This is an optimization exercise on Yosys and OpenROAD, whose aim is small area and a short achievable clock period, not a production implementation.
Where RTL was checked, it was by simulation tests only, not by an equivalence proof against the original.
Not every run is shown, and edits may drop behaviour that the tests do not exercise.
For runs 4 to 7, only the layout was checked, not whether the RTL still works.
Power figures rest on the tool's default switching activity, not on a simulated workload.

File: run.sh
#!/bin/bash
# synth_recipe.tcl (not shown) runs the flow's synth.tcl, then flattens the netlist and writes it again
# the make line also repeats each setting of config.mk as NAME=value (left out here)
make -C /OpenROAD-flow-scripts/flow DESIGN_CONFIG=/design/flow/config.mk WORK_HOME=/design/flow/orfs CLKGATE_MAP_FILE= SYNTH_SCRIPT=/design/flow/synth_recipe.tcl finish
File: config.mk
export PLATFORM = sky130hd
export DESIGN_NAME = fpm
export DESIGN_NICKNAME = fpm
export VERILOG_FILES = /design/flow/design.v
export SDC_FILE = /design/flow/constraint.sdc
export NUM_CORES = 4
export LEC_CHECK = 0
export CAP_MARGIN = 20
export CORE_MARGIN = 2
export CORE_UTILIZATION = 35
export SETUP_SLACK_MARGIN = 2.5
export SLEW_MARGIN = 20
export SYNTH_HIERARCHICAL = 1
export SYNTH_MINIMUM_KEEP_SIZE = 0
export TNS_END_PERCENT = 0
File: constraint.sdc
create_clock -name core_clock -period 5.0 [get_ports {clk}]
set_input_delay 1.0000 -clock core_clock [delete_from_list [all_inputs] [get_ports {clk}]]
set_output_delay 1.0000 -clock core_clock [all_outputs]
set_load 0.01 [all_outputs]
File: design.v
module fpm(
    input [32:1] a,
    input [32:1] b,
    input clk,
    input rst,
    input in_valid,
    output [32:1] c,
    output out_valid
    );
reg [3:0] vld;
always @(posedge clk)
    if (!rst)
        vld <= 0;
    else
        vld <= {vld[2:0], in_valid};
assign out_valid = vld[3];
wire one1;
wire two2;
wire neg3;
wire bp4;
wire bp5;
wire bp6;
wire bp7;
wire bp8;
wire bp9;
wire bp10;
wire bp11;
wire bp12;
wire bp13;
wire bp14;
wire bp15;
wire bp16;
wire bp17;
wire bp18;
wire bp19;
wire bp20;
wire bp21;
wire bp22;
wire bp23;
wire bp24;
wire bp25;
wire bp26;
wire bp27;
wire bp28;
wire nn29;
wire one30;
wire two31;
wire neg32;
wire bp33;
wire bp34;
wire bp35;
wire bp36;
wire bp37;
wire bp38;
wire bp39;
wire bp40;
wire bp41;
wire bp42;
wire bp43;
wire bp44;
wire bp45;
wire bp46;
wire bp47;
wire bp48;
wire bp49;
wire bp50;
wire bp51;
wire bp52;
wire bp53;
wire bp54;
wire bp55;
wire bp56;
wire bp57;
wire nn58;
wire one59;
wire two60;
wire neg61;
wire bp62;
wire bp63;
wire bp64;
wire bp65;
wire bp66;
wire bp67;
wire bp68;
wire bp69;
wire bp70;
wire bp71;
wire bp72;
wire bp73;
wire bp74;
wire bp75;
wire bp76;
wire bp77;
wire bp78;
wire bp79;
wire bp80;
wire bp81;
wire bp82;
wire bp83;
wire bp84;
wire bp85;
wire bp86;
wire nn87;
wire one88;
wire two89;
wire neg90;
wire bp91;
wire bp92;
wire bp93;
wire bp94;
wire bp95;
wire bp96;
wire bp97;
wire bp98;
wire bp99;
wire bp100;
wire bp101;
wire bp102;
wire bp103;
wire bp104;
wire bp105;
wire bp106;
wire bp107;
wire bp108;
wire bp109;
wire bp110;
wire bp111;
wire bp112;
wire bp113;
wire bp114;
wire bp115;
wire nn116;
wire one117;
wire two118;
wire neg119;
wire bp120;
wire bp121;
wire bp122;
wire bp123;
wire bp124;
wire bp125;
wire bp126;
wire bp127;
wire bp128;
wire bp129;
wire bp130;
wire bp131;
wire bp132;
wire bp133;
wire bp134;
wire bp135;
wire bp136;
wire bp137;
wire bp138;
wire bp139;
wire bp140;
wire bp141;
wire bp142;
wire bp143;
wire bp144;
wire nn145;
wire one146;
wire two147;
wire neg148;
wire bp149;
wire bp150;
wire bp151;
wire bp152;
wire bp153;
wire bp154;
wire bp155;
wire bp156;
wire bp157;
wire bp158;
wire bp159;
wire bp160;
wire bp161;
wire bp162;
wire bp163;
wire bp164;
wire bp165;
wire bp166;
wire bp167;
wire bp168;
wire bp169;
wire bp170;
wire bp171;
wire bp172;
wire bp173;
wire nn174;
wire one175;
wire two176;
wire neg177;
wire bp178;
wire bp179;
wire bp180;
wire bp181;
wire bp182;
wire bp183;
wire bp184;
wire bp185;
wire bp186;
wire bp187;
wire bp188;
wire bp189;
wire bp190;
wire bp191;
wire bp192;
wire bp193;
wire bp194;
wire bp195;
wire bp196;
wire bp197;
wire bp198;
wire bp199;
wire bp200;
wire bp201;
wire bp202;
wire nn203;
wire one204;
wire two205;
wire neg206;
wire bp207;
wire bp208;
wire bp209;
wire bp210;
wire bp211;
wire bp212;
wire bp213;
wire bp214;
wire bp215;
wire bp216;
wire bp217;
wire bp218;
wire bp219;
wire bp220;
wire bp221;
wire bp222;
wire bp223;
wire bp224;
wire bp225;
wire bp226;
wire bp227;
wire bp228;
wire bp229;
wire bp230;
wire bp231;
wire nn232;
wire one233;
wire two234;
wire neg235;
wire bp236;
wire bp237;
wire bp238;
wire bp239;
wire bp240;
wire bp241;
wire bp242;
wire bp243;
wire bp244;
wire bp245;
wire bp246;
wire bp247;
wire bp248;
wire bp249;
wire bp250;
wire bp251;
wire bp252;
wire bp253;
wire bp254;
wire bp255;
wire bp256;
wire bp257;
wire bp258;
wire bp259;
wire bp260;
wire nn261;
wire one262;
wire two263;
wire neg264;
wire bp265;
wire bp266;
wire bp267;
wire bp268;
wire bp269;
wire bp270;
wire bp271;
wire bp272;
wire bp273;
wire bp274;
wire bp275;
wire bp276;
wire bp277;
wire bp278;
wire bp279;
wire bp280;
wire bp281;
wire bp282;
wire bp283;
wire bp284;
wire bp285;
wire bp286;
wire bp287;
wire bp288;
wire bp289;
wire nn290;
wire one291;
wire two292;
wire neg293;
wire bp294;
wire bp295;
wire bp296;
wire bp297;
wire bp298;
wire bp299;
wire bp300;
wire bp301;
wire bp302;
wire bp303;
wire bp304;
wire bp305;
wire bp306;
wire bp307;
wire bp308;
wire bp309;
wire bp310;
wire bp311;
wire bp312;
wire bp313;
wire bp314;
wire bp315;
wire bp316;
wire bp317;
wire bp318;
wire nn319;
wire one320;
wire two321;
wire neg322;
wire bp323;
wire bp324;
wire bp325;
wire bp326;
wire bp327;
wire bp328;
wire bp329;
wire bp330;
wire bp331;
wire bp332;
wire bp333;
wire bp334;
wire bp335;
wire bp336;
wire bp337;
wire bp338;
wire bp339;
wire bp340;
wire bp341;
wire bp342;
wire bp343;
wire bp344;
wire bp345;
wire bp346;
wire bp347;
wire nn348;
wire s349;
wire c350;
wire s351;
wire c352;
wire s353;
wire c354;
wire s355;
wire c356;
wire s357;
wire c358;
wire s359;
wire c360;
wire s361;
wire c362;
wire s363;
wire c364;
wire s365;
wire c366;
wire s367;
wire c368;
wire s369;
wire c370;
wire s371;
wire c372;
wire s373;
wire c374;
wire s375;
wire c376;
wire s377;
wire c378;
wire s379;
wire c380;
wire s381;
wire c382;
wire s383;
wire c384;
wire s385;
wire c386;
wire s387;
wire c388;
wire s389;
wire c390;
wire s391;
wire c392;
wire s393;
wire c394;
wire s395;
wire c396;
wire s397;
wire c398;
wire s399;
wire c400;
wire s401;
wire c402;
wire s403;
wire c404;
wire s405;
wire c406;
wire s407;
wire c408;
wire s409;
wire c410;
wire s411;
wire c412;
wire s413;
wire c414;
wire s415;
wire c416;
wire s417;
wire c418;
wire s419;
wire c420;
wire s421;
wire c422;
wire s423;
wire c424;
wire s425;
wire c426;
wire s427;
wire c428;
wire s429;
wire c430;
wire s431;
wire c432;
wire s433;
wire c434;
wire s435;
wire c436;
wire s437;
wire c438;
wire s439;
wire c440;
wire s441;
wire c442;
wire s443;
wire c444;
wire s445;
wire c446;
wire s447;
wire c448;
wire s449;
wire c450;
wire s451;
wire c452;
wire s453;
wire c454;
wire s455;
wire c456;
wire s457;
wire c458;
wire s459;
wire c460;
wire s461;
wire c462;
wire s463;
wire c464;
wire s465;
wire c466;
wire s467;
wire c468;
wire s469;
wire c470;
wire s471;
wire c472;
wire s473;
wire c474;
wire s475;
wire c476;
wire s477;
wire c478;
wire s479;
wire c480;
wire s481;
wire c482;
wire s483;
wire c484;
wire s485;
wire c486;
wire s487;
wire c488;
wire s489;
wire c490;
wire s491;
wire c492;
wire s493;
wire c494;
wire s495;
wire c496;
wire s497;
wire c498;
wire s499;
wire c500;
wire s501;
wire c502;
wire s503;
wire c504;
wire s505;
wire c506;
wire s507;
wire c508;
wire s509;
wire c510;
wire s511;
wire c512;
wire s513;
wire c514;
wire s515;
wire c516;
wire s517;
wire c518;
wire s519;
wire c520;
wire s521;
wire c522;
wire s523;
wire c524;
wire s525;
wire c526;
wire s527;
wire c528;
wire s529;
wire c530;
wire s531;
wire c532;
wire s533;
wire c534;
wire s535;
wire c536;
wire s537;
wire c538;
wire s539;
wire c540;
wire s541;
wire c542;
wire s543;
wire c544;
wire s545;
wire c546;
wire s547;
wire c548;
wire s549;
wire c550;
wire s551;
wire c552;
wire s553;
wire c554;
wire s555;
wire c556;
wire s557;
wire c558;
wire s559;
wire c560;
wire s561;
wire c562;
wire s563;
wire c564;
wire s565;
wire c566;
wire s567;
wire c568;
wire s569;
wire c570;
wire s571;
wire c572;
wire s573;
wire c574;
wire s575;
wire c576;
wire s577;
wire c578;
wire s579;
wire c580;
wire s581;
wire c582;
wire s583;
wire c584;
wire s585;
wire c586;
wire s587;
wire c588;
wire s589;
wire c590;
wire s591;
wire c592;
wire s593;
wire c594;
wire s595;
wire c596;
wire s597;
wire c598;
wire s599;
wire c600;
wire s601;
wire c602;
wire s603;
wire c604;
wire s605;
wire c606;
wire s607;
wire c608;
wire s609;
wire c610;
wire s611;
wire c612;
wire s613;
wire c614;
wire s615;
wire c616;
wire s617;
wire c618;
wire s619;
wire c620;
wire s621;
wire c622;
wire s623;
wire c624;
wire s625;
wire c626;
wire s627;
wire c628;
wire s629;
wire c630;
wire s631;
wire c632;
wire s633;
wire c634;
wire x635;
wire o636;
wire s637;
wire c638;
wire s639;
wire c640;
wire s641;
wire c642;
wire s643;
wire c644;
wire s645;
wire c646;
wire s647;
wire c648;
wire s649;
wire c650;
wire s651;
wire c652;
wire s653;
wire c654;
wire s655;
wire c656;
wire s657;
wire c658;
wire x659;
wire o660;
wire s661;
wire c662;
wire s663;
wire c664;
wire s665;
wire c666;
wire s667;
wire c668;
wire s669;
wire c670;
wire s671;
wire c672;
wire s673;
wire c674;
wire s675;
wire c676;
wire s677;
wire c678;
wire s679;
wire c680;
wire s681;
wire c682;
wire s683;
wire c684;
wire s685;
wire c686;
wire s687;
wire c688;
wire s689;
wire c690;
wire s691;
wire c692;
wire s693;
wire c694;
wire s695;
wire c696;
wire s697;
wire c698;
wire s699;
wire c700;
wire s701;
wire c702;
wire s703;
wire c704;
wire x705;
wire o706;
wire s707;
wire c708;
wire s709;
wire c710;
wire s711;
wire c712;
wire s713;
wire c714;
wire s715;
wire c716;
wire s717;
wire c718;
wire s719;
wire c720;
wire s721;
wire c722;
wire s723;
wire c724;
wire s725;
wire c726;
wire s727;
wire c728;
wire s729;
wire c730;
wire s731;
wire c732;
wire s733;
wire c734;
wire s735;
wire c736;
wire s737;
wire c738;
wire s739;
wire c740;
wire s741;
wire c742;
wire s743;
wire c744;
wire s745;
wire c746;
wire x747;
wire o748;
wire s749;
wire c750;
wire s751;
wire c752;
wire s753;
wire c754;
wire s755;
wire c756;
wire s757;
wire c758;
wire s759;
wire c760;
wire s761;
wire c762;
wire s763;
wire c764;
wire s765;
wire c766;
wire s767;
wire c768;
wire s769;
wire c770;
wire s771;
wire c772;
wire s773;
wire c774;
wire s775;
wire c776;
wire s777;
wire c778;
wire s779;
wire c780;
wire s781;
wire c782;
wire s783;
wire c784;
wire x785;
wire o786;
wire s787;
wire c788;
wire s789;
wire c790;
wire s791;
wire c792;
wire s793;
wire c794;
wire s795;
wire c796;
wire s797;
wire c798;
wire s799;
wire c800;
wire s801;
wire c802;
wire s803;
wire c804;
wire s805;
wire c806;
wire s807;
wire c808;
wire s809;
wire c810;
wire s811;
wire c812;
wire s813;
wire c814;
wire s815;
wire c816;
wire s817;
wire c818;
wire x819;
wire o820;
wire s821;
wire c822;
wire s823;
wire c824;
wire s825;
wire c826;
wire s827;
wire c828;
wire s829;
wire c830;
wire s831;
wire c832;
wire s833;
wire c834;
wire s835;
wire c836;
wire s837;
wire c838;
wire s839;
wire c840;
wire s841;
wire c842;
wire s843;
wire c844;
wire s845;
wire c846;
wire s847;
wire c848;
wire x849;
wire o850;
wire s851;
wire c852;
wire s853;
wire c854;
wire s855;
wire c856;
wire s857;
wire c858;
wire s859;
wire c860;
wire s861;
wire c862;
wire s863;
wire c864;
wire s865;
wire c866;
wire s867;
wire c868;
wire s869;
wire c870;
wire s871;
wire c872;
wire s873;
wire c874;
wire x875;
wire o876;
wire s877;
wire c878;
wire s879;
wire c880;
wire s881;
wire c882;
wire s883;
wire c884;
wire s885;
wire c886;
wire s887;
wire c888;
wire s889;
wire c890;
wire s891;
wire c892;
wire s893;
wire c894;
wire s895;
wire c896;
wire x897;
wire o898;
wire s899;
wire c900;
wire s901;
wire c902;
wire s903;
wire c904;
wire s905;
wire c906;
wire s907;
wire c908;
wire s909;
wire c910;
wire s911;
wire c912;
wire s913;
wire c914;
wire x915;
wire o916;
wire s917;
wire c918;
wire s919;
wire c920;
wire s921;
wire c922;
wire s923;
wire c924;
wire s925;
wire c926;
wire s927;
wire c928;
wire x929;
wire o930;
wire s931;
wire c932;
wire s933;
wire c934;
wire s935;
wire c936;
wire s937;
wire c938;
wire x939;
wire o940;
wire s941;
wire c942;
wire x943;
wire o944;
wire g945;
wire pp946;
wire g947;
wire pp948;
wire g949;
wire pp950;
wire g951;
wire pp952;
wire g953;
wire pp954;
wire g955;
wire pp956;
wire g957;
wire pp958;
wire g959;
wire pp960;
wire g961;
wire pp962;
wire g963;
wire pp964;
wire g965;
wire pp966;
wire g967;
wire pp968;
wire g969;
wire pp970;
wire g971;
wire pp972;
wire g973;
wire pp974;
wire g975;
wire pp976;
wire g977;
wire pp978;
wire g979;
wire pp980;
wire g981;
wire pp982;
wire g983;
wire pp984;
wire g985;
wire pp986;
wire g987;
wire pp988;
wire g989;
wire pp990;
wire g991;
wire pp992;
wire g993;
wire pp994;
wire g995;
wire pp996;
wire g997;
wire pp998;
wire g999;
wire pp1000;
wire g1001;
wire pp1002;
wire g1003;
wire pp1004;
wire g1005;
wire pp1006;
wire g1007;
wire pp1008;
wire g1009;
wire pp1010;
wire g1011;
wire pp1012;
wire g1013;
wire pp1014;
wire g1015;
wire pp1016;
wire g1017;
wire pp1018;
wire g1019;
wire pp1020;
wire g1021;
wire pp1022;
wire g1023;
wire pp1024;
wire g1025;
wire pp1026;
wire g1027;
wire pp1028;
wire g1029;
wire pp1030;
wire g1031;
wire pp1032;
wire g1033;
wire pp1034;
wire g1035;
wire pp1036;
wire g1037;
wire pp1038;
wire G1039;
wire P1040;
wire G1041;
wire P1042;
wire G1043;
wire P1044;
wire G1045;
wire P1046;
wire G1047;
wire P1048;
wire G1049;
wire P1050;
wire G1051;
wire P1052;
wire G1053;
wire P1054;
wire G1055;
wire P1056;
wire G1057;
wire P1058;
wire G1059;
wire P1060;
wire G1061;
wire P1062;
wire G1063;
wire P1064;
wire G1065;
wire P1066;
wire G1067;
wire P1068;
wire G1069;
wire P1070;
wire G1071;
wire P1072;
wire G1073;
wire P1074;
wire G1075;
wire P1076;
wire G1077;
wire P1078;
wire G1079;
wire P1080;
wire G1081;
wire P1082;
wire G1083;
wire P1084;
wire G1085;
wire P1086;
wire G1087;
wire P1088;
wire G1089;
wire P1090;
wire G1091;
wire P1092;
wire G1093;
wire P1094;
wire G1095;
wire P1096;
wire G1097;
wire P1098;
wire G1099;
wire P1100;
wire G1101;
wire P1102;
wire G1103;
wire P1104;
wire G1105;
wire P1106;
wire G1107;
wire P1108;
wire G1109;
wire P1110;
wire G1111;
wire P1112;
wire G1113;
wire P1114;
wire G1115;
wire P1116;
wire G1117;
wire P1118;
wire G1119;
wire P1120;
wire G1121;
wire P1122;
wire G1123;
wire P1124;
wire G1125;
wire P1126;
wire G1127;
wire P1128;
wire G1129;
wire P1130;
wire G1131;
wire P1132;
wire G1133;
wire P1134;
wire G1135;
wire P1136;
wire G1137;
wire P1138;
wire G1139;
wire P1140;
wire G1141;
wire P1142;
wire G1143;
wire P1144;
wire G1145;
wire P1146;
wire G1147;
wire P1148;
wire G1149;
wire P1150;
wire G1151;
wire P1152;
wire G1153;
wire P1154;
wire G1155;
wire P1156;
wire G1157;
wire P1158;
wire G1159;
wire P1160;
wire G1161;
wire P1162;
wire G1163;
wire P1164;
wire G1165;
wire P1166;
wire G1167;
wire P1168;
wire G1169;
wire P1170;
wire G1171;
wire P1172;
wire G1173;
wire P1174;
wire G1175;
wire P1176;
wire G1177;
wire P1178;
wire G1179;
wire P1180;
wire G1181;
wire P1182;
wire G1183;
wire P1184;
wire G1185;
wire P1186;
wire G1187;
wire P1188;
wire G1189;
wire P1190;
wire G1191;
wire P1192;
wire G1193;
wire P1194;
wire G1195;
wire P1196;
wire G1197;
wire P1198;
wire G1199;
wire P1200;
wire G1201;
wire P1202;
wire G1203;
wire P1204;
wire G1205;
wire P1206;
wire G1207;
wire P1208;
wire G1209;
wire P1210;
wire G1211;
wire P1212;
wire G1213;
wire P1214;
wire G1215;
wire P1216;
wire G1217;
wire P1218;
wire G1219;
wire P1220;
wire G1221;
wire P1222;
wire G1223;
wire P1224;
wire G1225;
wire P1226;
wire G1227;
wire P1228;
wire G1229;
wire P1230;
wire G1231;
wire P1232;
wire G1233;
wire P1234;
wire G1235;
wire P1236;
wire G1237;
wire P1238;
wire G1239;
wire P1240;
wire G1241;
wire P1242;
wire G1243;
wire P1244;
wire G1245;
wire P1246;
wire G1247;
wire P1248;
wire G1249;
wire P1250;
wire G1251;
wire P1252;
wire G1253;
wire P1254;
wire G1255;
wire P1256;
wire G1257;
wire P1258;
wire G1259;
wire P1260;
wire G1261;
wire P1262;
wire G1263;
wire P1264;
wire G1265;
wire P1266;
wire G1267;
wire P1268;
wire G1269;
wire P1270;
wire G1271;
wire P1272;
wire G1273;
wire P1274;
wire G1275;
wire P1276;
wire G1277;
wire P1278;
wire G1279;
wire P1280;
wire G1281;
wire P1282;
wire G1283;
wire P1284;
wire G1285;
wire P1286;
wire G1287;
wire P1288;
wire G1289;
wire P1290;
wire G1291;
wire P1292;
wire G1293;
wire P1294;
wire P1295;
wire P1296;
wire P1297;
wire P1298;
wire P1299;
wire P1300;
wire P1301;
wire P1302;
wire P1303;
wire P1304;
wire P1305;
wire P1306;
wire P1307;
wire P1308;
wire P1309;
wire P1310;
wire P1311;
wire P1312;
wire P1313;
wire P1314;
wire P1315;
wire P1316;
wire P1317;
wire P1318;
wire P1319;
wire w_sgn;
wire w_fz;
wire w_e255;
wire [8:0] w_S0;
reg q1_a_1;
reg q1_a_2;
reg q1_a_3;
reg q1_a_4;
reg q1_a_5;
reg q1_a_6;
reg q1_a_7;
reg q1_a_8;
reg q1_a_9;
reg q1_a_10;
reg q1_a_11;
reg q1_a_12;
reg q1_a_13;
reg q1_a_14;
reg q1_a_15;
reg q1_a_16;
reg q1_a_17;
reg q1_a_18;
reg q1_a_19;
reg q1_a_20;
reg q1_a_21;
reg q1_a_22;
reg q1_a_23;
reg q1_b_1;
reg q1_b_2;
reg q1_b_3;
reg q1_b_4;
reg q1_b_5;
reg q1_b_6;
reg q1_b_7;
reg q1_b_8;
reg q1_b_9;
reg q1_b_10;
reg q1_b_11;
reg q1_b_12;
reg q1_b_13;
reg q1_b_14;
reg q1_b_15;
reg q1_b_16;
reg q1_b_17;
reg q1_b_18;
reg q1_b_19;
reg q1_b_20;
reg q1_b_21;
reg q1_b_22;
reg q1_b_23;
reg q2_s383;
reg q2_c380;
reg q2_s391;
reg q2_c384;
reg q2_s393;
reg q2_c386;
reg q2_s401;
reg q2_c394;
reg q2_s403;
reg q2_c404;
reg q2_s413;
reg q2_s415;
reg q2_c416;
reg q2_s425;
reg q2_s427;
reg q2_s439;
reg q2_c428;
reg q2_s441;
reg q2_s453;
reg q2_c442;
reg q2_s455;
reg q2_s469;
reg q2_c456;
reg q2_s471;
reg q2_s485;
reg q2_c472;
reg q2_s487;
reg q2_c486;
reg q2_s499;
reg q2_s501;
reg q2_c488;
reg q2_s503;
reg q2_s517;
reg q2_s519;
reg q2_c504;
reg q2_s521;
reg q2_s537;
reg q2_s539;
reg q2_c522;
reg q2_s541;
reg q2_s557;
reg q2_s559;
reg q2_c542;
reg q2_s561;
reg q2_s579;
reg q2_c562;
reg q2_s581;
reg q2_s583;
reg q2_c580;
reg q2_s599;
reg q2_s601;
reg q2_c582;
reg q2_c584;
reg q2_s603;
reg q2_s623;
reg q2_s625;
reg q2_c604;
reg q2_s627;
reg q2_s647;
reg q2_c628;
reg q2_s649;
reg q2_s651;
reg q2_c648;
reg q2_s669;
reg q2_s671;
reg q2_c650;
reg q2_c652;
reg q2_s673;
reg q2_s693;
reg q2_s695;
reg q2_c674;
reg q2_s697;
reg q2_s715;
reg q2_c698;
reg q2_s717;
reg q2_s719;
reg q2_s735;
reg q2_s737;
reg q2_c718;
reg q2_c720;
reg q2_s739;
reg q2_s755;
reg q2_s757;
reg q2_c740;
reg q2_s759;
reg q2_s773;
reg q2_c758;
reg q2_s775;
reg q2_c760;
reg q2_s777;
reg q2_s791;
reg q2_s793;
reg q2_c778;
reg q2_s795;
reg q2_s811;
reg q2_c796;
reg q2_s813;
reg q2_s827;
reg q2_c814;
reg q2_s829;
reg q2_c828;
reg q2_s841;
reg q2_c830;
reg q2_s843;
reg q2_s855;
reg q2_c844;
reg q2_s857;
reg q2_c856;
reg q2_s867;
reg q2_s869;
reg q2_c858;
reg q2_s879;
reg q2_c870;
reg q2_s881;
reg q2_s889;
reg q2_c880;
reg q2_s891;
reg q2_c882;
reg q2_s903;
reg q2_c902;
reg q2_s911;
reg q2_c904;
reg q2_c912;
reg q2_s919;
reg q2_c918;
reg q2_s925;
reg q2_c920;
reg q2_s369;
reg q2_s371;
reg q2_c372;
reg q2_s379;
reg q2_s385;
reg q2_s933;
reg q2_c934;
reg q2_s937;
reg q2_c938;
reg q2_s941;
reg q2_g955;
reg q2_pp956;
reg q2_g1037;
reg q2_pp1038;
reg q2_G1043;
reg q2_P1044;
reg q2_G1091;
reg q2_P1092;
reg q2_G1089;
reg q2_P1090;
reg q3_g999;
reg q3_pp1000;
reg q3_G1113;
reg q3_G1067;
reg q3_P1068;
reg q3_G1115;
reg q3_P1116;
reg q3_G1117;
reg q3_P1118;
reg q3_g1015;
reg q3_pp1016;
reg q3_G1121;
reg q3_G1075;
reg q3_P1076;
reg q3_G1123;
reg q3_P1124;
reg q3_G1125;
reg q3_P1126;
reg q3_g991;
reg q3_pp992;
reg q3_G1157;
reg q3_P1158;
reg q3_G1063;
reg q3_P1064;
reg q3_G1111;
reg q3_P1112;
reg q3_P1114;
reg q3_P1160;
reg q3_P1162;
reg q3_P1164;
reg q3_P1166;
reg q3_g1023;
reg q3_pp1024;
reg q3_P1174;
reg q3_G1079;
reg q3_P1080;
reg q3_G1127;
reg q3_P1128;
reg q3_G1129;
reg q3_P1130;
reg q3_G1175;
reg q3_P1176;
reg q3_G1177;
reg q3_P1178;
reg q3_G1179;
reg q3_P1180;
reg q3_G1181;
reg q3_P1182;
reg q3_G1151;
reg q3_P1152;
reg q3_G1197;
reg q3_G1153;
reg q3_P1154;
reg q3_G1155;
reg q3_P1156;
reg q3_P1198;
reg q3_g1007;
reg q3_pp1008;
reg q3_G1071;
reg q3_P1072;
reg q3_G1119;
reg q3_P1120;
reg q3_P1122;
reg q3_P1168;
reg q3_P1170;
reg q3_P1172;
reg q3_pp990;
reg q3_pp994;
reg q3_pp996;
reg q3_pp998;
reg q3_pp1002;
reg q3_pp1004;
reg q3_pp1006;
reg q3_pp1010;
reg q3_pp1012;
reg q3_pp1014;
reg q3_pp1018;
reg q3_pp1020;
reg q3_pp1022;
reg q3_pp1026;
reg q3_pp1028;
reg q3_pp1030;
reg q3_pp1032;
reg q3_pp1034;
reg q3_pp1036;
reg q3_pp1038;
reg q1_w_S0_0;
reg q2_w_S0_0;
reg q3_w_S0_0;
reg q1_w_S0_1;
reg q2_w_S0_1;
reg q3_w_S0_1;
reg q1_w_S0_2;
reg q2_w_S0_2;
reg q3_w_S0_2;
reg q1_w_S0_3;
reg q2_w_S0_3;
reg q3_w_S0_3;
reg q1_w_S0_4;
reg q2_w_S0_4;
reg q3_w_S0_4;
reg q1_w_S0_5;
reg q2_w_S0_5;
reg q3_w_S0_5;
reg q1_w_S0_6;
reg q2_w_S0_6;
reg q3_w_S0_6;
reg q1_w_S0_7;
reg q2_w_S0_7;
reg q3_w_S0_7;
reg q1_w_S0_8;
reg q2_w_S0_8;
reg q3_w_S0_8;
reg q1_w_fz;
reg q2_w_fz;
reg q3_w_fz;
reg q1_w_e255;
reg q2_w_e255;
reg q3_w_e255;
reg q1_w_sgn;
reg q2_w_sgn;
reg q3_w_sgn;
reg [31:0] q_c;
assign one1 = q1_b_1 ^ 1'b0;
assign two2 = (q1_b_2 & ~q1_b_1 & ~1'b0) | (~q1_b_2 & q1_b_1 & 1'b0);
assign neg3 = q1_b_2;
assign bp4 = ((one1 & q1_a_1) | (two2 & 1'b0)) ^ neg3;
bsel u_bp5 (one1, two2, neg3, q1_a_2, q1_a_1, bp5);
bsel u_bp6 (one1, two2, neg3, q1_a_3, q1_a_2, bp6);
bsel u_bp7 (one1, two2, neg3, q1_a_4, q1_a_3, bp7);
bsel u_bp8 (one1, two2, neg3, q1_a_5, q1_a_4, bp8);
bsel u_bp9 (one1, two2, neg3, q1_a_6, q1_a_5, bp9);
bsel u_bp10 (one1, two2, neg3, q1_a_7, q1_a_6, bp10);
bsel u_bp11 (one1, two2, neg3, q1_a_8, q1_a_7, bp11);
bsel u_bp12 (one1, two2, neg3, q1_a_9, q1_a_8, bp12);
bsel u_bp13 (one1, two2, neg3, q1_a_10, q1_a_9, bp13);
bsel u_bp14 (one1, two2, neg3, q1_a_11, q1_a_10, bp14);
bsel u_bp15 (one1, two2, neg3, q1_a_12, q1_a_11, bp15);
bsel u_bp16 (one1, two2, neg3, q1_a_13, q1_a_12, bp16);
bsel u_bp17 (one1, two2, neg3, q1_a_14, q1_a_13, bp17);
bsel u_bp18 (one1, two2, neg3, q1_a_15, q1_a_14, bp18);
bsel u_bp19 (one1, two2, neg3, q1_a_16, q1_a_15, bp19);
bsel u_bp20 (one1, two2, neg3, q1_a_17, q1_a_16, bp20);
bsel u_bp21 (one1, two2, neg3, q1_a_18, q1_a_17, bp21);
bsel u_bp22 (one1, two2, neg3, q1_a_19, q1_a_18, bp22);
bsel u_bp23 (one1, two2, neg3, q1_a_20, q1_a_19, bp23);
bsel u_bp24 (one1, two2, neg3, q1_a_21, q1_a_20, bp24);
bsel u_bp25 (one1, two2, neg3, q1_a_22, q1_a_21, bp25);
bsel u_bp26 (one1, two2, neg3, q1_a_23, q1_a_22, bp26);
assign bp27 = ((one1 & 1'b1) | (two2 & q1_a_23)) ^ neg3;
assign bp28 = ((one1 & 1'b0) | (two2 & 1'b1)) ^ neg3;
assign nn29 = ~neg3;
assign one30 = q1_b_3 ^ q1_b_2;
assign two31 = (q1_b_4 & ~q1_b_3 & ~q1_b_2) | (~q1_b_4 & q1_b_3 & q1_b_2);
assign neg32 = q1_b_4;
assign bp33 = ((one30 & q1_a_1) | (two31 & 1'b0)) ^ neg32;
bsel u_bp34 (one30, two31, neg32, q1_a_2, q1_a_1, bp34);
bsel u_bp35 (one30, two31, neg32, q1_a_3, q1_a_2, bp35);
bsel u_bp36 (one30, two31, neg32, q1_a_4, q1_a_3, bp36);
bsel u_bp37 (one30, two31, neg32, q1_a_5, q1_a_4, bp37);
bsel u_bp38 (one30, two31, neg32, q1_a_6, q1_a_5, bp38);
bsel u_bp39 (one30, two31, neg32, q1_a_7, q1_a_6, bp39);
bsel u_bp40 (one30, two31, neg32, q1_a_8, q1_a_7, bp40);
bsel u_bp41 (one30, two31, neg32, q1_a_9, q1_a_8, bp41);
bsel u_bp42 (one30, two31, neg32, q1_a_10, q1_a_9, bp42);
bsel u_bp43 (one30, two31, neg32, q1_a_11, q1_a_10, bp43);
bsel u_bp44 (one30, two31, neg32, q1_a_12, q1_a_11, bp44);
bsel u_bp45 (one30, two31, neg32, q1_a_13, q1_a_12, bp45);
bsel u_bp46 (one30, two31, neg32, q1_a_14, q1_a_13, bp46);
bsel u_bp47 (one30, two31, neg32, q1_a_15, q1_a_14, bp47);
bsel u_bp48 (one30, two31, neg32, q1_a_16, q1_a_15, bp48);
bsel u_bp49 (one30, two31, neg32, q1_a_17, q1_a_16, bp49);
bsel u_bp50 (one30, two31, neg32, q1_a_18, q1_a_17, bp50);
bsel u_bp51 (one30, two31, neg32, q1_a_19, q1_a_18, bp51);
bsel u_bp52 (one30, two31, neg32, q1_a_20, q1_a_19, bp52);
bsel u_bp53 (one30, two31, neg32, q1_a_21, q1_a_20, bp53);
bsel u_bp54 (one30, two31, neg32, q1_a_22, q1_a_21, bp54);
bsel u_bp55 (one30, two31, neg32, q1_a_23, q1_a_22, bp55);
assign bp56 = ((one30 & 1'b1) | (two31 & q1_a_23)) ^ neg32;
assign bp57 = ((one30 & 1'b0) | (two31 & 1'b1)) ^ neg32;
assign nn58 = ~neg32;
assign one59 = q1_b_5 ^ q1_b_4;
assign two60 = (q1_b_6 & ~q1_b_5 & ~q1_b_4) | (~q1_b_6 & q1_b_5 & q1_b_4);
assign neg61 = q1_b_6;
assign bp62 = ((one59 & q1_a_1) | (two60 & 1'b0)) ^ neg61;
bsel u_bp63 (one59, two60, neg61, q1_a_2, q1_a_1, bp63);
bsel u_bp64 (one59, two60, neg61, q1_a_3, q1_a_2, bp64);
bsel u_bp65 (one59, two60, neg61, q1_a_4, q1_a_3, bp65);
bsel u_bp66 (one59, two60, neg61, q1_a_5, q1_a_4, bp66);
bsel u_bp67 (one59, two60, neg61, q1_a_6, q1_a_5, bp67);
bsel u_bp68 (one59, two60, neg61, q1_a_7, q1_a_6, bp68);
bsel u_bp69 (one59, two60, neg61, q1_a_8, q1_a_7, bp69);
bsel u_bp70 (one59, two60, neg61, q1_a_9, q1_a_8, bp70);
bsel u_bp71 (one59, two60, neg61, q1_a_10, q1_a_9, bp71);
bsel u_bp72 (one59, two60, neg61, q1_a_11, q1_a_10, bp72);
bsel u_bp73 (one59, two60, neg61, q1_a_12, q1_a_11, bp73);
bsel u_bp74 (one59, two60, neg61, q1_a_13, q1_a_12, bp74);
bsel u_bp75 (one59, two60, neg61, q1_a_14, q1_a_13, bp75);
bsel u_bp76 (one59, two60, neg61, q1_a_15, q1_a_14, bp76);
bsel u_bp77 (one59, two60, neg61, q1_a_16, q1_a_15, bp77);
bsel u_bp78 (one59, two60, neg61, q1_a_17, q1_a_16, bp78);
bsel u_bp79 (one59, two60, neg61, q1_a_18, q1_a_17, bp79);
bsel u_bp80 (one59, two60, neg61, q1_a_19, q1_a_18, bp80);
bsel u_bp81 (one59, two60, neg61, q1_a_20, q1_a_19, bp81);
bsel u_bp82 (one59, two60, neg61, q1_a_21, q1_a_20, bp82);
bsel u_bp83 (one59, two60, neg61, q1_a_22, q1_a_21, bp83);
bsel u_bp84 (one59, two60, neg61, q1_a_23, q1_a_22, bp84);
assign bp85 = ((one59 & 1'b1) | (two60 & q1_a_23)) ^ neg61;
assign bp86 = ((one59 & 1'b0) | (two60 & 1'b1)) ^ neg61;
assign nn87 = ~neg61;
assign one88 = q1_b_7 ^ q1_b_6;
assign two89 = (q1_b_8 & ~q1_b_7 & ~q1_b_6) | (~q1_b_8 & q1_b_7 & q1_b_6);
assign neg90 = q1_b_8;
assign bp91 = ((one88 & q1_a_1) | (two89 & 1'b0)) ^ neg90;
bsel u_bp92 (one88, two89, neg90, q1_a_2, q1_a_1, bp92);
bsel u_bp93 (one88, two89, neg90, q1_a_3, q1_a_2, bp93);
bsel u_bp94 (one88, two89, neg90, q1_a_4, q1_a_3, bp94);
bsel u_bp95 (one88, two89, neg90, q1_a_5, q1_a_4, bp95);
bsel u_bp96 (one88, two89, neg90, q1_a_6, q1_a_5, bp96);
bsel u_bp97 (one88, two89, neg90, q1_a_7, q1_a_6, bp97);
bsel u_bp98 (one88, two89, neg90, q1_a_8, q1_a_7, bp98);
bsel u_bp99 (one88, two89, neg90, q1_a_9, q1_a_8, bp99);
bsel u_bp100 (one88, two89, neg90, q1_a_10, q1_a_9, bp100);
bsel u_bp101 (one88, two89, neg90, q1_a_11, q1_a_10, bp101);
bsel u_bp102 (one88, two89, neg90, q1_a_12, q1_a_11, bp102);
bsel u_bp103 (one88, two89, neg90, q1_a_13, q1_a_12, bp103);
bsel u_bp104 (one88, two89, neg90, q1_a_14, q1_a_13, bp104);
bsel u_bp105 (one88, two89, neg90, q1_a_15, q1_a_14, bp105);
bsel u_bp106 (one88, two89, neg90, q1_a_16, q1_a_15, bp106);
bsel u_bp107 (one88, two89, neg90, q1_a_17, q1_a_16, bp107);
bsel u_bp108 (one88, two89, neg90, q1_a_18, q1_a_17, bp108);
bsel u_bp109 (one88, two89, neg90, q1_a_19, q1_a_18, bp109);
bsel u_bp110 (one88, two89, neg90, q1_a_20, q1_a_19, bp110);
bsel u_bp111 (one88, two89, neg90, q1_a_21, q1_a_20, bp111);
bsel u_bp112 (one88, two89, neg90, q1_a_22, q1_a_21, bp112);
bsel u_bp113 (one88, two89, neg90, q1_a_23, q1_a_22, bp113);
assign bp114 = ((one88 & 1'b1) | (two89 & q1_a_23)) ^ neg90;
assign bp115 = ((one88 & 1'b0) | (two89 & 1'b1)) ^ neg90;
assign nn116 = ~neg90;
assign one117 = q1_b_9 ^ q1_b_8;
assign two118 = (q1_b_10 & ~q1_b_9 & ~q1_b_8) | (~q1_b_10 & q1_b_9 & q1_b_8);
assign neg119 = q1_b_10;
assign bp120 = ((one117 & q1_a_1) | (two118 & 1'b0)) ^ neg119;
bsel u_bp121 (one117, two118, neg119, q1_a_2, q1_a_1, bp121);
bsel u_bp122 (one117, two118, neg119, q1_a_3, q1_a_2, bp122);
bsel u_bp123 (one117, two118, neg119, q1_a_4, q1_a_3, bp123);
bsel u_bp124 (one117, two118, neg119, q1_a_5, q1_a_4, bp124);
bsel u_bp125 (one117, two118, neg119, q1_a_6, q1_a_5, bp125);
bsel u_bp126 (one117, two118, neg119, q1_a_7, q1_a_6, bp126);
bsel u_bp127 (one117, two118, neg119, q1_a_8, q1_a_7, bp127);
bsel u_bp128 (one117, two118, neg119, q1_a_9, q1_a_8, bp128);
bsel u_bp129 (one117, two118, neg119, q1_a_10, q1_a_9, bp129);
bsel u_bp130 (one117, two118, neg119, q1_a_11, q1_a_10, bp130);
bsel u_bp131 (one117, two118, neg119, q1_a_12, q1_a_11, bp131);
bsel u_bp132 (one117, two118, neg119, q1_a_13, q1_a_12, bp132);
bsel u_bp133 (one117, two118, neg119, q1_a_14, q1_a_13, bp133);
bsel u_bp134 (one117, two118, neg119, q1_a_15, q1_a_14, bp134);
bsel u_bp135 (one117, two118, neg119, q1_a_16, q1_a_15, bp135);
bsel u_bp136 (one117, two118, neg119, q1_a_17, q1_a_16, bp136);
bsel u_bp137 (one117, two118, neg119, q1_a_18, q1_a_17, bp137);
bsel u_bp138 (one117, two118, neg119, q1_a_19, q1_a_18, bp138);
bsel u_bp139 (one117, two118, neg119, q1_a_20, q1_a_19, bp139);
bsel u_bp140 (one117, two118, neg119, q1_a_21, q1_a_20, bp140);
bsel u_bp141 (one117, two118, neg119, q1_a_22, q1_a_21, bp141);
bsel u_bp142 (one117, two118, neg119, q1_a_23, q1_a_22, bp142);
assign bp143 = ((one117 & 1'b1) | (two118 & q1_a_23)) ^ neg119;
assign bp144 = ((one117 & 1'b0) | (two118 & 1'b1)) ^ neg119;
assign nn145 = ~neg119;
assign one146 = q1_b_11 ^ q1_b_10;
assign two147 = (q1_b_12 & ~q1_b_11 & ~q1_b_10) | (~q1_b_12 & q1_b_11 & q1_b_10);
assign neg148 = q1_b_12;
assign bp149 = ((one146 & q1_a_1) | (two147 & 1'b0)) ^ neg148;
bsel u_bp150 (one146, two147, neg148, q1_a_2, q1_a_1, bp150);
bsel u_bp151 (one146, two147, neg148, q1_a_3, q1_a_2, bp151);
bsel u_bp152 (one146, two147, neg148, q1_a_4, q1_a_3, bp152);
bsel u_bp153 (one146, two147, neg148, q1_a_5, q1_a_4, bp153);
bsel u_bp154 (one146, two147, neg148, q1_a_6, q1_a_5, bp154);
bsel u_bp155 (one146, two147, neg148, q1_a_7, q1_a_6, bp155);
bsel u_bp156 (one146, two147, neg148, q1_a_8, q1_a_7, bp156);
bsel u_bp157 (one146, two147, neg148, q1_a_9, q1_a_8, bp157);
bsel u_bp158 (one146, two147, neg148, q1_a_10, q1_a_9, bp158);
bsel u_bp159 (one146, two147, neg148, q1_a_11, q1_a_10, bp159);
bsel u_bp160 (one146, two147, neg148, q1_a_12, q1_a_11, bp160);
bsel u_bp161 (one146, two147, neg148, q1_a_13, q1_a_12, bp161);
bsel u_bp162 (one146, two147, neg148, q1_a_14, q1_a_13, bp162);
bsel u_bp163 (one146, two147, neg148, q1_a_15, q1_a_14, bp163);
bsel u_bp164 (one146, two147, neg148, q1_a_16, q1_a_15, bp164);
bsel u_bp165 (one146, two147, neg148, q1_a_17, q1_a_16, bp165);
bsel u_bp166 (one146, two147, neg148, q1_a_18, q1_a_17, bp166);
bsel u_bp167 (one146, two147, neg148, q1_a_19, q1_a_18, bp167);
bsel u_bp168 (one146, two147, neg148, q1_a_20, q1_a_19, bp168);
bsel u_bp169 (one146, two147, neg148, q1_a_21, q1_a_20, bp169);
bsel u_bp170 (one146, two147, neg148, q1_a_22, q1_a_21, bp170);
bsel u_bp171 (one146, two147, neg148, q1_a_23, q1_a_22, bp171);
assign bp172 = ((one146 & 1'b1) | (two147 & q1_a_23)) ^ neg148;
assign bp173 = ((one146 & 1'b0) | (two147 & 1'b1)) ^ neg148;
assign nn174 = ~neg148;
assign one175 = q1_b_13 ^ q1_b_12;
assign two176 = (q1_b_14 & ~q1_b_13 & ~q1_b_12) | (~q1_b_14 & q1_b_13 & q1_b_12);
assign neg177 = q1_b_14;
assign bp178 = ((one175 & q1_a_1) | (two176 & 1'b0)) ^ neg177;
bsel u_bp179 (one175, two176, neg177, q1_a_2, q1_a_1, bp179);
bsel u_bp180 (one175, two176, neg177, q1_a_3, q1_a_2, bp180);
bsel u_bp181 (one175, two176, neg177, q1_a_4, q1_a_3, bp181);
bsel u_bp182 (one175, two176, neg177, q1_a_5, q1_a_4, bp182);
bsel u_bp183 (one175, two176, neg177, q1_a_6, q1_a_5, bp183);
bsel u_bp184 (one175, two176, neg177, q1_a_7, q1_a_6, bp184);
bsel u_bp185 (one175, two176, neg177, q1_a_8, q1_a_7, bp185);
bsel u_bp186 (one175, two176, neg177, q1_a_9, q1_a_8, bp186);
bsel u_bp187 (one175, two176, neg177, q1_a_10, q1_a_9, bp187);
bsel u_bp188 (one175, two176, neg177, q1_a_11, q1_a_10, bp188);
bsel u_bp189 (one175, two176, neg177, q1_a_12, q1_a_11, bp189);
bsel u_bp190 (one175, two176, neg177, q1_a_13, q1_a_12, bp190);
bsel u_bp191 (one175, two176, neg177, q1_a_14, q1_a_13, bp191);
bsel u_bp192 (one175, two176, neg177, q1_a_15, q1_a_14, bp192);
bsel u_bp193 (one175, two176, neg177, q1_a_16, q1_a_15, bp193);
bsel u_bp194 (one175, two176, neg177, q1_a_17, q1_a_16, bp194);
bsel u_bp195 (one175, two176, neg177, q1_a_18, q1_a_17, bp195);
bsel u_bp196 (one175, two176, neg177, q1_a_19, q1_a_18, bp196);
bsel u_bp197 (one175, two176, neg177, q1_a_20, q1_a_19, bp197);
bsel u_bp198 (one175, two176, neg177, q1_a_21, q1_a_20, bp198);
bsel u_bp199 (one175, two176, neg177, q1_a_22, q1_a_21, bp199);
bsel u_bp200 (one175, two176, neg177, q1_a_23, q1_a_22, bp200);
assign bp201 = ((one175 & 1'b1) | (two176 & q1_a_23)) ^ neg177;
assign bp202 = ((one175 & 1'b0) | (two176 & 1'b1)) ^ neg177;
assign nn203 = ~neg177;
assign one204 = q1_b_15 ^ q1_b_14;
assign two205 = (q1_b_16 & ~q1_b_15 & ~q1_b_14) | (~q1_b_16 & q1_b_15 & q1_b_14);
assign neg206 = q1_b_16;
assign bp207 = ((one204 & q1_a_1) | (two205 & 1'b0)) ^ neg206;
bsel u_bp208 (one204, two205, neg206, q1_a_2, q1_a_1, bp208);
bsel u_bp209 (one204, two205, neg206, q1_a_3, q1_a_2, bp209);
bsel u_bp210 (one204, two205, neg206, q1_a_4, q1_a_3, bp210);
bsel u_bp211 (one204, two205, neg206, q1_a_5, q1_a_4, bp211);
bsel u_bp212 (one204, two205, neg206, q1_a_6, q1_a_5, bp212);
bsel u_bp213 (one204, two205, neg206, q1_a_7, q1_a_6, bp213);
bsel u_bp214 (one204, two205, neg206, q1_a_8, q1_a_7, bp214);
bsel u_bp215 (one204, two205, neg206, q1_a_9, q1_a_8, bp215);
bsel u_bp216 (one204, two205, neg206, q1_a_10, q1_a_9, bp216);
bsel u_bp217 (one204, two205, neg206, q1_a_11, q1_a_10, bp217);
bsel u_bp218 (one204, two205, neg206, q1_a_12, q1_a_11, bp218);
bsel u_bp219 (one204, two205, neg206, q1_a_13, q1_a_12, bp219);
bsel u_bp220 (one204, two205, neg206, q1_a_14, q1_a_13, bp220);
bsel u_bp221 (one204, two205, neg206, q1_a_15, q1_a_14, bp221);
bsel u_bp222 (one204, two205, neg206, q1_a_16, q1_a_15, bp222);
bsel u_bp223 (one204, two205, neg206, q1_a_17, q1_a_16, bp223);
bsel u_bp224 (one204, two205, neg206, q1_a_18, q1_a_17, bp224);
bsel u_bp225 (one204, two205, neg206, q1_a_19, q1_a_18, bp225);
bsel u_bp226 (one204, two205, neg206, q1_a_20, q1_a_19, bp226);
bsel u_bp227 (one204, two205, neg206, q1_a_21, q1_a_20, bp227);
bsel u_bp228 (one204, two205, neg206, q1_a_22, q1_a_21, bp228);
bsel u_bp229 (one204, two205, neg206, q1_a_23, q1_a_22, bp229);
assign bp230 = ((one204 & 1'b1) | (two205 & q1_a_23)) ^ neg206;
assign bp231 = ((one204 & 1'b0) | (two205 & 1'b1)) ^ neg206;
assign nn232 = ~neg206;
assign one233 = q1_b_17 ^ q1_b_16;
assign two234 = (q1_b_18 & ~q1_b_17 & ~q1_b_16) | (~q1_b_18 & q1_b_17 & q1_b_16);
assign neg235 = q1_b_18;
assign bp236 = ((one233 & q1_a_1) | (two234 & 1'b0)) ^ neg235;
bsel u_bp237 (one233, two234, neg235, q1_a_2, q1_a_1, bp237);
bsel u_bp238 (one233, two234, neg235, q1_a_3, q1_a_2, bp238);
bsel u_bp239 (one233, two234, neg235, q1_a_4, q1_a_3, bp239);
bsel u_bp240 (one233, two234, neg235, q1_a_5, q1_a_4, bp240);
bsel u_bp241 (one233, two234, neg235, q1_a_6, q1_a_5, bp241);
bsel u_bp242 (one233, two234, neg235, q1_a_7, q1_a_6, bp242);
bsel u_bp243 (one233, two234, neg235, q1_a_8, q1_a_7, bp243);
bsel u_bp244 (one233, two234, neg235, q1_a_9, q1_a_8, bp244);
bsel u_bp245 (one233, two234, neg235, q1_a_10, q1_a_9, bp245);
bsel u_bp246 (one233, two234, neg235, q1_a_11, q1_a_10, bp246);
bsel u_bp247 (one233, two234, neg235, q1_a_12, q1_a_11, bp247);
bsel u_bp248 (one233, two234, neg235, q1_a_13, q1_a_12, bp248);
bsel u_bp249 (one233, two234, neg235, q1_a_14, q1_a_13, bp249);
bsel u_bp250 (one233, two234, neg235, q1_a_15, q1_a_14, bp250);
bsel u_bp251 (one233, two234, neg235, q1_a_16, q1_a_15, bp251);
bsel u_bp252 (one233, two234, neg235, q1_a_17, q1_a_16, bp252);
bsel u_bp253 (one233, two234, neg235, q1_a_18, q1_a_17, bp253);
bsel u_bp254 (one233, two234, neg235, q1_a_19, q1_a_18, bp254);
bsel u_bp255 (one233, two234, neg235, q1_a_20, q1_a_19, bp255);
bsel u_bp256 (one233, two234, neg235, q1_a_21, q1_a_20, bp256);
bsel u_bp257 (one233, two234, neg235, q1_a_22, q1_a_21, bp257);
bsel u_bp258 (one233, two234, neg235, q1_a_23, q1_a_22, bp258);
assign bp259 = ((one233 & 1'b1) | (two234 & q1_a_23)) ^ neg235;
assign bp260 = ((one233 & 1'b0) | (two234 & 1'b1)) ^ neg235;
assign nn261 = ~neg235;
assign one262 = q1_b_19 ^ q1_b_18;
assign two263 = (q1_b_20 & ~q1_b_19 & ~q1_b_18) | (~q1_b_20 & q1_b_19 & q1_b_18);
assign neg264 = q1_b_20;
assign bp265 = ((one262 & q1_a_1) | (two263 & 1'b0)) ^ neg264;
bsel u_bp266 (one262, two263, neg264, q1_a_2, q1_a_1, bp266);
bsel u_bp267 (one262, two263, neg264, q1_a_3, q1_a_2, bp267);
bsel u_bp268 (one262, two263, neg264, q1_a_4, q1_a_3, bp268);
bsel u_bp269 (one262, two263, neg264, q1_a_5, q1_a_4, bp269);
bsel u_bp270 (one262, two263, neg264, q1_a_6, q1_a_5, bp270);
bsel u_bp271 (one262, two263, neg264, q1_a_7, q1_a_6, bp271);
bsel u_bp272 (one262, two263, neg264, q1_a_8, q1_a_7, bp272);
bsel u_bp273 (one262, two263, neg264, q1_a_9, q1_a_8, bp273);
bsel u_bp274 (one262, two263, neg264, q1_a_10, q1_a_9, bp274);
bsel u_bp275 (one262, two263, neg264, q1_a_11, q1_a_10, bp275);
bsel u_bp276 (one262, two263, neg264, q1_a_12, q1_a_11, bp276);
bsel u_bp277 (one262, two263, neg264, q1_a_13, q1_a_12, bp277);
bsel u_bp278 (one262, two263, neg264, q1_a_14, q1_a_13, bp278);
bsel u_bp279 (one262, two263, neg264, q1_a_15, q1_a_14, bp279);
bsel u_bp280 (one262, two263, neg264, q1_a_16, q1_a_15, bp280);
bsel u_bp281 (one262, two263, neg264, q1_a_17, q1_a_16, bp281);
bsel u_bp282 (one262, two263, neg264, q1_a_18, q1_a_17, bp282);
bsel u_bp283 (one262, two263, neg264, q1_a_19, q1_a_18, bp283);
bsel u_bp284 (one262, two263, neg264, q1_a_20, q1_a_19, bp284);
bsel u_bp285 (one262, two263, neg264, q1_a_21, q1_a_20, bp285);
bsel u_bp286 (one262, two263, neg264, q1_a_22, q1_a_21, bp286);
bsel u_bp287 (one262, two263, neg264, q1_a_23, q1_a_22, bp287);
assign bp288 = ((one262 & 1'b1) | (two263 & q1_a_23)) ^ neg264;
assign bp289 = ((one262 & 1'b0) | (two263 & 1'b1)) ^ neg264;
assign nn290 = ~neg264;
assign one291 = q1_b_21 ^ q1_b_20;
assign two292 = (q1_b_22 & ~q1_b_21 & ~q1_b_20) | (~q1_b_22 & q1_b_21 & q1_b_20);
assign neg293 = q1_b_22;
assign bp294 = ((one291 & q1_a_1) | (two292 & 1'b0)) ^ neg293;
bsel u_bp295 (one291, two292, neg293, q1_a_2, q1_a_1, bp295);
bsel u_bp296 (one291, two292, neg293, q1_a_3, q1_a_2, bp296);
bsel u_bp297 (one291, two292, neg293, q1_a_4, q1_a_3, bp297);
bsel u_bp298 (one291, two292, neg293, q1_a_5, q1_a_4, bp298);
bsel u_bp299 (one291, two292, neg293, q1_a_6, q1_a_5, bp299);
bsel u_bp300 (one291, two292, neg293, q1_a_7, q1_a_6, bp300);
bsel u_bp301 (one291, two292, neg293, q1_a_8, q1_a_7, bp301);
bsel u_bp302 (one291, two292, neg293, q1_a_9, q1_a_8, bp302);
bsel u_bp303 (one291, two292, neg293, q1_a_10, q1_a_9, bp303);
bsel u_bp304 (one291, two292, neg293, q1_a_11, q1_a_10, bp304);
bsel u_bp305 (one291, two292, neg293, q1_a_12, q1_a_11, bp305);
bsel u_bp306 (one291, two292, neg293, q1_a_13, q1_a_12, bp306);
bsel u_bp307 (one291, two292, neg293, q1_a_14, q1_a_13, bp307);
bsel u_bp308 (one291, two292, neg293, q1_a_15, q1_a_14, bp308);
bsel u_bp309 (one291, two292, neg293, q1_a_16, q1_a_15, bp309);
bsel u_bp310 (one291, two292, neg293, q1_a_17, q1_a_16, bp310);
bsel u_bp311 (one291, two292, neg293, q1_a_18, q1_a_17, bp311);
bsel u_bp312 (one291, two292, neg293, q1_a_19, q1_a_18, bp312);
bsel u_bp313 (one291, two292, neg293, q1_a_20, q1_a_19, bp313);
bsel u_bp314 (one291, two292, neg293, q1_a_21, q1_a_20, bp314);
bsel u_bp315 (one291, two292, neg293, q1_a_22, q1_a_21, bp315);
bsel u_bp316 (one291, two292, neg293, q1_a_23, q1_a_22, bp316);
assign bp317 = ((one291 & 1'b1) | (two292 & q1_a_23)) ^ neg293;
assign bp318 = ((one291 & 1'b0) | (two292 & 1'b1)) ^ neg293;
assign nn319 = ~neg293;
assign one320 = q1_b_23 ^ q1_b_22;
assign two321 = (1'b1 & ~q1_b_23 & ~q1_b_22) | (~1'b1 & q1_b_23 & q1_b_22);
assign neg322 = 1'b1;
assign bp323 = ((one320 & q1_a_1) | (two321 & 1'b0)) ^ neg322;
bsel u_bp324 (one320, two321, neg322, q1_a_2, q1_a_1, bp324);
bsel u_bp325 (one320, two321, neg322, q1_a_3, q1_a_2, bp325);
bsel u_bp326 (one320, two321, neg322, q1_a_4, q1_a_3, bp326);
bsel u_bp327 (one320, two321, neg322, q1_a_5, q1_a_4, bp327);
bsel u_bp328 (one320, two321, neg322, q1_a_6, q1_a_5, bp328);
bsel u_bp329 (one320, two321, neg322, q1_a_7, q1_a_6, bp329);
bsel u_bp330 (one320, two321, neg322, q1_a_8, q1_a_7, bp330);
bsel u_bp331 (one320, two321, neg322, q1_a_9, q1_a_8, bp331);
bsel u_bp332 (one320, two321, neg322, q1_a_10, q1_a_9, bp332);
bsel u_bp333 (one320, two321, neg322, q1_a_11, q1_a_10, bp333);
bsel u_bp334 (one320, two321, neg322, q1_a_12, q1_a_11, bp334);
bsel u_bp335 (one320, two321, neg322, q1_a_13, q1_a_12, bp335);
bsel u_bp336 (one320, two321, neg322, q1_a_14, q1_a_13, bp336);
bsel u_bp337 (one320, two321, neg322, q1_a_15, q1_a_14, bp337);
bsel u_bp338 (one320, two321, neg322, q1_a_16, q1_a_15, bp338);
bsel u_bp339 (one320, two321, neg322, q1_a_17, q1_a_16, bp339);
bsel u_bp340 (one320, two321, neg322, q1_a_18, q1_a_17, bp340);
bsel u_bp341 (one320, two321, neg322, q1_a_19, q1_a_18, bp341);
bsel u_bp342 (one320, two321, neg322, q1_a_20, q1_a_19, bp342);
bsel u_bp343 (one320, two321, neg322, q1_a_21, q1_a_20, bp343);
bsel u_bp344 (one320, two321, neg322, q1_a_22, q1_a_21, bp344);
bsel u_bp345 (one320, two321, neg322, q1_a_23, q1_a_22, bp345);
assign bp346 = ((one320 & 1'b1) | (two321 & q1_a_23)) ^ neg322;
assign bp347 = ((one320 & 1'b0) | (two321 & 1'b1)) ^ neg322;
assign nn348 = ~neg322;
hadd u_s349 (neg32, bp6, s349, c350);
hadd u_s351 (bp7, bp34, s351, c352);
fadd u_s353 (neg61, bp8, bp35, s353, c354);
hadd u_s355 (bp62, c352, s355, c356);
fadd u_s357 (bp9, bp36, bp63, s357, c358);
hadd u_s359 (c354, c356, s359, c360);
fadd u_s361 (neg90, bp10, bp37, s361, c362);
fadd u_s363 (bp64, bp91, c358, s363, c364);
hadd u_s365 (s361, c360, s365, c366);
fadd u_s367 (bp11, bp38, bp65, s367, c368);
fadd u_s369 (bp92, c362, s367, s369, c370);
hadd u_s371 (c364, c366, s371, c372);
fadd u_s373 (neg119, bp12, bp39, s373, c374);
fadd u_s375 (bp66, bp93, bp120, s375, c376);
fadd u_s377 (c368, s373, s375, s377, c378);
hadd u_s379 (c370, s377, s379, c380);
fadd u_s381 (bp13, bp40, bp67, s381, c382);
fadd u_s383 (bp94, bp121, c374, s383, c384);
fadd u_s385 (c376, s381, c378, s385, c386);
hadd u_s387 (q2_s383, q2_c380, s387, c388);
fadd u_s389 (neg148, bp14, bp41, s389, c390);
fadd u_s391 (bp68, bp95, bp122, s391, c392);
fadd u_s393 (bp149, c382, s389, s393, c394);
fadd u_s395 (q2_s391, q2_c384, q2_s393, s395, c396);
hadd u_s397 (q2_c386, c388, s397, c398);
fadd u_s399 (bp15, bp42, bp69, s399, c400);
fadd u_s401 (bp96, bp123, bp150, s401, c402);
fadd u_s403 (c390, c392, s399, s403, c404);
fadd u_s405 (q2_s401, q2_c394, q2_s403, s405, c406);
hadd u_s407 (c396, c398, s407, c408);
fadd u_s409 (neg177, bp16, bp43, s409, c410);
fadd u_s411 (bp70, bp97, bp124, s411, c412);
fadd u_s413 (bp151, bp178, c400, s413, c414);
fadd u_s415 (c402, s409, s411, s415, c416);
fadd u_s417 (q2_c404, q2_s413, q2_s415, s417, c418);
hadd u_s419 (c406, s417, s419, c420);
fadd u_s421 (bp17, bp44, bp71, s421, c422);
fadd u_s423 (bp98, bp125, bp152, s423, c424);
fadd u_s425 (bp179, c410, c412, s425, c426);
fadd u_s427 (s421, s423, c414, s427, c428);
fadd u_s429 (q2_c416, q2_s425, q2_s427, s429, c430);
hadd u_s431 (c418, s429, s431, c432);
fadd u_s433 (neg206, bp18, bp45, s433, c434);
fadd u_s435 (bp72, bp99, bp126, s435, c436);
fadd u_s437 (bp153, bp180, bp207, s437, c438);
fadd u_s439 (c422, c424, s433, s439, c440);
fadd u_s441 (s435, s437, c426, s441, c442);
fadd u_s443 (q2_s439, q2_c428, q2_s441, s443, c444);
hadd u_s445 (c430, s443, s445, c446);
fadd u_s447 (bp19, bp46, bp73, s447, c448);
fadd u_s449 (bp100, bp127, bp154, s449, c450);
fadd u_s451 (bp181, bp208, c434, s451, c452);
fadd u_s453 (c436, c438, s447, s453, c454);
fadd u_s455 (s449, c440, s451, s455, c456);
fadd u_s457 (q2_s453, q2_c442, q2_s455, s457, c458);
hadd u_s459 (c444, s457, s459, c460);
fadd u_s461 (neg235, bp20, bp47, s461, c462);
fadd u_s463 (bp74, bp101, bp128, s463, c464);
fadd u_s465 (bp155, bp182, bp209, s465, c466);
fadd u_s467 (bp236, c448, c450, s467, c468);
fadd u_s469 (s461, s463, s465, s469, c470);
fadd u_s471 (c452, c454, s467, s471, c472);
fadd u_s473 (q2_s469, q2_c456, q2_s471, s473, c474);
hadd u_s475 (c458, s473, s475, c476);
fadd u_s477 (bp21, bp48, bp75, s477, c478);
fadd u_s479 (bp102, bp129, bp156, s479, c480);
fadd u_s481 (bp183, bp210, bp237, s481, c482);
fadd u_s483 (c462, c464, c466, s483, c484);
fadd u_s485 (s477, s479, s481, s485, c486);
fadd u_s487 (c468, c470, s483, s487, c488);
fadd u_s489 (q2_s485, q2_c472, q2_s487, s489, c490);
hadd u_s491 (c474, s489, s491, c492);
fadd u_s493 (neg264, bp22, bp49, s493, c494);
fadd u_s495 (bp76, bp103, bp130, s495, c496);
fadd u_s497 (bp157, bp184, bp211, s497, c498);
fadd u_s499 (bp238, bp265, c478, s499, c500);
fadd u_s501 (c480, c482, s493, s501, c502);
fadd u_s503 (s495, s497, c484, s503, c504);
fadd u_s505 (q2_c486, q2_s499, q2_s501, s505, c506);
fadd u_s507 (q2_c488, q2_s503, c490, s507, c508);
hadd u_s509 (s505, c492, s509, c510);
fadd u_s511 (bp23, bp50, bp77, s511, c512);
fadd u_s513 (bp104, bp131, bp158, s513, c514);
fadd u_s515 (bp185, bp212, bp239, s515, c516);
fadd u_s517 (bp266, c494, c496, s517, c518);
fadd u_s519 (c498, s511, s513, s519, c520);
fadd u_s521 (s515, c500, c502, s521, c522);
fadd u_s523 (q2_s517, q2_s519, q2_c504, s523, c524);
fadd u_s525 (q2_s521, c506, s523, s525, c526);
hadd u_s527 (c508, c510, s527, c528);
fadd u_s529 (neg293, bp24, bp51, s529, c530);
fadd u_s531 (bp78, bp105, bp132, s531, c532);
fadd u_s533 (bp159, bp186, bp213, s533, c534);
fadd u_s535 (bp240, bp267, bp294, s535, c536);
fadd u_s537 (c512, c514, c516, s537, c538);
fadd u_s539 (s529, s531, s533, s539, c540);
fadd u_s541 (s535, c518, c520, s541, c542);
fadd u_s543 (q2_s537, q2_s539, q2_c522, s543, c544);
fadd u_s545 (q2_s541, c524, s543, s545, c546);
hadd u_s547 (c526, s545, s547, c548);
fadd u_s549 (bp25, bp52, bp79, s549, c550);
fadd u_s551 (bp106, bp133, bp160, s551, c552);
fadd u_s553 (bp187, bp214, bp241, s553, c554);
fadd u_s555 (bp268, bp295, c530, s555, c556);
fadd u_s557 (c532, c534, c536, s557, c558);
fadd u_s559 (s549, s551, s553, s559, c560);
fadd u_s561 (c538, c540, s555, s561, c562);
fadd u_s563 (q2_s557, q2_s559, q2_c542, s563, c564);
fadd u_s565 (q2_s561, c544, s563, s565, c566);
hadd u_s567 (c546, s565, s567, c568);
fadd u_s569 (neg322, bp26, bp53, s569, c570);
fadd u_s571 (bp80, bp107, bp134, s571, c572);
fadd u_s573 (bp161, bp188, bp215, s573, c574);
fadd u_s575 (bp242, bp269, bp296, s575, c576);
fadd u_s577 (bp323, c550, c552, s577, c578);
fadd u_s579 (c554, s569, s571, s579, c580);
fadd u_s581 (s573, s575, c556, s581, c582);
fadd u_s583 (c558, c560, s577, s583, c584);
fadd u_s585 (q2_s579, q2_c562, q2_s581, s585, c586);
fadd u_s587 (q2_s583, c564, s585, s587, c588);
hadd u_s589 (c566, s587, s589, c590);
fadd u_s591 (bp27, bp54, bp81, s591, c592);
fadd u_s593 (bp108, bp135, bp162, s593, c594);
fadd u_s595 (bp189, bp216, bp243, s595, c596);
fadd u_s597 (bp270, bp297, bp324, s597, c598);
fadd u_s599 (c570, c572, c574, s599, c600);
fadd u_s601 (c576, s591, s593, s601, c602);
fadd u_s603 (s595, s597, c578, s603, c604);
fadd u_s605 (q2_c580, q2_s599, q2_s601, s605, c606);
fadd u_s607 (q2_c582, q2_c584, q2_s603, s607, c608);
fadd u_s609 (c586, s605, s607, s609, c610);
hadd u_s611 (c588, s609, s611, c612);
fadd u_s613 (q1_a_1, bp28, bp55, s613, c614);
fadd u_s615 (bp82, bp109, bp136, s615, c616);
fadd u_s617 (bp163, bp190, bp217, s617, c618);
fadd u_s619 (bp244, bp271, bp298, s619, c620);
fadd u_s621 (bp325, c592, c594, s621, c622);
fadd u_s623 (c596, c598, s613, s623, c624);
fadd u_s625 (s615, s617, s619, s625, c626);
fadd u_s627 (c600, c602, s621, s627, c628);
fadd u_s629 (q2_s623, q2_s625, q2_c604, s629, c630);
fadd u_s631 (q2_s627, c606, c608, s631, c632);
fadd u_s633 (s629, c610, s631, s633, c634);
assign x635 = ~(q1_a_2 ^ nn29);
assign o636 = q1_a_2 | nn29;
fadd u_s637 (x635, bp56, bp83, s637, c638);
fadd u_s639 (bp110, bp137, bp164, s639, c640);
fadd u_s641 (bp191, bp218, bp245, s641, c642);
fadd u_s643 (bp272, bp299, bp326, s643, c644);
fadd u_s645 (c614, c616, c618, s645, c646);
fadd u_s647 (c620, s637, s639, s647, c648);
fadd u_s649 (s641, s643, c622, s649, c650);
fadd u_s651 (c624, c626, s645, s651, c652);
fadd u_s653 (q2_s647, q2_c628, q2_s649, s653, c654);
fadd u_s655 (q2_s651, c630, s653, s655, c656);
hadd u_s657 (c632, s655, s657, c658);
assign x659 = ~(q1_a_3 ^ o636);
assign o660 = q1_a_3 | o636;
fadd u_s661 (bp57, bp84, bp111, s661, c662);
fadd u_s663 (bp138, bp165, bp192, s663, c664);
fadd u_s665 (bp219, bp246, bp273, s665, c666);
fadd u_s667 (bp300, bp327, x659, s667, c668);
fadd u_s669 (c638, c640, c642, s669, c670);
fadd u_s671 (c644, s661, s663, s671, c672);
fadd u_s673 (s665, s667, c646, s673, c674);
fadd u_s675 (q2_c648, q2_s669, q2_s671, s675, c676);
fadd u_s677 (q2_c650, q2_c652, q2_s673, s677, c678);
fadd u_s679 (c654, s675, s677, s679, c680);
hadd u_s681 (c656, s679, s681, c682);
fadd u_s683 (q1_a_4, nn58, bp85, s683, c684);
fadd u_s685 (bp112, bp139, bp166, s685, c686);
fadd u_s687 (bp193, bp220, bp247, s687, c688);
fadd u_s689 (bp274, bp301, bp328, s689, c690);
fadd u_s691 (o660, c662, c664, s691, c692);
fadd u_s693 (c666, c668, s683, s693, c694);
fadd u_s695 (s685, s687, s689, s695, c696);
fadd u_s697 (c670, c672, s691, s697, c698);
fadd u_s699 (q2_s693, q2_s695, q2_c674, s699, c700);
fadd u_s701 (q2_s697, c676, c678, s701, c702);
fadd u_s703 (s699, c680, s701, s703, c704);
assign x705 = ~(q1_a_5 ^ bp86);
assign o706 = q1_a_5 | bp86;
fadd u_s707 (bp113, bp140, bp167, s707, c708);
fadd u_s709 (bp194, bp221, bp248, s709, c710);
fadd u_s711 (bp275, bp302, bp329, s711, c712);
fadd u_s713 (x705, c684, c686, s713, c714);
fadd u_s715 (c688, c690, s707, s715, c716);
fadd u_s717 (s709, s711, c692, s717, c718);
fadd u_s719 (c694, c696, s713, s719, c720);
fadd u_s721 (q2_s715, q2_c698, q2_s717, s721, c722);
fadd u_s723 (q2_s719, c700, s721, s723, c724);
hadd u_s725 (c702, s723, s725, c726);
fadd u_s727 (q1_a_6, nn87, bp114, s727, c728);
fadd u_s729 (bp141, bp168, bp195, s729, c730);
fadd u_s731 (bp222, bp249, bp276, s731, c732);
fadd u_s733 (bp303, bp330, o706, s733, c734);
fadd u_s735 (c708, c710, c712, s735, c736);
fadd u_s737 (s727, s729, s731, s737, c738);
fadd u_s739 (s733, c714, c716, s739, c740);
fadd u_s741 (q2_s735, q2_s737, q2_c718, s741, c742);
fadd u_s743 (q2_c720, q2_s739, c722, s743, c744);
fadd u_s745 (s741, c724, s743, s745, c746);
assign x747 = ~(q1_a_7 ^ bp115);
assign o748 = q1_a_7 | bp115;
fadd u_s749 (bp142, bp169, bp196, s749, c750);
fadd u_s751 (bp223, bp250, bp277, s751, c752);
fadd u_s753 (bp304, bp331, x747, s753, c754);
fadd u_s755 (c728, c730, c732, s755, c756);
fadd u_s757 (s749, s751, c734, s757, c758);
fadd u_s759 (s753, c736, c738, s759, c760);
fadd u_s761 (q2_s755, q2_s757, q2_c740, s761, c762);
fadd u_s763 (q2_s759, c742, s761, s763, c764);
hadd u_s765 (c744, s763, s765, c766);
fadd u_s767 (q1_a_8, nn116, bp143, s767, c768);
fadd u_s769 (bp170, bp197, bp224, s769, c770);
fadd u_s771 (bp251, bp278, bp305, s771, c772);
fadd u_s773 (bp332, o748, c750, s773, c774);
fadd u_s775 (c752, s767, s769, s775, c776);
fadd u_s777 (s771, c754, c756, s777, c778);
fadd u_s779 (q2_s773, q2_c758, q2_s775, s779, c780);
fadd u_s781 (q2_c760, q2_s777, c762, s781, c782);
fadd u_s783 (s779, c764, s781, s783, c784);
assign x785 = ~(q1_a_9 ^ bp144);
assign o786 = q1_a_9 | bp144;
fadd u_s787 (bp171, bp198, bp225, s787, c788);
fadd u_s789 (bp252, bp279, bp306, s789, c790);
fadd u_s791 (bp333, x785, c768, s791, c792);
fadd u_s793 (c770, c772, s787, s793, c794);
fadd u_s795 (s789, c774, c776, s795, c796);
fadd u_s797 (q2_s791, q2_s793, q2_c778, s797, c798);
fadd u_s799 (q2_s795, c780, s797, s799, c800);
hadd u_s801 (c782, s799, s801, c802);
fadd u_s803 (q1_a_10, nn145, bp172, s803, c804);
fadd u_s805 (bp199, bp226, bp253, s805, c806);
fadd u_s807 (bp280, bp307, bp334, s807, c808);
fadd u_s809 (o786, c788, c790, s809, c810);
fadd u_s811 (s803, s805, s807, s811, c812);
fadd u_s813 (c792, c794, s809, s813, c814);
fadd u_s815 (q2_s811, q2_c796, q2_s813, s815, c816);
fadd u_s817 (c798, s815, c800, s817, c818);
assign x819 = ~(q1_a_11 ^ bp173);
assign o820 = q1_a_11 | bp173;
fadd u_s821 (bp200, bp227, bp254, s821, c822);
fadd u_s823 (bp281, bp308, bp335, s823, c824);
fadd u_s825 (x819, c804, c806, s825, c826);
fadd u_s827 (c808, s821, s823, s827, c828);
fadd u_s829 (c810, c812, s825, s829, c830);
fadd u_s831 (q2_s827, q2_c814, q2_s829, s831, c832);
hadd u_s833 (c816, s831, s833, c834);
fadd u_s835 (q1_a_12, nn174, bp201, s835, c836);
fadd u_s837 (bp228, bp255, bp282, s837, c838);
fadd u_s839 (bp309, bp336, o820, s839, c840);
fadd u_s841 (c822, c824, s835, s841, c842);
fadd u_s843 (s837, s839, c826, s843, c844);
fadd u_s845 (q2_c828, q2_s841, q2_c830, s845, c846);
fadd u_s847 (q2_s843, c832, s845, s847, c848);
assign x849 = ~(q1_a_13 ^ bp202);
assign o850 = q1_a_13 | bp202;
fadd u_s851 (bp229, bp256, bp283, s851, c852);
fadd u_s853 (bp310, bp337, x849, s853, c854);
fadd u_s855 (c836, c838, s851, s855, c856);
fadd u_s857 (c840, s853, c842, s857, c858);
fadd u_s859 (q2_s855, q2_c844, q2_s857, s859, c860);
hadd u_s861 (c846, s859, s861, c862);
fadd u_s863 (q1_a_14, nn203, bp230, s863, c864);
fadd u_s865 (bp257, bp284, bp311, s865, c866);
fadd u_s867 (bp338, o850, c852, s867, c868);
fadd u_s869 (s863, s865, c854, s869, c870);
fadd u_s871 (q2_c856, q2_s867, q2_s869, s871, c872);
fadd u_s873 (q2_c858, c860, s871, s873, c874);
assign x875 = ~(q1_a_15 ^ bp231);
assign o876 = q1_a_15 | bp231;
fadd u_s877 (bp258, bp285, bp312, s877, c878);
fadd u_s879 (bp339, x875, c864, s879, c880);
fadd u_s881 (c866, s877, c868, s881, c882);
fadd u_s883 (q2_s879, q2_c870, q2_s881, s883, c884);
hadd u_s885 (c872, s883, s885, c886);
fadd u_s887 (q1_a_16, nn232, bp259, s887, c888);
fadd u_s889 (bp286, bp313, bp340, s889, c890);
fadd u_s891 (o876, c878, s887, s891, c892);
fadd u_s893 (q2_s889, q2_c880, q2_s891, s893, c894);
fadd u_s895 (q2_c882, c884, s893, s895, c896);
assign x897 = ~(q1_a_17 ^ bp260);
assign o898 = q1_a_17 | bp260;
fadd u_s899 (bp287, bp314, bp341, s899, c900);
fadd u_s901 (x897, c888, c890, s901, c902);
fadd u_s903 (s899, c892, s901, s903, c904);
hadd u_s905 (q2_s903, c894, s905, c906);
fadd u_s907 (q1_a_18, nn261, bp288, s907, c908);
fadd u_s909 (bp315, bp342, o898, s909, c910);
fadd u_s911 (c900, s907, s909, s911, c912);
fadd u_s913 (q2_c902, q2_s911, q2_c904, s913, c914);
assign x915 = ~(q1_a_19 ^ bp289);
assign o916 = q1_a_19 | bp289;
fadd u_s917 (bp316, bp343, x915, s917, c918);
fadd u_s919 (c908, c910, s917, s919, c920);
hadd u_s921 (q2_c912, q2_s919, s921, c922);
fadd u_s923 (q1_a_20, nn290, bp317, s923, c924);
fadd u_s925 (bp344, o916, s923, s925, c926);
fadd u_s927 (q2_c918, q2_s925, q2_c920, s927, c928);
assign x929 = ~(q1_a_21 ^ bp318);
assign o930 = q1_a_21 | bp318;
fadd u_s931 (bp345, x929, c924, s931, c932);
hadd u_s933 (c926, s931, s933, c934);
fadd u_s935 (q1_a_22, nn319, bp346, s935, c936);
fadd u_s937 (o930, s935, c932, s937, c938);
assign x939 = ~(q1_a_23 ^ bp347);
assign o940 = q1_a_23 | bp347;
hadd u_s941 (x939, c936, s941, c942);
assign x943 = ~(nn348 ^ o940);
assign o944 = nn348 | o940;
assign g945 = bp4 & neg3;
assign pp946 = bp4 ^ neg3;
assign g947 = bp33 & s349;
assign pp948 = bp33 ^ s349;
assign g949 = c350 & s351;
assign pp950 = c350 ^ s351;
assign g951 = s353 & s355;
assign pp952 = s353 ^ s355;
assign g953 = s357 & s359;
assign pp954 = s357 ^ s359;
assign g955 = s363 & s365;
assign pp956 = s363 ^ s365;
assign g957 = q2_s369 & q2_s371;
assign pp958 = q2_s369 ^ q2_s371;
assign g959 = q2_c372 & q2_s379;
assign pp960 = q2_c372 ^ q2_s379;
assign g961 = q2_s385 & s387;
assign pp962 = q2_s385 ^ s387;
assign g963 = s395 & s397;
assign pp964 = s395 ^ s397;
assign g965 = s405 & s407;
assign pp966 = s405 ^ s407;
assign g967 = c408 & s419;
assign pp968 = c408 ^ s419;
assign g969 = c420 & s431;
assign pp970 = c420 ^ s431;
assign g971 = c432 & s445;
assign pp972 = c432 ^ s445;
assign g973 = c446 & s459;
assign pp974 = c446 ^ s459;
assign g975 = c460 & s475;
assign pp976 = c460 ^ s475;
assign g977 = c476 & s491;
assign pp978 = c476 ^ s491;
assign g979 = s507 & s509;
assign pp980 = s507 ^ s509;
assign g981 = s525 & s527;
assign pp982 = s525 ^ s527;
assign g983 = c528 & s547;
assign pp984 = c528 ^ s547;
assign g985 = c548 & s567;
assign pp986 = c548 ^ s567;
assign g987 = c568 & s589;
assign pp988 = c568 ^ s589;
assign g989 = c590 & s611;
assign pp990 = c590 ^ s611;
assign g991 = c612 & s633;
assign pp992 = c612 ^ s633;
assign g993 = c634 & s657;
assign pp994 = c634 ^ s657;
assign g995 = c658 & s681;
assign pp996 = c658 ^ s681;
assign g997 = c682 & s703;
assign pp998 = c682 ^ s703;
assign g999 = c704 & s725;
assign pp1000 = c704 ^ s725;
assign g1001 = c726 & s745;
assign pp1002 = c726 ^ s745;
assign g1003 = c746 & s765;
assign pp1004 = c746 ^ s765;
assign g1005 = c766 & s783;
assign pp1006 = c766 ^ s783;
assign g1007 = c784 & s801;
assign pp1008 = c784 ^ s801;
assign g1009 = c802 & s817;
assign pp1010 = c802 ^ s817;
assign g1011 = c818 & s833;
assign pp1012 = c818 ^ s833;
assign g1013 = c834 & s847;
assign pp1014 = c834 ^ s847;
assign g1015 = c848 & s861;
assign pp1016 = c848 ^ s861;
assign g1017 = c862 & s873;
assign pp1018 = c862 ^ s873;
assign g1019 = c874 & s885;
assign pp1020 = c874 ^ s885;
assign g1021 = c886 & s895;
assign pp1022 = c886 ^ s895;
assign g1023 = c896 & s905;
assign pp1024 = c896 ^ s905;
assign g1025 = c906 & s913;
assign pp1026 = c906 ^ s913;
assign g1027 = c914 & s921;
assign pp1028 = c914 ^ s921;
assign g1029 = c922 & s927;
assign pp1030 = c922 ^ s927;
assign g1031 = c928 & q2_s933;
assign pp1032 = c928 ^ q2_s933;
assign g1033 = q2_c934 & q2_s937;
assign pp1034 = q2_c934 ^ q2_s937;
assign g1035 = q2_c938 & q2_s941;
assign pp1036 = q2_c938 ^ q2_s941;
assign g1037 = c942 & x943;
assign pp1038 = c942 ^ x943;
assign G1039 = 1'b0 | (bp5 & g945);
assign P1040 = bp5 & pp946;
assign G1041 = g949 | (pp950 & g947);
assign P1042 = pp950 & pp948;
assign G1043 = g953 | (pp954 & g951);
assign P1044 = pp954 & pp952;
assign G1045 = g957 | (pp958 & q2_g955);
assign P1046 = pp958 & q2_pp956;
assign G1047 = g961 | (pp962 & g959);
assign P1048 = pp962 & pp960;
assign G1049 = g965 | (pp966 & g963);
assign P1050 = pp966 & pp964;
assign G1051 = g969 | (pp970 & g967);
assign P1052 = pp970 & pp968;
assign G1053 = g973 | (pp974 & g971);
assign P1054 = pp974 & pp972;
assign G1055 = g977 | (pp978 & g975);
assign P1056 = pp978 & pp976;
assign G1057 = g981 | (pp982 & g979);
assign P1058 = pp982 & pp980;
assign G1059 = g985 | (pp986 & g983);
assign P1060 = pp986 & pp984;
assign G1061 = g989 | (pp990 & g987);
assign P1062 = pp990 & pp988;
assign G1063 = g993 | (pp994 & g991);
assign P1064 = pp994 & pp992;
assign G1065 = g997 | (pp998 & g995);
assign P1066 = pp998 & pp996;
assign G1067 = g1001 | (pp1002 & g999);
assign P1068 = pp1002 & pp1000;
assign G1069 = g1005 | (pp1006 & g1003);
assign P1070 = pp1006 & pp1004;
assign G1071 = g1009 | (pp1010 & g1007);
assign P1072 = pp1010 & pp1008;
assign G1073 = g1013 | (pp1014 & g1011);
assign P1074 = pp1014 & pp1012;
assign G1075 = g1017 | (pp1018 & g1015);
assign P1076 = pp1018 & pp1016;
assign G1077 = g1021 | (pp1022 & g1019);
assign P1078 = pp1022 & pp1020;
assign G1079 = g1025 | (pp1026 & g1023);
assign P1080 = pp1026 & pp1024;
assign G1081 = g1029 | (pp1030 & g1027);
assign P1082 = pp1030 & pp1028;
assign G1083 = g1033 | (pp1034 & g1031);
assign P1084 = pp1034 & pp1032;
assign G1085 = q2_g1037 | (q2_pp1038 & g1035);
assign P1086 = q2_pp1038 & pp1036;
assign G1087 = g947 | (pp948 & G1039);
assign P1088 = pp948 & P1040;
assign G1089 = G1041 | (P1042 & G1039);
assign P1090 = P1042 & P1040;
assign G1091 = g955 | (pp956 & G1043);
assign P1092 = pp956 & P1044;
assign G1093 = G1045 | (P1046 & q2_G1043);
assign P1094 = P1046 & q2_P1044;
assign G1095 = g963 | (pp964 & G1047);
assign P1096 = pp964 & P1048;
assign G1097 = G1049 | (P1050 & G1047);
assign P1098 = P1050 & P1048;
assign G1099 = g971 | (pp972 & G1051);
assign P1100 = pp972 & P1052;
assign G1101 = G1053 | (P1054 & G1051);
assign P1102 = P1054 & P1052;
assign G1103 = g979 | (pp980 & G1055);
assign P1104 = pp980 & P1056;
assign G1105 = G1057 | (P1058 & G1055);
assign P1106 = P1058 & P1056;
assign G1107 = g987 | (pp988 & G1059);
assign P1108 = pp988 & P1060;
assign G1109 = G1061 | (P1062 & G1059);
assign P1110 = P1062 & P1060;
assign G1111 = g995 | (pp996 & G1063);
assign P1112 = pp996 & P1064;
assign G1113 = G1065 | (P1066 & G1063);
assign P1114 = P1066 & P1064;
assign G1115 = g1003 | (pp1004 & G1067);
assign P1116 = pp1004 & P1068;
assign G1117 = G1069 | (P1070 & G1067);
assign P1118 = P1070 & P1068;
assign G1119 = g1011 | (pp1012 & G1071);
assign P1120 = pp1012 & P1072;
assign G1121 = G1073 | (P1074 & G1071);
assign P1122 = P1074 & P1072;
assign G1123 = g1019 | (pp1020 & G1075);
assign P1124 = pp1020 & P1076;
assign G1125 = G1077 | (P1078 & G1075);
assign P1126 = P1078 & P1076;
assign G1127 = g1027 | (pp1028 & G1079);
assign P1128 = pp1028 & P1080;
assign G1129 = G1081 | (P1082 & G1079);
assign P1130 = P1082 & P1080;
assign G1131 = g1035 | (pp1036 & G1083);
assign P1132 = pp1036 & P1084;
assign G1133 = G1085 | (P1086 & G1083);
assign P1134 = P1086 & P1084;
assign G1135 = g951 | (pp952 & G1089);
assign P1136 = pp952 & P1090;
assign G1137 = G1043 | (P1044 & G1089);
assign P1138 = P1044 & P1090;
assign G1139 = q2_G1091 | (q2_P1092 & q2_G1089);
assign P1140 = q2_P1092 & q2_P1090;
assign G1141 = G1093 | (P1094 & q2_G1089);
assign P1142 = P1094 & q2_P1090;
assign G1143 = g967 | (pp968 & G1097);
assign P1144 = pp968 & P1098;
assign G1145 = G1051 | (P1052 & G1097);
assign P1146 = P1052 & P1098;
assign G1147 = G1099 | (P1100 & G1097);
assign P1148 = P1100 & P1098;
assign G1149 = G1101 | (P1102 & G1097);
assign P1150 = P1102 & P1098;
assign G1151 = g983 | (pp984 & G1105);
assign P1152 = pp984 & P1106;
assign G1153 = G1059 | (P1060 & G1105);
assign P1154 = P1060 & P1106;
assign G1155 = G1107 | (P1108 & G1105);
assign P1156 = P1108 & P1106;
assign G1157 = G1109 | (P1110 & G1105);
assign P1158 = P1110 & P1106;
assign G1159 = q3_g999 | (q3_pp1000 & q3_G1113);
assign P1160 = pp1000 & P1114;
assign G1161 = q3_G1067 | (q3_P1068 & q3_G1113);
assign P1162 = P1068 & P1114;
assign G1163 = q3_G1115 | (q3_P1116 & q3_G1113);
assign P1164 = P1116 & P1114;
assign G1165 = q3_G1117 | (q3_P1118 & q3_G1113);
assign P1166 = P1118 & P1114;
assign G1167 = q3_g1015 | (q3_pp1016 & q3_G1121);
assign P1168 = pp1016 & P1122;
assign G1169 = q3_G1075 | (q3_P1076 & q3_G1121);
assign P1170 = P1076 & P1122;
assign G1171 = q3_G1123 | (q3_P1124 & q3_G1121);
assign P1172 = P1124 & P1122;
assign G1173 = q3_G1125 | (q3_P1126 & q3_G1121);
assign P1174 = P1126 & P1122;
assign G1175 = g1031 | (pp1032 & G1129);
assign P1176 = pp1032 & P1130;
assign G1177 = G1083 | (P1084 & G1129);
assign P1178 = P1084 & P1130;
assign G1179 = G1131 | (P1132 & G1129);
assign P1180 = P1132 & P1130;
assign G1181 = G1133 | (P1134 & G1129);
assign P1182 = P1134 & P1130;
assign G1183 = g959 | (pp960 & G1141);
assign P1184 = pp960 & P1142;
assign G1185 = G1047 | (P1048 & G1141);
assign P1186 = P1048 & P1142;
assign G1187 = G1095 | (P1096 & G1141);
assign P1188 = P1096 & P1142;
assign G1189 = G1097 | (P1098 & G1141);
assign P1190 = P1098 & P1142;
assign G1191 = G1143 | (P1144 & G1141);
assign P1192 = P1144 & P1142;
assign G1193 = G1145 | (P1146 & G1141);
assign P1194 = P1146 & P1142;
assign G1195 = G1147 | (P1148 & G1141);
assign P1196 = P1148 & P1142;
assign G1197 = G1149 | (P1150 & G1141);
assign P1198 = P1150 & P1142;
assign G1199 = q3_g991 | (q3_pp992 & q3_G1157);
assign P1200 = q3_pp992 & q3_P1158;
assign G1201 = q3_G1063 | (q3_P1064 & q3_G1157);
assign P1202 = q3_P1064 & q3_P1158;
assign G1203 = q3_G1111 | (q3_P1112 & q3_G1157);
assign P1204 = q3_P1112 & q3_P1158;
assign G1205 = q3_G1113 | (q3_P1114 & q3_G1157);
assign P1206 = q3_P1114 & q3_P1158;
assign G1207 = G1159 | (q3_P1160 & q3_G1157);
assign P1208 = q3_P1160 & q3_P1158;
assign G1209 = G1161 | (q3_P1162 & q3_G1157);
assign P1210 = q3_P1162 & q3_P1158;
assign G1211 = G1163 | (q3_P1164 & q3_G1157);
assign P1212 = q3_P1164 & q3_P1158;
assign G1213 = G1165 | (q3_P1166 & q3_G1157);
assign P1214 = q3_P1166 & q3_P1158;
assign G1215 = q3_g1023 | (q3_pp1024 & G1173);
assign P1216 = q3_pp1024 & q3_P1174;
assign G1217 = q3_G1079 | (q3_P1080 & G1173);
assign P1218 = q3_P1080 & q3_P1174;
assign G1219 = q3_G1127 | (q3_P1128 & G1173);
assign P1220 = q3_P1128 & q3_P1174;
assign G1221 = q3_G1129 | (q3_P1130 & G1173);
assign P1222 = q3_P1130 & q3_P1174;
assign G1223 = q3_G1175 | (q3_P1176 & G1173);
assign P1224 = q3_P1176 & q3_P1174;
assign G1225 = q3_G1177 | (q3_P1178 & G1173);
assign P1226 = q3_P1178 & q3_P1174;
assign G1227 = q3_G1179 | (q3_P1180 & G1173);
assign P1228 = q3_P1180 & q3_P1174;
assign G1229 = q3_G1181 | (q3_P1182 & G1173);
assign P1230 = q3_P1182 & q3_P1174;
assign G1231 = g975 | (pp976 & G1197);
assign P1232 = pp976 & P1198;
assign G1233 = G1055 | (P1056 & G1197);
assign P1234 = P1056 & P1198;
assign G1235 = G1103 | (P1104 & G1197);
assign P1236 = P1104 & P1198;
assign G1237 = G1105 | (P1106 & G1197);
assign P1238 = P1106 & P1198;
assign G1239 = q3_G1151 | (q3_P1152 & q3_G1197);
assign P1240 = P1152 & P1198;
assign G1241 = q3_G1153 | (q3_P1154 & q3_G1197);
assign P1242 = P1154 & P1198;
assign G1243 = q3_G1155 | (q3_P1156 & q3_G1197);
assign P1244 = q3_P1156 & q3_P1198;
assign G1245 = q3_G1157 | (q3_P1158 & q3_G1197);
assign P1246 = q3_P1158 & q3_P1198;
assign G1247 = G1199 | (P1200 & q3_G1197);
assign P1248 = P1200 & q3_P1198;
assign G1249 = G1201 | (P1202 & q3_G1197);
assign P1250 = P1202 & q3_P1198;
assign G1251 = G1203 | (P1204 & q3_G1197);
assign P1252 = P1204 & q3_P1198;
assign G1253 = G1205 | (P1206 & q3_G1197);
assign P1254 = P1206 & q3_P1198;
assign G1255 = G1207 | (P1208 & q3_G1197);
assign P1256 = P1208 & q3_P1198;
assign G1257 = G1209 | (P1210 & q3_G1197);
assign P1258 = P1210 & q3_P1198;
assign G1259 = G1211 | (P1212 & q3_G1197);
assign P1260 = P1212 & q3_P1198;
assign G1261 = G1213 | (P1214 & q3_G1197);
assign P1262 = P1214 & q3_P1198;
assign G1263 = q3_g1007 | (q3_pp1008 & G1261);
assign P1264 = q3_pp1008 & P1262;
assign G1265 = q3_G1071 | (q3_P1072 & G1261);
assign P1266 = q3_P1072 & P1262;
assign G1267 = q3_G1119 | (q3_P1120 & G1261);
assign P1268 = q3_P1120 & P1262;
assign G1269 = q3_G1121 | (q3_P1122 & G1261);
assign P1270 = q3_P1122 & P1262;
assign G1271 = G1167 | (q3_P1168 & G1261);
assign P1272 = q3_P1168 & P1262;
assign G1273 = G1169 | (q3_P1170 & G1261);
assign P1274 = q3_P1170 & P1262;
assign G1275 = G1171 | (q3_P1172 & G1261);
assign P1276 = q3_P1172 & P1262;
assign G1277 = G1173 | (q3_P1174 & G1261);
assign P1278 = q3_P1174 & P1262;
assign G1279 = G1215 | (P1216 & G1261);
assign P1280 = P1216 & P1262;
assign G1281 = G1217 | (P1218 & G1261);
assign P1282 = P1218 & P1262;
assign G1283 = G1219 | (P1220 & G1261);
assign P1284 = P1220 & P1262;
assign G1285 = G1221 | (P1222 & G1261);
assign P1286 = P1222 & P1262;
assign G1287 = G1223 | (P1224 & G1261);
assign P1288 = P1224 & P1262;
assign G1289 = G1225 | (P1226 & G1261);
assign P1290 = P1226 & P1262;
assign G1291 = G1227 | (P1228 & G1261);
assign P1292 = P1228 & P1262;
assign G1293 = G1229 | (P1230 & G1261);
assign P1294 = P1230 & P1262;
assign P1295 = q3_pp990 ^ G1243;
assign P1296 = q3_pp992 ^ G1245;
assign P1297 = q3_pp994 ^ G1247;
assign P1298 = q3_pp996 ^ G1249;
assign P1299 = q3_pp998 ^ G1251;
assign P1300 = q3_pp1000 ^ G1253;
assign P1301 = q3_pp1002 ^ G1255;
assign P1302 = q3_pp1004 ^ G1257;
assign P1303 = q3_pp1006 ^ G1259;
assign P1304 = q3_pp1008 ^ G1261;
assign P1305 = q3_pp1010 ^ G1263;
assign P1306 = q3_pp1012 ^ G1265;
assign P1307 = q3_pp1014 ^ G1267;
assign P1308 = q3_pp1016 ^ G1269;
assign P1309 = q3_pp1018 ^ G1271;
assign P1310 = q3_pp1020 ^ G1273;
assign P1311 = q3_pp1022 ^ G1275;
assign P1312 = q3_pp1024 ^ G1277;
assign P1313 = q3_pp1026 ^ G1279;
assign P1314 = q3_pp1028 ^ G1281;
assign P1315 = q3_pp1030 ^ G1283;
assign P1316 = q3_pp1032 ^ G1285;
assign P1317 = q3_pp1034 ^ G1287;
assign P1318 = q3_pp1036 ^ G1289;
assign P1319 = q3_pp1038 ^ G1291;
assign w_sgn = a[32] ^ b[32];
assign w_fz = (a[31:1] == 31'd0) | (b[31:1] == 31'd0) | (((a[31:24] == 8'hff) | (b[31:24] == 8'hff)) & (a[23:1] == 23'd0) & (b[23:1] == 23'd0));
assign w_e255 = ((a[31:24] == 8'hff) | (b[31:24] == 8'hff)) & (a[31:1] != 31'd0) & (b[31:1] != 31'd0);
assign w_S0 = {1'b0, a[31:24]} + {1'b0, b[31:24]} + 9'd385;
wire [8:0] o_S0 = {q3_w_S0_8, q3_w_S0_7, q3_w_S0_6, q3_w_S0_5, q3_w_S0_4, q3_w_S0_3, q3_w_S0_2, q3_w_S0_1, q3_w_S0_0};
wire [8:0] o_E = o_S0 + {8'd0, P1319};
wire [22:0] o_F = P1319 ? {P1318, P1317, P1316, P1315, P1314, P1313, P1312, P1311, P1310, P1309, P1308, P1307, P1306, P1305, P1304, P1303, P1302, P1301, P1300, P1299, P1298, P1297, P1296} : {P1317, P1316, P1315, P1314, P1313, P1312, P1311, P1310, P1309, P1308, P1307, P1306, P1305, P1304, P1303, P1302, P1301, P1300, P1299, P1298, P1297, P1296, P1295};
wire [22:0] o_frac = q3_w_fz ? 23'd0 : q3_w_e255 ? (P1319 ? 23'h001000 : 23'h002000) : o_F;
wire [7:0] o_exp = (q3_w_fz & ~q3_w_e255) ? 8'h00 : ((q3_w_e255 | o_E[8]) ? 8'hff : o_E[7:0]);
wire [31:0] o_c = {q3_w_sgn, o_exp, o_frac};
always @(posedge clk) begin
    q1_a_1 <= a[1];
    q1_a_2 <= a[2];
    q1_a_3 <= a[3];
    q1_a_4 <= a[4];
    q1_a_5 <= a[5];
    q1_a_6 <= a[6];
    q1_a_7 <= a[7];
    q1_a_8 <= a[8];
    q1_a_9 <= a[9];
    q1_a_10 <= a[10];
    q1_a_11 <= a[11];
    q1_a_12 <= a[12];
    q1_a_13 <= a[13];
    q1_a_14 <= a[14];
    q1_a_15 <= a[15];
    q1_a_16 <= a[16];
    q1_a_17 <= a[17];
    q1_a_18 <= a[18];
    q1_a_19 <= a[19];
    q1_a_20 <= a[20];
    q1_a_21 <= a[21];
    q1_a_22 <= a[22];
    q1_a_23 <= a[23];
    q1_b_1 <= b[1];
    q1_b_2 <= b[2];
    q1_b_3 <= b[3];
    q1_b_4 <= b[4];
    q1_b_5 <= b[5];
    q1_b_6 <= b[6];
    q1_b_7 <= b[7];
    q1_b_8 <= b[8];
    q1_b_9 <= b[9];
    q1_b_10 <= b[10];
    q1_b_11 <= b[11];
    q1_b_12 <= b[12];
    q1_b_13 <= b[13];
    q1_b_14 <= b[14];
    q1_b_15 <= b[15];
    q1_b_16 <= b[16];
    q1_b_17 <= b[17];
    q1_b_18 <= b[18];
    q1_b_19 <= b[19];
    q1_b_20 <= b[20];
    q1_b_21 <= b[21];
    q1_b_22 <= b[22];
    q1_b_23 <= b[23];
    q2_s383 <= s383;
    q2_c380 <= c380;
    q2_s391 <= s391;
    q2_c384 <= c384;
    q2_s393 <= s393;
    q2_c386 <= c386;
    q2_s401 <= s401;
    q2_c394 <= c394;
    q2_s403 <= s403;
    q2_c404 <= c404;
    q2_s413 <= s413;
    q2_s415 <= s415;
    q2_c416 <= c416;
    q2_s425 <= s425;
    q2_s427 <= s427;
    q2_s439 <= s439;
    q2_c428 <= c428;
    q2_s441 <= s441;
    q2_s453 <= s453;
    q2_c442 <= c442;
    q2_s455 <= s455;
    q2_s469 <= s469;
    q2_c456 <= c456;
    q2_s471 <= s471;
    q2_s485 <= s485;
    q2_c472 <= c472;
    q2_s487 <= s487;
    q2_c486 <= c486;
    q2_s499 <= s499;
    q2_s501 <= s501;
    q2_c488 <= c488;
    q2_s503 <= s503;
    q2_s517 <= s517;
    q2_s519 <= s519;
    q2_c504 <= c504;
    q2_s521 <= s521;
    q2_s537 <= s537;
    q2_s539 <= s539;
    q2_c522 <= c522;
    q2_s541 <= s541;
    q2_s557 <= s557;
    q2_s559 <= s559;
    q2_c542 <= c542;
    q2_s561 <= s561;
    q2_s579 <= s579;
    q2_c562 <= c562;
    q2_s581 <= s581;
    q2_s583 <= s583;
    q2_c580 <= c580;
    q2_s599 <= s599;
    q2_s601 <= s601;
    q2_c582 <= c582;
    q2_c584 <= c584;
    q2_s603 <= s603;
    q2_s623 <= s623;
    q2_s625 <= s625;
    q2_c604 <= c604;
    q2_s627 <= s627;
    q2_s647 <= s647;
    q2_c628 <= c628;
    q2_s649 <= s649;
    q2_s651 <= s651;
    q2_c648 <= c648;
    q2_s669 <= s669;
    q2_s671 <= s671;
    q2_c650 <= c650;
    q2_c652 <= c652;
    q2_s673 <= s673;
    q2_s693 <= s693;
    q2_s695 <= s695;
    q2_c674 <= c674;
    q2_s697 <= s697;
    q2_s715 <= s715;
    q2_c698 <= c698;
    q2_s717 <= s717;
    q2_s719 <= s719;
    q2_s735 <= s735;
    q2_s737 <= s737;
    q2_c718 <= c718;
    q2_c720 <= c720;
    q2_s739 <= s739;
    q2_s755 <= s755;
    q2_s757 <= s757;
    q2_c740 <= c740;
    q2_s759 <= s759;
    q2_s773 <= s773;
    q2_c758 <= c758;
    q2_s775 <= s775;
    q2_c760 <= c760;
    q2_s777 <= s777;
    q2_s791 <= s791;
    q2_s793 <= s793;
    q2_c778 <= c778;
    q2_s795 <= s795;
    q2_s811 <= s811;
    q2_c796 <= c796;
    q2_s813 <= s813;
    q2_s827 <= s827;
    q2_c814 <= c814;
    q2_s829 <= s829;
    q2_c828 <= c828;
    q2_s841 <= s841;
    q2_c830 <= c830;
    q2_s843 <= s843;
    q2_s855 <= s855;
    q2_c844 <= c844;
    q2_s857 <= s857;
    q2_c856 <= c856;
    q2_s867 <= s867;
    q2_s869 <= s869;
    q2_c858 <= c858;
    q2_s879 <= s879;
    q2_c870 <= c870;
    q2_s881 <= s881;
    q2_s889 <= s889;
    q2_c880 <= c880;
    q2_s891 <= s891;
    q2_c882 <= c882;
    q2_s903 <= s903;
    q2_c902 <= c902;
    q2_s911 <= s911;
    q2_c904 <= c904;
    q2_c912 <= c912;
    q2_s919 <= s919;
    q2_c918 <= c918;
    q2_s925 <= s925;
    q2_c920 <= c920;
    q2_s369 <= s369;
    q2_s371 <= s371;
    q2_c372 <= c372;
    q2_s379 <= s379;
    q2_s385 <= s385;
    q2_s933 <= s933;
    q2_c934 <= c934;
    q2_s937 <= s937;
    q2_c938 <= c938;
    q2_s941 <= s941;
    q2_g955 <= g955;
    q2_pp956 <= pp956;
    q2_g1037 <= g1037;
    q2_pp1038 <= pp1038;
    q2_G1043 <= G1043;
    q2_P1044 <= P1044;
    q2_G1091 <= G1091;
    q2_P1092 <= P1092;
    q2_G1089 <= G1089;
    q2_P1090 <= P1090;
    q3_g999 <= g999;
    q3_pp1000 <= pp1000;
    q3_G1113 <= G1113;
    q3_G1067 <= G1067;
    q3_P1068 <= P1068;
    q3_G1115 <= G1115;
    q3_P1116 <= P1116;
    q3_G1117 <= G1117;
    q3_P1118 <= P1118;
    q3_g1015 <= g1015;
    q3_pp1016 <= pp1016;
    q3_G1121 <= G1121;
    q3_G1075 <= G1075;
    q3_P1076 <= P1076;
    q3_G1123 <= G1123;
    q3_P1124 <= P1124;
    q3_G1125 <= G1125;
    q3_P1126 <= P1126;
    q3_g991 <= g991;
    q3_pp992 <= pp992;
    q3_G1157 <= G1157;
    q3_P1158 <= P1158;
    q3_G1063 <= G1063;
    q3_P1064 <= P1064;
    q3_G1111 <= G1111;
    q3_P1112 <= P1112;
    q3_P1114 <= P1114;
    q3_P1160 <= P1160;
    q3_P1162 <= P1162;
    q3_P1164 <= P1164;
    q3_P1166 <= P1166;
    q3_g1023 <= g1023;
    q3_pp1024 <= pp1024;
    q3_P1174 <= P1174;
    q3_G1079 <= G1079;
    q3_P1080 <= P1080;
    q3_G1127 <= G1127;
    q3_P1128 <= P1128;
    q3_G1129 <= G1129;
    q3_P1130 <= P1130;
    q3_G1175 <= G1175;
    q3_P1176 <= P1176;
    q3_G1177 <= G1177;
    q3_P1178 <= P1178;
    q3_G1179 <= G1179;
    q3_P1180 <= P1180;
    q3_G1181 <= G1181;
    q3_P1182 <= P1182;
    q3_G1151 <= G1151;
    q3_P1152 <= P1152;
    q3_G1197 <= G1197;
    q3_G1153 <= G1153;
    q3_P1154 <= P1154;
    q3_G1155 <= G1155;
    q3_P1156 <= P1156;
    q3_P1198 <= P1198;
    q3_g1007 <= g1007;
    q3_pp1008 <= pp1008;
    q3_G1071 <= G1071;
    q3_P1072 <= P1072;
    q3_G1119 <= G1119;
    q3_P1120 <= P1120;
    q3_P1122 <= P1122;
    q3_P1168 <= P1168;
    q3_P1170 <= P1170;
    q3_P1172 <= P1172;
    q3_pp990 <= pp990;
    q3_pp994 <= pp994;
    q3_pp996 <= pp996;
    q3_pp998 <= pp998;
    q3_pp1002 <= pp1002;
    q3_pp1004 <= pp1004;
    q3_pp1006 <= pp1006;
    q3_pp1010 <= pp1010;
    q3_pp1012 <= pp1012;
    q3_pp1014 <= pp1014;
    q3_pp1018 <= pp1018;
    q3_pp1020 <= pp1020;
    q3_pp1022 <= pp1022;
    q3_pp1026 <= pp1026;
    q3_pp1028 <= pp1028;
    q3_pp1030 <= pp1030;
    q3_pp1032 <= pp1032;
    q3_pp1034 <= pp1034;
    q3_pp1036 <= pp1036;
    q3_pp1038 <= q2_pp1038;
    q1_w_S0_0 <= w_S0[0];
    q2_w_S0_0 <= q1_w_S0_0;
    q3_w_S0_0 <= q2_w_S0_0;
    q1_w_S0_1 <= w_S0[1];
    q2_w_S0_1 <= q1_w_S0_1;
    q3_w_S0_1 <= q2_w_S0_1;
    q1_w_S0_2 <= w_S0[2];
    q2_w_S0_2 <= q1_w_S0_2;
    q3_w_S0_2 <= q2_w_S0_2;
    q1_w_S0_3 <= w_S0[3];
    q2_w_S0_3 <= q1_w_S0_3;
    q3_w_S0_3 <= q2_w_S0_3;
    q1_w_S0_4 <= w_S0[4];
    q2_w_S0_4 <= q1_w_S0_4;
    q3_w_S0_4 <= q2_w_S0_4;
    q1_w_S0_5 <= w_S0[5];
    q2_w_S0_5 <= q1_w_S0_5;
    q3_w_S0_5 <= q2_w_S0_5;
    q1_w_S0_6 <= w_S0[6];
    q2_w_S0_6 <= q1_w_S0_6;
    q3_w_S0_6 <= q2_w_S0_6;
    q1_w_S0_7 <= w_S0[7];
    q2_w_S0_7 <= q1_w_S0_7;
    q3_w_S0_7 <= q2_w_S0_7;
    q1_w_S0_8 <= w_S0[8];
    q2_w_S0_8 <= q1_w_S0_8;
    q3_w_S0_8 <= q2_w_S0_8;
    q1_w_fz <= w_fz;
    q2_w_fz <= q1_w_fz;
    q3_w_fz <= q2_w_fz;
    q1_w_e255 <= w_e255;
    q2_w_e255 <= q1_w_e255;
    q3_w_e255 <= q2_w_e255;
    q1_w_sgn <= w_sgn;
    q2_w_sgn <= q1_w_sgn;
    q3_w_sgn <= q2_w_sgn;
    q_c <= o_c;
end
assign c = q_c;
endmodule
module fadd(input x, input y, input z, output s, output co);
assign s = x ^ y ^ z;
assign co = (x & y) | (x & z) | (y & z);
endmodule
module bsel(input one, input two, input neg, input x1, input x0, output p);
wire t;
ao22 u_ao(one, x1, two, x0, t);
assign p = t ^ neg;
endmodule
module ao22(input a1, input a2, input b1, input b2, output y);
assign y = (a1 & a2) | (b1 & b2);
endmodule
module hadd(input x, input y, output s, output co);
assign s = x ^ y;
assign co = x & y;
endmodule
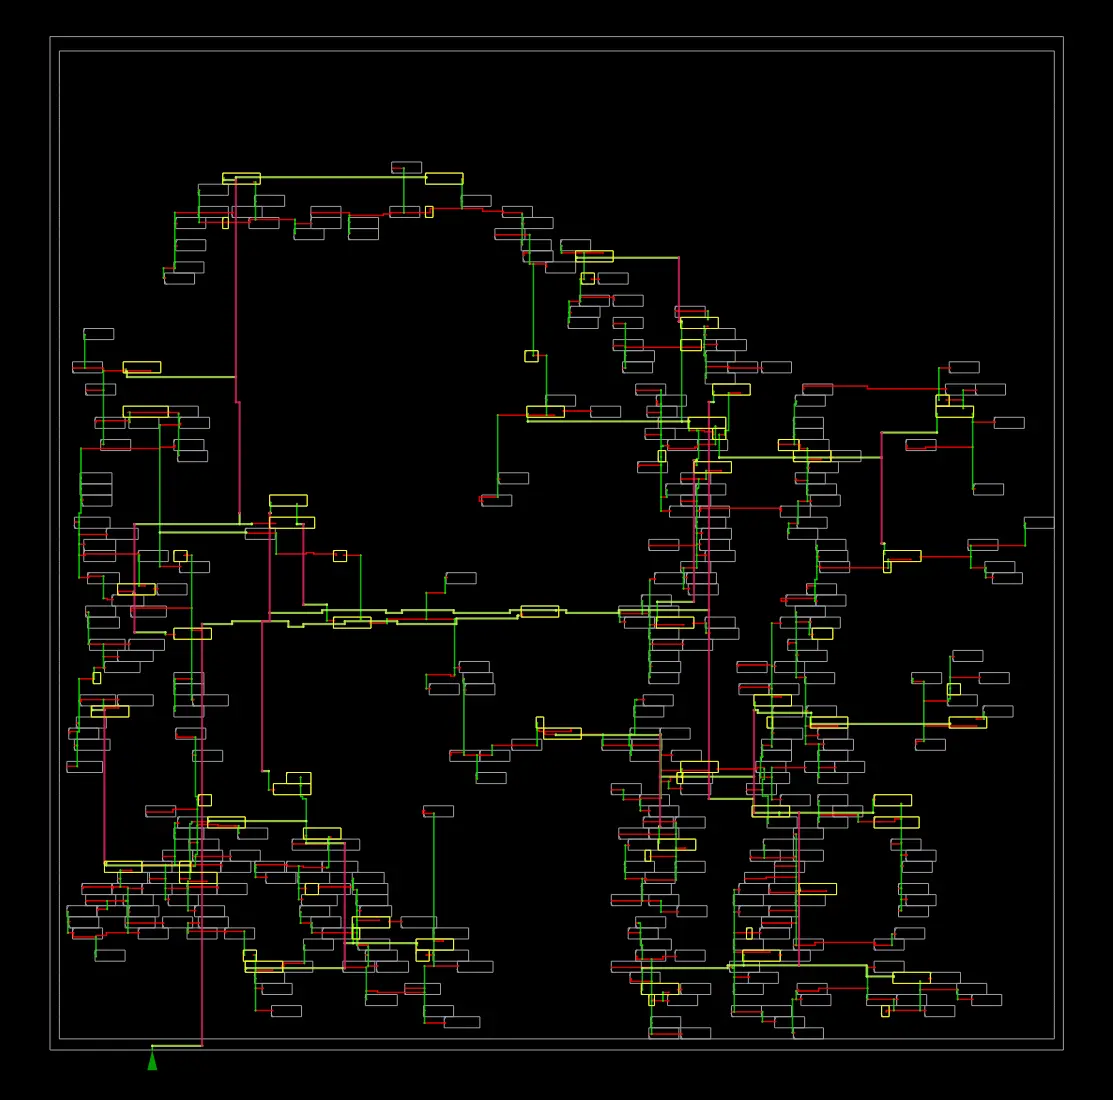
run_1/clocks.png
total clock buffers created by CTS: 39
clock latency of the later-clocked register in the worst-skew pair: 0.58 ns

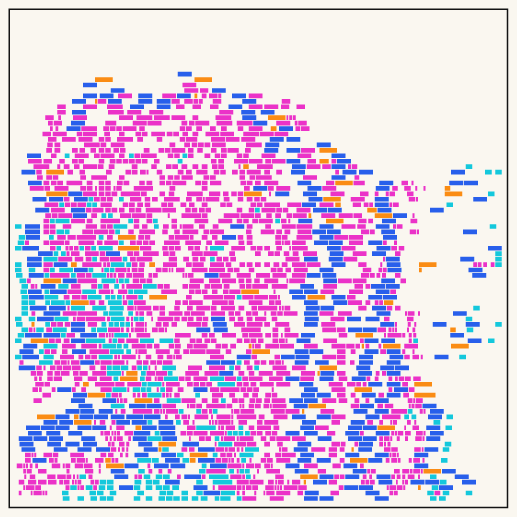
run_1/placement_by_type.png
(2 px per um)
[combinational and other logic] magenta | cells: 1,428 | share of their area: 58%
[flops] blue | cells: 340 | share of their area: 26%
[other buffers and delay cells] cyan | cells: 270 | share of their area: 11%
[clock drivers and dummy loads] orange | cells: 71 | share of their area: 4.8%
sequential fraction of total cell area: 25.10%
post-route cell area: 27,540 sq um
area of the placeable core: 59,020 sq um
number of standard-cell rows in the floorplan: 89
fin util: 46.67%

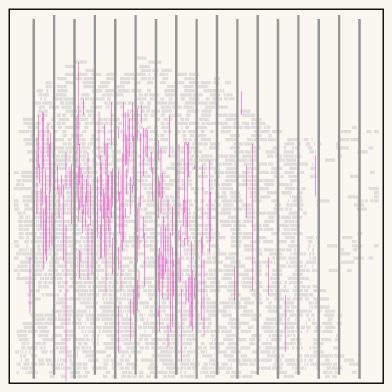
run_1/layer_met4.png
(1.5 px per um) Supply wires on this layer in grey.
main direction: vertical
longest straight run: 103 um
overall via count from detail_route: 16,070
final WL: 69,880 um

==> impl_metrics.py, run 1 <==
metrics = {
    "critical_path": {
        "worst_setup_path_endpoint": "q2_s385$_DFF_P_",
        "cell_chain_critical_path": "buf_8 -> xor2_4 -> buf_12 -> buf_4 -> a22o_1 -> xor2_2 -> fa_1 -> fa_2 -> fa_1",
        "timing.critical_path.required_ns": 5.44,
        "worst-path-stages": 9,
        "crit_top_cell": "sky130_fd_sc_hd__fa_1",
        "worstReg2RegStart": "q1_b_4$_DFF_P_",
        "cp_slowest_stage_delay_ns": 0.50,
        "critical_path.max_fanout": 10,
        "worstRegToRegCells": 9,
        "cp-startpoint": "q1_b_4$_DFF_P_",
        "start_kind": "flip-flop",
        "critPathSlowestCell": "sky130_fd_sc_hd__fa_1",
        "path_buf_inv": 3,
    },
    "grt": {
        "groute.usage.overall_pct": 23.00,
        "grt_use_met2_pct": 35.39,
        "grt_pass1_vias": 17190,
        "grtUsageMet1_pct": 28.87,
        "grt_start_max_net_pins": 28,
    },
    "pwr": {
        "top_power_group": "combinational cells",
        "seqPwrFrac_pct": 27.4,
        "switching_fraction_of_total_power_pct": 40.13,
        "peakVddDrop_uv": 415.2,
        "power.density_nw_per_um2": 614.8,
        "total_power_mw": 16.93,
        "netSwitchingPower_mw": 6.796,
        "p_comb_share_pct": 55.9,
        "share_clk_of_total_power_pct": 16.7,
    },
    "yosys": {
        "yosysMostFrequentCell": "sky130_fd_sc_hd__dfxtp_1",
        "synth_seq_area_share_pct": 32.58,
        "synth-edff-count": 0,
        "synth_top_family_by_area": "adder cells",
        "synth_compound_gate_area_share_pct": 15.43,
        "post_synthesis_share_of_cell_area_spent_on_xor_and_xnor_gates_pct": 13.25,
        "synth.area.mux_share_pct": 0.9283,
        "post_synth.cell_area_avg_sq_um": 12.00,
        "postSynth.asyncResetShare_pct": 0,
        "yosysWarnings": 7,
        "synth-simple-area-share_pct": 5.432,
        "yosysTopAreaCellShare_pct": 32.58,
        "netlist_top_cells_area": "sky130_fd_sc_hd__dfxtp_1 33%, sky130_fd_sc_hd__fa_1 24%, sky130_fd_sc_hd__xor2_1 12%",
        "synthesis.area_sq_um": 20890,
    },
    "clock_network": {
        "tritoncts": "yes",
        "cts_hold_repair.buffers": 0,
        "postCtsResizedCells": 124,
        "h_tree_levels": 2,
        "ctsLongestPathBuffers": 3,
    },
    "finish": {
        "clock_buffers": 48,
        "n_all_inverters": 58,
        "registers.top_by_ff_count": "q_c",
        "finalNonFillerCells": 2883,
        "antenna_cells_inserted": 1,
        "seq_cell_count": 340,
        "area_share_nonclk_buffers_pct": 10.88,
        "num-nonclk-buffers": 270,
        "n_multi_input_combinational_cell": 1370,
        "multi_input_comb_area_sq_um": 15130,
        "multi_input_area_share_pct": 54.94,
        "layout_commonest_cell": "sky130_fd_sc_hd__dfxtp_1",
        "layout.area.top_class": "multi-input combinational cells",
        "final-seq-area_sq_um": 6913,
        "area_growth_syn_to_layout_pct": 31.83,
        "final-clk-cell-share_pct": 4.665,
    },
    "floorplanning": {
        "die_w_um": 248.3,
        "die-height_um": 248.3,
        "fp.dieArea_sq_um": 61660,
        "initial_utilization_pct": 35.40,
        "n_tap_cell": 773,
        "design.portCount": 100,
    },
    "hold_path": {
        "worst_hold_startpoint": "q2_pp1038$_DFF_P_",
        "hold_crit_endpoint": "q3_pp1038$_DFF_P_",
    },
    "status": {
        "outcome": "finished clean",
    },
    "route": {
        "vias_per_instance": 5.575,
        "routed_wire_length_per_instance_um": 24.24,
        "dr_wl_met2_um": 30640,
        "remaining_drc_errors": 0,
    },
    "sta": {
        "final_hold_viol_count": 0,
        "slew_viol_final": 0,
        "totalNegativeSetupSlack_ns": 0,
        "timing.final.crit_share_pct": 58.49,
        "rsz_0062_raised_after_global_routing": "yes",
        "final.min_clock_period_ns": 2.925,
        "tightestPinTransition_ns": 1.014,
        "clock.fmax_mhz": 341.9,
        "max_slew_margin_pct": 32.30,
    },
    "placement": {
        "placed_cell_area_sq_um": 23430,
    },
}
run_1/power_grid.png
(1.5 px per um) Pins as bars on the die edge. Tap cells in grey.
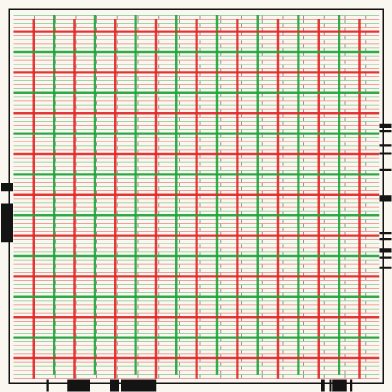

==> run 2: changes to the inputs <==
--- a/config.mk
+++ b/config.mk
@@ -8,8 +8,6 @@
 export CAP_MARGIN = 20
 export CORE_MARGIN = 2
 export CORE_UTILIZATION = 35
-export SETUP_SLACK_MARGIN = 2.5
 export SLEW_MARGIN = 20
 export SYNTH_HIERARCHICAL = 1
 export SYNTH_MINIMUM_KEEP_SIZE = 0
-export TNS_END_PERCENT = 0
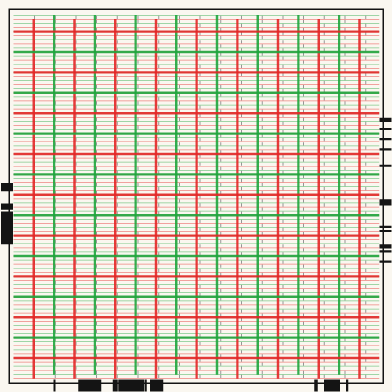
run_2/power_grid.png
(1.5 px per um) Pins as bars on the die edge. Tap cells in grey.
[VSS] red
[VDD] green
tap cells: 773
met4 straps: 17
VDD IR-drop max: 427.5 uV
x dimension of the die: 248.3 um
die height: 248.3 um

==> run 2 against run 1 <==
  * Non-clock buffer count fell by 112
  * Sequential cell count unchanged
  * Highest routed layer unchanged
  * Clock skew fell by 0.0023 ns
  * Via count shrank 11%
  * Worst setup slack lost 0.89 ns
  * Core utilization fell by 4.9 points
  * Clock power about the same
  * Critical path depth unchanged
  * Final area is 11% lower
  * Die area is the same
  * First-iteration DRC count decreased by 41%
==> impl_metrics.py, run 2 <==
metrics = {
    "yosys": {
        "synth-simple-area-share_pct": 5.432,
        "yosysMostFrequentCell": "sky130_fd_sc_hd__dfxtp_1",
        "synth.area.mux_share_pct": 0.9283,
        "synth_cells": 1741,
        "yosysWarnings": 7,
        "synth_compound_gate_area_share_pct": 15.43,
        "synth_seq_area_share_pct": 32.58,
        "post_synth.cell_area_avg_sq_um": 12.00,
        "synthesis.area_sq_um": 20890,
        "netlist_top_cells_area": "sky130_fd_sc_hd__dfxtp_1 33%, sky130_fd_sc_hd__fa_1 24%, sky130_fd_sc_hd__xor2_1 12%",
        "synth-edff-count": 0,
        "post_synth_num_cell_types": 46,
        "post_synthesis_share_of_cell_area_spent_on_xor_and_xnor_gates_pct": 13.25,
    },
    "clock_network": {
        "cts_hold_repair.buffers": 0,
        "postCtsResizedCells": 0,
        "ctsLongestPathBuffers": 3,
        "h_tree_levels": 2,
        "tritoncts": "yes",
    },
    "critical_path": {
        "critPathSlowestCell": "sky130_fd_sc_hd__dfxtp_2",
        "start_kind": "flip-flop",
        "path_buf_inv": 2,
        "crit_top_cell": "sky130_fd_sc_hd__fa_1",
        "cell_chain_critical_path": "inv_1 -> nand3_1 -> o21ai_1 -> buf_4 -> a22o_1 -> xor2_1 -> fa_1 -> fa_1 -> fa_1",
        "cp-startpoint": "q1_b_8$_DFF_P_",
        "worstRegToRegCells": 9,
        "cp_slowest_stage_delay_ns": 1.02,
        "worst_setup_path_endpoint": "q2_s561$_DFF_P_",
        "timing.critical_path.required_ns": 5.43,
        "worst-path-stages": 9,
        "critical_path.max_fanout": 34,
    },
    "sta": {
        "final.min_clock_period_ns": 3.814,
        "totalNegativeSetupSlack_ns": 0,
        "max_slew_margin_pct": 19.25,
        "slew_viol_final": 0,
        "final_hold_viol_count": 0,
        "clock.fmax_mhz": 262.2,
        "timing.final.crit_share_pct": 76.28,
        "tightestPinTransition_ns": 1.210,
    },
    "finish": {
        "finalCoreUtilization_pct": 41.72,
        "final-clk-cell-share_pct": 5.290,
        "n_all_inverters": 58,
        "finalInstanceArea_sq_um": 24620,
        "seq_cell_count": 340,
        "multi_input_area_share_pct": 56.39,
        "antenna_cells_inserted": 0,
        "finalNonFillerCells": 2743,
        "final-seq-area_sq_um": 6815,
        "layout_commonest_cell": "sky130_fd_sc_hd__dfxtp_1",
        "seqAreaFraction_pct": 27.68,
        "layout.area.top_class": "multi-input combinational cells",
        "registers.top_by_ff_count": "q_c",
    },
    "hold_path": {
        "hold_crit_endpoint": "q_c[31]$_DFF_P_",
        "worst_hold_startpoint": "q3_w_sgn$_DFF_P_",
    },
    "floorplanning": {
        "rows": 89,
        "design.portCount": 100,
        "core-area_sq_um": 59020,
        "n_tap_cell": 773,
        "fp.dieArea_sq_um": 61660,
        "initial_utilization_pct": 35.40,
    },
    "pwr": {
        "total_power_mw": 16.45,
        "power.density_nw_per_um2": 667.9,
        "netSwitchingPower_mw": 6.511,
        "seqPwrFrac_pct": 27.9,
        "switching_fraction_of_total_power_pct": 39.59,
        "p_comb_share_pct": 54.8,
    },
    "route": {
        "routed_wire_length_per_instance_um": 21.00,
        "remaining_drc_errors": 0,
        "dr_wl_met2_um": 26430,
        "vias_per_instance": 5.210,
    },
    "grt": {
        "grt_pass1_vias": 15370,
        "grtUsageMet1_pct": 26.10,
        "grt_start_max_net_pins": 35,
    },
    "status": {
        "outcome": "finished clean",
    },
}
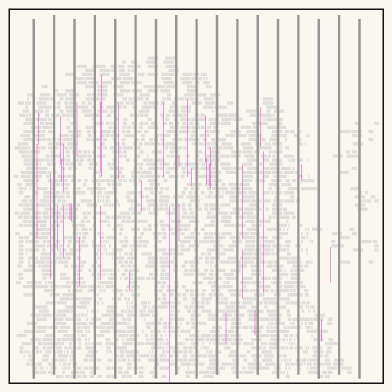
run_2/layer_met4.png
(1.5 px per um) Supply wires on this layer in grey.
overall via count from detail_route: 14,290
final WL: 57,610 um

==> run 3: changes to the inputs <==
==> config.mk (replaced) <==
export PLATFORM = sky130hd
export DESIGN_NAME = fpm
export DESIGN_NICKNAME = fpm
export VERILOG_FILES = /design/flow/design.v
export SDC_FILE = /design/flow/constraint.sdc
export NUM_CORES = 4
export LEC_CHECK = 0
export CAP_MARGIN = 50
export CORE_MARGIN = 2
export CORE_UTILIZATION = 60
export SETUP_SLACK_MARGIN = 2.5
export SLEW_MARGIN = 70
export SYNTH_HIERARCHICAL = 1
export SYNTH_MINIMUM_KEEP_SIZE = 0
export TNS_END_PERCENT = 0
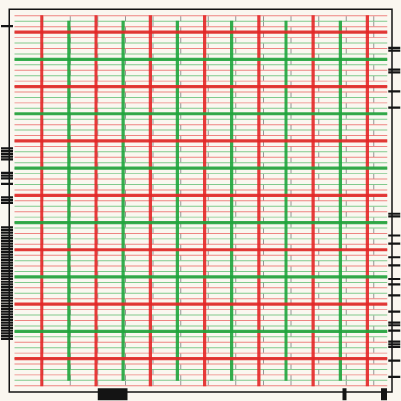
run_3/power_grid.png
(2 px per um) Pins as bars on the die edge. Tap cells in grey.
[VDD] green
[VSS] red
met4 straps: 13
tap cells: 455
signal pins: 100
met5 straps: 13
met1 rails: 69
area of the placeable core: 34,460 sq um
x dimension of the die: 190.6 um
VDD IR-drop max: 640.1 uV
die height: 190.6 um

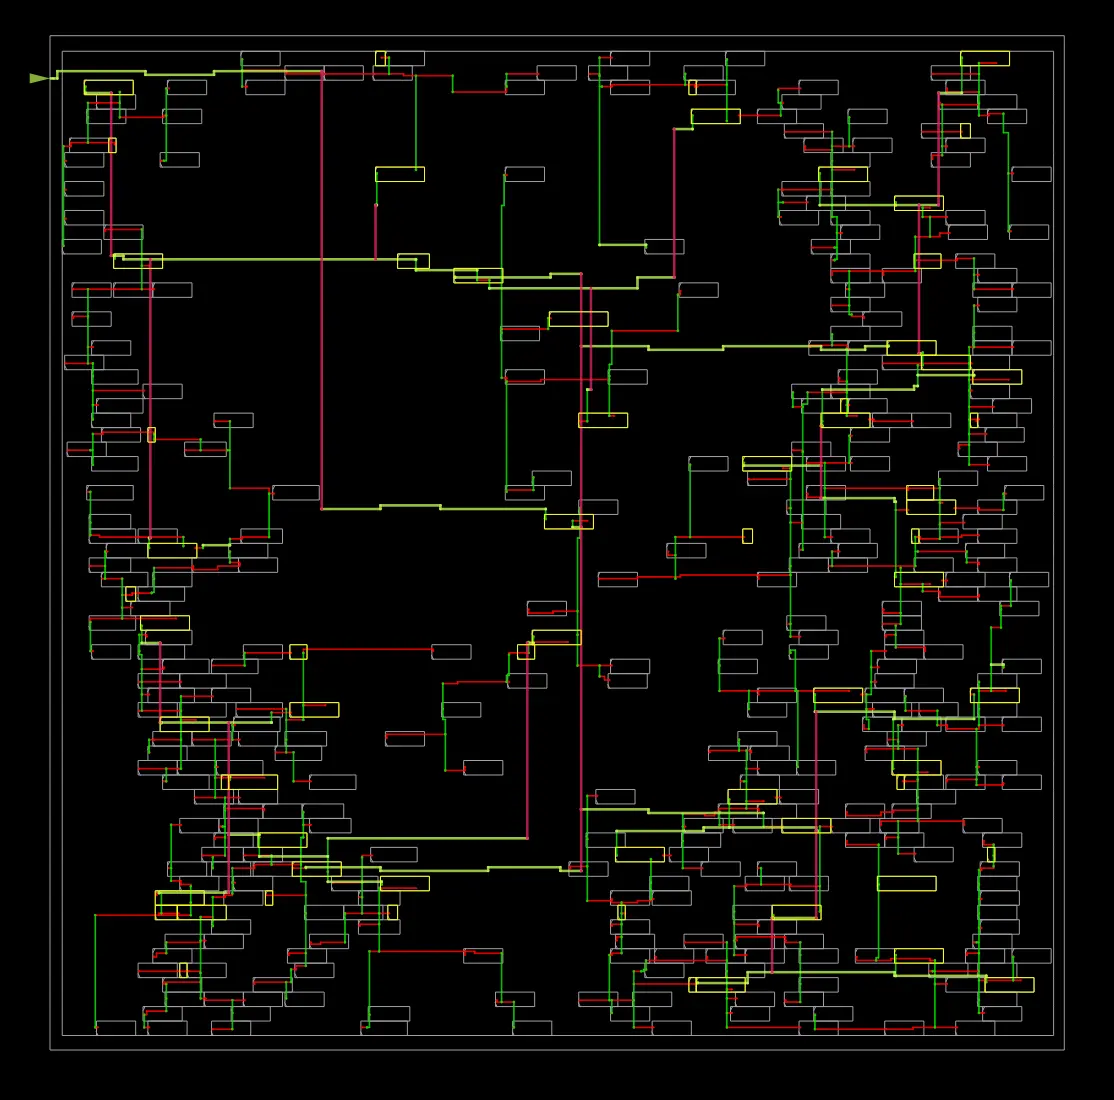
run_3/clocks.png
clock latency of the later-clocked register in the worst-skew pair: 0.56 ns
final worst clock skew: 0.03103 ns
clock sink count: 340
Clock Power: 2.65 mW
FF+latch count: 340

==> run 3 against run 2 <==
  * Still clean on timing, DRC and antenna
  * Core utilization increased by 34 points
  * Sequential power up 0.9%
  * Die area fell by 41%
  * First-iteration DRC count rose by 47%
  * Area after synthesis unchanged
  * Via count rose by 6.9%
  * Worst setup slack better by 0.76 ns
  * Final cell count down 8.3%
  * Maximum frequency up 25%
  * Clock skew about the same
  * Non-clock buffer count grew 95
==> impl_metrics.py, run 3 <==
metrics = {
    "finish": {
        "finalInstanceArea_sq_um": 26080,
        "n_all_inverters": 58,
        "registers.top_by_ff_count": "q_c",
        "seqAreaFraction_pct": 26.53,
        "clock_buffers": 51,
        "area_growth_syn_to_layout_pct": 24.84,
        "area_share_nonclk_buffers_pct": 10.15,
        "finalCoreUtilization_pct": 75.69,
        "antenna_cells_inserted": 0,
        "multi_input_area_share_pct": 55.76,
        "layout.area.top_class": "multi-input combinational cells",
        "num-nonclk-buffers": 253,
        "n_multi_input_combinational_cell": 1346,
        "final-seq-area_sq_um": 6920,
        "finalNonFillerCells": 2516,
        "multi_input_comb_area_sq_um": 14540,
        "final-clk-cell-share_pct": 4.437,
    },
    "pwr": {
        "share_clk_of_total_power_pct": 16.1,
        "internal_power_mw": 9.984,
        "switching_fraction_of_total_power_pct": 39.45,
        "p_comb_share_pct": 55.9,
        "netSwitchingPower_mw": 6.506,
        "total_power_mw": 16.49,
        "power.density_nw_per_um2": 632.2,
    },
    "clock_network": {
        "cts_made_buffers": 37,
        "clkTransAtPathRegs_ns": 0.06,
        "cts_hold_repair.buffers": 0,
        "ctsLongestPathBuffers": 3,
        "postCtsResizedCells": 47,
        "h_tree_levels": 2,
        "tritoncts": "yes",
    },
    "yosys": {
        "synth_cells": 1741,
        "post_synth_num_cell_types": 46,
        "synth_common_cells": "340 x sky130_fd_sc_hd__dfxtp_1, 280 x sky130_fd_sc_hd__xor2_1, 264 x sky130_fd_sc_hd__a22o_1",
        "synth-simple-area-share_pct": 5.432,
        "synth_seq_area_share_pct": 32.58,
        "post_synthesis_share_of_cell_area_spent_on_xor_and_xnor_gates_pct": 13.25,
        "yosysWarnings": 7,
        "synth.area.mux_share_pct": 0.9283,
        "yosysTopAreaCellShare_pct": 32.58,
        "postSynth.asyncResetShare_pct": 0,
        "yosysMostFrequentCell": "sky130_fd_sc_hd__dfxtp_1",
        "synth-edff-count": 0,
        "post_synth.cell_area_avg_sq_um": 12.00,
    },
    "hold_path": {
        "hold_path_depth": 0,
        "worst_hold_startpoint": "q2_w_S0_1$_DFF_P_",
        "hold_path.class": "flip-flop to flip-flop",
    },
    "floorplanning": {
        "fp.dieArea_sq_um": 36330,
        "rows": 68,
        "initial_utilization_pct": 60.63,
        "design.portCount": 100,
    },
    "route": {
        "routed_wire_length_per_instance_um": 22.80,
        "vias_per_instance": 6.074,
        "dr_wl_met2_um": 25450,
        "detail_route.wirelength_um": 57360,
        "remaining_drc_errors": 0,
    },
    "critical_path": {
        "cell_chain_critical_path": "buf_16 -> buf_4 -> nand3_2 -> o21ai_4 -> buf_6 -> buf_6 -> a22o_1 -> xor2_2 -> fa_2 -> fa_2 -> fa_1",
        "timing.critical_path.required_ns": 5.42,
        "start_kind": "flip-flop",
        "path_buf_inv": 4,
        "worst_setup_path_endpoint": "q2_s651$_DFF_P_",
        "worstReg2RegStart": "q1_b_6$_DFF_P_",
        "critPathSlowestCell": "sky130_fd_sc_hd__fa_2",
        "worst-path-stages": 11,
        "critical_path.max_fanout": 9,
        "worstRegToRegCells": 11,
        "cp_slowest_stage_delay_ns": 0.54,
    },
    "sta": {
        "final.min_clock_period_ns": 3.059,
        "slew_viol_final": 0,
        "rsz_0062_raised_after_global_routing": "yes",
        "clock.fmax_mhz": 327.0,
        "totalNegativeSetupSlack_ns": 0,
        "timing.final.crit_share_pct": 61.17,
        "final_hold_viol_count": 0,
    },
    "grt": {
        "grt_start_max_net_pins": 27,
        "grt_use_met2_pct": 49.59,
        "groute.usage.overall_pct": 32.19,
        "grt_pass1_vias": 15810,
        "grtUsageMet1_pct": 43.87,
    },
    "status": {
        "outcome": "finished clean",
    },
}
==> run 4: changes to the inputs <==
--- a/design.v
+++ b/design.v
@@ -7,13 +7,13 @@
     output [32:1] c,
     output out_valid
     );
-reg [3:0] vld;
+reg [2:0] vld;
 always @(posedge clk)
     if (!rst)
         vld <= 0;
     else
-        vld <= {vld[2:0], in_valid};
-assign out_valid = vld[3];
+        vld <= {vld[1:0], in_valid};
+assign out_valid = vld[2];
 wire one1;
 wire two2;
 wire neg3;
@@ -1383,21 +1383,16 @@
 reg q1_b_21;
 reg q1_b_22;
 reg q1_b_23;
-reg q2_s383;
-reg q2_c380;
-reg q2_s391;
-reg q2_c384;
-reg q2_s393;
 reg q2_c386;
-reg q2_s401;
-reg q2_c394;
-reg q2_s403;
-reg q2_c404;
-reg q2_s413;
-reg q2_s415;
+reg q2_c388;
+reg q2_c396;
+reg q2_s405;
+reg q2_c406;
+reg q2_s417;
 reg q2_c416;
 reg q2_s425;
 reg q2_s427;
+reg q2_c418;
 reg q2_s439;
 reg q2_c428;
 reg q2_s441;
@@ -1410,15 +1405,14 @@
 reg q2_s485;
 reg q2_c472;
 reg q2_s487;
-reg q2_c486;
-reg q2_s499;
-reg q2_s501;
 reg q2_c488;
 reg q2_s503;
+reg q2_s505;
 reg q2_s517;
 reg q2_s519;
 reg q2_c504;
 reg q2_s521;
+reg q2_c506;
 reg q2_s537;
 reg q2_s539;
 reg q2_c522;
@@ -1431,30 +1425,28 @@
 reg q2_c562;
 reg q2_s581;
 reg q2_s583;
-reg q2_c580;
-reg q2_s599;
-reg q2_s601;
 reg q2_c582;
 reg q2_c584;
 reg q2_s603;
+reg q2_s605;
 reg q2_s623;
 reg q2_s625;
 reg q2_c604;
 reg q2_s627;
+reg q2_c606;
 reg q2_s647;
 reg q2_c628;
 reg q2_s649;
 reg q2_s651;
-reg q2_c648;
-reg q2_s669;
-reg q2_s671;
 reg q2_c650;
 reg q2_c652;
 reg q2_s673;
+reg q2_s675;
 reg q2_s693;
 reg q2_s695;
 reg q2_c674;
 reg q2_s697;
+reg q2_c676;
 reg q2_s715;
 reg q2_c698;
 reg q2_s717;
@@ -1468,15 +1460,14 @@
 reg q2_s757;
 reg q2_c740;
 reg q2_s759;
-reg q2_s773;
-reg q2_c758;
-reg q2_s775;
 reg q2_c760;
 reg q2_s777;
+reg q2_s779;
 reg q2_s791;
 reg q2_s793;
 reg q2_c778;
 reg q2_s795;
+reg q2_c780;
 reg q2_s811;
 reg q2_c796;
 reg q2_s813;
@@ -1497,73 +1488,60 @@
 reg q2_s879;
 reg q2_c870;
 reg q2_s881;
-reg q2_s889;
-reg q2_c880;
-reg q2_s891;
 reg q2_c882;
+reg q2_s893;
 reg q2_s903;
+reg q2_c894;
 reg q2_c902;
 reg q2_s911;
 reg q2_c904;
-reg q2_c912;
-reg q2_s919;
 reg q2_c918;
 reg q2_s925;
 reg q2_c920;
-reg q2_s369;
-reg q2_s371;
-reg q2_c372;
-reg q2_s379;
 reg q2_s385;
+reg q2_s387;
+reg q2_s395;
+reg q2_s921;
+reg q2_c922;
 reg q2_s933;
-reg q2_c934;
-reg q2_s937;
-reg q2_c938;
-reg q2_s941;
+reg q2_g957;
+reg q2_pp958;
 reg q2_g955;
 reg q2_pp956;
+reg q2_g959;
+reg q2_pp960;
+reg q2_g1033;
+reg q2_pp1034;
 reg q2_g1037;
 reg q2_pp1038;
+reg q2_g1035;
+reg q2_pp1036;
 reg q2_G1043;
 reg q2_P1044;
 reg q2_G1091;
 reg q2_P1092;
 reg q2_G1089;
 reg q2_P1090;
-reg q3_g999;
-reg q3_pp1000;
-reg q3_G1113;
-reg q3_G1067;
-reg q3_P1068;
-reg q3_G1115;
-reg q3_P1116;
-reg q3_G1117;
-reg q3_P1118;
-reg q3_g1015;
-reg q3_pp1016;
-reg q3_G1121;
-reg q3_G1075;
-reg q3_P1076;
-reg q3_G1123;
-reg q3_P1124;
-reg q3_G1125;
-reg q3_P1126;
 reg q3_g991;
 reg q3_pp992;
 reg q3_G1157;
-reg q3_P1158;
 reg q3_G1063;
 reg q3_P1064;
 reg q3_G1111;
 reg q3_P1112;
+reg q3_G1113;
 reg q3_P1114;
+reg q3_G1159;
 reg q3_P1160;
+reg q3_G1161;
 reg q3_P1162;
+reg q3_G1163;
 reg q3_P1164;
+reg q3_G1165;
 reg q3_P1166;
 reg q3_g1023;
 reg q3_pp1024;
-reg q3_P1174;
+reg q3_G1173;
 reg q3_G1079;
 reg q3_P1080;
 reg q3_G1127;
@@ -1578,34 +1556,54 @@
 reg q3_P1180;
 reg q3_G1181;
 reg q3_P1182;
-reg q3_G1151;
-reg q3_P1152;
-reg q3_G1197;
-reg q3_G1153;
-reg q3_P1154;
 reg q3_G1155;
 reg q3_P1156;
+reg q3_G1197;
+reg q3_P1158;
+reg q3_P1200;
 reg q3_P1198;
+reg q3_P1202;
+reg q3_P1204;
+reg q3_P1206;
+reg q3_P1208;
+reg q3_P1210;
+reg q3_P1212;
+reg q3_P1214;
 reg q3_g1007;
 reg q3_pp1008;
 reg q3_G1071;
 reg q3_P1072;
 reg q3_G1119;
 reg q3_P1120;
+reg q3_G1121;
 reg q3_P1122;
+reg q3_G1167;
 reg q3_P1168;
+reg q3_G1169;
 reg q3_P1170;
+reg q3_G1171;
 reg q3_P1172;
+reg q3_P1174;
+reg q3_P1216;
+reg q3_P1218;
+reg q3_P1220;
+reg q3_P1222;
+reg q3_P1224;
+reg q3_P1226;
+reg q3_P1228;
+reg q3_P1230;
 reg q3_pp990;
 reg q3_pp994;
 reg q3_pp996;
 reg q3_pp998;
+reg q3_pp1000;
 reg q3_pp1002;
 reg q3_pp1004;
 reg q3_pp1006;
 reg q3_pp1010;
 reg q3_pp1012;
 reg q3_pp1014;
+reg q3_pp1016;
 reg q3_pp1018;
 reg q3_pp1020;
 reg q3_pp1022;
@@ -1652,7 +1650,6 @@
 reg q1_w_sgn;
 reg q2_w_sgn;
 reg q3_w_sgn;
-reg [31:0] q_c;
 assign one1 = q1_b_1 ^ 1'b0;
 assign two2 = (q1_b_2 & ~q1_b_1 & ~1'b0) | (~q1_b_2 & q1_b_1 & 1'b0);
 assign neg3 = q1_b_2;
@@ -2020,36 +2017,36 @@
 fadd u_s381 (bp13, bp40, bp67, s381, c382);
 fadd u_s383 (bp94, bp121, c374, s383, c384);
 fadd u_s385 (c376, s381, c378, s385, c386);
-hadd u_s387 (q2_s383, q2_c380, s387, c388);
+hadd u_s387 (s383, c380, s387, c388);
 fadd u_s389 (neg148, bp14, bp41, s389, c390);
 fadd u_s391 (bp68, bp95, bp122, s391, c392);
 fadd u_s393 (bp149, c382, s389, s393, c394);
-fadd u_s395 (q2_s391, q2_c384, q2_s393, s395, c396);
-hadd u_s397 (q2_c386, c388, s397, c398);
+fadd u_s395 (s391, c384, s393, s395, c396);
+hadd u_s397 (q2_c386, q2_c388, s397, c398);
 fadd u_s399 (bp15, bp42, bp69, s399, c400);
 fadd u_s401 (bp96, bp123, bp150, s401, c402);
 fadd u_s403 (c390, c392, s399, s403, c404);
-fadd u_s405 (q2_s401, q2_c394, q2_s403, s405, c406);
-hadd u_s407 (c396, c398, s407, c408);
+fadd u_s405 (s401, c394, s403, s405, c406);
+hadd u_s407 (q2_c396, q2_s405, s407, c408);
 fadd u_s409 (neg177, bp16, bp43, s409, c410);
 fadd u_s411 (bp70, bp97, bp124, s411, c412);
 fadd u_s413 (bp151, bp178, c400, s413, c414);
 fadd u_s415 (c402, s409, s411, s415, c416);
-fadd u_s417 (q2_c404, q2_s413, q2_s415, s417, c418);
-hadd u_s419 (c406, s417, s419, c420);
+fadd u_s417 (c404, s413, s415, s417, c418);
+hadd u_s419 (q2_c406, q2_s417, s419, c420);
 fadd u_s421 (bp17, bp44, bp71, s421, c422);
 fadd u_s423 (bp98, bp125, bp152, s423, c424);
 fadd u_s425 (bp179, c410, c412, s425, c426);
 fadd u_s427 (s421, s423, c414, s427, c428);
 fadd u_s429 (q2_c416, q2_s425, q2_s427, s429, c430);
-hadd u_s431 (c418, s429, s431, c432);
+hadd u_s431 (q2_c418, c420, s431, c432);
 fadd u_s433 (neg206, bp18, bp45, s433, c434);
 fadd u_s435 (bp72, bp99, bp126, s435, c436);
 fadd u_s437 (bp153, bp180, bp207, s437, c438);
 fadd u_s439 (c422, c424, s433, s439, c440);
 fadd u_s441 (s435, s437, c426, s441, c442);
 fadd u_s443 (q2_s439, q2_c428, q2_s441, s443, c444);
-hadd u_s445 (c430, s443, s445, c446);
+hadd u_s445 (c430, c432, s445, c446);
 fadd u_s447 (bp19, bp46, bp73, s447, c448);
 fadd u_s449 (bp100, bp127, bp154, s449, c450);
 fadd u_s451 (bp181, bp208, c434, s451, c452);
@@ -2079,9 +2076,9 @@
 fadd u_s499 (bp238, bp265, c478, s499, c500);
 fadd u_s501 (c480, c482, s493, s501, c502);
 fadd u_s503 (s495, s497, c484, s503, c504);
-fadd u_s505 (q2_c486, q2_s499, q2_s501, s505, c506);
-fadd u_s507 (q2_c488, q2_s503, c490, s507, c508);
-hadd u_s509 (s505, c492, s509, c510);
+fadd u_s505 (c486, s499, s501, s505, c506);
+fadd u_s507 (q2_c488, q2_s503, q2_s505, s507, c508);
+hadd u_s509 (c490, s507, s509, c510);
 fadd u_s511 (bp23, bp50, bp77, s511, c512);
 fadd u_s513 (bp104, bp131, bp158, s513, c514);
 fadd u_s515 (bp185, bp212, bp239, s515, c516);
@@ -2089,8 +2086,8 @@
 fadd u_s519 (c498, s511, s513, s519, c520);
 fadd u_s521 (s515, c500, c502, s521, c522);
 fadd u_s523 (q2_s517, q2_s519, q2_c504, s523, c524);
-fadd u_s525 (q2_s521, c506, s523, s525, c526);
-hadd u_s527 (c508, c510, s527, c528);
+fadd u_s525 (q2_s521, q2_c506, c508, s525, c526);
+hadd u_s527 (s523, c510, s527, c528);
 fadd u_s529 (neg293, bp24, bp51, s529, c530);
 fadd u_s531 (bp78, bp105, bp132, s531, c532);
 fadd u_s533 (bp159, bp186, bp213, s533, c534);
@@ -2100,7 +2097,7 @@
 fadd u_s541 (s535, c518, c520, s541, c542);
 fadd u_s543 (q2_s537, q2_s539, q2_c522, s543, c544);
 fadd u_s545 (q2_s541, c524, s543, s545, c546);
-hadd u_s547 (c526, s545, s547, c548);
+hadd u_s547 (c526, c528, s547, c548);
 fadd u_s549 (bp25, bp52, bp79, s549, c550);
 fadd u_s551 (bp106, bp133, bp160, s551, c552);
 fadd u_s553 (bp187, bp214, bp241, s553, c554);
@@ -2129,9 +2126,9 @@
 fadd u_s599 (c570, c572, c574, s599, c600);
 fadd u_s601 (c576, s591, s593, s601, c602);
 fadd u_s603 (s595, s597, c578, s603, c604);
-fadd u_s605 (q2_c580, q2_s599, q2_s601, s605, c606);
+fadd u_s605 (c580, s599, s601, s605, c606);
 fadd u_s607 (q2_c582, q2_c584, q2_s603, s607, c608);
-fadd u_s609 (c586, s605, s607, s609, c610);
+fadd u_s609 (q2_s605, c586, s607, s609, c610);
 hadd u_s611 (c588, s609, s611, c612);
 fadd u_s613 (q1_a_1, bp28, bp55, s613, c614);
 fadd u_s615 (bp82, bp109, bp136, s615, c616);
@@ -2142,7 +2139,7 @@
 fadd u_s625 (s615, s617, s619, s625, c626);
 fadd u_s627 (c600, c602, s621, s627, c628);
 fadd u_s629 (q2_s623, q2_s625, q2_c604, s629, c630);
-fadd u_s631 (q2_s627, c606, c608, s631, c632);
+fadd u_s631 (q2_s627, q2_c606, c608, s631, c632);
 fadd u_s633 (s629, c610, s631, s633, c634);
 assign x635 = ~(q1_a_2 ^ nn29);
 assign o636 = q1_a_2 | nn29;
@@ -2166,9 +2163,9 @@
 fadd u_s669 (c638, c640, c642, s669, c670);
 fadd u_s671 (c644, s661, s663, s671, c672);
 fadd u_s673 (s665, s667, c646, s673, c674);
-fadd u_s675 (q2_c648, q2_s669, q2_s671, s675, c676);
+fadd u_s675 (c648, s669, s671, s675, c676);
 fadd u_s677 (q2_c650, q2_c652, q2_s673, s677, c678);
-fadd u_s679 (c654, s675, s677, s679, c680);
+fadd u_s679 (q2_s675, c654, s677, s679, c680);
 hadd u_s681 (c656, s679, s681, c682);
 fadd u_s683 (q1_a_4, nn58, bp85, s683, c684);
 fadd u_s685 (bp112, bp139, bp166, s685, c686);
@@ -2179,7 +2176,7 @@
 fadd u_s695 (s685, s687, s689, s695, c696);
 fadd u_s697 (c670, c672, s691, s697, c698);
 fadd u_s699 (q2_s693, q2_s695, q2_c674, s699, c700);
-fadd u_s701 (q2_s697, c676, c678, s701, c702);
+fadd u_s701 (q2_s697, q2_c676, c678, s701, c702);
 fadd u_s703 (s699, c680, s701, s703, c704);
 assign x705 = ~(q1_a_5 ^ bp86);
 assign o706 = q1_a_5 | bp86;
@@ -2220,9 +2217,9 @@
 fadd u_s773 (bp332, o748, c750, s773, c774);
 fadd u_s775 (c752, s767, s769, s775, c776);
 fadd u_s777 (s771, c754, c756, s777, c778);
-fadd u_s779 (q2_s773, q2_c758, q2_s775, s779, c780);
-fadd u_s781 (q2_c760, q2_s777, c762, s781, c782);
-fadd u_s783 (s779, c764, s781, s783, c784);
+fadd u_s779 (s773, c758, s775, s779, c780);
+fadd u_s781 (q2_c760, q2_s777, q2_s779, s781, c782);
+fadd u_s783 (c762, s781, c764, s783, c784);
 assign x785 = ~(q1_a_9 ^ bp144);
 assign o786 = q1_a_9 | bp144;
 fadd u_s787 (bp171, bp198, bp225, s787, c788);
@@ -2231,8 +2228,8 @@
 fadd u_s793 (c770, c772, s787, s793, c794);
 fadd u_s795 (s789, c774, c776, s795, c796);
 fadd u_s797 (q2_s791, q2_s793, q2_c778, s797, c798);
-fadd u_s799 (q2_s795, c780, s797, s799, c800);
-hadd u_s801 (c782, s799, s801, c802);
+fadd u_s799 (q2_s795, q2_c780, c782, s799, c800);
+hadd u_s801 (s797, s799, s801, c802);
 fadd u_s803 (q1_a_10, nn145, bp172, s803, c804);
 fadd u_s805 (bp199, bp226, bp253, s805, c806);
 fadd u_s807 (bp280, bp307, bp334, s807, c808);
@@ -2281,14 +2278,14 @@
 fadd u_s887 (q1_a_16, nn232, bp259, s887, c888);
 fadd u_s889 (bp286, bp313, bp340, s889, c890);
 fadd u_s891 (o876, c878, s887, s891, c892);
-fadd u_s893 (q2_s889, q2_c880, q2_s891, s893, c894);
-fadd u_s895 (q2_c882, c884, s893, s895, c896);
+fadd u_s893 (s889, c880, s891, s893, c894);
+fadd u_s895 (q2_c882, q2_s893, c884, s895, c896);
 assign x897 = ~(q1_a_17 ^ bp260);
 assign o898 = q1_a_17 | bp260;
 fadd u_s899 (bp287, bp314, bp341, s899, c900);
 fadd u_s901 (x897, c888, c890, s901, c902);
 fadd u_s903 (s899, c892, s901, s903, c904);
-hadd u_s905 (q2_s903, c894, s905, c906);
+hadd u_s905 (q2_s903, q2_c894, s905, c906);
 fadd u_s907 (q1_a_18, nn261, bp288, s907, c908);
 fadd u_s909 (bp315, bp342, o898, s909, c910);
 fadd u_s911 (c900, s907, s909, s911, c912);
@@ -2297,7 +2294,7 @@
 assign o916 = q1_a_19 | bp289;
 fadd u_s917 (bp316, bp343, x915, s917, c918);
 fadd u_s919 (c908, c910, s917, s919, c920);
-hadd u_s921 (q2_c912, q2_s919, s921, c922);
+hadd u_s921 (c912, s919, s921, c922);
 fadd u_s923 (q1_a_20, nn290, bp317, s923, c924);
 fadd u_s925 (bp344, o916, s923, s925, c926);
 fadd u_s927 (q2_c918, q2_s925, q2_c920, s927, c928);
@@ -2324,34 +2321,34 @@
 assign pp954 = s357 ^ s359;
 assign g955 = s363 & s365;
 assign pp956 = s363 ^ s365;
-assign g957 = q2_s369 & q2_s371;
-assign pp958 = q2_s369 ^ q2_s371;
-assign g959 = q2_c372 & q2_s379;
-assign pp960 = q2_c372 ^ q2_s379;
-assign g961 = q2_s385 & s387;
-assign pp962 = q2_s385 ^ s387;
-assign g963 = s395 & s397;
-assign pp964 = s395 ^ s397;
-assign g965 = s405 & s407;
-assign pp966 = s405 ^ s407;
+assign g957 = s369 & s371;
+assign pp958 = s369 ^ s371;
+assign g959 = c372 & s379;
+assign pp960 = c372 ^ s379;
+assign g961 = q2_s385 & q2_s387;
+assign pp962 = q2_s385 ^ q2_s387;
+assign g963 = q2_s395 & s397;
+assign pp964 = q2_s395 ^ s397;
+assign g965 = c398 & s407;
+assign pp966 = c398 ^ s407;
 assign g967 = c408 & s419;
 assign pp968 = c408 ^ s419;
-assign g969 = c420 & s431;
-assign pp970 = c420 ^ s431;
-assign g971 = c432 & s445;
-assign pp972 = c432 ^ s445;
+assign g969 = s429 & s431;
+assign pp970 = s429 ^ s431;
+assign g971 = s443 & s445;
+assign pp972 = s443 ^ s445;
 assign g973 = c446 & s459;
 assign pp974 = c446 ^ s459;
 assign g975 = c460 & s475;
 assign pp976 = c460 ^ s475;
 assign g977 = c476 & s491;
 assign pp978 = c476 ^ s491;
-assign g979 = s507 & s509;
-assign pp980 = s507 ^ s509;
+assign g979 = c492 & s509;
+assign pp980 = c492 ^ s509;
 assign g981 = s525 & s527;
 assign pp982 = s525 ^ s527;
-assign g983 = c528 & s547;
-assign pp984 = c528 ^ s547;
+assign g983 = s545 & s547;
+assign pp984 = s545 ^ s547;
 assign g985 = c548 & s567;
 assign pp986 = c548 ^ s567;
 assign g987 = c568 & s589;
@@ -2394,16 +2391,16 @@
 assign pp1024 = c896 ^ s905;
 assign g1025 = c906 & s913;
 assign pp1026 = c906 ^ s913;
-assign g1027 = c914 & s921;
-assign pp1028 = c914 ^ s921;
-assign g1029 = c922 & s927;
-assign pp1030 = c922 ^ s927;
+assign g1027 = c914 & q2_s921;
+assign pp1028 = c914 ^ q2_s921;
+assign g1029 = q2_c922 & s927;
+assign pp1030 = q2_c922 ^ s927;
 assign g1031 = c928 & q2_s933;
 assign pp1032 = c928 ^ q2_s933;
-assign g1033 = q2_c934 & q2_s937;
-assign pp1034 = q2_c934 ^ q2_s937;
-assign g1035 = q2_c938 & q2_s941;
-assign pp1036 = q2_c938 ^ q2_s941;
+assign g1033 = c934 & s937;
+assign pp1034 = c934 ^ s937;
+assign g1035 = c938 & s941;
+assign pp1036 = c938 ^ s941;
 assign g1037 = c942 & x943;
 assign pp1038 = c942 ^ x943;
 assign G1039 = 1'b0 | (bp5 & g945);
@@ -2412,10 +2409,10 @@
 assign P1042 = pp950 & pp948;
 assign G1043 = g953 | (pp954 & g951);
 assign P1044 = pp954 & pp952;
-assign G1045 = g957 | (pp958 & q2_g955);
-assign P1046 = pp958 & q2_pp956;
-assign G1047 = g961 | (pp962 & g959);
-assign P1048 = pp962 & pp960;
+assign G1045 = q2_g957 | (q2_pp958 & q2_g955);
+assign P1046 = q2_pp958 & q2_pp956;
+assign G1047 = g961 | (pp962 & q2_g959);
+assign P1048 = pp962 & q2_pp960;
 assign G1049 = g965 | (pp966 & g963);
 assign P1050 = pp966 & pp964;
 assign G1051 = g969 | (pp970 & g967);
@@ -2450,10 +2447,10 @@
 assign P1080 = pp1026 & pp1024;
 assign G1081 = g1029 | (pp1030 & g1027);
 assign P1082 = pp1030 & pp1028;
-assign G1083 = g1033 | (pp1034 & g1031);
-assign P1084 = pp1034 & pp1032;
-assign G1085 = q2_g1037 | (q2_pp1038 & g1035);
-assign P1086 = q2_pp1038 & pp1036;
+assign G1083 = q2_g1033 | (q2_pp1034 & g1031);
+assign P1084 = q2_pp1034 & pp1032;
+assign G1085 = q2_g1037 | (q2_pp1038 & q2_g1035);
+assign P1086 = q2_pp1038 & q2_pp1036;
 assign G1087 = g947 | (pp948 & G1039);
 assign P1088 = pp948 & P1040;
 assign G1089 = G1041 | (P1042 & G1039);
@@ -2498,8 +2495,8 @@
 assign P1128 = pp1028 & P1080;
 assign G1129 = G1081 | (P1082 & G1079);
 assign P1130 = P1082 & P1080;
-assign G1131 = g1035 | (pp1036 & G1083);
-assign P1132 = pp1036 & P1084;
+assign G1131 = q2_g1035 | (q2_pp1036 & G1083);
+assign P1132 = q2_pp1036 & P1084;
 assign G1133 = G1085 | (P1086 & G1083);
 assign P1134 = P1086 & P1084;
 assign G1135 = g951 | (pp952 & G1089);
@@ -2507,7 +2504,7 @@
 assign G1137 = G1043 | (P1044 & G1089);
 assign P1138 = P1044 & P1090;
 assign G1139 = q2_G1091 | (q2_P1092 & q2_G1089);
-assign P1140 = q2_P1092 & q2_P1090;
+assign P1140 = P1092 & P1090;
 assign G1141 = G1093 | (P1094 & q2_G1089);
 assign P1142 = P1094 & q2_P1090;
 assign G1143 = g967 | (pp968 & G1097);
@@ -2526,21 +2523,21 @@
 assign P1156 = P1108 & P1106;
 assign G1157 = G1109 | (P1110 & G1105);
 assign P1158 = P1110 & P1106;
-assign G1159 = q3_g999 | (q3_pp1000 & q3_G1113);
+assign G1159 = g999 | (pp1000 & G1113);
 assign P1160 = pp1000 & P1114;
-assign G1161 = q3_G1067 | (q3_P1068 & q3_G1113);
+assign G1161 = G1067 | (P1068 & G1113);
 assign P1162 = P1068 & P1114;
-assign G1163 = q3_G1115 | (q3_P1116 & q3_G1113);
+assign G1163 = G1115 | (P1116 & G1113);
 assign P1164 = P1116 & P1114;
-assign G1165 = q3_G1117 | (q3_P1118 & q3_G1113);
+assign G1165 = G1117 | (P1118 & G1113);
 assign P1166 = P1118 & P1114;
-assign G1167 = q3_g1015 | (q3_pp1016 & q3_G1121);
+assign G1167 = g1015 | (pp1016 & G1121);
 assign P1168 = pp1016 & P1122;
-assign G1169 = q3_G1075 | (q3_P1076 & q3_G1121);
+assign G1169 = G1075 | (P1076 & G1121);
 assign P1170 = P1076 & P1122;
-assign G1171 = q3_G1123 | (q3_P1124 & q3_G1121);
+assign G1171 = G1123 | (P1124 & G1121);
 assign P1172 = P1124 & P1122;
-assign G1173 = q3_G1125 | (q3_P1126 & q3_G1121);
+assign G1173 = G1125 | (P1126 & G1121);
 assign P1174 = P1126 & P1122;
 assign G1175 = g1031 | (pp1032 & G1129);
 assign P1176 = pp1032 & P1130;
@@ -2550,8 +2547,8 @@
 assign P1180 = P1132 & P1130;
 assign G1181 = G1133 | (P1134 & G1129);
 assign P1182 = P1134 & P1130;
-assign G1183 = g959 | (pp960 & G1141);
-assign P1184 = pp960 & P1142;
+assign G1183 = q2_g959 | (q2_pp960 & G1141);
+assign P1184 = q2_pp960 & P1142;
 assign G1185 = G1047 | (P1048 & G1141);
 assign P1186 = P1048 & P1142;
 assign G1187 = G1095 | (P1096 & G1141);
@@ -2567,37 +2564,37 @@
 assign G1197 = G1149 | (P1150 & G1141);
 assign P1198 = P1150 & P1142;
 assign G1199 = q3_g991 | (q3_pp992 & q3_G1157);
-assign P1200 = q3_pp992 & q3_P1158;
+assign P1200 = pp992 & P1158;
 assign G1201 = q3_G1063 | (q3_P1064 & q3_G1157);
-assign P1202 = q3_P1064 & q3_P1158;
+assign P1202 = P1064 & P1158;
 assign G1203 = q3_G1111 | (q3_P1112 & q3_G1157);
-assign P1204 = q3_P1112 & q3_P1158;
+assign P1204 = P1112 & P1158;
 assign G1205 = q3_G1113 | (q3_P1114 & q3_G1157);
-assign P1206 = q3_P1114 & q3_P1158;
-assign G1207 = G1159 | (q3_P1160 & q3_G1157);
-assign P1208 = q3_P1160 & q3_P1158;
-assign G1209 = G1161 | (q3_P1162 & q3_G1157);
-assign P1210 = q3_P1162 & q3_P1158;
-assign G1211 = G1163 | (q3_P1164 & q3_G1157);
-assign P1212 = q3_P1164 & q3_P1158;
-assign G1213 = G1165 | (q3_P1166 & q3_G1157);
-assign P1214 = q3_P1166 & q3_P1158;
-assign G1215 = q3_g1023 | (q3_pp1024 & G1173);
-assign P1216 = q3_pp1024 & q3_P1174;
-assign G1217 = q3_G1079 | (q3_P1080 & G1173);
-assign P1218 = q3_P1080 & q3_P1174;
-assign G1219 = q3_G1127 | (q3_P1128 & G1173);
-assign P1220 = q3_P1128 & q3_P1174;
-assign G1221 = q3_G1129 | (q3_P1130 & G1173);
-assign P1222 = q3_P1130 & q3_P1174;
-assign G1223 = q3_G1175 | (q3_P1176 & G1173);
-assign P1224 = q3_P1176 & q3_P1174;
-assign G1225 = q3_G1177 | (q3_P1178 & G1173);
-assign P1226 = q3_P1178 & q3_P1174;
-assign G1227 = q3_G1179 | (q3_P1180 & G1173);
-assign P1228 = q3_P1180 & q3_P1174;
-assign G1229 = q3_G1181 | (q3_P1182 & G1173);
-assign P1230 = q3_P1182 & q3_P1174;
+assign P1206 = P1114 & P1158;
+assign G1207 = q3_G1159 | (q3_P1160 & q3_G1157);
+assign P1208 = P1160 & P1158;
+assign G1209 = q3_G1161 | (q3_P1162 & q3_G1157);
+assign P1210 = P1162 & P1158;
+assign G1211 = q3_G1163 | (q3_P1164 & q3_G1157);
+assign P1212 = P1164 & P1158;
+assign G1213 = q3_G1165 | (q3_P1166 & q3_G1157);
+assign P1214 = P1166 & P1158;
+assign G1215 = q3_g1023 | (q3_pp1024 & q3_G1173);
+assign P1216 = pp1024 & P1174;
+assign G1217 = q3_G1079 | (q3_P1080 & q3_G1173);
+assign P1218 = P1080 & P1174;
+assign G1219 = q3_G1127 | (q3_P1128 & q3_G1173);
+assign P1220 = P1128 & P1174;
+assign G1221 = q3_G1129 | (q3_P1130 & q3_G1173);
+assign P1222 = P1130 & P1174;
+assign G1223 = q3_G1175 | (q3_P1176 & q3_G1173);
+assign P1224 = P1176 & P1174;
+assign G1225 = q3_G1177 | (q3_P1178 & q3_G1173);
+assign P1226 = P1178 & P1174;
+assign G1227 = q3_G1179 | (q3_P1180 & q3_G1173);
+assign P1228 = P1180 & P1174;
+assign G1229 = q3_G1181 | (q3_P1182 & q3_G1173);
+assign P1230 = P1182 & P1174;
 assign G1231 = g975 | (pp976 & G1197);
 assign P1232 = pp976 & P1198;
 assign G1233 = G1055 | (P1056 & G1197);
@@ -2606,30 +2603,30 @@
 assign P1236 = P1104 & P1198;
 assign G1237 = G1105 | (P1106 & G1197);
 assign P1238 = P1106 & P1198;
-assign G1239 = q3_G1151 | (q3_P1152 & q3_G1197);
+assign G1239 = G1151 | (P1152 & G1197);
 assign P1240 = P1152 & P1198;
-assign G1241 = q3_G1153 | (q3_P1154 & q3_G1197);
+assign G1241 = G1153 | (P1154 & G1197);
 assign P1242 = P1154 & P1198;
 assign G1243 = q3_G1155 | (q3_P1156 & q3_G1197);
-assign P1244 = q3_P1156 & q3_P1198;
+assign P1244 = P1156 & P1198;
 assign G1245 = q3_G1157 | (q3_P1158 & q3_G1197);
-assign P1246 = q3_P1158 & q3_P1198;
-assign G1247 = G1199 | (P1200 & q3_G1197);
-assign P1248 = P1200 & q3_P1198;
-assign G1249 = G1201 | (P1202 & q3_G1197);
-assign P1250 = P1202 & q3_P1198;
-assign G1251 = G1203 | (P1204 & q3_G1197);
-assign P1252 = P1204 & q3_P1198;
-assign G1253 = G1205 | (P1206 & q3_G1197);
-assign P1254 = P1206 & q3_P1198;
-assign G1255 = G1207 | (P1208 & q3_G1197);
-assign P1256 = P1208 & q3_P1198;
-assign G1257 = G1209 | (P1210 & q3_G1197);
-assign P1258 = P1210 & q3_P1198;
-assign G1259 = G1211 | (P1212 & q3_G1197);
-assign P1260 = P1212 & q3_P1198;
-assign G1261 = G1213 | (P1214 & q3_G1197);
-assign P1262 = P1214 & q3_P1198;
+assign P1246 = P1158 & P1198;
+assign G1247 = G1199 | (q3_P1200 & q3_G1197);
+assign P1248 = q3_P1200 & q3_P1198;
+assign G1249 = G1201 | (q3_P1202 & q3_G1197);
+assign P1250 = q3_P1202 & q3_P1198;
+assign G1251 = G1203 | (q3_P1204 & q3_G1197);
+assign P1252 = q3_P1204 & q3_P1198;
+assign G1253 = G1205 | (q3_P1206 & q3_G1197);
+assign P1254 = q3_P1206 & q3_P1198;
+assign G1255 = G1207 | (q3_P1208 & q3_G1197);
+assign P1256 = q3_P1208 & q3_P1198;
+assign G1257 = G1209 | (q3_P1210 & q3_G1197);
+assign P1258 = q3_P1210 & q3_P1198;
+assign G1259 = G1211 | (q3_P1212 & q3_G1197);
+assign P1260 = q3_P1212 & q3_P1198;
+assign G1261 = G1213 | (q3_P1214 & q3_G1197);
+assign P1262 = q3_P1214 & q3_P1198;
 assign G1263 = q3_g1007 | (q3_pp1008 & G1261);
 assign P1264 = q3_pp1008 & P1262;
 assign G1265 = q3_G1071 | (q3_P1072 & G1261);
@@ -2638,30 +2635,30 @@
 assign P1268 = q3_P1120 & P1262;
 assign G1269 = q3_G1121 | (q3_P1122 & G1261);
 assign P1270 = q3_P1122 & P1262;
-assign G1271 = G1167 | (q3_P1168 & G1261);
+assign G1271 = q3_G1167 | (q3_P1168 & G1261);
 assign P1272 = q3_P1168 & P1262;
-assign G1273 = G1169 | (q3_P1170 & G1261);
+assign G1273 = q3_G1169 | (q3_P1170 & G1261);
 assign P1274 = q3_P1170 & P1262;
-assign G1275 = G1171 | (q3_P1172 & G1261);
+assign G1275 = q3_G1171 | (q3_P1172 & G1261);
 assign P1276 = q3_P1172 & P1262;
-assign G1277 = G1173 | (q3_P1174 & G1261);
+assign G1277 = q3_G1173 | (q3_P1174 & G1261);
 assign P1278 = q3_P1174 & P1262;
-assign G1279 = G1215 | (P1216 & G1261);
-assign P1280 = P1216 & P1262;
-assign G1281 = G1217 | (P1218 & G1261);
-assign P1282 = P1218 & P1262;
-assign G1283 = G1219 | (P1220 & G1261);
-assign P1284 = P1220 & P1262;
-assign G1285 = G1221 | (P1222 & G1261);
-assign P1286 = P1222 & P1262;
-assign G1287 = G1223 | (P1224 & G1261);
-assign P1288 = P1224 & P1262;
-assign G1289 = G1225 | (P1226 & G1261);
-assign P1290 = P1226 & P1262;
-assign G1291 = G1227 | (P1228 & G1261);
-assign P1292 = P1228 & P1262;
-assign G1293 = G1229 | (P1230 & G1261);
-assign P1294 = P1230 & P1262;
+assign G1279 = G1215 | (q3_P1216 & G1261);
+assign P1280 = q3_P1216 & P1262;
+assign G1281 = G1217 | (q3_P1218 & G1261);
+assign P1282 = q3_P1218 & P1262;
+assign G1283 = G1219 | (q3_P1220 & G1261);
+assign P1284 = q3_P1220 & P1262;
+assign G1285 = G1221 | (q3_P1222 & G1261);
+assign P1286 = q3_P1222 & P1262;
+assign G1287 = G1223 | (q3_P1224 & G1261);
+assign P1288 = q3_P1224 & P1262;
+assign G1289 = G1225 | (q3_P1226 & G1261);
+assign P1290 = q3_P1226 & P1262;
+assign G1291 = G1227 | (q3_P1228 & G1261);
+assign P1292 = q3_P1228 & P1262;
+assign G1293 = G1229 | (q3_P1230 & G1261);
+assign P1294 = q3_P1230 & P1262;
 assign P1295 = q3_pp990 ^ G1243;
 assign P1296 = q3_pp992 ^ G1245;
 assign P1297 = q3_pp994 ^ G1247;
@@ -2744,21 +2741,16 @@
     q1_b_21 <= b[21];
     q1_b_22 <= b[22];
     q1_b_23 <= b[23];
-    q2_s383 <= s383;
-    q2_c380 <= c380;
-    q2_s391 <= s391;
-    q2_c384 <= c384;
-    q2_s393 <= s393;
     q2_c386 <= c386;
-    q2_s401 <= s401;
-    q2_c394 <= c394;
-    q2_s403 <= s403;
-    q2_c404 <= c404;
-    q2_s413 <= s413;
-    q2_s415 <= s415;
+    q2_c388 <= c388;
+    q2_c396 <= c396;
+    q2_s405 <= s405;
+    q2_c406 <= c406;
+    q2_s417 <= s417;
     q2_c416 <= c416;
     q2_s425 <= s425;
     q2_s427 <= s427;
+    q2_c418 <= c418;
     q2_s439 <= s439;
     q2_c428 <= c428;
     q2_s441 <= s441;
@@ -2771,15 +2763,14 @@
     q2_s485 <= s485;
     q2_c472 <= c472;
     q2_s487 <= s487;
-    q2_c486 <= c486;
-    q2_s499 <= s499;
-    q2_s501 <= s501;
     q2_c488 <= c488;
     q2_s503 <= s503;
+    q2_s505 <= s505;
     q2_s517 <= s517;
     q2_s519 <= s519;
     q2_c504 <= c504;
     q2_s521 <= s521;
+    q2_c506 <= c506;
     q2_s537 <= s537;
     q2_s539 <= s539;
     q2_c522 <= c522;
@@ -2792,30 +2783,28 @@
     q2_c562 <= c562;
     q2_s581 <= s581;
     q2_s583 <= s583;
-    q2_c580 <= c580;
-    q2_s599 <= s599;
-    q2_s601 <= s601;
     q2_c582 <= c582;
     q2_c584 <= c584;
     q2_s603 <= s603;
+    q2_s605 <= s605;
     q2_s623 <= s623;
     q2_s625 <= s625;
     q2_c604 <= c604;
     q2_s627 <= s627;
+    q2_c606 <= c606;
     q2_s647 <= s647;
     q2_c628 <= c628;
     q2_s649 <= s649;
     q2_s651 <= s651;
-    q2_c648 <= c648;
-    q2_s669 <= s669;
-    q2_s671 <= s671;
     q2_c650 <= c650;
     q2_c652 <= c652;
     q2_s673 <= s673;
+    q2_s675 <= s675;
     q2_s693 <= s693;
     q2_s695 <= s695;
     q2_c674 <= c674;
     q2_s697 <= s697;
+    q2_c676 <= c676;
     q2_s715 <= s715;
     q2_c698 <= c698;
     q2_s717 <= s717;
@@ -2829,15 +2818,14 @@
     q2_s757 <= s757;
     q2_c740 <= c740;
     q2_s759 <= s759;
-    q2_s773 <= s773;
-    q2_c758 <= c758;
-    q2_s775 <= s775;
     q2_c760 <= c760;
     q2_s777 <= s777;
+    q2_s779 <= s779;
     q2_s791 <= s791;
     q2_s793 <= s793;
     q2_c778 <= c778;
     q2_s795 <= s795;
+    q2_c780 <= c780;
     q2_s811 <= s811;
     q2_c796 <= c796;
     q2_s813 <= s813;
@@ -2858,73 +2846,60 @@
     q2_s879 <= s879;
     q2_c870 <= c870;
     q2_s881 <= s881;
-    q2_s889 <= s889;
-    q2_c880 <= c880;
-    q2_s891 <= s891;
     q2_c882 <= c882;
+    q2_s893 <= s893;
     q2_s903 <= s903;
+    q2_c894 <= c894;
     q2_c902 <= c902;
     q2_s911 <= s911;
     q2_c904 <= c904;
-    q2_c912 <= c912;
-    q2_s919 <= s919;
     q2_c918 <= c918;
     q2_s925 <= s925;
     q2_c920 <= c920;
-    q2_s369 <= s369;
-    q2_s371 <= s371;
-    q2_c372 <= c372;
-    q2_s379 <= s379;
     q2_s385 <= s385;
+    q2_s387 <= s387;
+    q2_s395 <= s395;
+    q2_s921 <= s921;
+    q2_c922 <= c922;
     q2_s933 <= s933;
-    q2_c934 <= c934;
-    q2_s937 <= s937;
-    q2_c938 <= c938;
-    q2_s941 <= s941;
+    q2_g957 <= g957;
+    q2_pp958 <= pp958;
     q2_g955 <= g955;
     q2_pp956 <= pp956;
+    q2_g959 <= g959;
+    q2_pp960 <= pp960;
+    q2_g1033 <= g1033;
+    q2_pp1034 <= pp1034;
     q2_g1037 <= g1037;
     q2_pp1038 <= pp1038;
+    q2_g1035 <= g1035;
+    q2_pp1036 <= pp1036;
     q2_G1043 <= G1043;
     q2_P1044 <= P1044;
     q2_G1091 <= G1091;
     q2_P1092 <= P1092;
     q2_G1089 <= G1089;
     q2_P1090 <= P1090;
-    q3_g999 <= g999;
-    q3_pp1000 <= pp1000;
-    q3_G1113 <= G1113;
-    q3_G1067 <= G1067;
-    q3_P1068 <= P1068;
-    q3_G1115 <= G1115;
-    q3_P1116 <= P1116;
-    q3_G1117 <= G1117;
-    q3_P1118 <= P1118;
-    q3_g1015 <= g1015;
-    q3_pp1016 <= pp1016;
-    q3_G1121 <= G1121;
-    q3_G1075 <= G1075;
-    q3_P1076 <= P1076;
-    q3_G1123 <= G1123;
-    q3_P1124 <= P1124;
-    q3_G1125 <= G1125;
-    q3_P1126 <= P1126;
     q3_g991 <= g991;
     q3_pp992 <= pp992;
     q3_G1157 <= G1157;
-    q3_P1158 <= P1158;
     q3_G1063 <= G1063;
     q3_P1064 <= P1064;
     q3_G1111 <= G1111;
     q3_P1112 <= P1112;
+    q3_G1113 <= G1113;
     q3_P1114 <= P1114;
+    q3_G1159 <= G1159;
     q3_P1160 <= P1160;
+    q3_G1161 <= G1161;
     q3_P1162 <= P1162;
+    q3_G1163 <= G1163;
     q3_P1164 <= P1164;
+    q3_G1165 <= G1165;
     q3_P1166 <= P1166;
     q3_g1023 <= g1023;
     q3_pp1024 <= pp1024;
-    q3_P1174 <= P1174;
+    q3_G1173 <= G1173;
     q3_G1079 <= G1079;
     q3_P1080 <= P1080;
     q3_G1127 <= G1127;
@@ -2939,34 +2914,54 @@
     q3_P1180 <= P1180;
     q3_G1181 <= G1181;
     q3_P1182 <= P1182;
-    q3_G1151 <= G1151;
-    q3_P1152 <= P1152;
-    q3_G1197 <= G1197;
-    q3_G1153 <= G1153;
-    q3_P1154 <= P1154;
     q3_G1155 <= G1155;
     q3_P1156 <= P1156;
+    q3_G1197 <= G1197;
+    q3_P1158 <= P1158;
+    q3_P1200 <= P1200;
     q3_P1198 <= P1198;
+    q3_P1202 <= P1202;
+    q3_P1204 <= P1204;
+    q3_P1206 <= P1206;
+    q3_P1208 <= P1208;
+    q3_P1210 <= P1210;
+    q3_P1212 <= P1212;
+    q3_P1214 <= P1214;
     q3_g1007 <= g1007;
     q3_pp1008 <= pp1008;
     q3_G1071 <= G1071;
     q3_P1072 <= P1072;
     q3_G1119 <= G1119;
     q3_P1120 <= P1120;
+    q3_G1121 <= G1121;
     q3_P1122 <= P1122;
+    q3_G1167 <= G1167;
     q3_P1168 <= P1168;
+    q3_G1169 <= G1169;
     q3_P1170 <= P1170;
+    q3_G1171 <= G1171;
     q3_P1172 <= P1172;
+    q3_P1174 <= P1174;
+    q3_P1216 <= P1216;
+    q3_P1218 <= P1218;
+    q3_P1220 <= P1220;
+    q3_P1222 <= P1222;
+    q3_P1224 <= P1224;
+    q3_P1226 <= P1226;
+    q3_P1228 <= P1228;
+    q3_P1230 <= P1230;
     q3_pp990 <= pp990;
     q3_pp994 <= pp994;
     q3_pp996 <= pp996;
     q3_pp998 <= pp998;
+    q3_pp1000 <= pp1000;
     q3_pp1002 <= pp1002;
     q3_pp1004 <= pp1004;
     q3_pp1006 <= pp1006;
     q3_pp1010 <= pp1010;
     q3_pp1012 <= pp1012;
     q3_pp1014 <= pp1014;
+    q3_pp1016 <= pp1016;
     q3_pp1018 <= pp1018;
     q3_pp1020 <= pp1020;
     q3_pp1022 <= pp1022;
@@ -2974,8 +2969,8 @@
     q3_pp1028 <= pp1028;
     q3_pp1030 <= pp1030;
     q3_pp1032 <= pp1032;
-    q3_pp1034 <= pp1034;
-    q3_pp1036 <= pp1036;
+    q3_pp1034 <= q2_pp1034;
+    q3_pp1036 <= q2_pp1036;
     q3_pp1038 <= q2_pp1038;
     q1_w_S0_0 <= w_S0[0];
     q2_w_S0_0 <= q1_w_S0_0;
@@ -3013,21 +3008,15 @@
     q1_w_sgn <= w_sgn;
     q2_w_sgn <= q1_w_sgn;
     q3_w_sgn <= q2_w_sgn;
-    q_c <= o_c;
 end
-assign c = q_c;
+assign c = o_c;
 endmodule
 module fadd(input x, input y, input z, output s, output co);
 assign s = x ^ y ^ z;
 assign co = (x & y) | (x & z) | (y & z);
 endmodule
 module bsel(input one, input two, input neg, input x1, input x0, output p);
-wire t;
-ao22 u_ao(one, x1, two, x0, t);
-assign p = t ^ neg;
-endmodule
-module ao22(input a1, input a2, input b1, input b2, output y);
-assign y = (a1 & a2) | (b1 & b2);
+assign p = ((one & x1) | (two & x0)) ^ neg;
 endmodule
 module hadd(input x, input y, output s, output co);
 assign s = x ^ y;
==> config.mk (replaced) <==
export PLATFORM = sky130hd
export DESIGN_NAME = fpm
export DESIGN_NICKNAME = fpm
export VERILOG_FILES = /design/flow/design.v
export SDC_FILE = /design/flow/constraint.sdc
export NUM_CORES = 4
export LEC_CHECK = 0
export CAP_MARGIN = 20
export CORE_MARGIN = 2
export CORE_UTILIZATION = 35
export SETUP_SLACK_MARGIN = 1.9
export SLEW_MARGIN = 20
export SYNTH_HIERARCHICAL = 1
export SYNTH_MINIMUM_KEEP_SIZE = 0
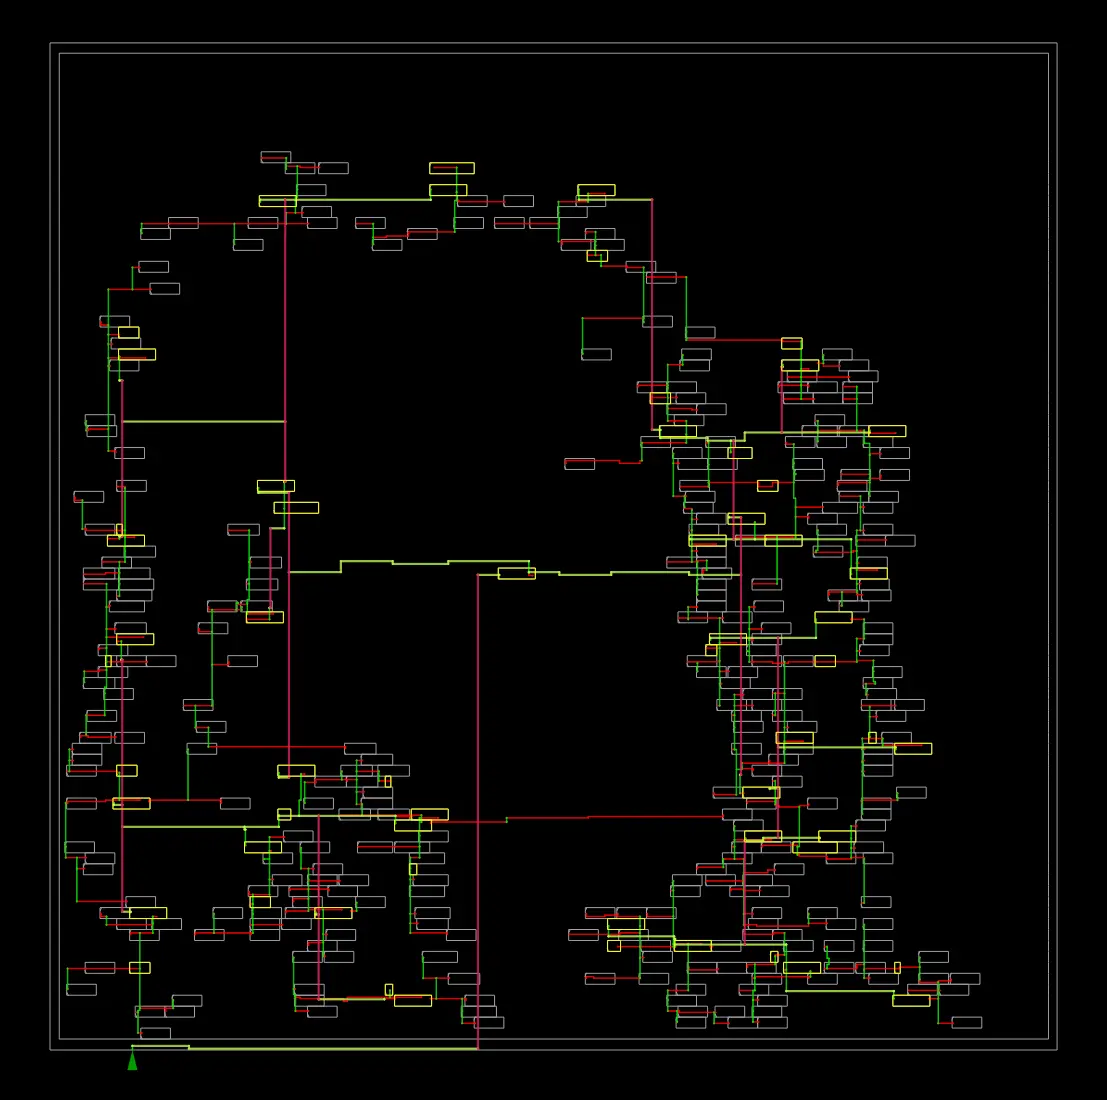
run_4/clocks.png
clock sink count: 308
total clock buffers created by CTS: 35
FF+latch count: 308

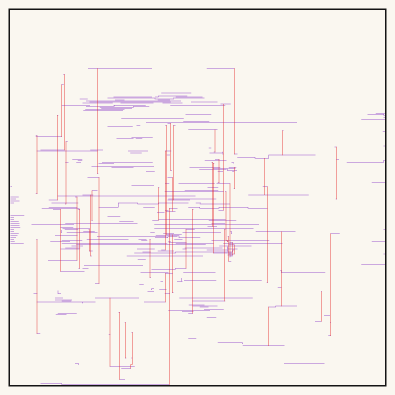
run_4/wires.png
(1.5 px per um) Only two layers are drawn.
[metal 3] purple | wire length: 3,970 um
[metal 4] red | wire length: 2,060 um
WL per Instance: 22.37 um
overall via count from detail_route: 14,930
final WL: 63,780 um
global-route usage over all layers: 20.34%

==> run 4 against run 3 <==
  * Still clean
  * Synthesized cell count fell by 0.69%
  * Core utilization down 30 points
  * Die area grew 72%
  * Worst setup slack worse by 1.0 ns
  * Combinational power grew 24%
  * Area after synthesis up 1.4%
  * Critical path type is now flip-flop to output pin
==> impl_metrics.py, run 4 <==
metrics = {
    "yosys": {
        "synth_seq_area_share_pct": 29.09,
        "synth-edff-count": 0,
        "synth_common_cells": "308 x sky130_fd_sc_hd__dfxtp_1, 305 x sky130_fd_sc_hd__xnor2_1, 264 x sky130_fd_sc_hd__a22oi_2",
        "yosysTopAreaCellShare_pct": 29.09,
        "yosysMostFrequentCell": "sky130_fd_sc_hd__dfxtp_1",
        "postSynth.asyncResetShare_pct": 0,
        "synth-simple-area-share_pct": 5.301,
        "netlist_top_cells_area": "sky130_fd_sc_hd__dfxtp_1 29%, sky130_fd_sc_hd__fa_1 24%, sky130_fd_sc_hd__a22oi_2 16%",
        "synth_cells": 1729,
        "synth_top_family_by_area": "adder cells",
        "synth.area.mux_share_pct": 0.04723,
        "synthesis.area_sq_um": 21190,
        "post_synth_num_cell_types": 47,
        "post_synth.cell_area_avg_sq_um": 12.26,
        "yosysWarnings": 7,
        "post_synthesis_share_of_cell_area_spent_on_xor_and_xnor_gates_pct": 13.34,
    },
    "sta": {
        "tightestPinTransition_ns": 1.189,
        "timing.final.crit_share_pct": 81.63,
        "final.min_clock_period_ns": 4.081,
        "clock-skew-final_ns": 0.02364,
        "slew_viol_final": 0,
        "totalNegativeSetupSlack_ns": 0,
        "max_slew_margin_pct": 19.87,
        "clock.fmax_mhz": 245.0,
        "rsz_0062_raised_after_global_routing": "yes",
    },
    "clock_network": {
        "cts_hold_repair.buffers": 0,
        "clkTransAtPathRegs_ns": 0.06,
        "postCtsResizedCells": 192,
        "tritoncts": "yes",
        "h_tree_levels": 2,
        "cts.root.buffer_cell": "sky130_fd_sc_hd__clkbuf_16",
        "clk_latency_ns": 0.56,
    },
    "pwr": {
        "p_comb_share_pct": 63.1,
        "power.sequential.total_mw": 4.08,
        "top_power_group": "combinational cells",
        "peakVddDrop_uv": 547.9,
        "total_power_mw": 18.00,
        "netSwitchingPower_mw": 7.520,
        "leakage_nw": 10.27,
        "share_clk_of_total_power_pct": 14.3,
        "seqPwrFrac_pct": 22.7,
        "internal_power_mw": 10.48,
        "switching_fraction_of_total_power_pct": 41.77,
        "p_clk_mw": 2.57,
    },
    "finish": {
        "registers.top_by_ff_count": "vld",
        "area_growth_syn_to_layout_pct": 29.75,
        "num-nonclk-buffers": 282,
        "finalInstanceArea_sq_um": 27500,
        "final-clk-cell-share_pct": 4.240,
        "n_multi_input_combinational_cell": 1359,
        "multi_input_area_share_pct": 58.55,
        "n_all_inverters": 61,
        "antenna_cells_inserted": 0,
        "final-seq-area_sq_um": 6245,
        "area_share_nonclk_buffers_pct": 10.09,
        "seqAreaFraction_pct": 22.71,
        "finalNonFillerCells": 2851,
        "layout_commonest_cell": "sky130_fd_sc_hd__xnor2_1",
        "multi_input_comb_area_sq_um": 16100,
    },
    "floorplanning": {
        "die-height_um": 250.1,
        "n_tap_cell": 782,
        "core-area_sq_um": 60130,
        "design.portCount": 100,
        "initial_utilization_pct": 35.25,
        "die_w_um": 250.1,
        "fp.dieArea_sq_um": 62540,
    },
    "route": {
        "drt_iter0_markers": 944,
        "remaining_drc_errors": 0,
        "dr_wl_met2_um": 29990,
        "vias_per_instance": 5.237,
    },
    "hold_path": {
        "worst_hold_startpoint": "q1_w_S0_5$_DFF_P_",
        "hold_path.class": "flip-flop to flip-flop",
        "hold_path_depth": 0,
        "hold_crit_endpoint": "q2_w_S0_5$_DFF_P_",
    },
    "critical_path": {
        "worstReg2RegStart": "q1_b_15$_DFF_P_",
        "path_buf_inv": 3,
        "critPathSlowestCell": "sky130_fd_sc_hd__a221o_1",
        "start_kind": "flip-flop",
        "timing.critical_path.required_ns": 4.00,
        "cp_slowest_stage_delay_ns": 0.41,
        "worst-path-stages": 13,
        "critical_path.max_fanout": 4,
        "worst_setup_path_endpoint": "c[25]",
        "cp-startpoint": "q3_G1157$_DFF_P_",
        "cell_chain_critical_path": "a221o_1 -> a221oi_4 -> xor2_2 -> inv_4 -> ha_4 -> ha_4 -> nand3_4 -> nor3_4 -> xor2_2 -> nor2_4 -> buf_4 -> a21oi_2 -> buf_2",
    },
    "grt": {
        "grt_start_max_net_pins": 28,
    },
    "status": {
        "outcome": "finished clean",
    },
}
--- run 5: outline of the changes from run 4 ---
design.v: 3024 -> 3320 lines; modules unchanged: 3
  fpm: edited, 3013 -> 3309 lines
--- a/config.mk
+++ b/config.mk
@@ -9,5 +9,5 @@
 export CORE_MARGIN = 2
 export CORE_UTILIZATION = 35
-export SETUP_SLACK_MARGIN = 1.9
+export SETUP_SLACK_MARGIN = 2.5
 export SLEW_MARGIN = 20
 export SYNTH_HIERARCHICAL = 1
==> run 5 against run 4 <==
  * Core utilization is 2.8 points higher
  * Sequential cell count is 143 higher
  * Critical endpoint is now c[26]
  * Global-route usage is 2.0 points higher
  * Combinational power is 24% lower
  * Power is 3.1% higher
  * Largest power group unchanged
  * Final area is 21% higher
  * Via count is 18% higher
==> impl_metrics.py, run 5 <==
metrics = {
    "status": {
        "outcome": "finished clean",
    },
    "sta": {
        "tightestPinTransition_ns": 0.8216,
        "minimum_hold_slack_ns": 0.3221,
        "totalNegativeSetupSlack_ns": 0,
        "final_hold_viol_count": 0,
        "clock.fmax_mhz": 316.5,
        "timing.final.crit_share_pct": 63.18,
        "rsz_0062_raised_after_global_routing": "yes",
        "max_slew_margin_pct": 44.98,
        "clock-skew-final_ns": 0.05331,
        "slew_viol_final": 0,
        "final.min_clock_period_ns": 3.159,
    },
    "pwr": {
        "netSwitchingPower_mw": 6.821,
        "leakage_nw": 12.95,
        "top_power_group": "combinational cells",
        "share_clk_of_total_power_pct": 21.5,
        "power.density_nw_per_um2": 558.2,
        "power.sequential.total_mw": 5.87,
        "p_clk_mw": 4.00,
        "peakVddDrop_uv": 305.2,
        "seqPwrFrac_pct": 31.6,
        "total_power_mw": 18.56,
        "switching_fraction_of_total_power_pct": 36.74,
        "p_comb_share_pct": 46.8,
        "internal_power_mw": 11.74,
        "power.combinational.total_mw": 8.70,
    },
    "clock_network": {
        "cts_hold_repair.buffers": 0,
        "tritoncts": "yes",
        "post_cts_setup_buffer_count": 185,
        "ctsLongestPathBuffers": 3,
        "clkTransAtPathRegs_ns": 0.06,
        "postCtsResizedCells": 244,
        "h_tree_levels": 2,
        "cts.root.buffer_cell": "sky130_fd_sc_hd__clkbuf_16",
        "clk_latency_ns": 0.63,
        "cts_made_buffers": 49,
        "tritoncts_num_sinks": 451,
    },
    "critical_path": {
        "worst_setup_path_endpoint": "c[26]",
        "cell_chain_critical_path": "ha_4 -> ha_4 -> nand2_4 -> nor3_4 -> xor2_2 -> nor2_4 -> buf_12 -> a21oi_2 -> buf_2",
        "cp_slowest_stage_delay_ns": 0.35,
        "reg2reg_to": "q2_s485$_DFF_P_",
        "timing.critical_path.required_ns": 4.00,
        "critPathSlowestCell": "sky130_fd_sc_hd__dfxtp_4",
        "r2r_setup_slack_ns": 2.38,
        "path_class": "flip-flop to output pin",
        "critical_path.max_fanout": 8,
        "path_buf_inv": 2,
        "worstReg2RegStart": "q1_b_2$_DFF_P_",
        "worstRegToRegCells": 9,
        "crit_top_cell": "sky130_fd_sc_hd__ha_4",
        "worst-path-stages": 9,
        "start_kind": "flip-flop",
        "cp-startpoint": "q5_P1319$_DFF_P_",
    },
    "finish": {
        "antenna_cells_inserted": 0,
        "multi_input_comb_area_sq_um": 16790,
        "final-clk-cell-share_pct": 5.425,
        "area_share_nonclk_buffers_pct": 12.31,
        "seqAreaFraction_pct": 27.46,
        "n_all_inverters": 62,
        "seq_cell_count": 451,
        "flip_flop_count_of_the_largest_register_all_copies_and_words_added": 5,
        "n_multi_input_combinational_cell": 1385,
        "clock_buffers": 65,
        "num-nonclk-buffers": 379,
        "registers.top_by_ff_count": "vld",
        "finalNetCount": 2758,
        "finalInstanceArea_sq_um": 33260,
        "layout_commonest_cell": "sky130_fd_sc_hd__dfxtp_1",
        "finalNonFillerCells": 3299,
        "multi_input_area_share_pct": 50.49,
        "area_growth_syn_to_layout_pct": 37.38,
        "layout.area.top_class": "multi-input combinational cells",
        "final-seq-area_sq_um": 9134,
        "final_cell_mix": "419 x sky130_fd_sc_hd__dfxtp_1, 264 x sky130_fd_sc_hd__a22oi_2, 224 x sky130_fd_sc_hd__xnor2_1, 187 x sky130_fd_sc_hd__fa_1, 173 x sky130_fd_sc_hd__buf_4",
    },
    "yosys": {
        "synth_top_family_by_area": "adder cells",
        "yosysWarnings": 7,
        "synth-edff-count": 0,
        "post_synth_num_cell_types": 62,
        "adder_cell_share_of_the_synthesized_area_pct": 26.62,
        "synthesis.area_sq_um": 24210,
        "synth_cells": 1880,
        "netlist_top_cells_area": "sky130_fd_sc_hd__dfxtp_1 37%, sky130_fd_sc_hd__fa_1 21%, sky130_fd_sc_hd__a22oi_2 14%",
        "yosysMostFrequentCell": "sky130_fd_sc_hd__dfxtp_1",
        "synth-simple-area-share_pct": 4.595,
        "post_synth.cell_area_avg_sq_um": 12.88,
        "postSynth.asyncResetShare_pct": 0,
        "ys_seq_elements": 451,
        "synth_seq_area_share_pct": 37.29,
        "yosysTopAreaCellShare_pct": 37.29,
        "synth.area.mux_share_pct": 0.9096,
        "synth_common_cells": "451 x sky130_fd_sc_hd__dfxtp_1, 297 x sky130_fd_sc_hd__xnor2_1, 264 x sky130_fd_sc_hd__a22oi_2",
        "synth_compound_gate_area_share_pct": 17.65,
        "post_synthesis_share_of_cell_area_spent_on_xor_and_xnor_gates_pct": 11.50,
    },
    "hold_path": {
        "hold_path.class": "flip-flop to flip-flop",
        "hold_path_depth": 0,
        "hold_crit_endpoint": "q3_w_e255$_DFF_P_",
        "worst_hold_startpoint": "q2_w_e255$_DFF_P_",
    },
    "grt": {
        "grt_antenna_before_repair": 0,
        "grt_start_max_net_pins": 26,
        "grt_pass1_vias": 18360,
        "grtUsageMet1_pct": 28.61,
    },
    "route": {
        "drt_iter0_markers": 1523,
        "remaining_drc_errors": 0,
        "vias_per_instance": 5.319,
        "route.layer.met1.wl_um": 32330,
        "drt_pre_antenna_iters": 5,
        "dr_wl_met2_um": 37130,
        "detail_route.wirelength_um": 80890,
    },
    "placement": {
        "placed_cell_area_sq_um": 27230,
        "post-place-ws_ns": 1.504,
        "detailedPlacementHpwl_um": 44490,
    },
    "floorplanning": {
        "die-height_um": 267,
        "rows": 96,
        "fp.dieArea_sq_um": 71290,
        "core-area_sq_um": 68590,
        "design.portCount": 100,
        "n_tap_cell": 931,
        "initial_utilization_pct": 35.30,
        "die_w_um": 267,
    },
    "job": {
        "maxCapViolCount": 0,
    },
}
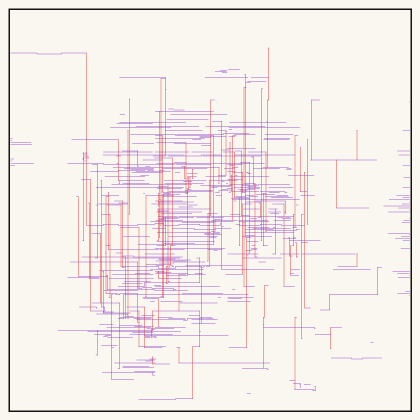
run_5/wires.png
(1.5 px per um) Only two layers are drawn.
[metal 3] purple | wire length: 7,000 um
[metal 4] red | wire length: 4,430 um
overall via count from detail_route: 17,550
WL per Instance: 24.52 um

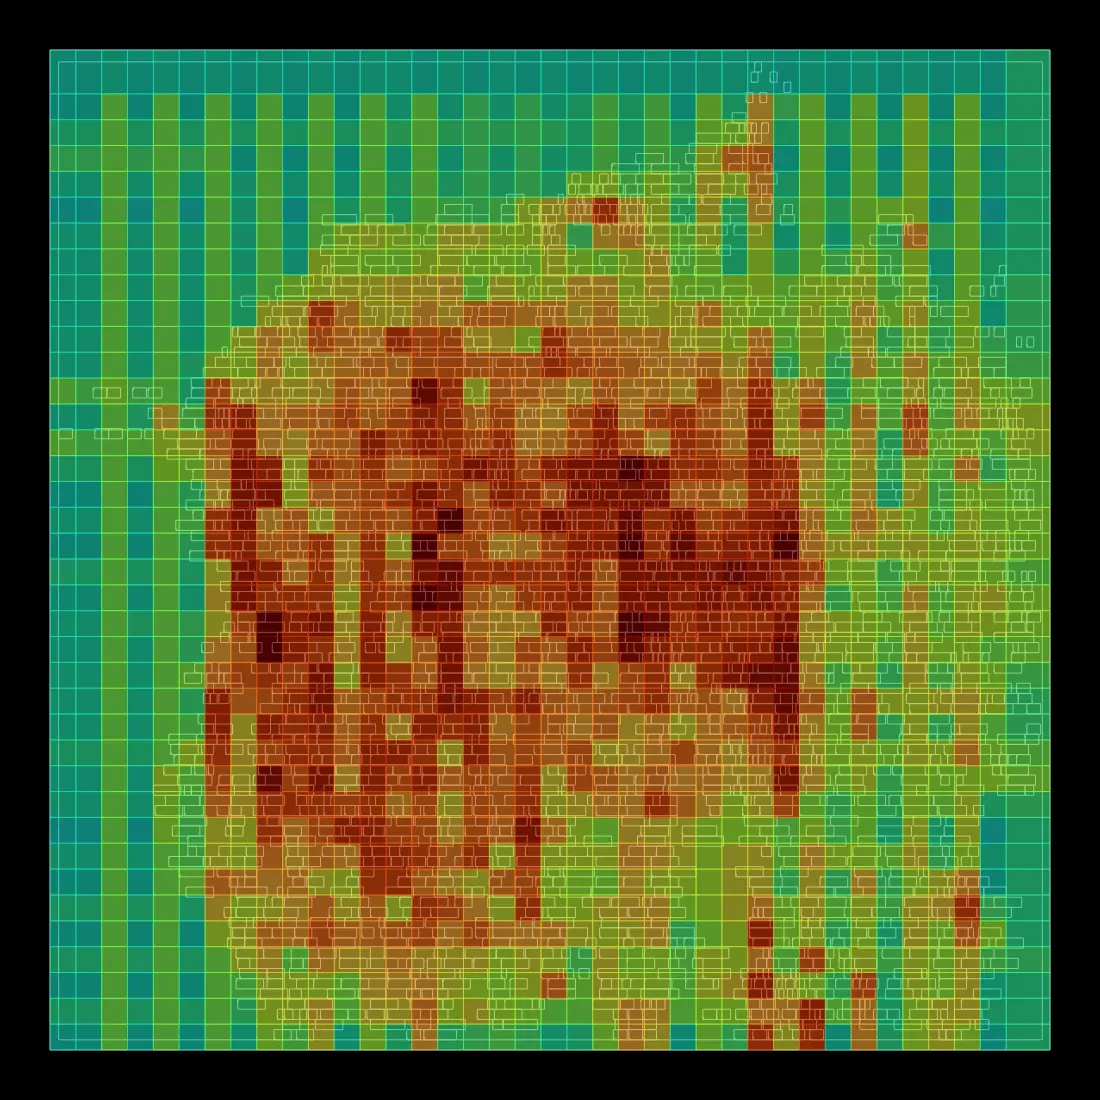
run_5/congestion.png
met2 demand-to-capacity share in global routing: 35.91%
global-route usage over all layers: 22.39%
met3 capacity usage during global routing: 4.659%
Most Crowded Layer GR: met2
fin util: 48.49%

--- run 6: outline of the changes from run 5 ---
design.v: 3320 -> 2996 lines; modules unchanged: 0
  fpm: edited, 3309 -> 2996 lines
  removed: fadd, bsel, hadd
--- a/config.mk
+++ b/config.mk
@@ -9,6 +9,3 @@
 export CORE_MARGIN = 2
 export CORE_UTILIZATION = 35
-export SETUP_SLACK_MARGIN = 2.5
 export SLEW_MARGIN = 20
-export SYNTH_HIERARCHICAL = 1
-export SYNTH_MINIMUM_KEEP_SIZE = 0
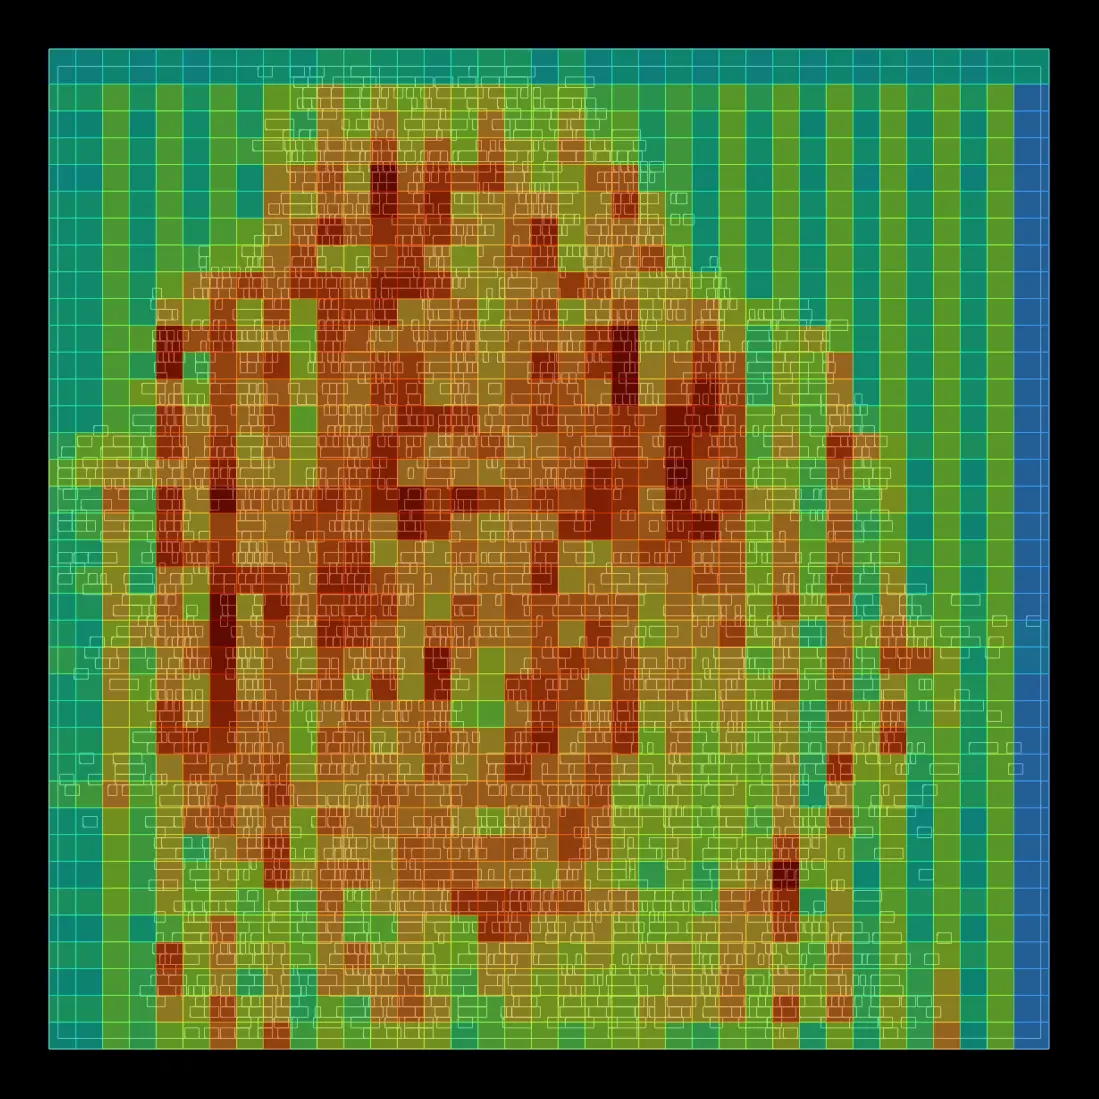
run_6/congestion.png
met3 capacity usage during global routing: 6.688%
met1 usage: 34.85%
met2 demand-to-capacity share in global routing: 35.33%
fin util: 39.51%

==> run 6 against run 5 <==
  * Final cell count is 10% higher
  * Final area decreased by 25%
  * Register-to-register slack worse by 1.9 ns
  * Global-route usage rose by 2.1 points
  * Worst hold slack improved by 0.0075 ns
  * Non-clock buffer count decreased by 144
  * Wire length is 1.3% higher
  * Combinational power down 5.4%
  * Critical path type is now flip-flop to flip-flop
  * Still clean
  * Sequential share of layout area down 12 points
  * Sequential power decreased by 58%
  * Core utilization down 9.0 points
  * Highest routed layer unchanged
  * Count of clock-buffer cells in the layout fell by 48
==> impl_metrics.py, run 6 <==
metrics = {
    "finish": {
        "n_multi_input_combinational_cell": 2030,
        "multi_input_area_share_pct": 65.25,
        "finalNetCount": 3206,
        "finalNonFillerCells": 3634,
        "area_share_nonclk_buffers_pct": 8.294,
        "layout_commonest_cell": "sky130_fd_sc_hd__inv_1",
        "n_all_inverters": 303,
        "registers.top_by_ff_count": "q_c",
        "layout.area.top_class": "multi-input combinational cells",
        "antenna_cells_inserted": 0,
        "seqAreaFraction_pct": 15.21,
        "final-clk-cell-share_pct": 2.466,
        "num-nonclk-buffers": 235,
        "flip_flop_count_of_the_largest_register_all_copies_and_words_added": 32,
        "seq_cell_count": 189,
        "final-seq-area_sq_um": 3804,
    },
    "yosys": {
        "netlist_top_cells_area": "sky130_fd_sc_hd__fa_1 22%, sky130_fd_sc_hd__dfxtp_1 17%, sky130_fd_sc_hd__ha_1 6.2%",
        "synth_seq_area_share_pct": 16.83,
        "yosysMostFrequentCell": "sky130_fd_sc_hd__inv_1",
        "post_synth.cell_area_avg_sq_um": 7.904,
        "synth-edff-count": 0,
        "synth.area.mux_share_pct": 0.7235,
        "yosysWarnings": 1,
        "synth_top_family_by_area": "adder cells",
        "ys_seq_elements": 189,
        "synth_common_cells": "297 x sky130_fd_sc_hd__inv_1, 275 x sky130_fd_sc_hd__clkbuf_1, 264 x sky130_fd_sc_hd__a21oi_1",
        "synth_cells": 2844,
    },
    "sta": {
        "tightestPinTransition_ns": 1.092,
        "minimum_hold_slack_ns": 0.3296,
        "rsz_0062_raised_after_global_routing": "no",
        "clock.fmax_mhz": 221.7,
        "final.min_clock_period_ns": 4.511,
        "clock-skew-final_ns": 0.03401,
        "slew_viol_final": 0,
        "timing.final.crit_share_pct": 90.22,
        "max_slew_margin_pct": 27.20,
        "final_hold_viol_count": 0,
    },
    "route": {
        "drt_iter0_markers": 2749,
        "dr_wl_met2_um": 34560,
        "detail_route.wirelength_um": 81950,
        "vias_per_instance": 5.891,
        "remaining_drc_errors": 0,
        "routed_wire_length_per_instance_um": 22.55,
        "num_vias": 21410,
    },
    "critical_path": {
        "worst-path-stages": 12,
        "r2r_setup_slack_ns": 0.49,
        "worst_setup_path_endpoint": "q2_s679$_DFF_P_",
        "cp-startpoint": "q1_b_7$_DFF_P_",
        "start_kind": "flip-flop",
        "path_buf_inv": 3,
        "critPathSlowestCell": "sky130_fd_sc_hd__dfxtp_1",
        "worstRegToRegCells": 12,
        "cp_slowest_stage_delay_ns": 0.72,
        "timing.critical_path.required_ns": 5.41,
    },
    "placement": {
        "post-place-ws_ns": 0.5814,
        "detailedPlacementHpwl_um": 62070,
    },
    "pwr": {
        "power.density_nw_per_um2": 487.4,
        "internal_power_mw": 6.447,
        "p_comb_share_pct": 67.5,
        "p_clk_mw": 1.48,
        "total_power_mw": 12.19,
        "share_clk_of_total_power_pct": 12.1,
        "leakage_nw": 10.29,
        "power.combinational.total_mw": 8.23,
        "top_power_group": "combinational cells",
        "switching_fraction_of_total_power_pct": 47.11,
    },
    "hold_path": {
        "worst_hold_startpoint": "q1_w_S0_1$_DFF_P_",
        "hold_crit_endpoint": "q2_w_S0_1$_DFF_P_",
    },
    "clock_network": {
        "tritoncts": "yes",
        "ctsLongestPathBuffers": 2,
        "clkTransAtPathRegs_ns": 0.10,
        "postCtsResizedCells": 0,
        "tritoncts_num_sinks": 189,
        "h_tree_levels": 4,
        "clk_latency_ns": 0.53,
        "cts_made_buffers": 17,
    },
    "status": {
        "outcome": "finished clean",
    },
    "floorplanning": {
        "n_tap_cell": 846,
        "fp.dieArea_sq_um": 66270,
        "initial_utilization_pct": 35.51,
        "rows": 92,
        "design.portCount": 100,
    },
    "grt": {
        "grt_start_max_net_pins": 136,
        "globalRoute.busiestLayer": "met2",
    },
    "job": {
        "maxCapViolCount": 0,
    },
}
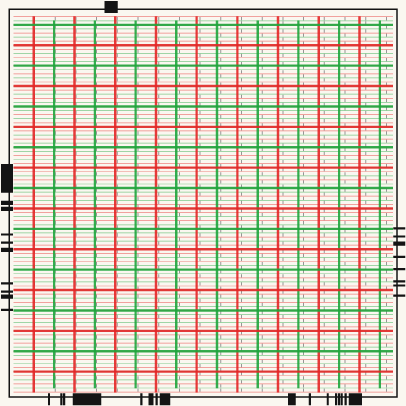
run_6/power_grid.png
(1.5 px per um) Pins as bars on the die edge. Tap cells in grey.
[VDD] green
[VSS] red
met4 straps: 18
tap cells: 846
rows: 92
area of the placeable core: 63,310 sq um
VDD IR-drop max: 298.0 uV
x dimension of the die: 257.4 um
die height: 257.4 um

==> run 7: too many edits to list; what changed since run 6 <==
design.v: 2996 -> 3452 lines; modules unchanged: 0
  fpm: edited, 2996 -> 3452 lines
==> run 7 against run 6 <==
  * Count of clock-buffer cells in the layout is 50 higher
  * Global-route usage is 3.1 points lower
  * Largest cell class unchanged
  * Maximum frequency is 23% higher
  * First-iteration DRC count is 20% higher
  * Final area is 22% higher
  * Combinational power is 13% lower
  * Register-to-register slack better by 0.83 ns
==> impl_metrics.py, run 7 <==
metrics = {
    "sta": {
        "finalWorstSetupSlack_ns": 1.321,
        "minimum_hold_slack_ns": 0.3224,
        "timing.final.crit_share_pct": 73.59,
        "max_slew_margin_pct": 21.77,
        "setup_viol_count_final": 0,
        "final_hold_viol_count": 0,
        "clock.fmax_mhz": 271.8,
        "clock-skew-final_ns": 0.03990,
        "final.min_clock_period_ns": 3.679,
        "tightestPinTransition_ns": 1.172,
        "rsz_0062_raised_after_global_routing": "no",
        "slew_viol_final": 0,
        "totalNegativeSetupSlack_ns": 0,
    },
    "yosys": {
        "post_synth_num_cell_types": 57,
        "synth_top_family_by_area": "adder cells",
        "post_synthesis_share_of_cell_area_spent_on_xor_and_xnor_gates_pct": 2.537,
        "yosysWarnings": 1,
        "netlist_top_cells_area": "sky130_fd_sc_hd__dfxtp_1 30%, sky130_fd_sc_hd__fa_1 18%, sky130_fd_sc_hd__a21oi_1 5.9%",
        "synth.area.mux_share_pct": 0.8810,
        "postSynth.asyncResetShare_pct": 0,
        "synth-edff-count": 0,
        "synthesis.area_sq_um": 27270,
        "primary_ff_master_synth": "sky130_fd_sc_hd__dfxtp_1",
        "synth-simple-area-share_pct": 9.783,
        "post_synth.cell_area_avg_sq_um": 8.668,
        "synth_compound_gate_area_share_pct": 22.90,
        "yosysMostFrequentCell": "sky130_fd_sc_hd__dfxtp_1",
        "ys_seq_elements": 410,
        "synth_seq_area_share_pct": 30.10,
        "yosysTopAreaCellShare_pct": 30.10,
        "synth_top_cell_by_area": "sky130_fd_sc_hd__dfxtp_1",
        "adder_cell_share_of_the_synthesized_area_pct": 25.36,
        "synth_common_cells": "410 x sky130_fd_sc_hd__dfxtp_1, 320 x sky130_fd_sc_hd__a21oi_1, 281 x sky130_fd_sc_hd__nor2_1",
        "synth_cells": 3146,
    },
    "clock_network": {
        "cts_made_buffers": 48,
        "tritoncts_num_sinks": 410,
        "clkTransAtPathRegs_ns": 0.06,
        "h_tree_levels": 2,
        "postCtsResizedCells": 0,
        "clk_latency_ns": 0.63,
        "ctsLongestPathBuffers": 3,
        "cts.root.buffer_cell": "sky130_fd_sc_hd__clkbuf_16",
        "post_cts_setup_buffer_count": 0,
        "tritoncts": "yes",
        "cts_hold_repair.buffers": 0,
    },
    "finish": {
        "multi_input_area_share_pct": 54.95,
        "n_multi_input_combinational_cell": 2125,
        "final_cell_mix": "394 x sky130_fd_sc_hd__dfxtp_1, 320 x sky130_fd_sc_hd__a21oi_1, 279 x sky130_fd_sc_hd__nor2_1, 275 x sky130_fd_sc_hd__inv_1, 251 x sky130_fd_sc_hd__fa_1",
        "n_fill_cell": 7808,
        "flip_flop_count_of_the_largest_register_all_copies_and_words_added": 32,
        "final-seq-area_sq_um": 8230,
        "area_growth_syn_to_layout_pct": 11.89,
        "area_share_nonclk_buffers_pct": 5.068,
        "registers.top_by_ff_count": "q_c",
        "n_all_inverters": 287,
        "finalNonFillerCells": 4124,
        "num-nonclk-buffers": 173,
        "final_layout_size_suffix_gt1_share_pct": 6.130,
        "layout.area.top_class": "multi-input combinational cells",
        "antenna_cells_inserted": 1,
        "seq_cell_count": 410,
        "layout_commonest_cell": "sky130_fd_sc_hd__dfxtp_1",
        "final-clk-cell-share_pct": 5.204,
        "finalNetCount": 3475,
        "clock_buffers": 67,
        "layout_top_registers": "q_c x32, vld x5",
        "multi_input_comb_area_sq_um": 16770,
    },
    "critical_path": {
        "critical_path.max_fanout": 26,
        "reg2reg_to": "q2_s539$_DFF_P_",
        "cp_slowest_stage_delay_ns": 0.92,
        "path_class": "flip-flop to flip-flop",
        "timing.critical_path.required_ns": 5.47,
        "worst_path_dominant_cell_family": "flip-flops",
        "start_kind": "flip-flop",
        "worstRegToRegCells": 7,
        "worst-path-stages": 7,
        "worst_setup_path_endpoint": "q2_s539$_DFF_P_",
        "critPathSlowestCell": "sky130_fd_sc_hd__dfxtp_1",
        "setup_crit_end_kind": "flip-flop",
        "cell_chain_critical_path": "nand2_1 -> o21ai_0 -> a21oi_1 -> o21ai_0 -> fa_1 -> inv_1 -> fa_1",
        "cp-startpoint": "q1_b_11$_DFF_P_",
        "path_buf_inv": 1,
        "r2r_setup_slack_ns": 1.32,
        "arrival_worst_endpoint_ns": 4.15,
        "worstReg2RegStart": "q1_b_11$_DFF_P_",
    },
    "route": {
        "remaining_drc_errors": 0,
        "route.layer.met1.wl_um": 37610,
        "detail_route.wirelength_um": 87610,
        "vias_per_instance": 5.583,
        "dr_wl_met2_um": 35660,
        "dr.max_layer_used": "met5",
        "drt_iter0_markers": 3291,
        "routed_wire_length_per_instance_um": 21.24,
        "final_antenna_net_count": 0,
        "num_vias": 23020,
        "drt_pre_antenna_iters": 6,
        "met3WireLength_um": 10020,
    },
    "placement": {
        "detailedPlacementHpwl_um": 59570,
        "io_buffer_count": 99,
        "numPlacedInstances": 4035,
        "placed_cell_area_sq_um": 28920,
        "gp_congestion": 0.9197,
        "post-place-ws_ns": 1.461,
    },
    "floorplanning": {
        "rows": 102,
        "fp.dieArea_sq_um": 80160,
        "initial_utilization_pct": 35.26,
        "design.portCount": 100,
        "n_tap_cell": 1040,
    },
    "pwr": {
        "leakage_nw": 12.53,
        "total_power_mw": 15.89,
        "switching_fraction_of_total_power_pct": 38.16,
        "internal_power_mw": 9.828,
        "p_clk_mw": 3.50,
        "power.combinational.total_mw": 7.18,
        "netSwitchingPower_mw": 6.064,
        "power.sequential.total_mw": 5.21,
        "p_comb_share_pct": 45.2,
        "share_clk_of_total_power_pct": 22.0,
        "seqPwrFrac_pct": 32.8,
        "power.density_nw_per_um2": 520.9,
        "top_power_group": "combinational cells",
    },
    "grt": {
        "grt_first_pass_wirelength_um": 133200,
        "grt_overflow": 0,
        "grt_pass1_vias": 21200,
        "grt_antenna_before_repair": 3,
        "groute.usage.overall_pct": 21.31,
        "globalRoute.busiestLayer": "met1",
        "grt_use_met2_pct": 30.36,
        "grtUsageMet1_pct": 30.46,
        "grt_util_met3_pct": 5.032,
        "grt_start_max_net_pins": 73,
    },
    "hold_path": {
        "hold_crit_endpoint": "q4_w_e255$_DFF_P_",
        "hold_path.class": "flip-flop to flip-flop",
        "worst_hold_startpoint": "q3_w_e255$_DFF_P_",
        "hold_path_depth": 0,
    },
    "job": {
        "maxCapViolCount": 0,
    },
    "status": {
        "outcome": "finished clean",
    },
}
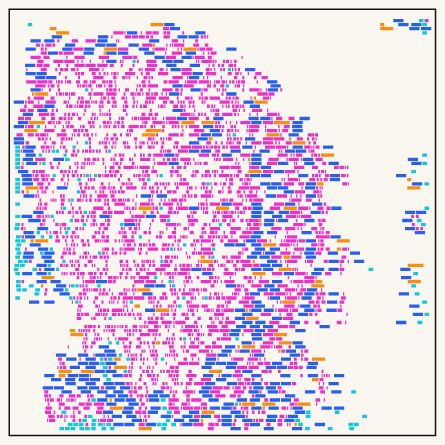
run_7/placement_by_type.png
(1.5 px per um)
sequential fraction of total cell area: 26.97%
area of the placeable core: 77,340 sq um
post-route cell area: 30,510 sq um
fin util: 39.45%

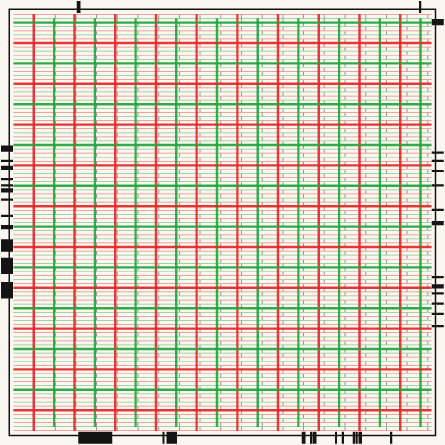
run_7/power_grid.png
(1.5 px per um) Pins as bars on the die edge. Tap cells in grey.
[VSS] red
[VDD] green
signal pins: 100
met5 straps: 20
rows: 102
met4 straps: 20
met1 rails: 103
VDD IR-drop max: 325.1 uV
x dimension of the die: 283.1 um
die height: 283.1 um

## what the ideal ports hide
No port has a modelled driver above. Below, the same layouts with a new extraction and two added sets of constraints.
Step 1, drivers: a clkbuf_16 drives clk and a buf_2 each remaining input, both assumed.
Step 2 moves the port delays by t, midway between the first and last clock arrival at a register: inputs arrive t later, outputs are due t later. That takes back most of the time a late clock gives input paths.
a / b / c = ideal ports / drivers / drivers and shift; a / b = the first two.
run	t (ns)	setup slack, ns	hold WS [ns]	worst setup path at the end
run 1	0.625	2.075 / 2.075 / 1.632	0.321 / 0.321 / 0.321	input to register
run 2	0.607	1.186 / 1.186 / 1.186	0.325 / 0.325 / 0.325	register to register
run 3	0.601	1.941 / 1.941 / 1.668	0.324 / 0.324 / 0.324	input to register
run 4	0.599	0.919 / 0.864 / 1.463	0.324 / 0.324 / 0.324	register to output
run 5	0.670	1.841 / 1.773 / 1.976	0.322 / 0.322 / 0.322	input to register
run 6	0.570	0.489 / 0.489 / 0.489	0.330 / 0.330 / 0.330	register to register
run 7	0.674	1.321 / 1.321 / 1.321	0.322 / 0.322 / 0.322	register to register
After both steps setup and hold are still met in every run listed. The setup slack of run 1, which loses most, moves by 0.000 ns with the drivers and by -0.443 ns with both steps.
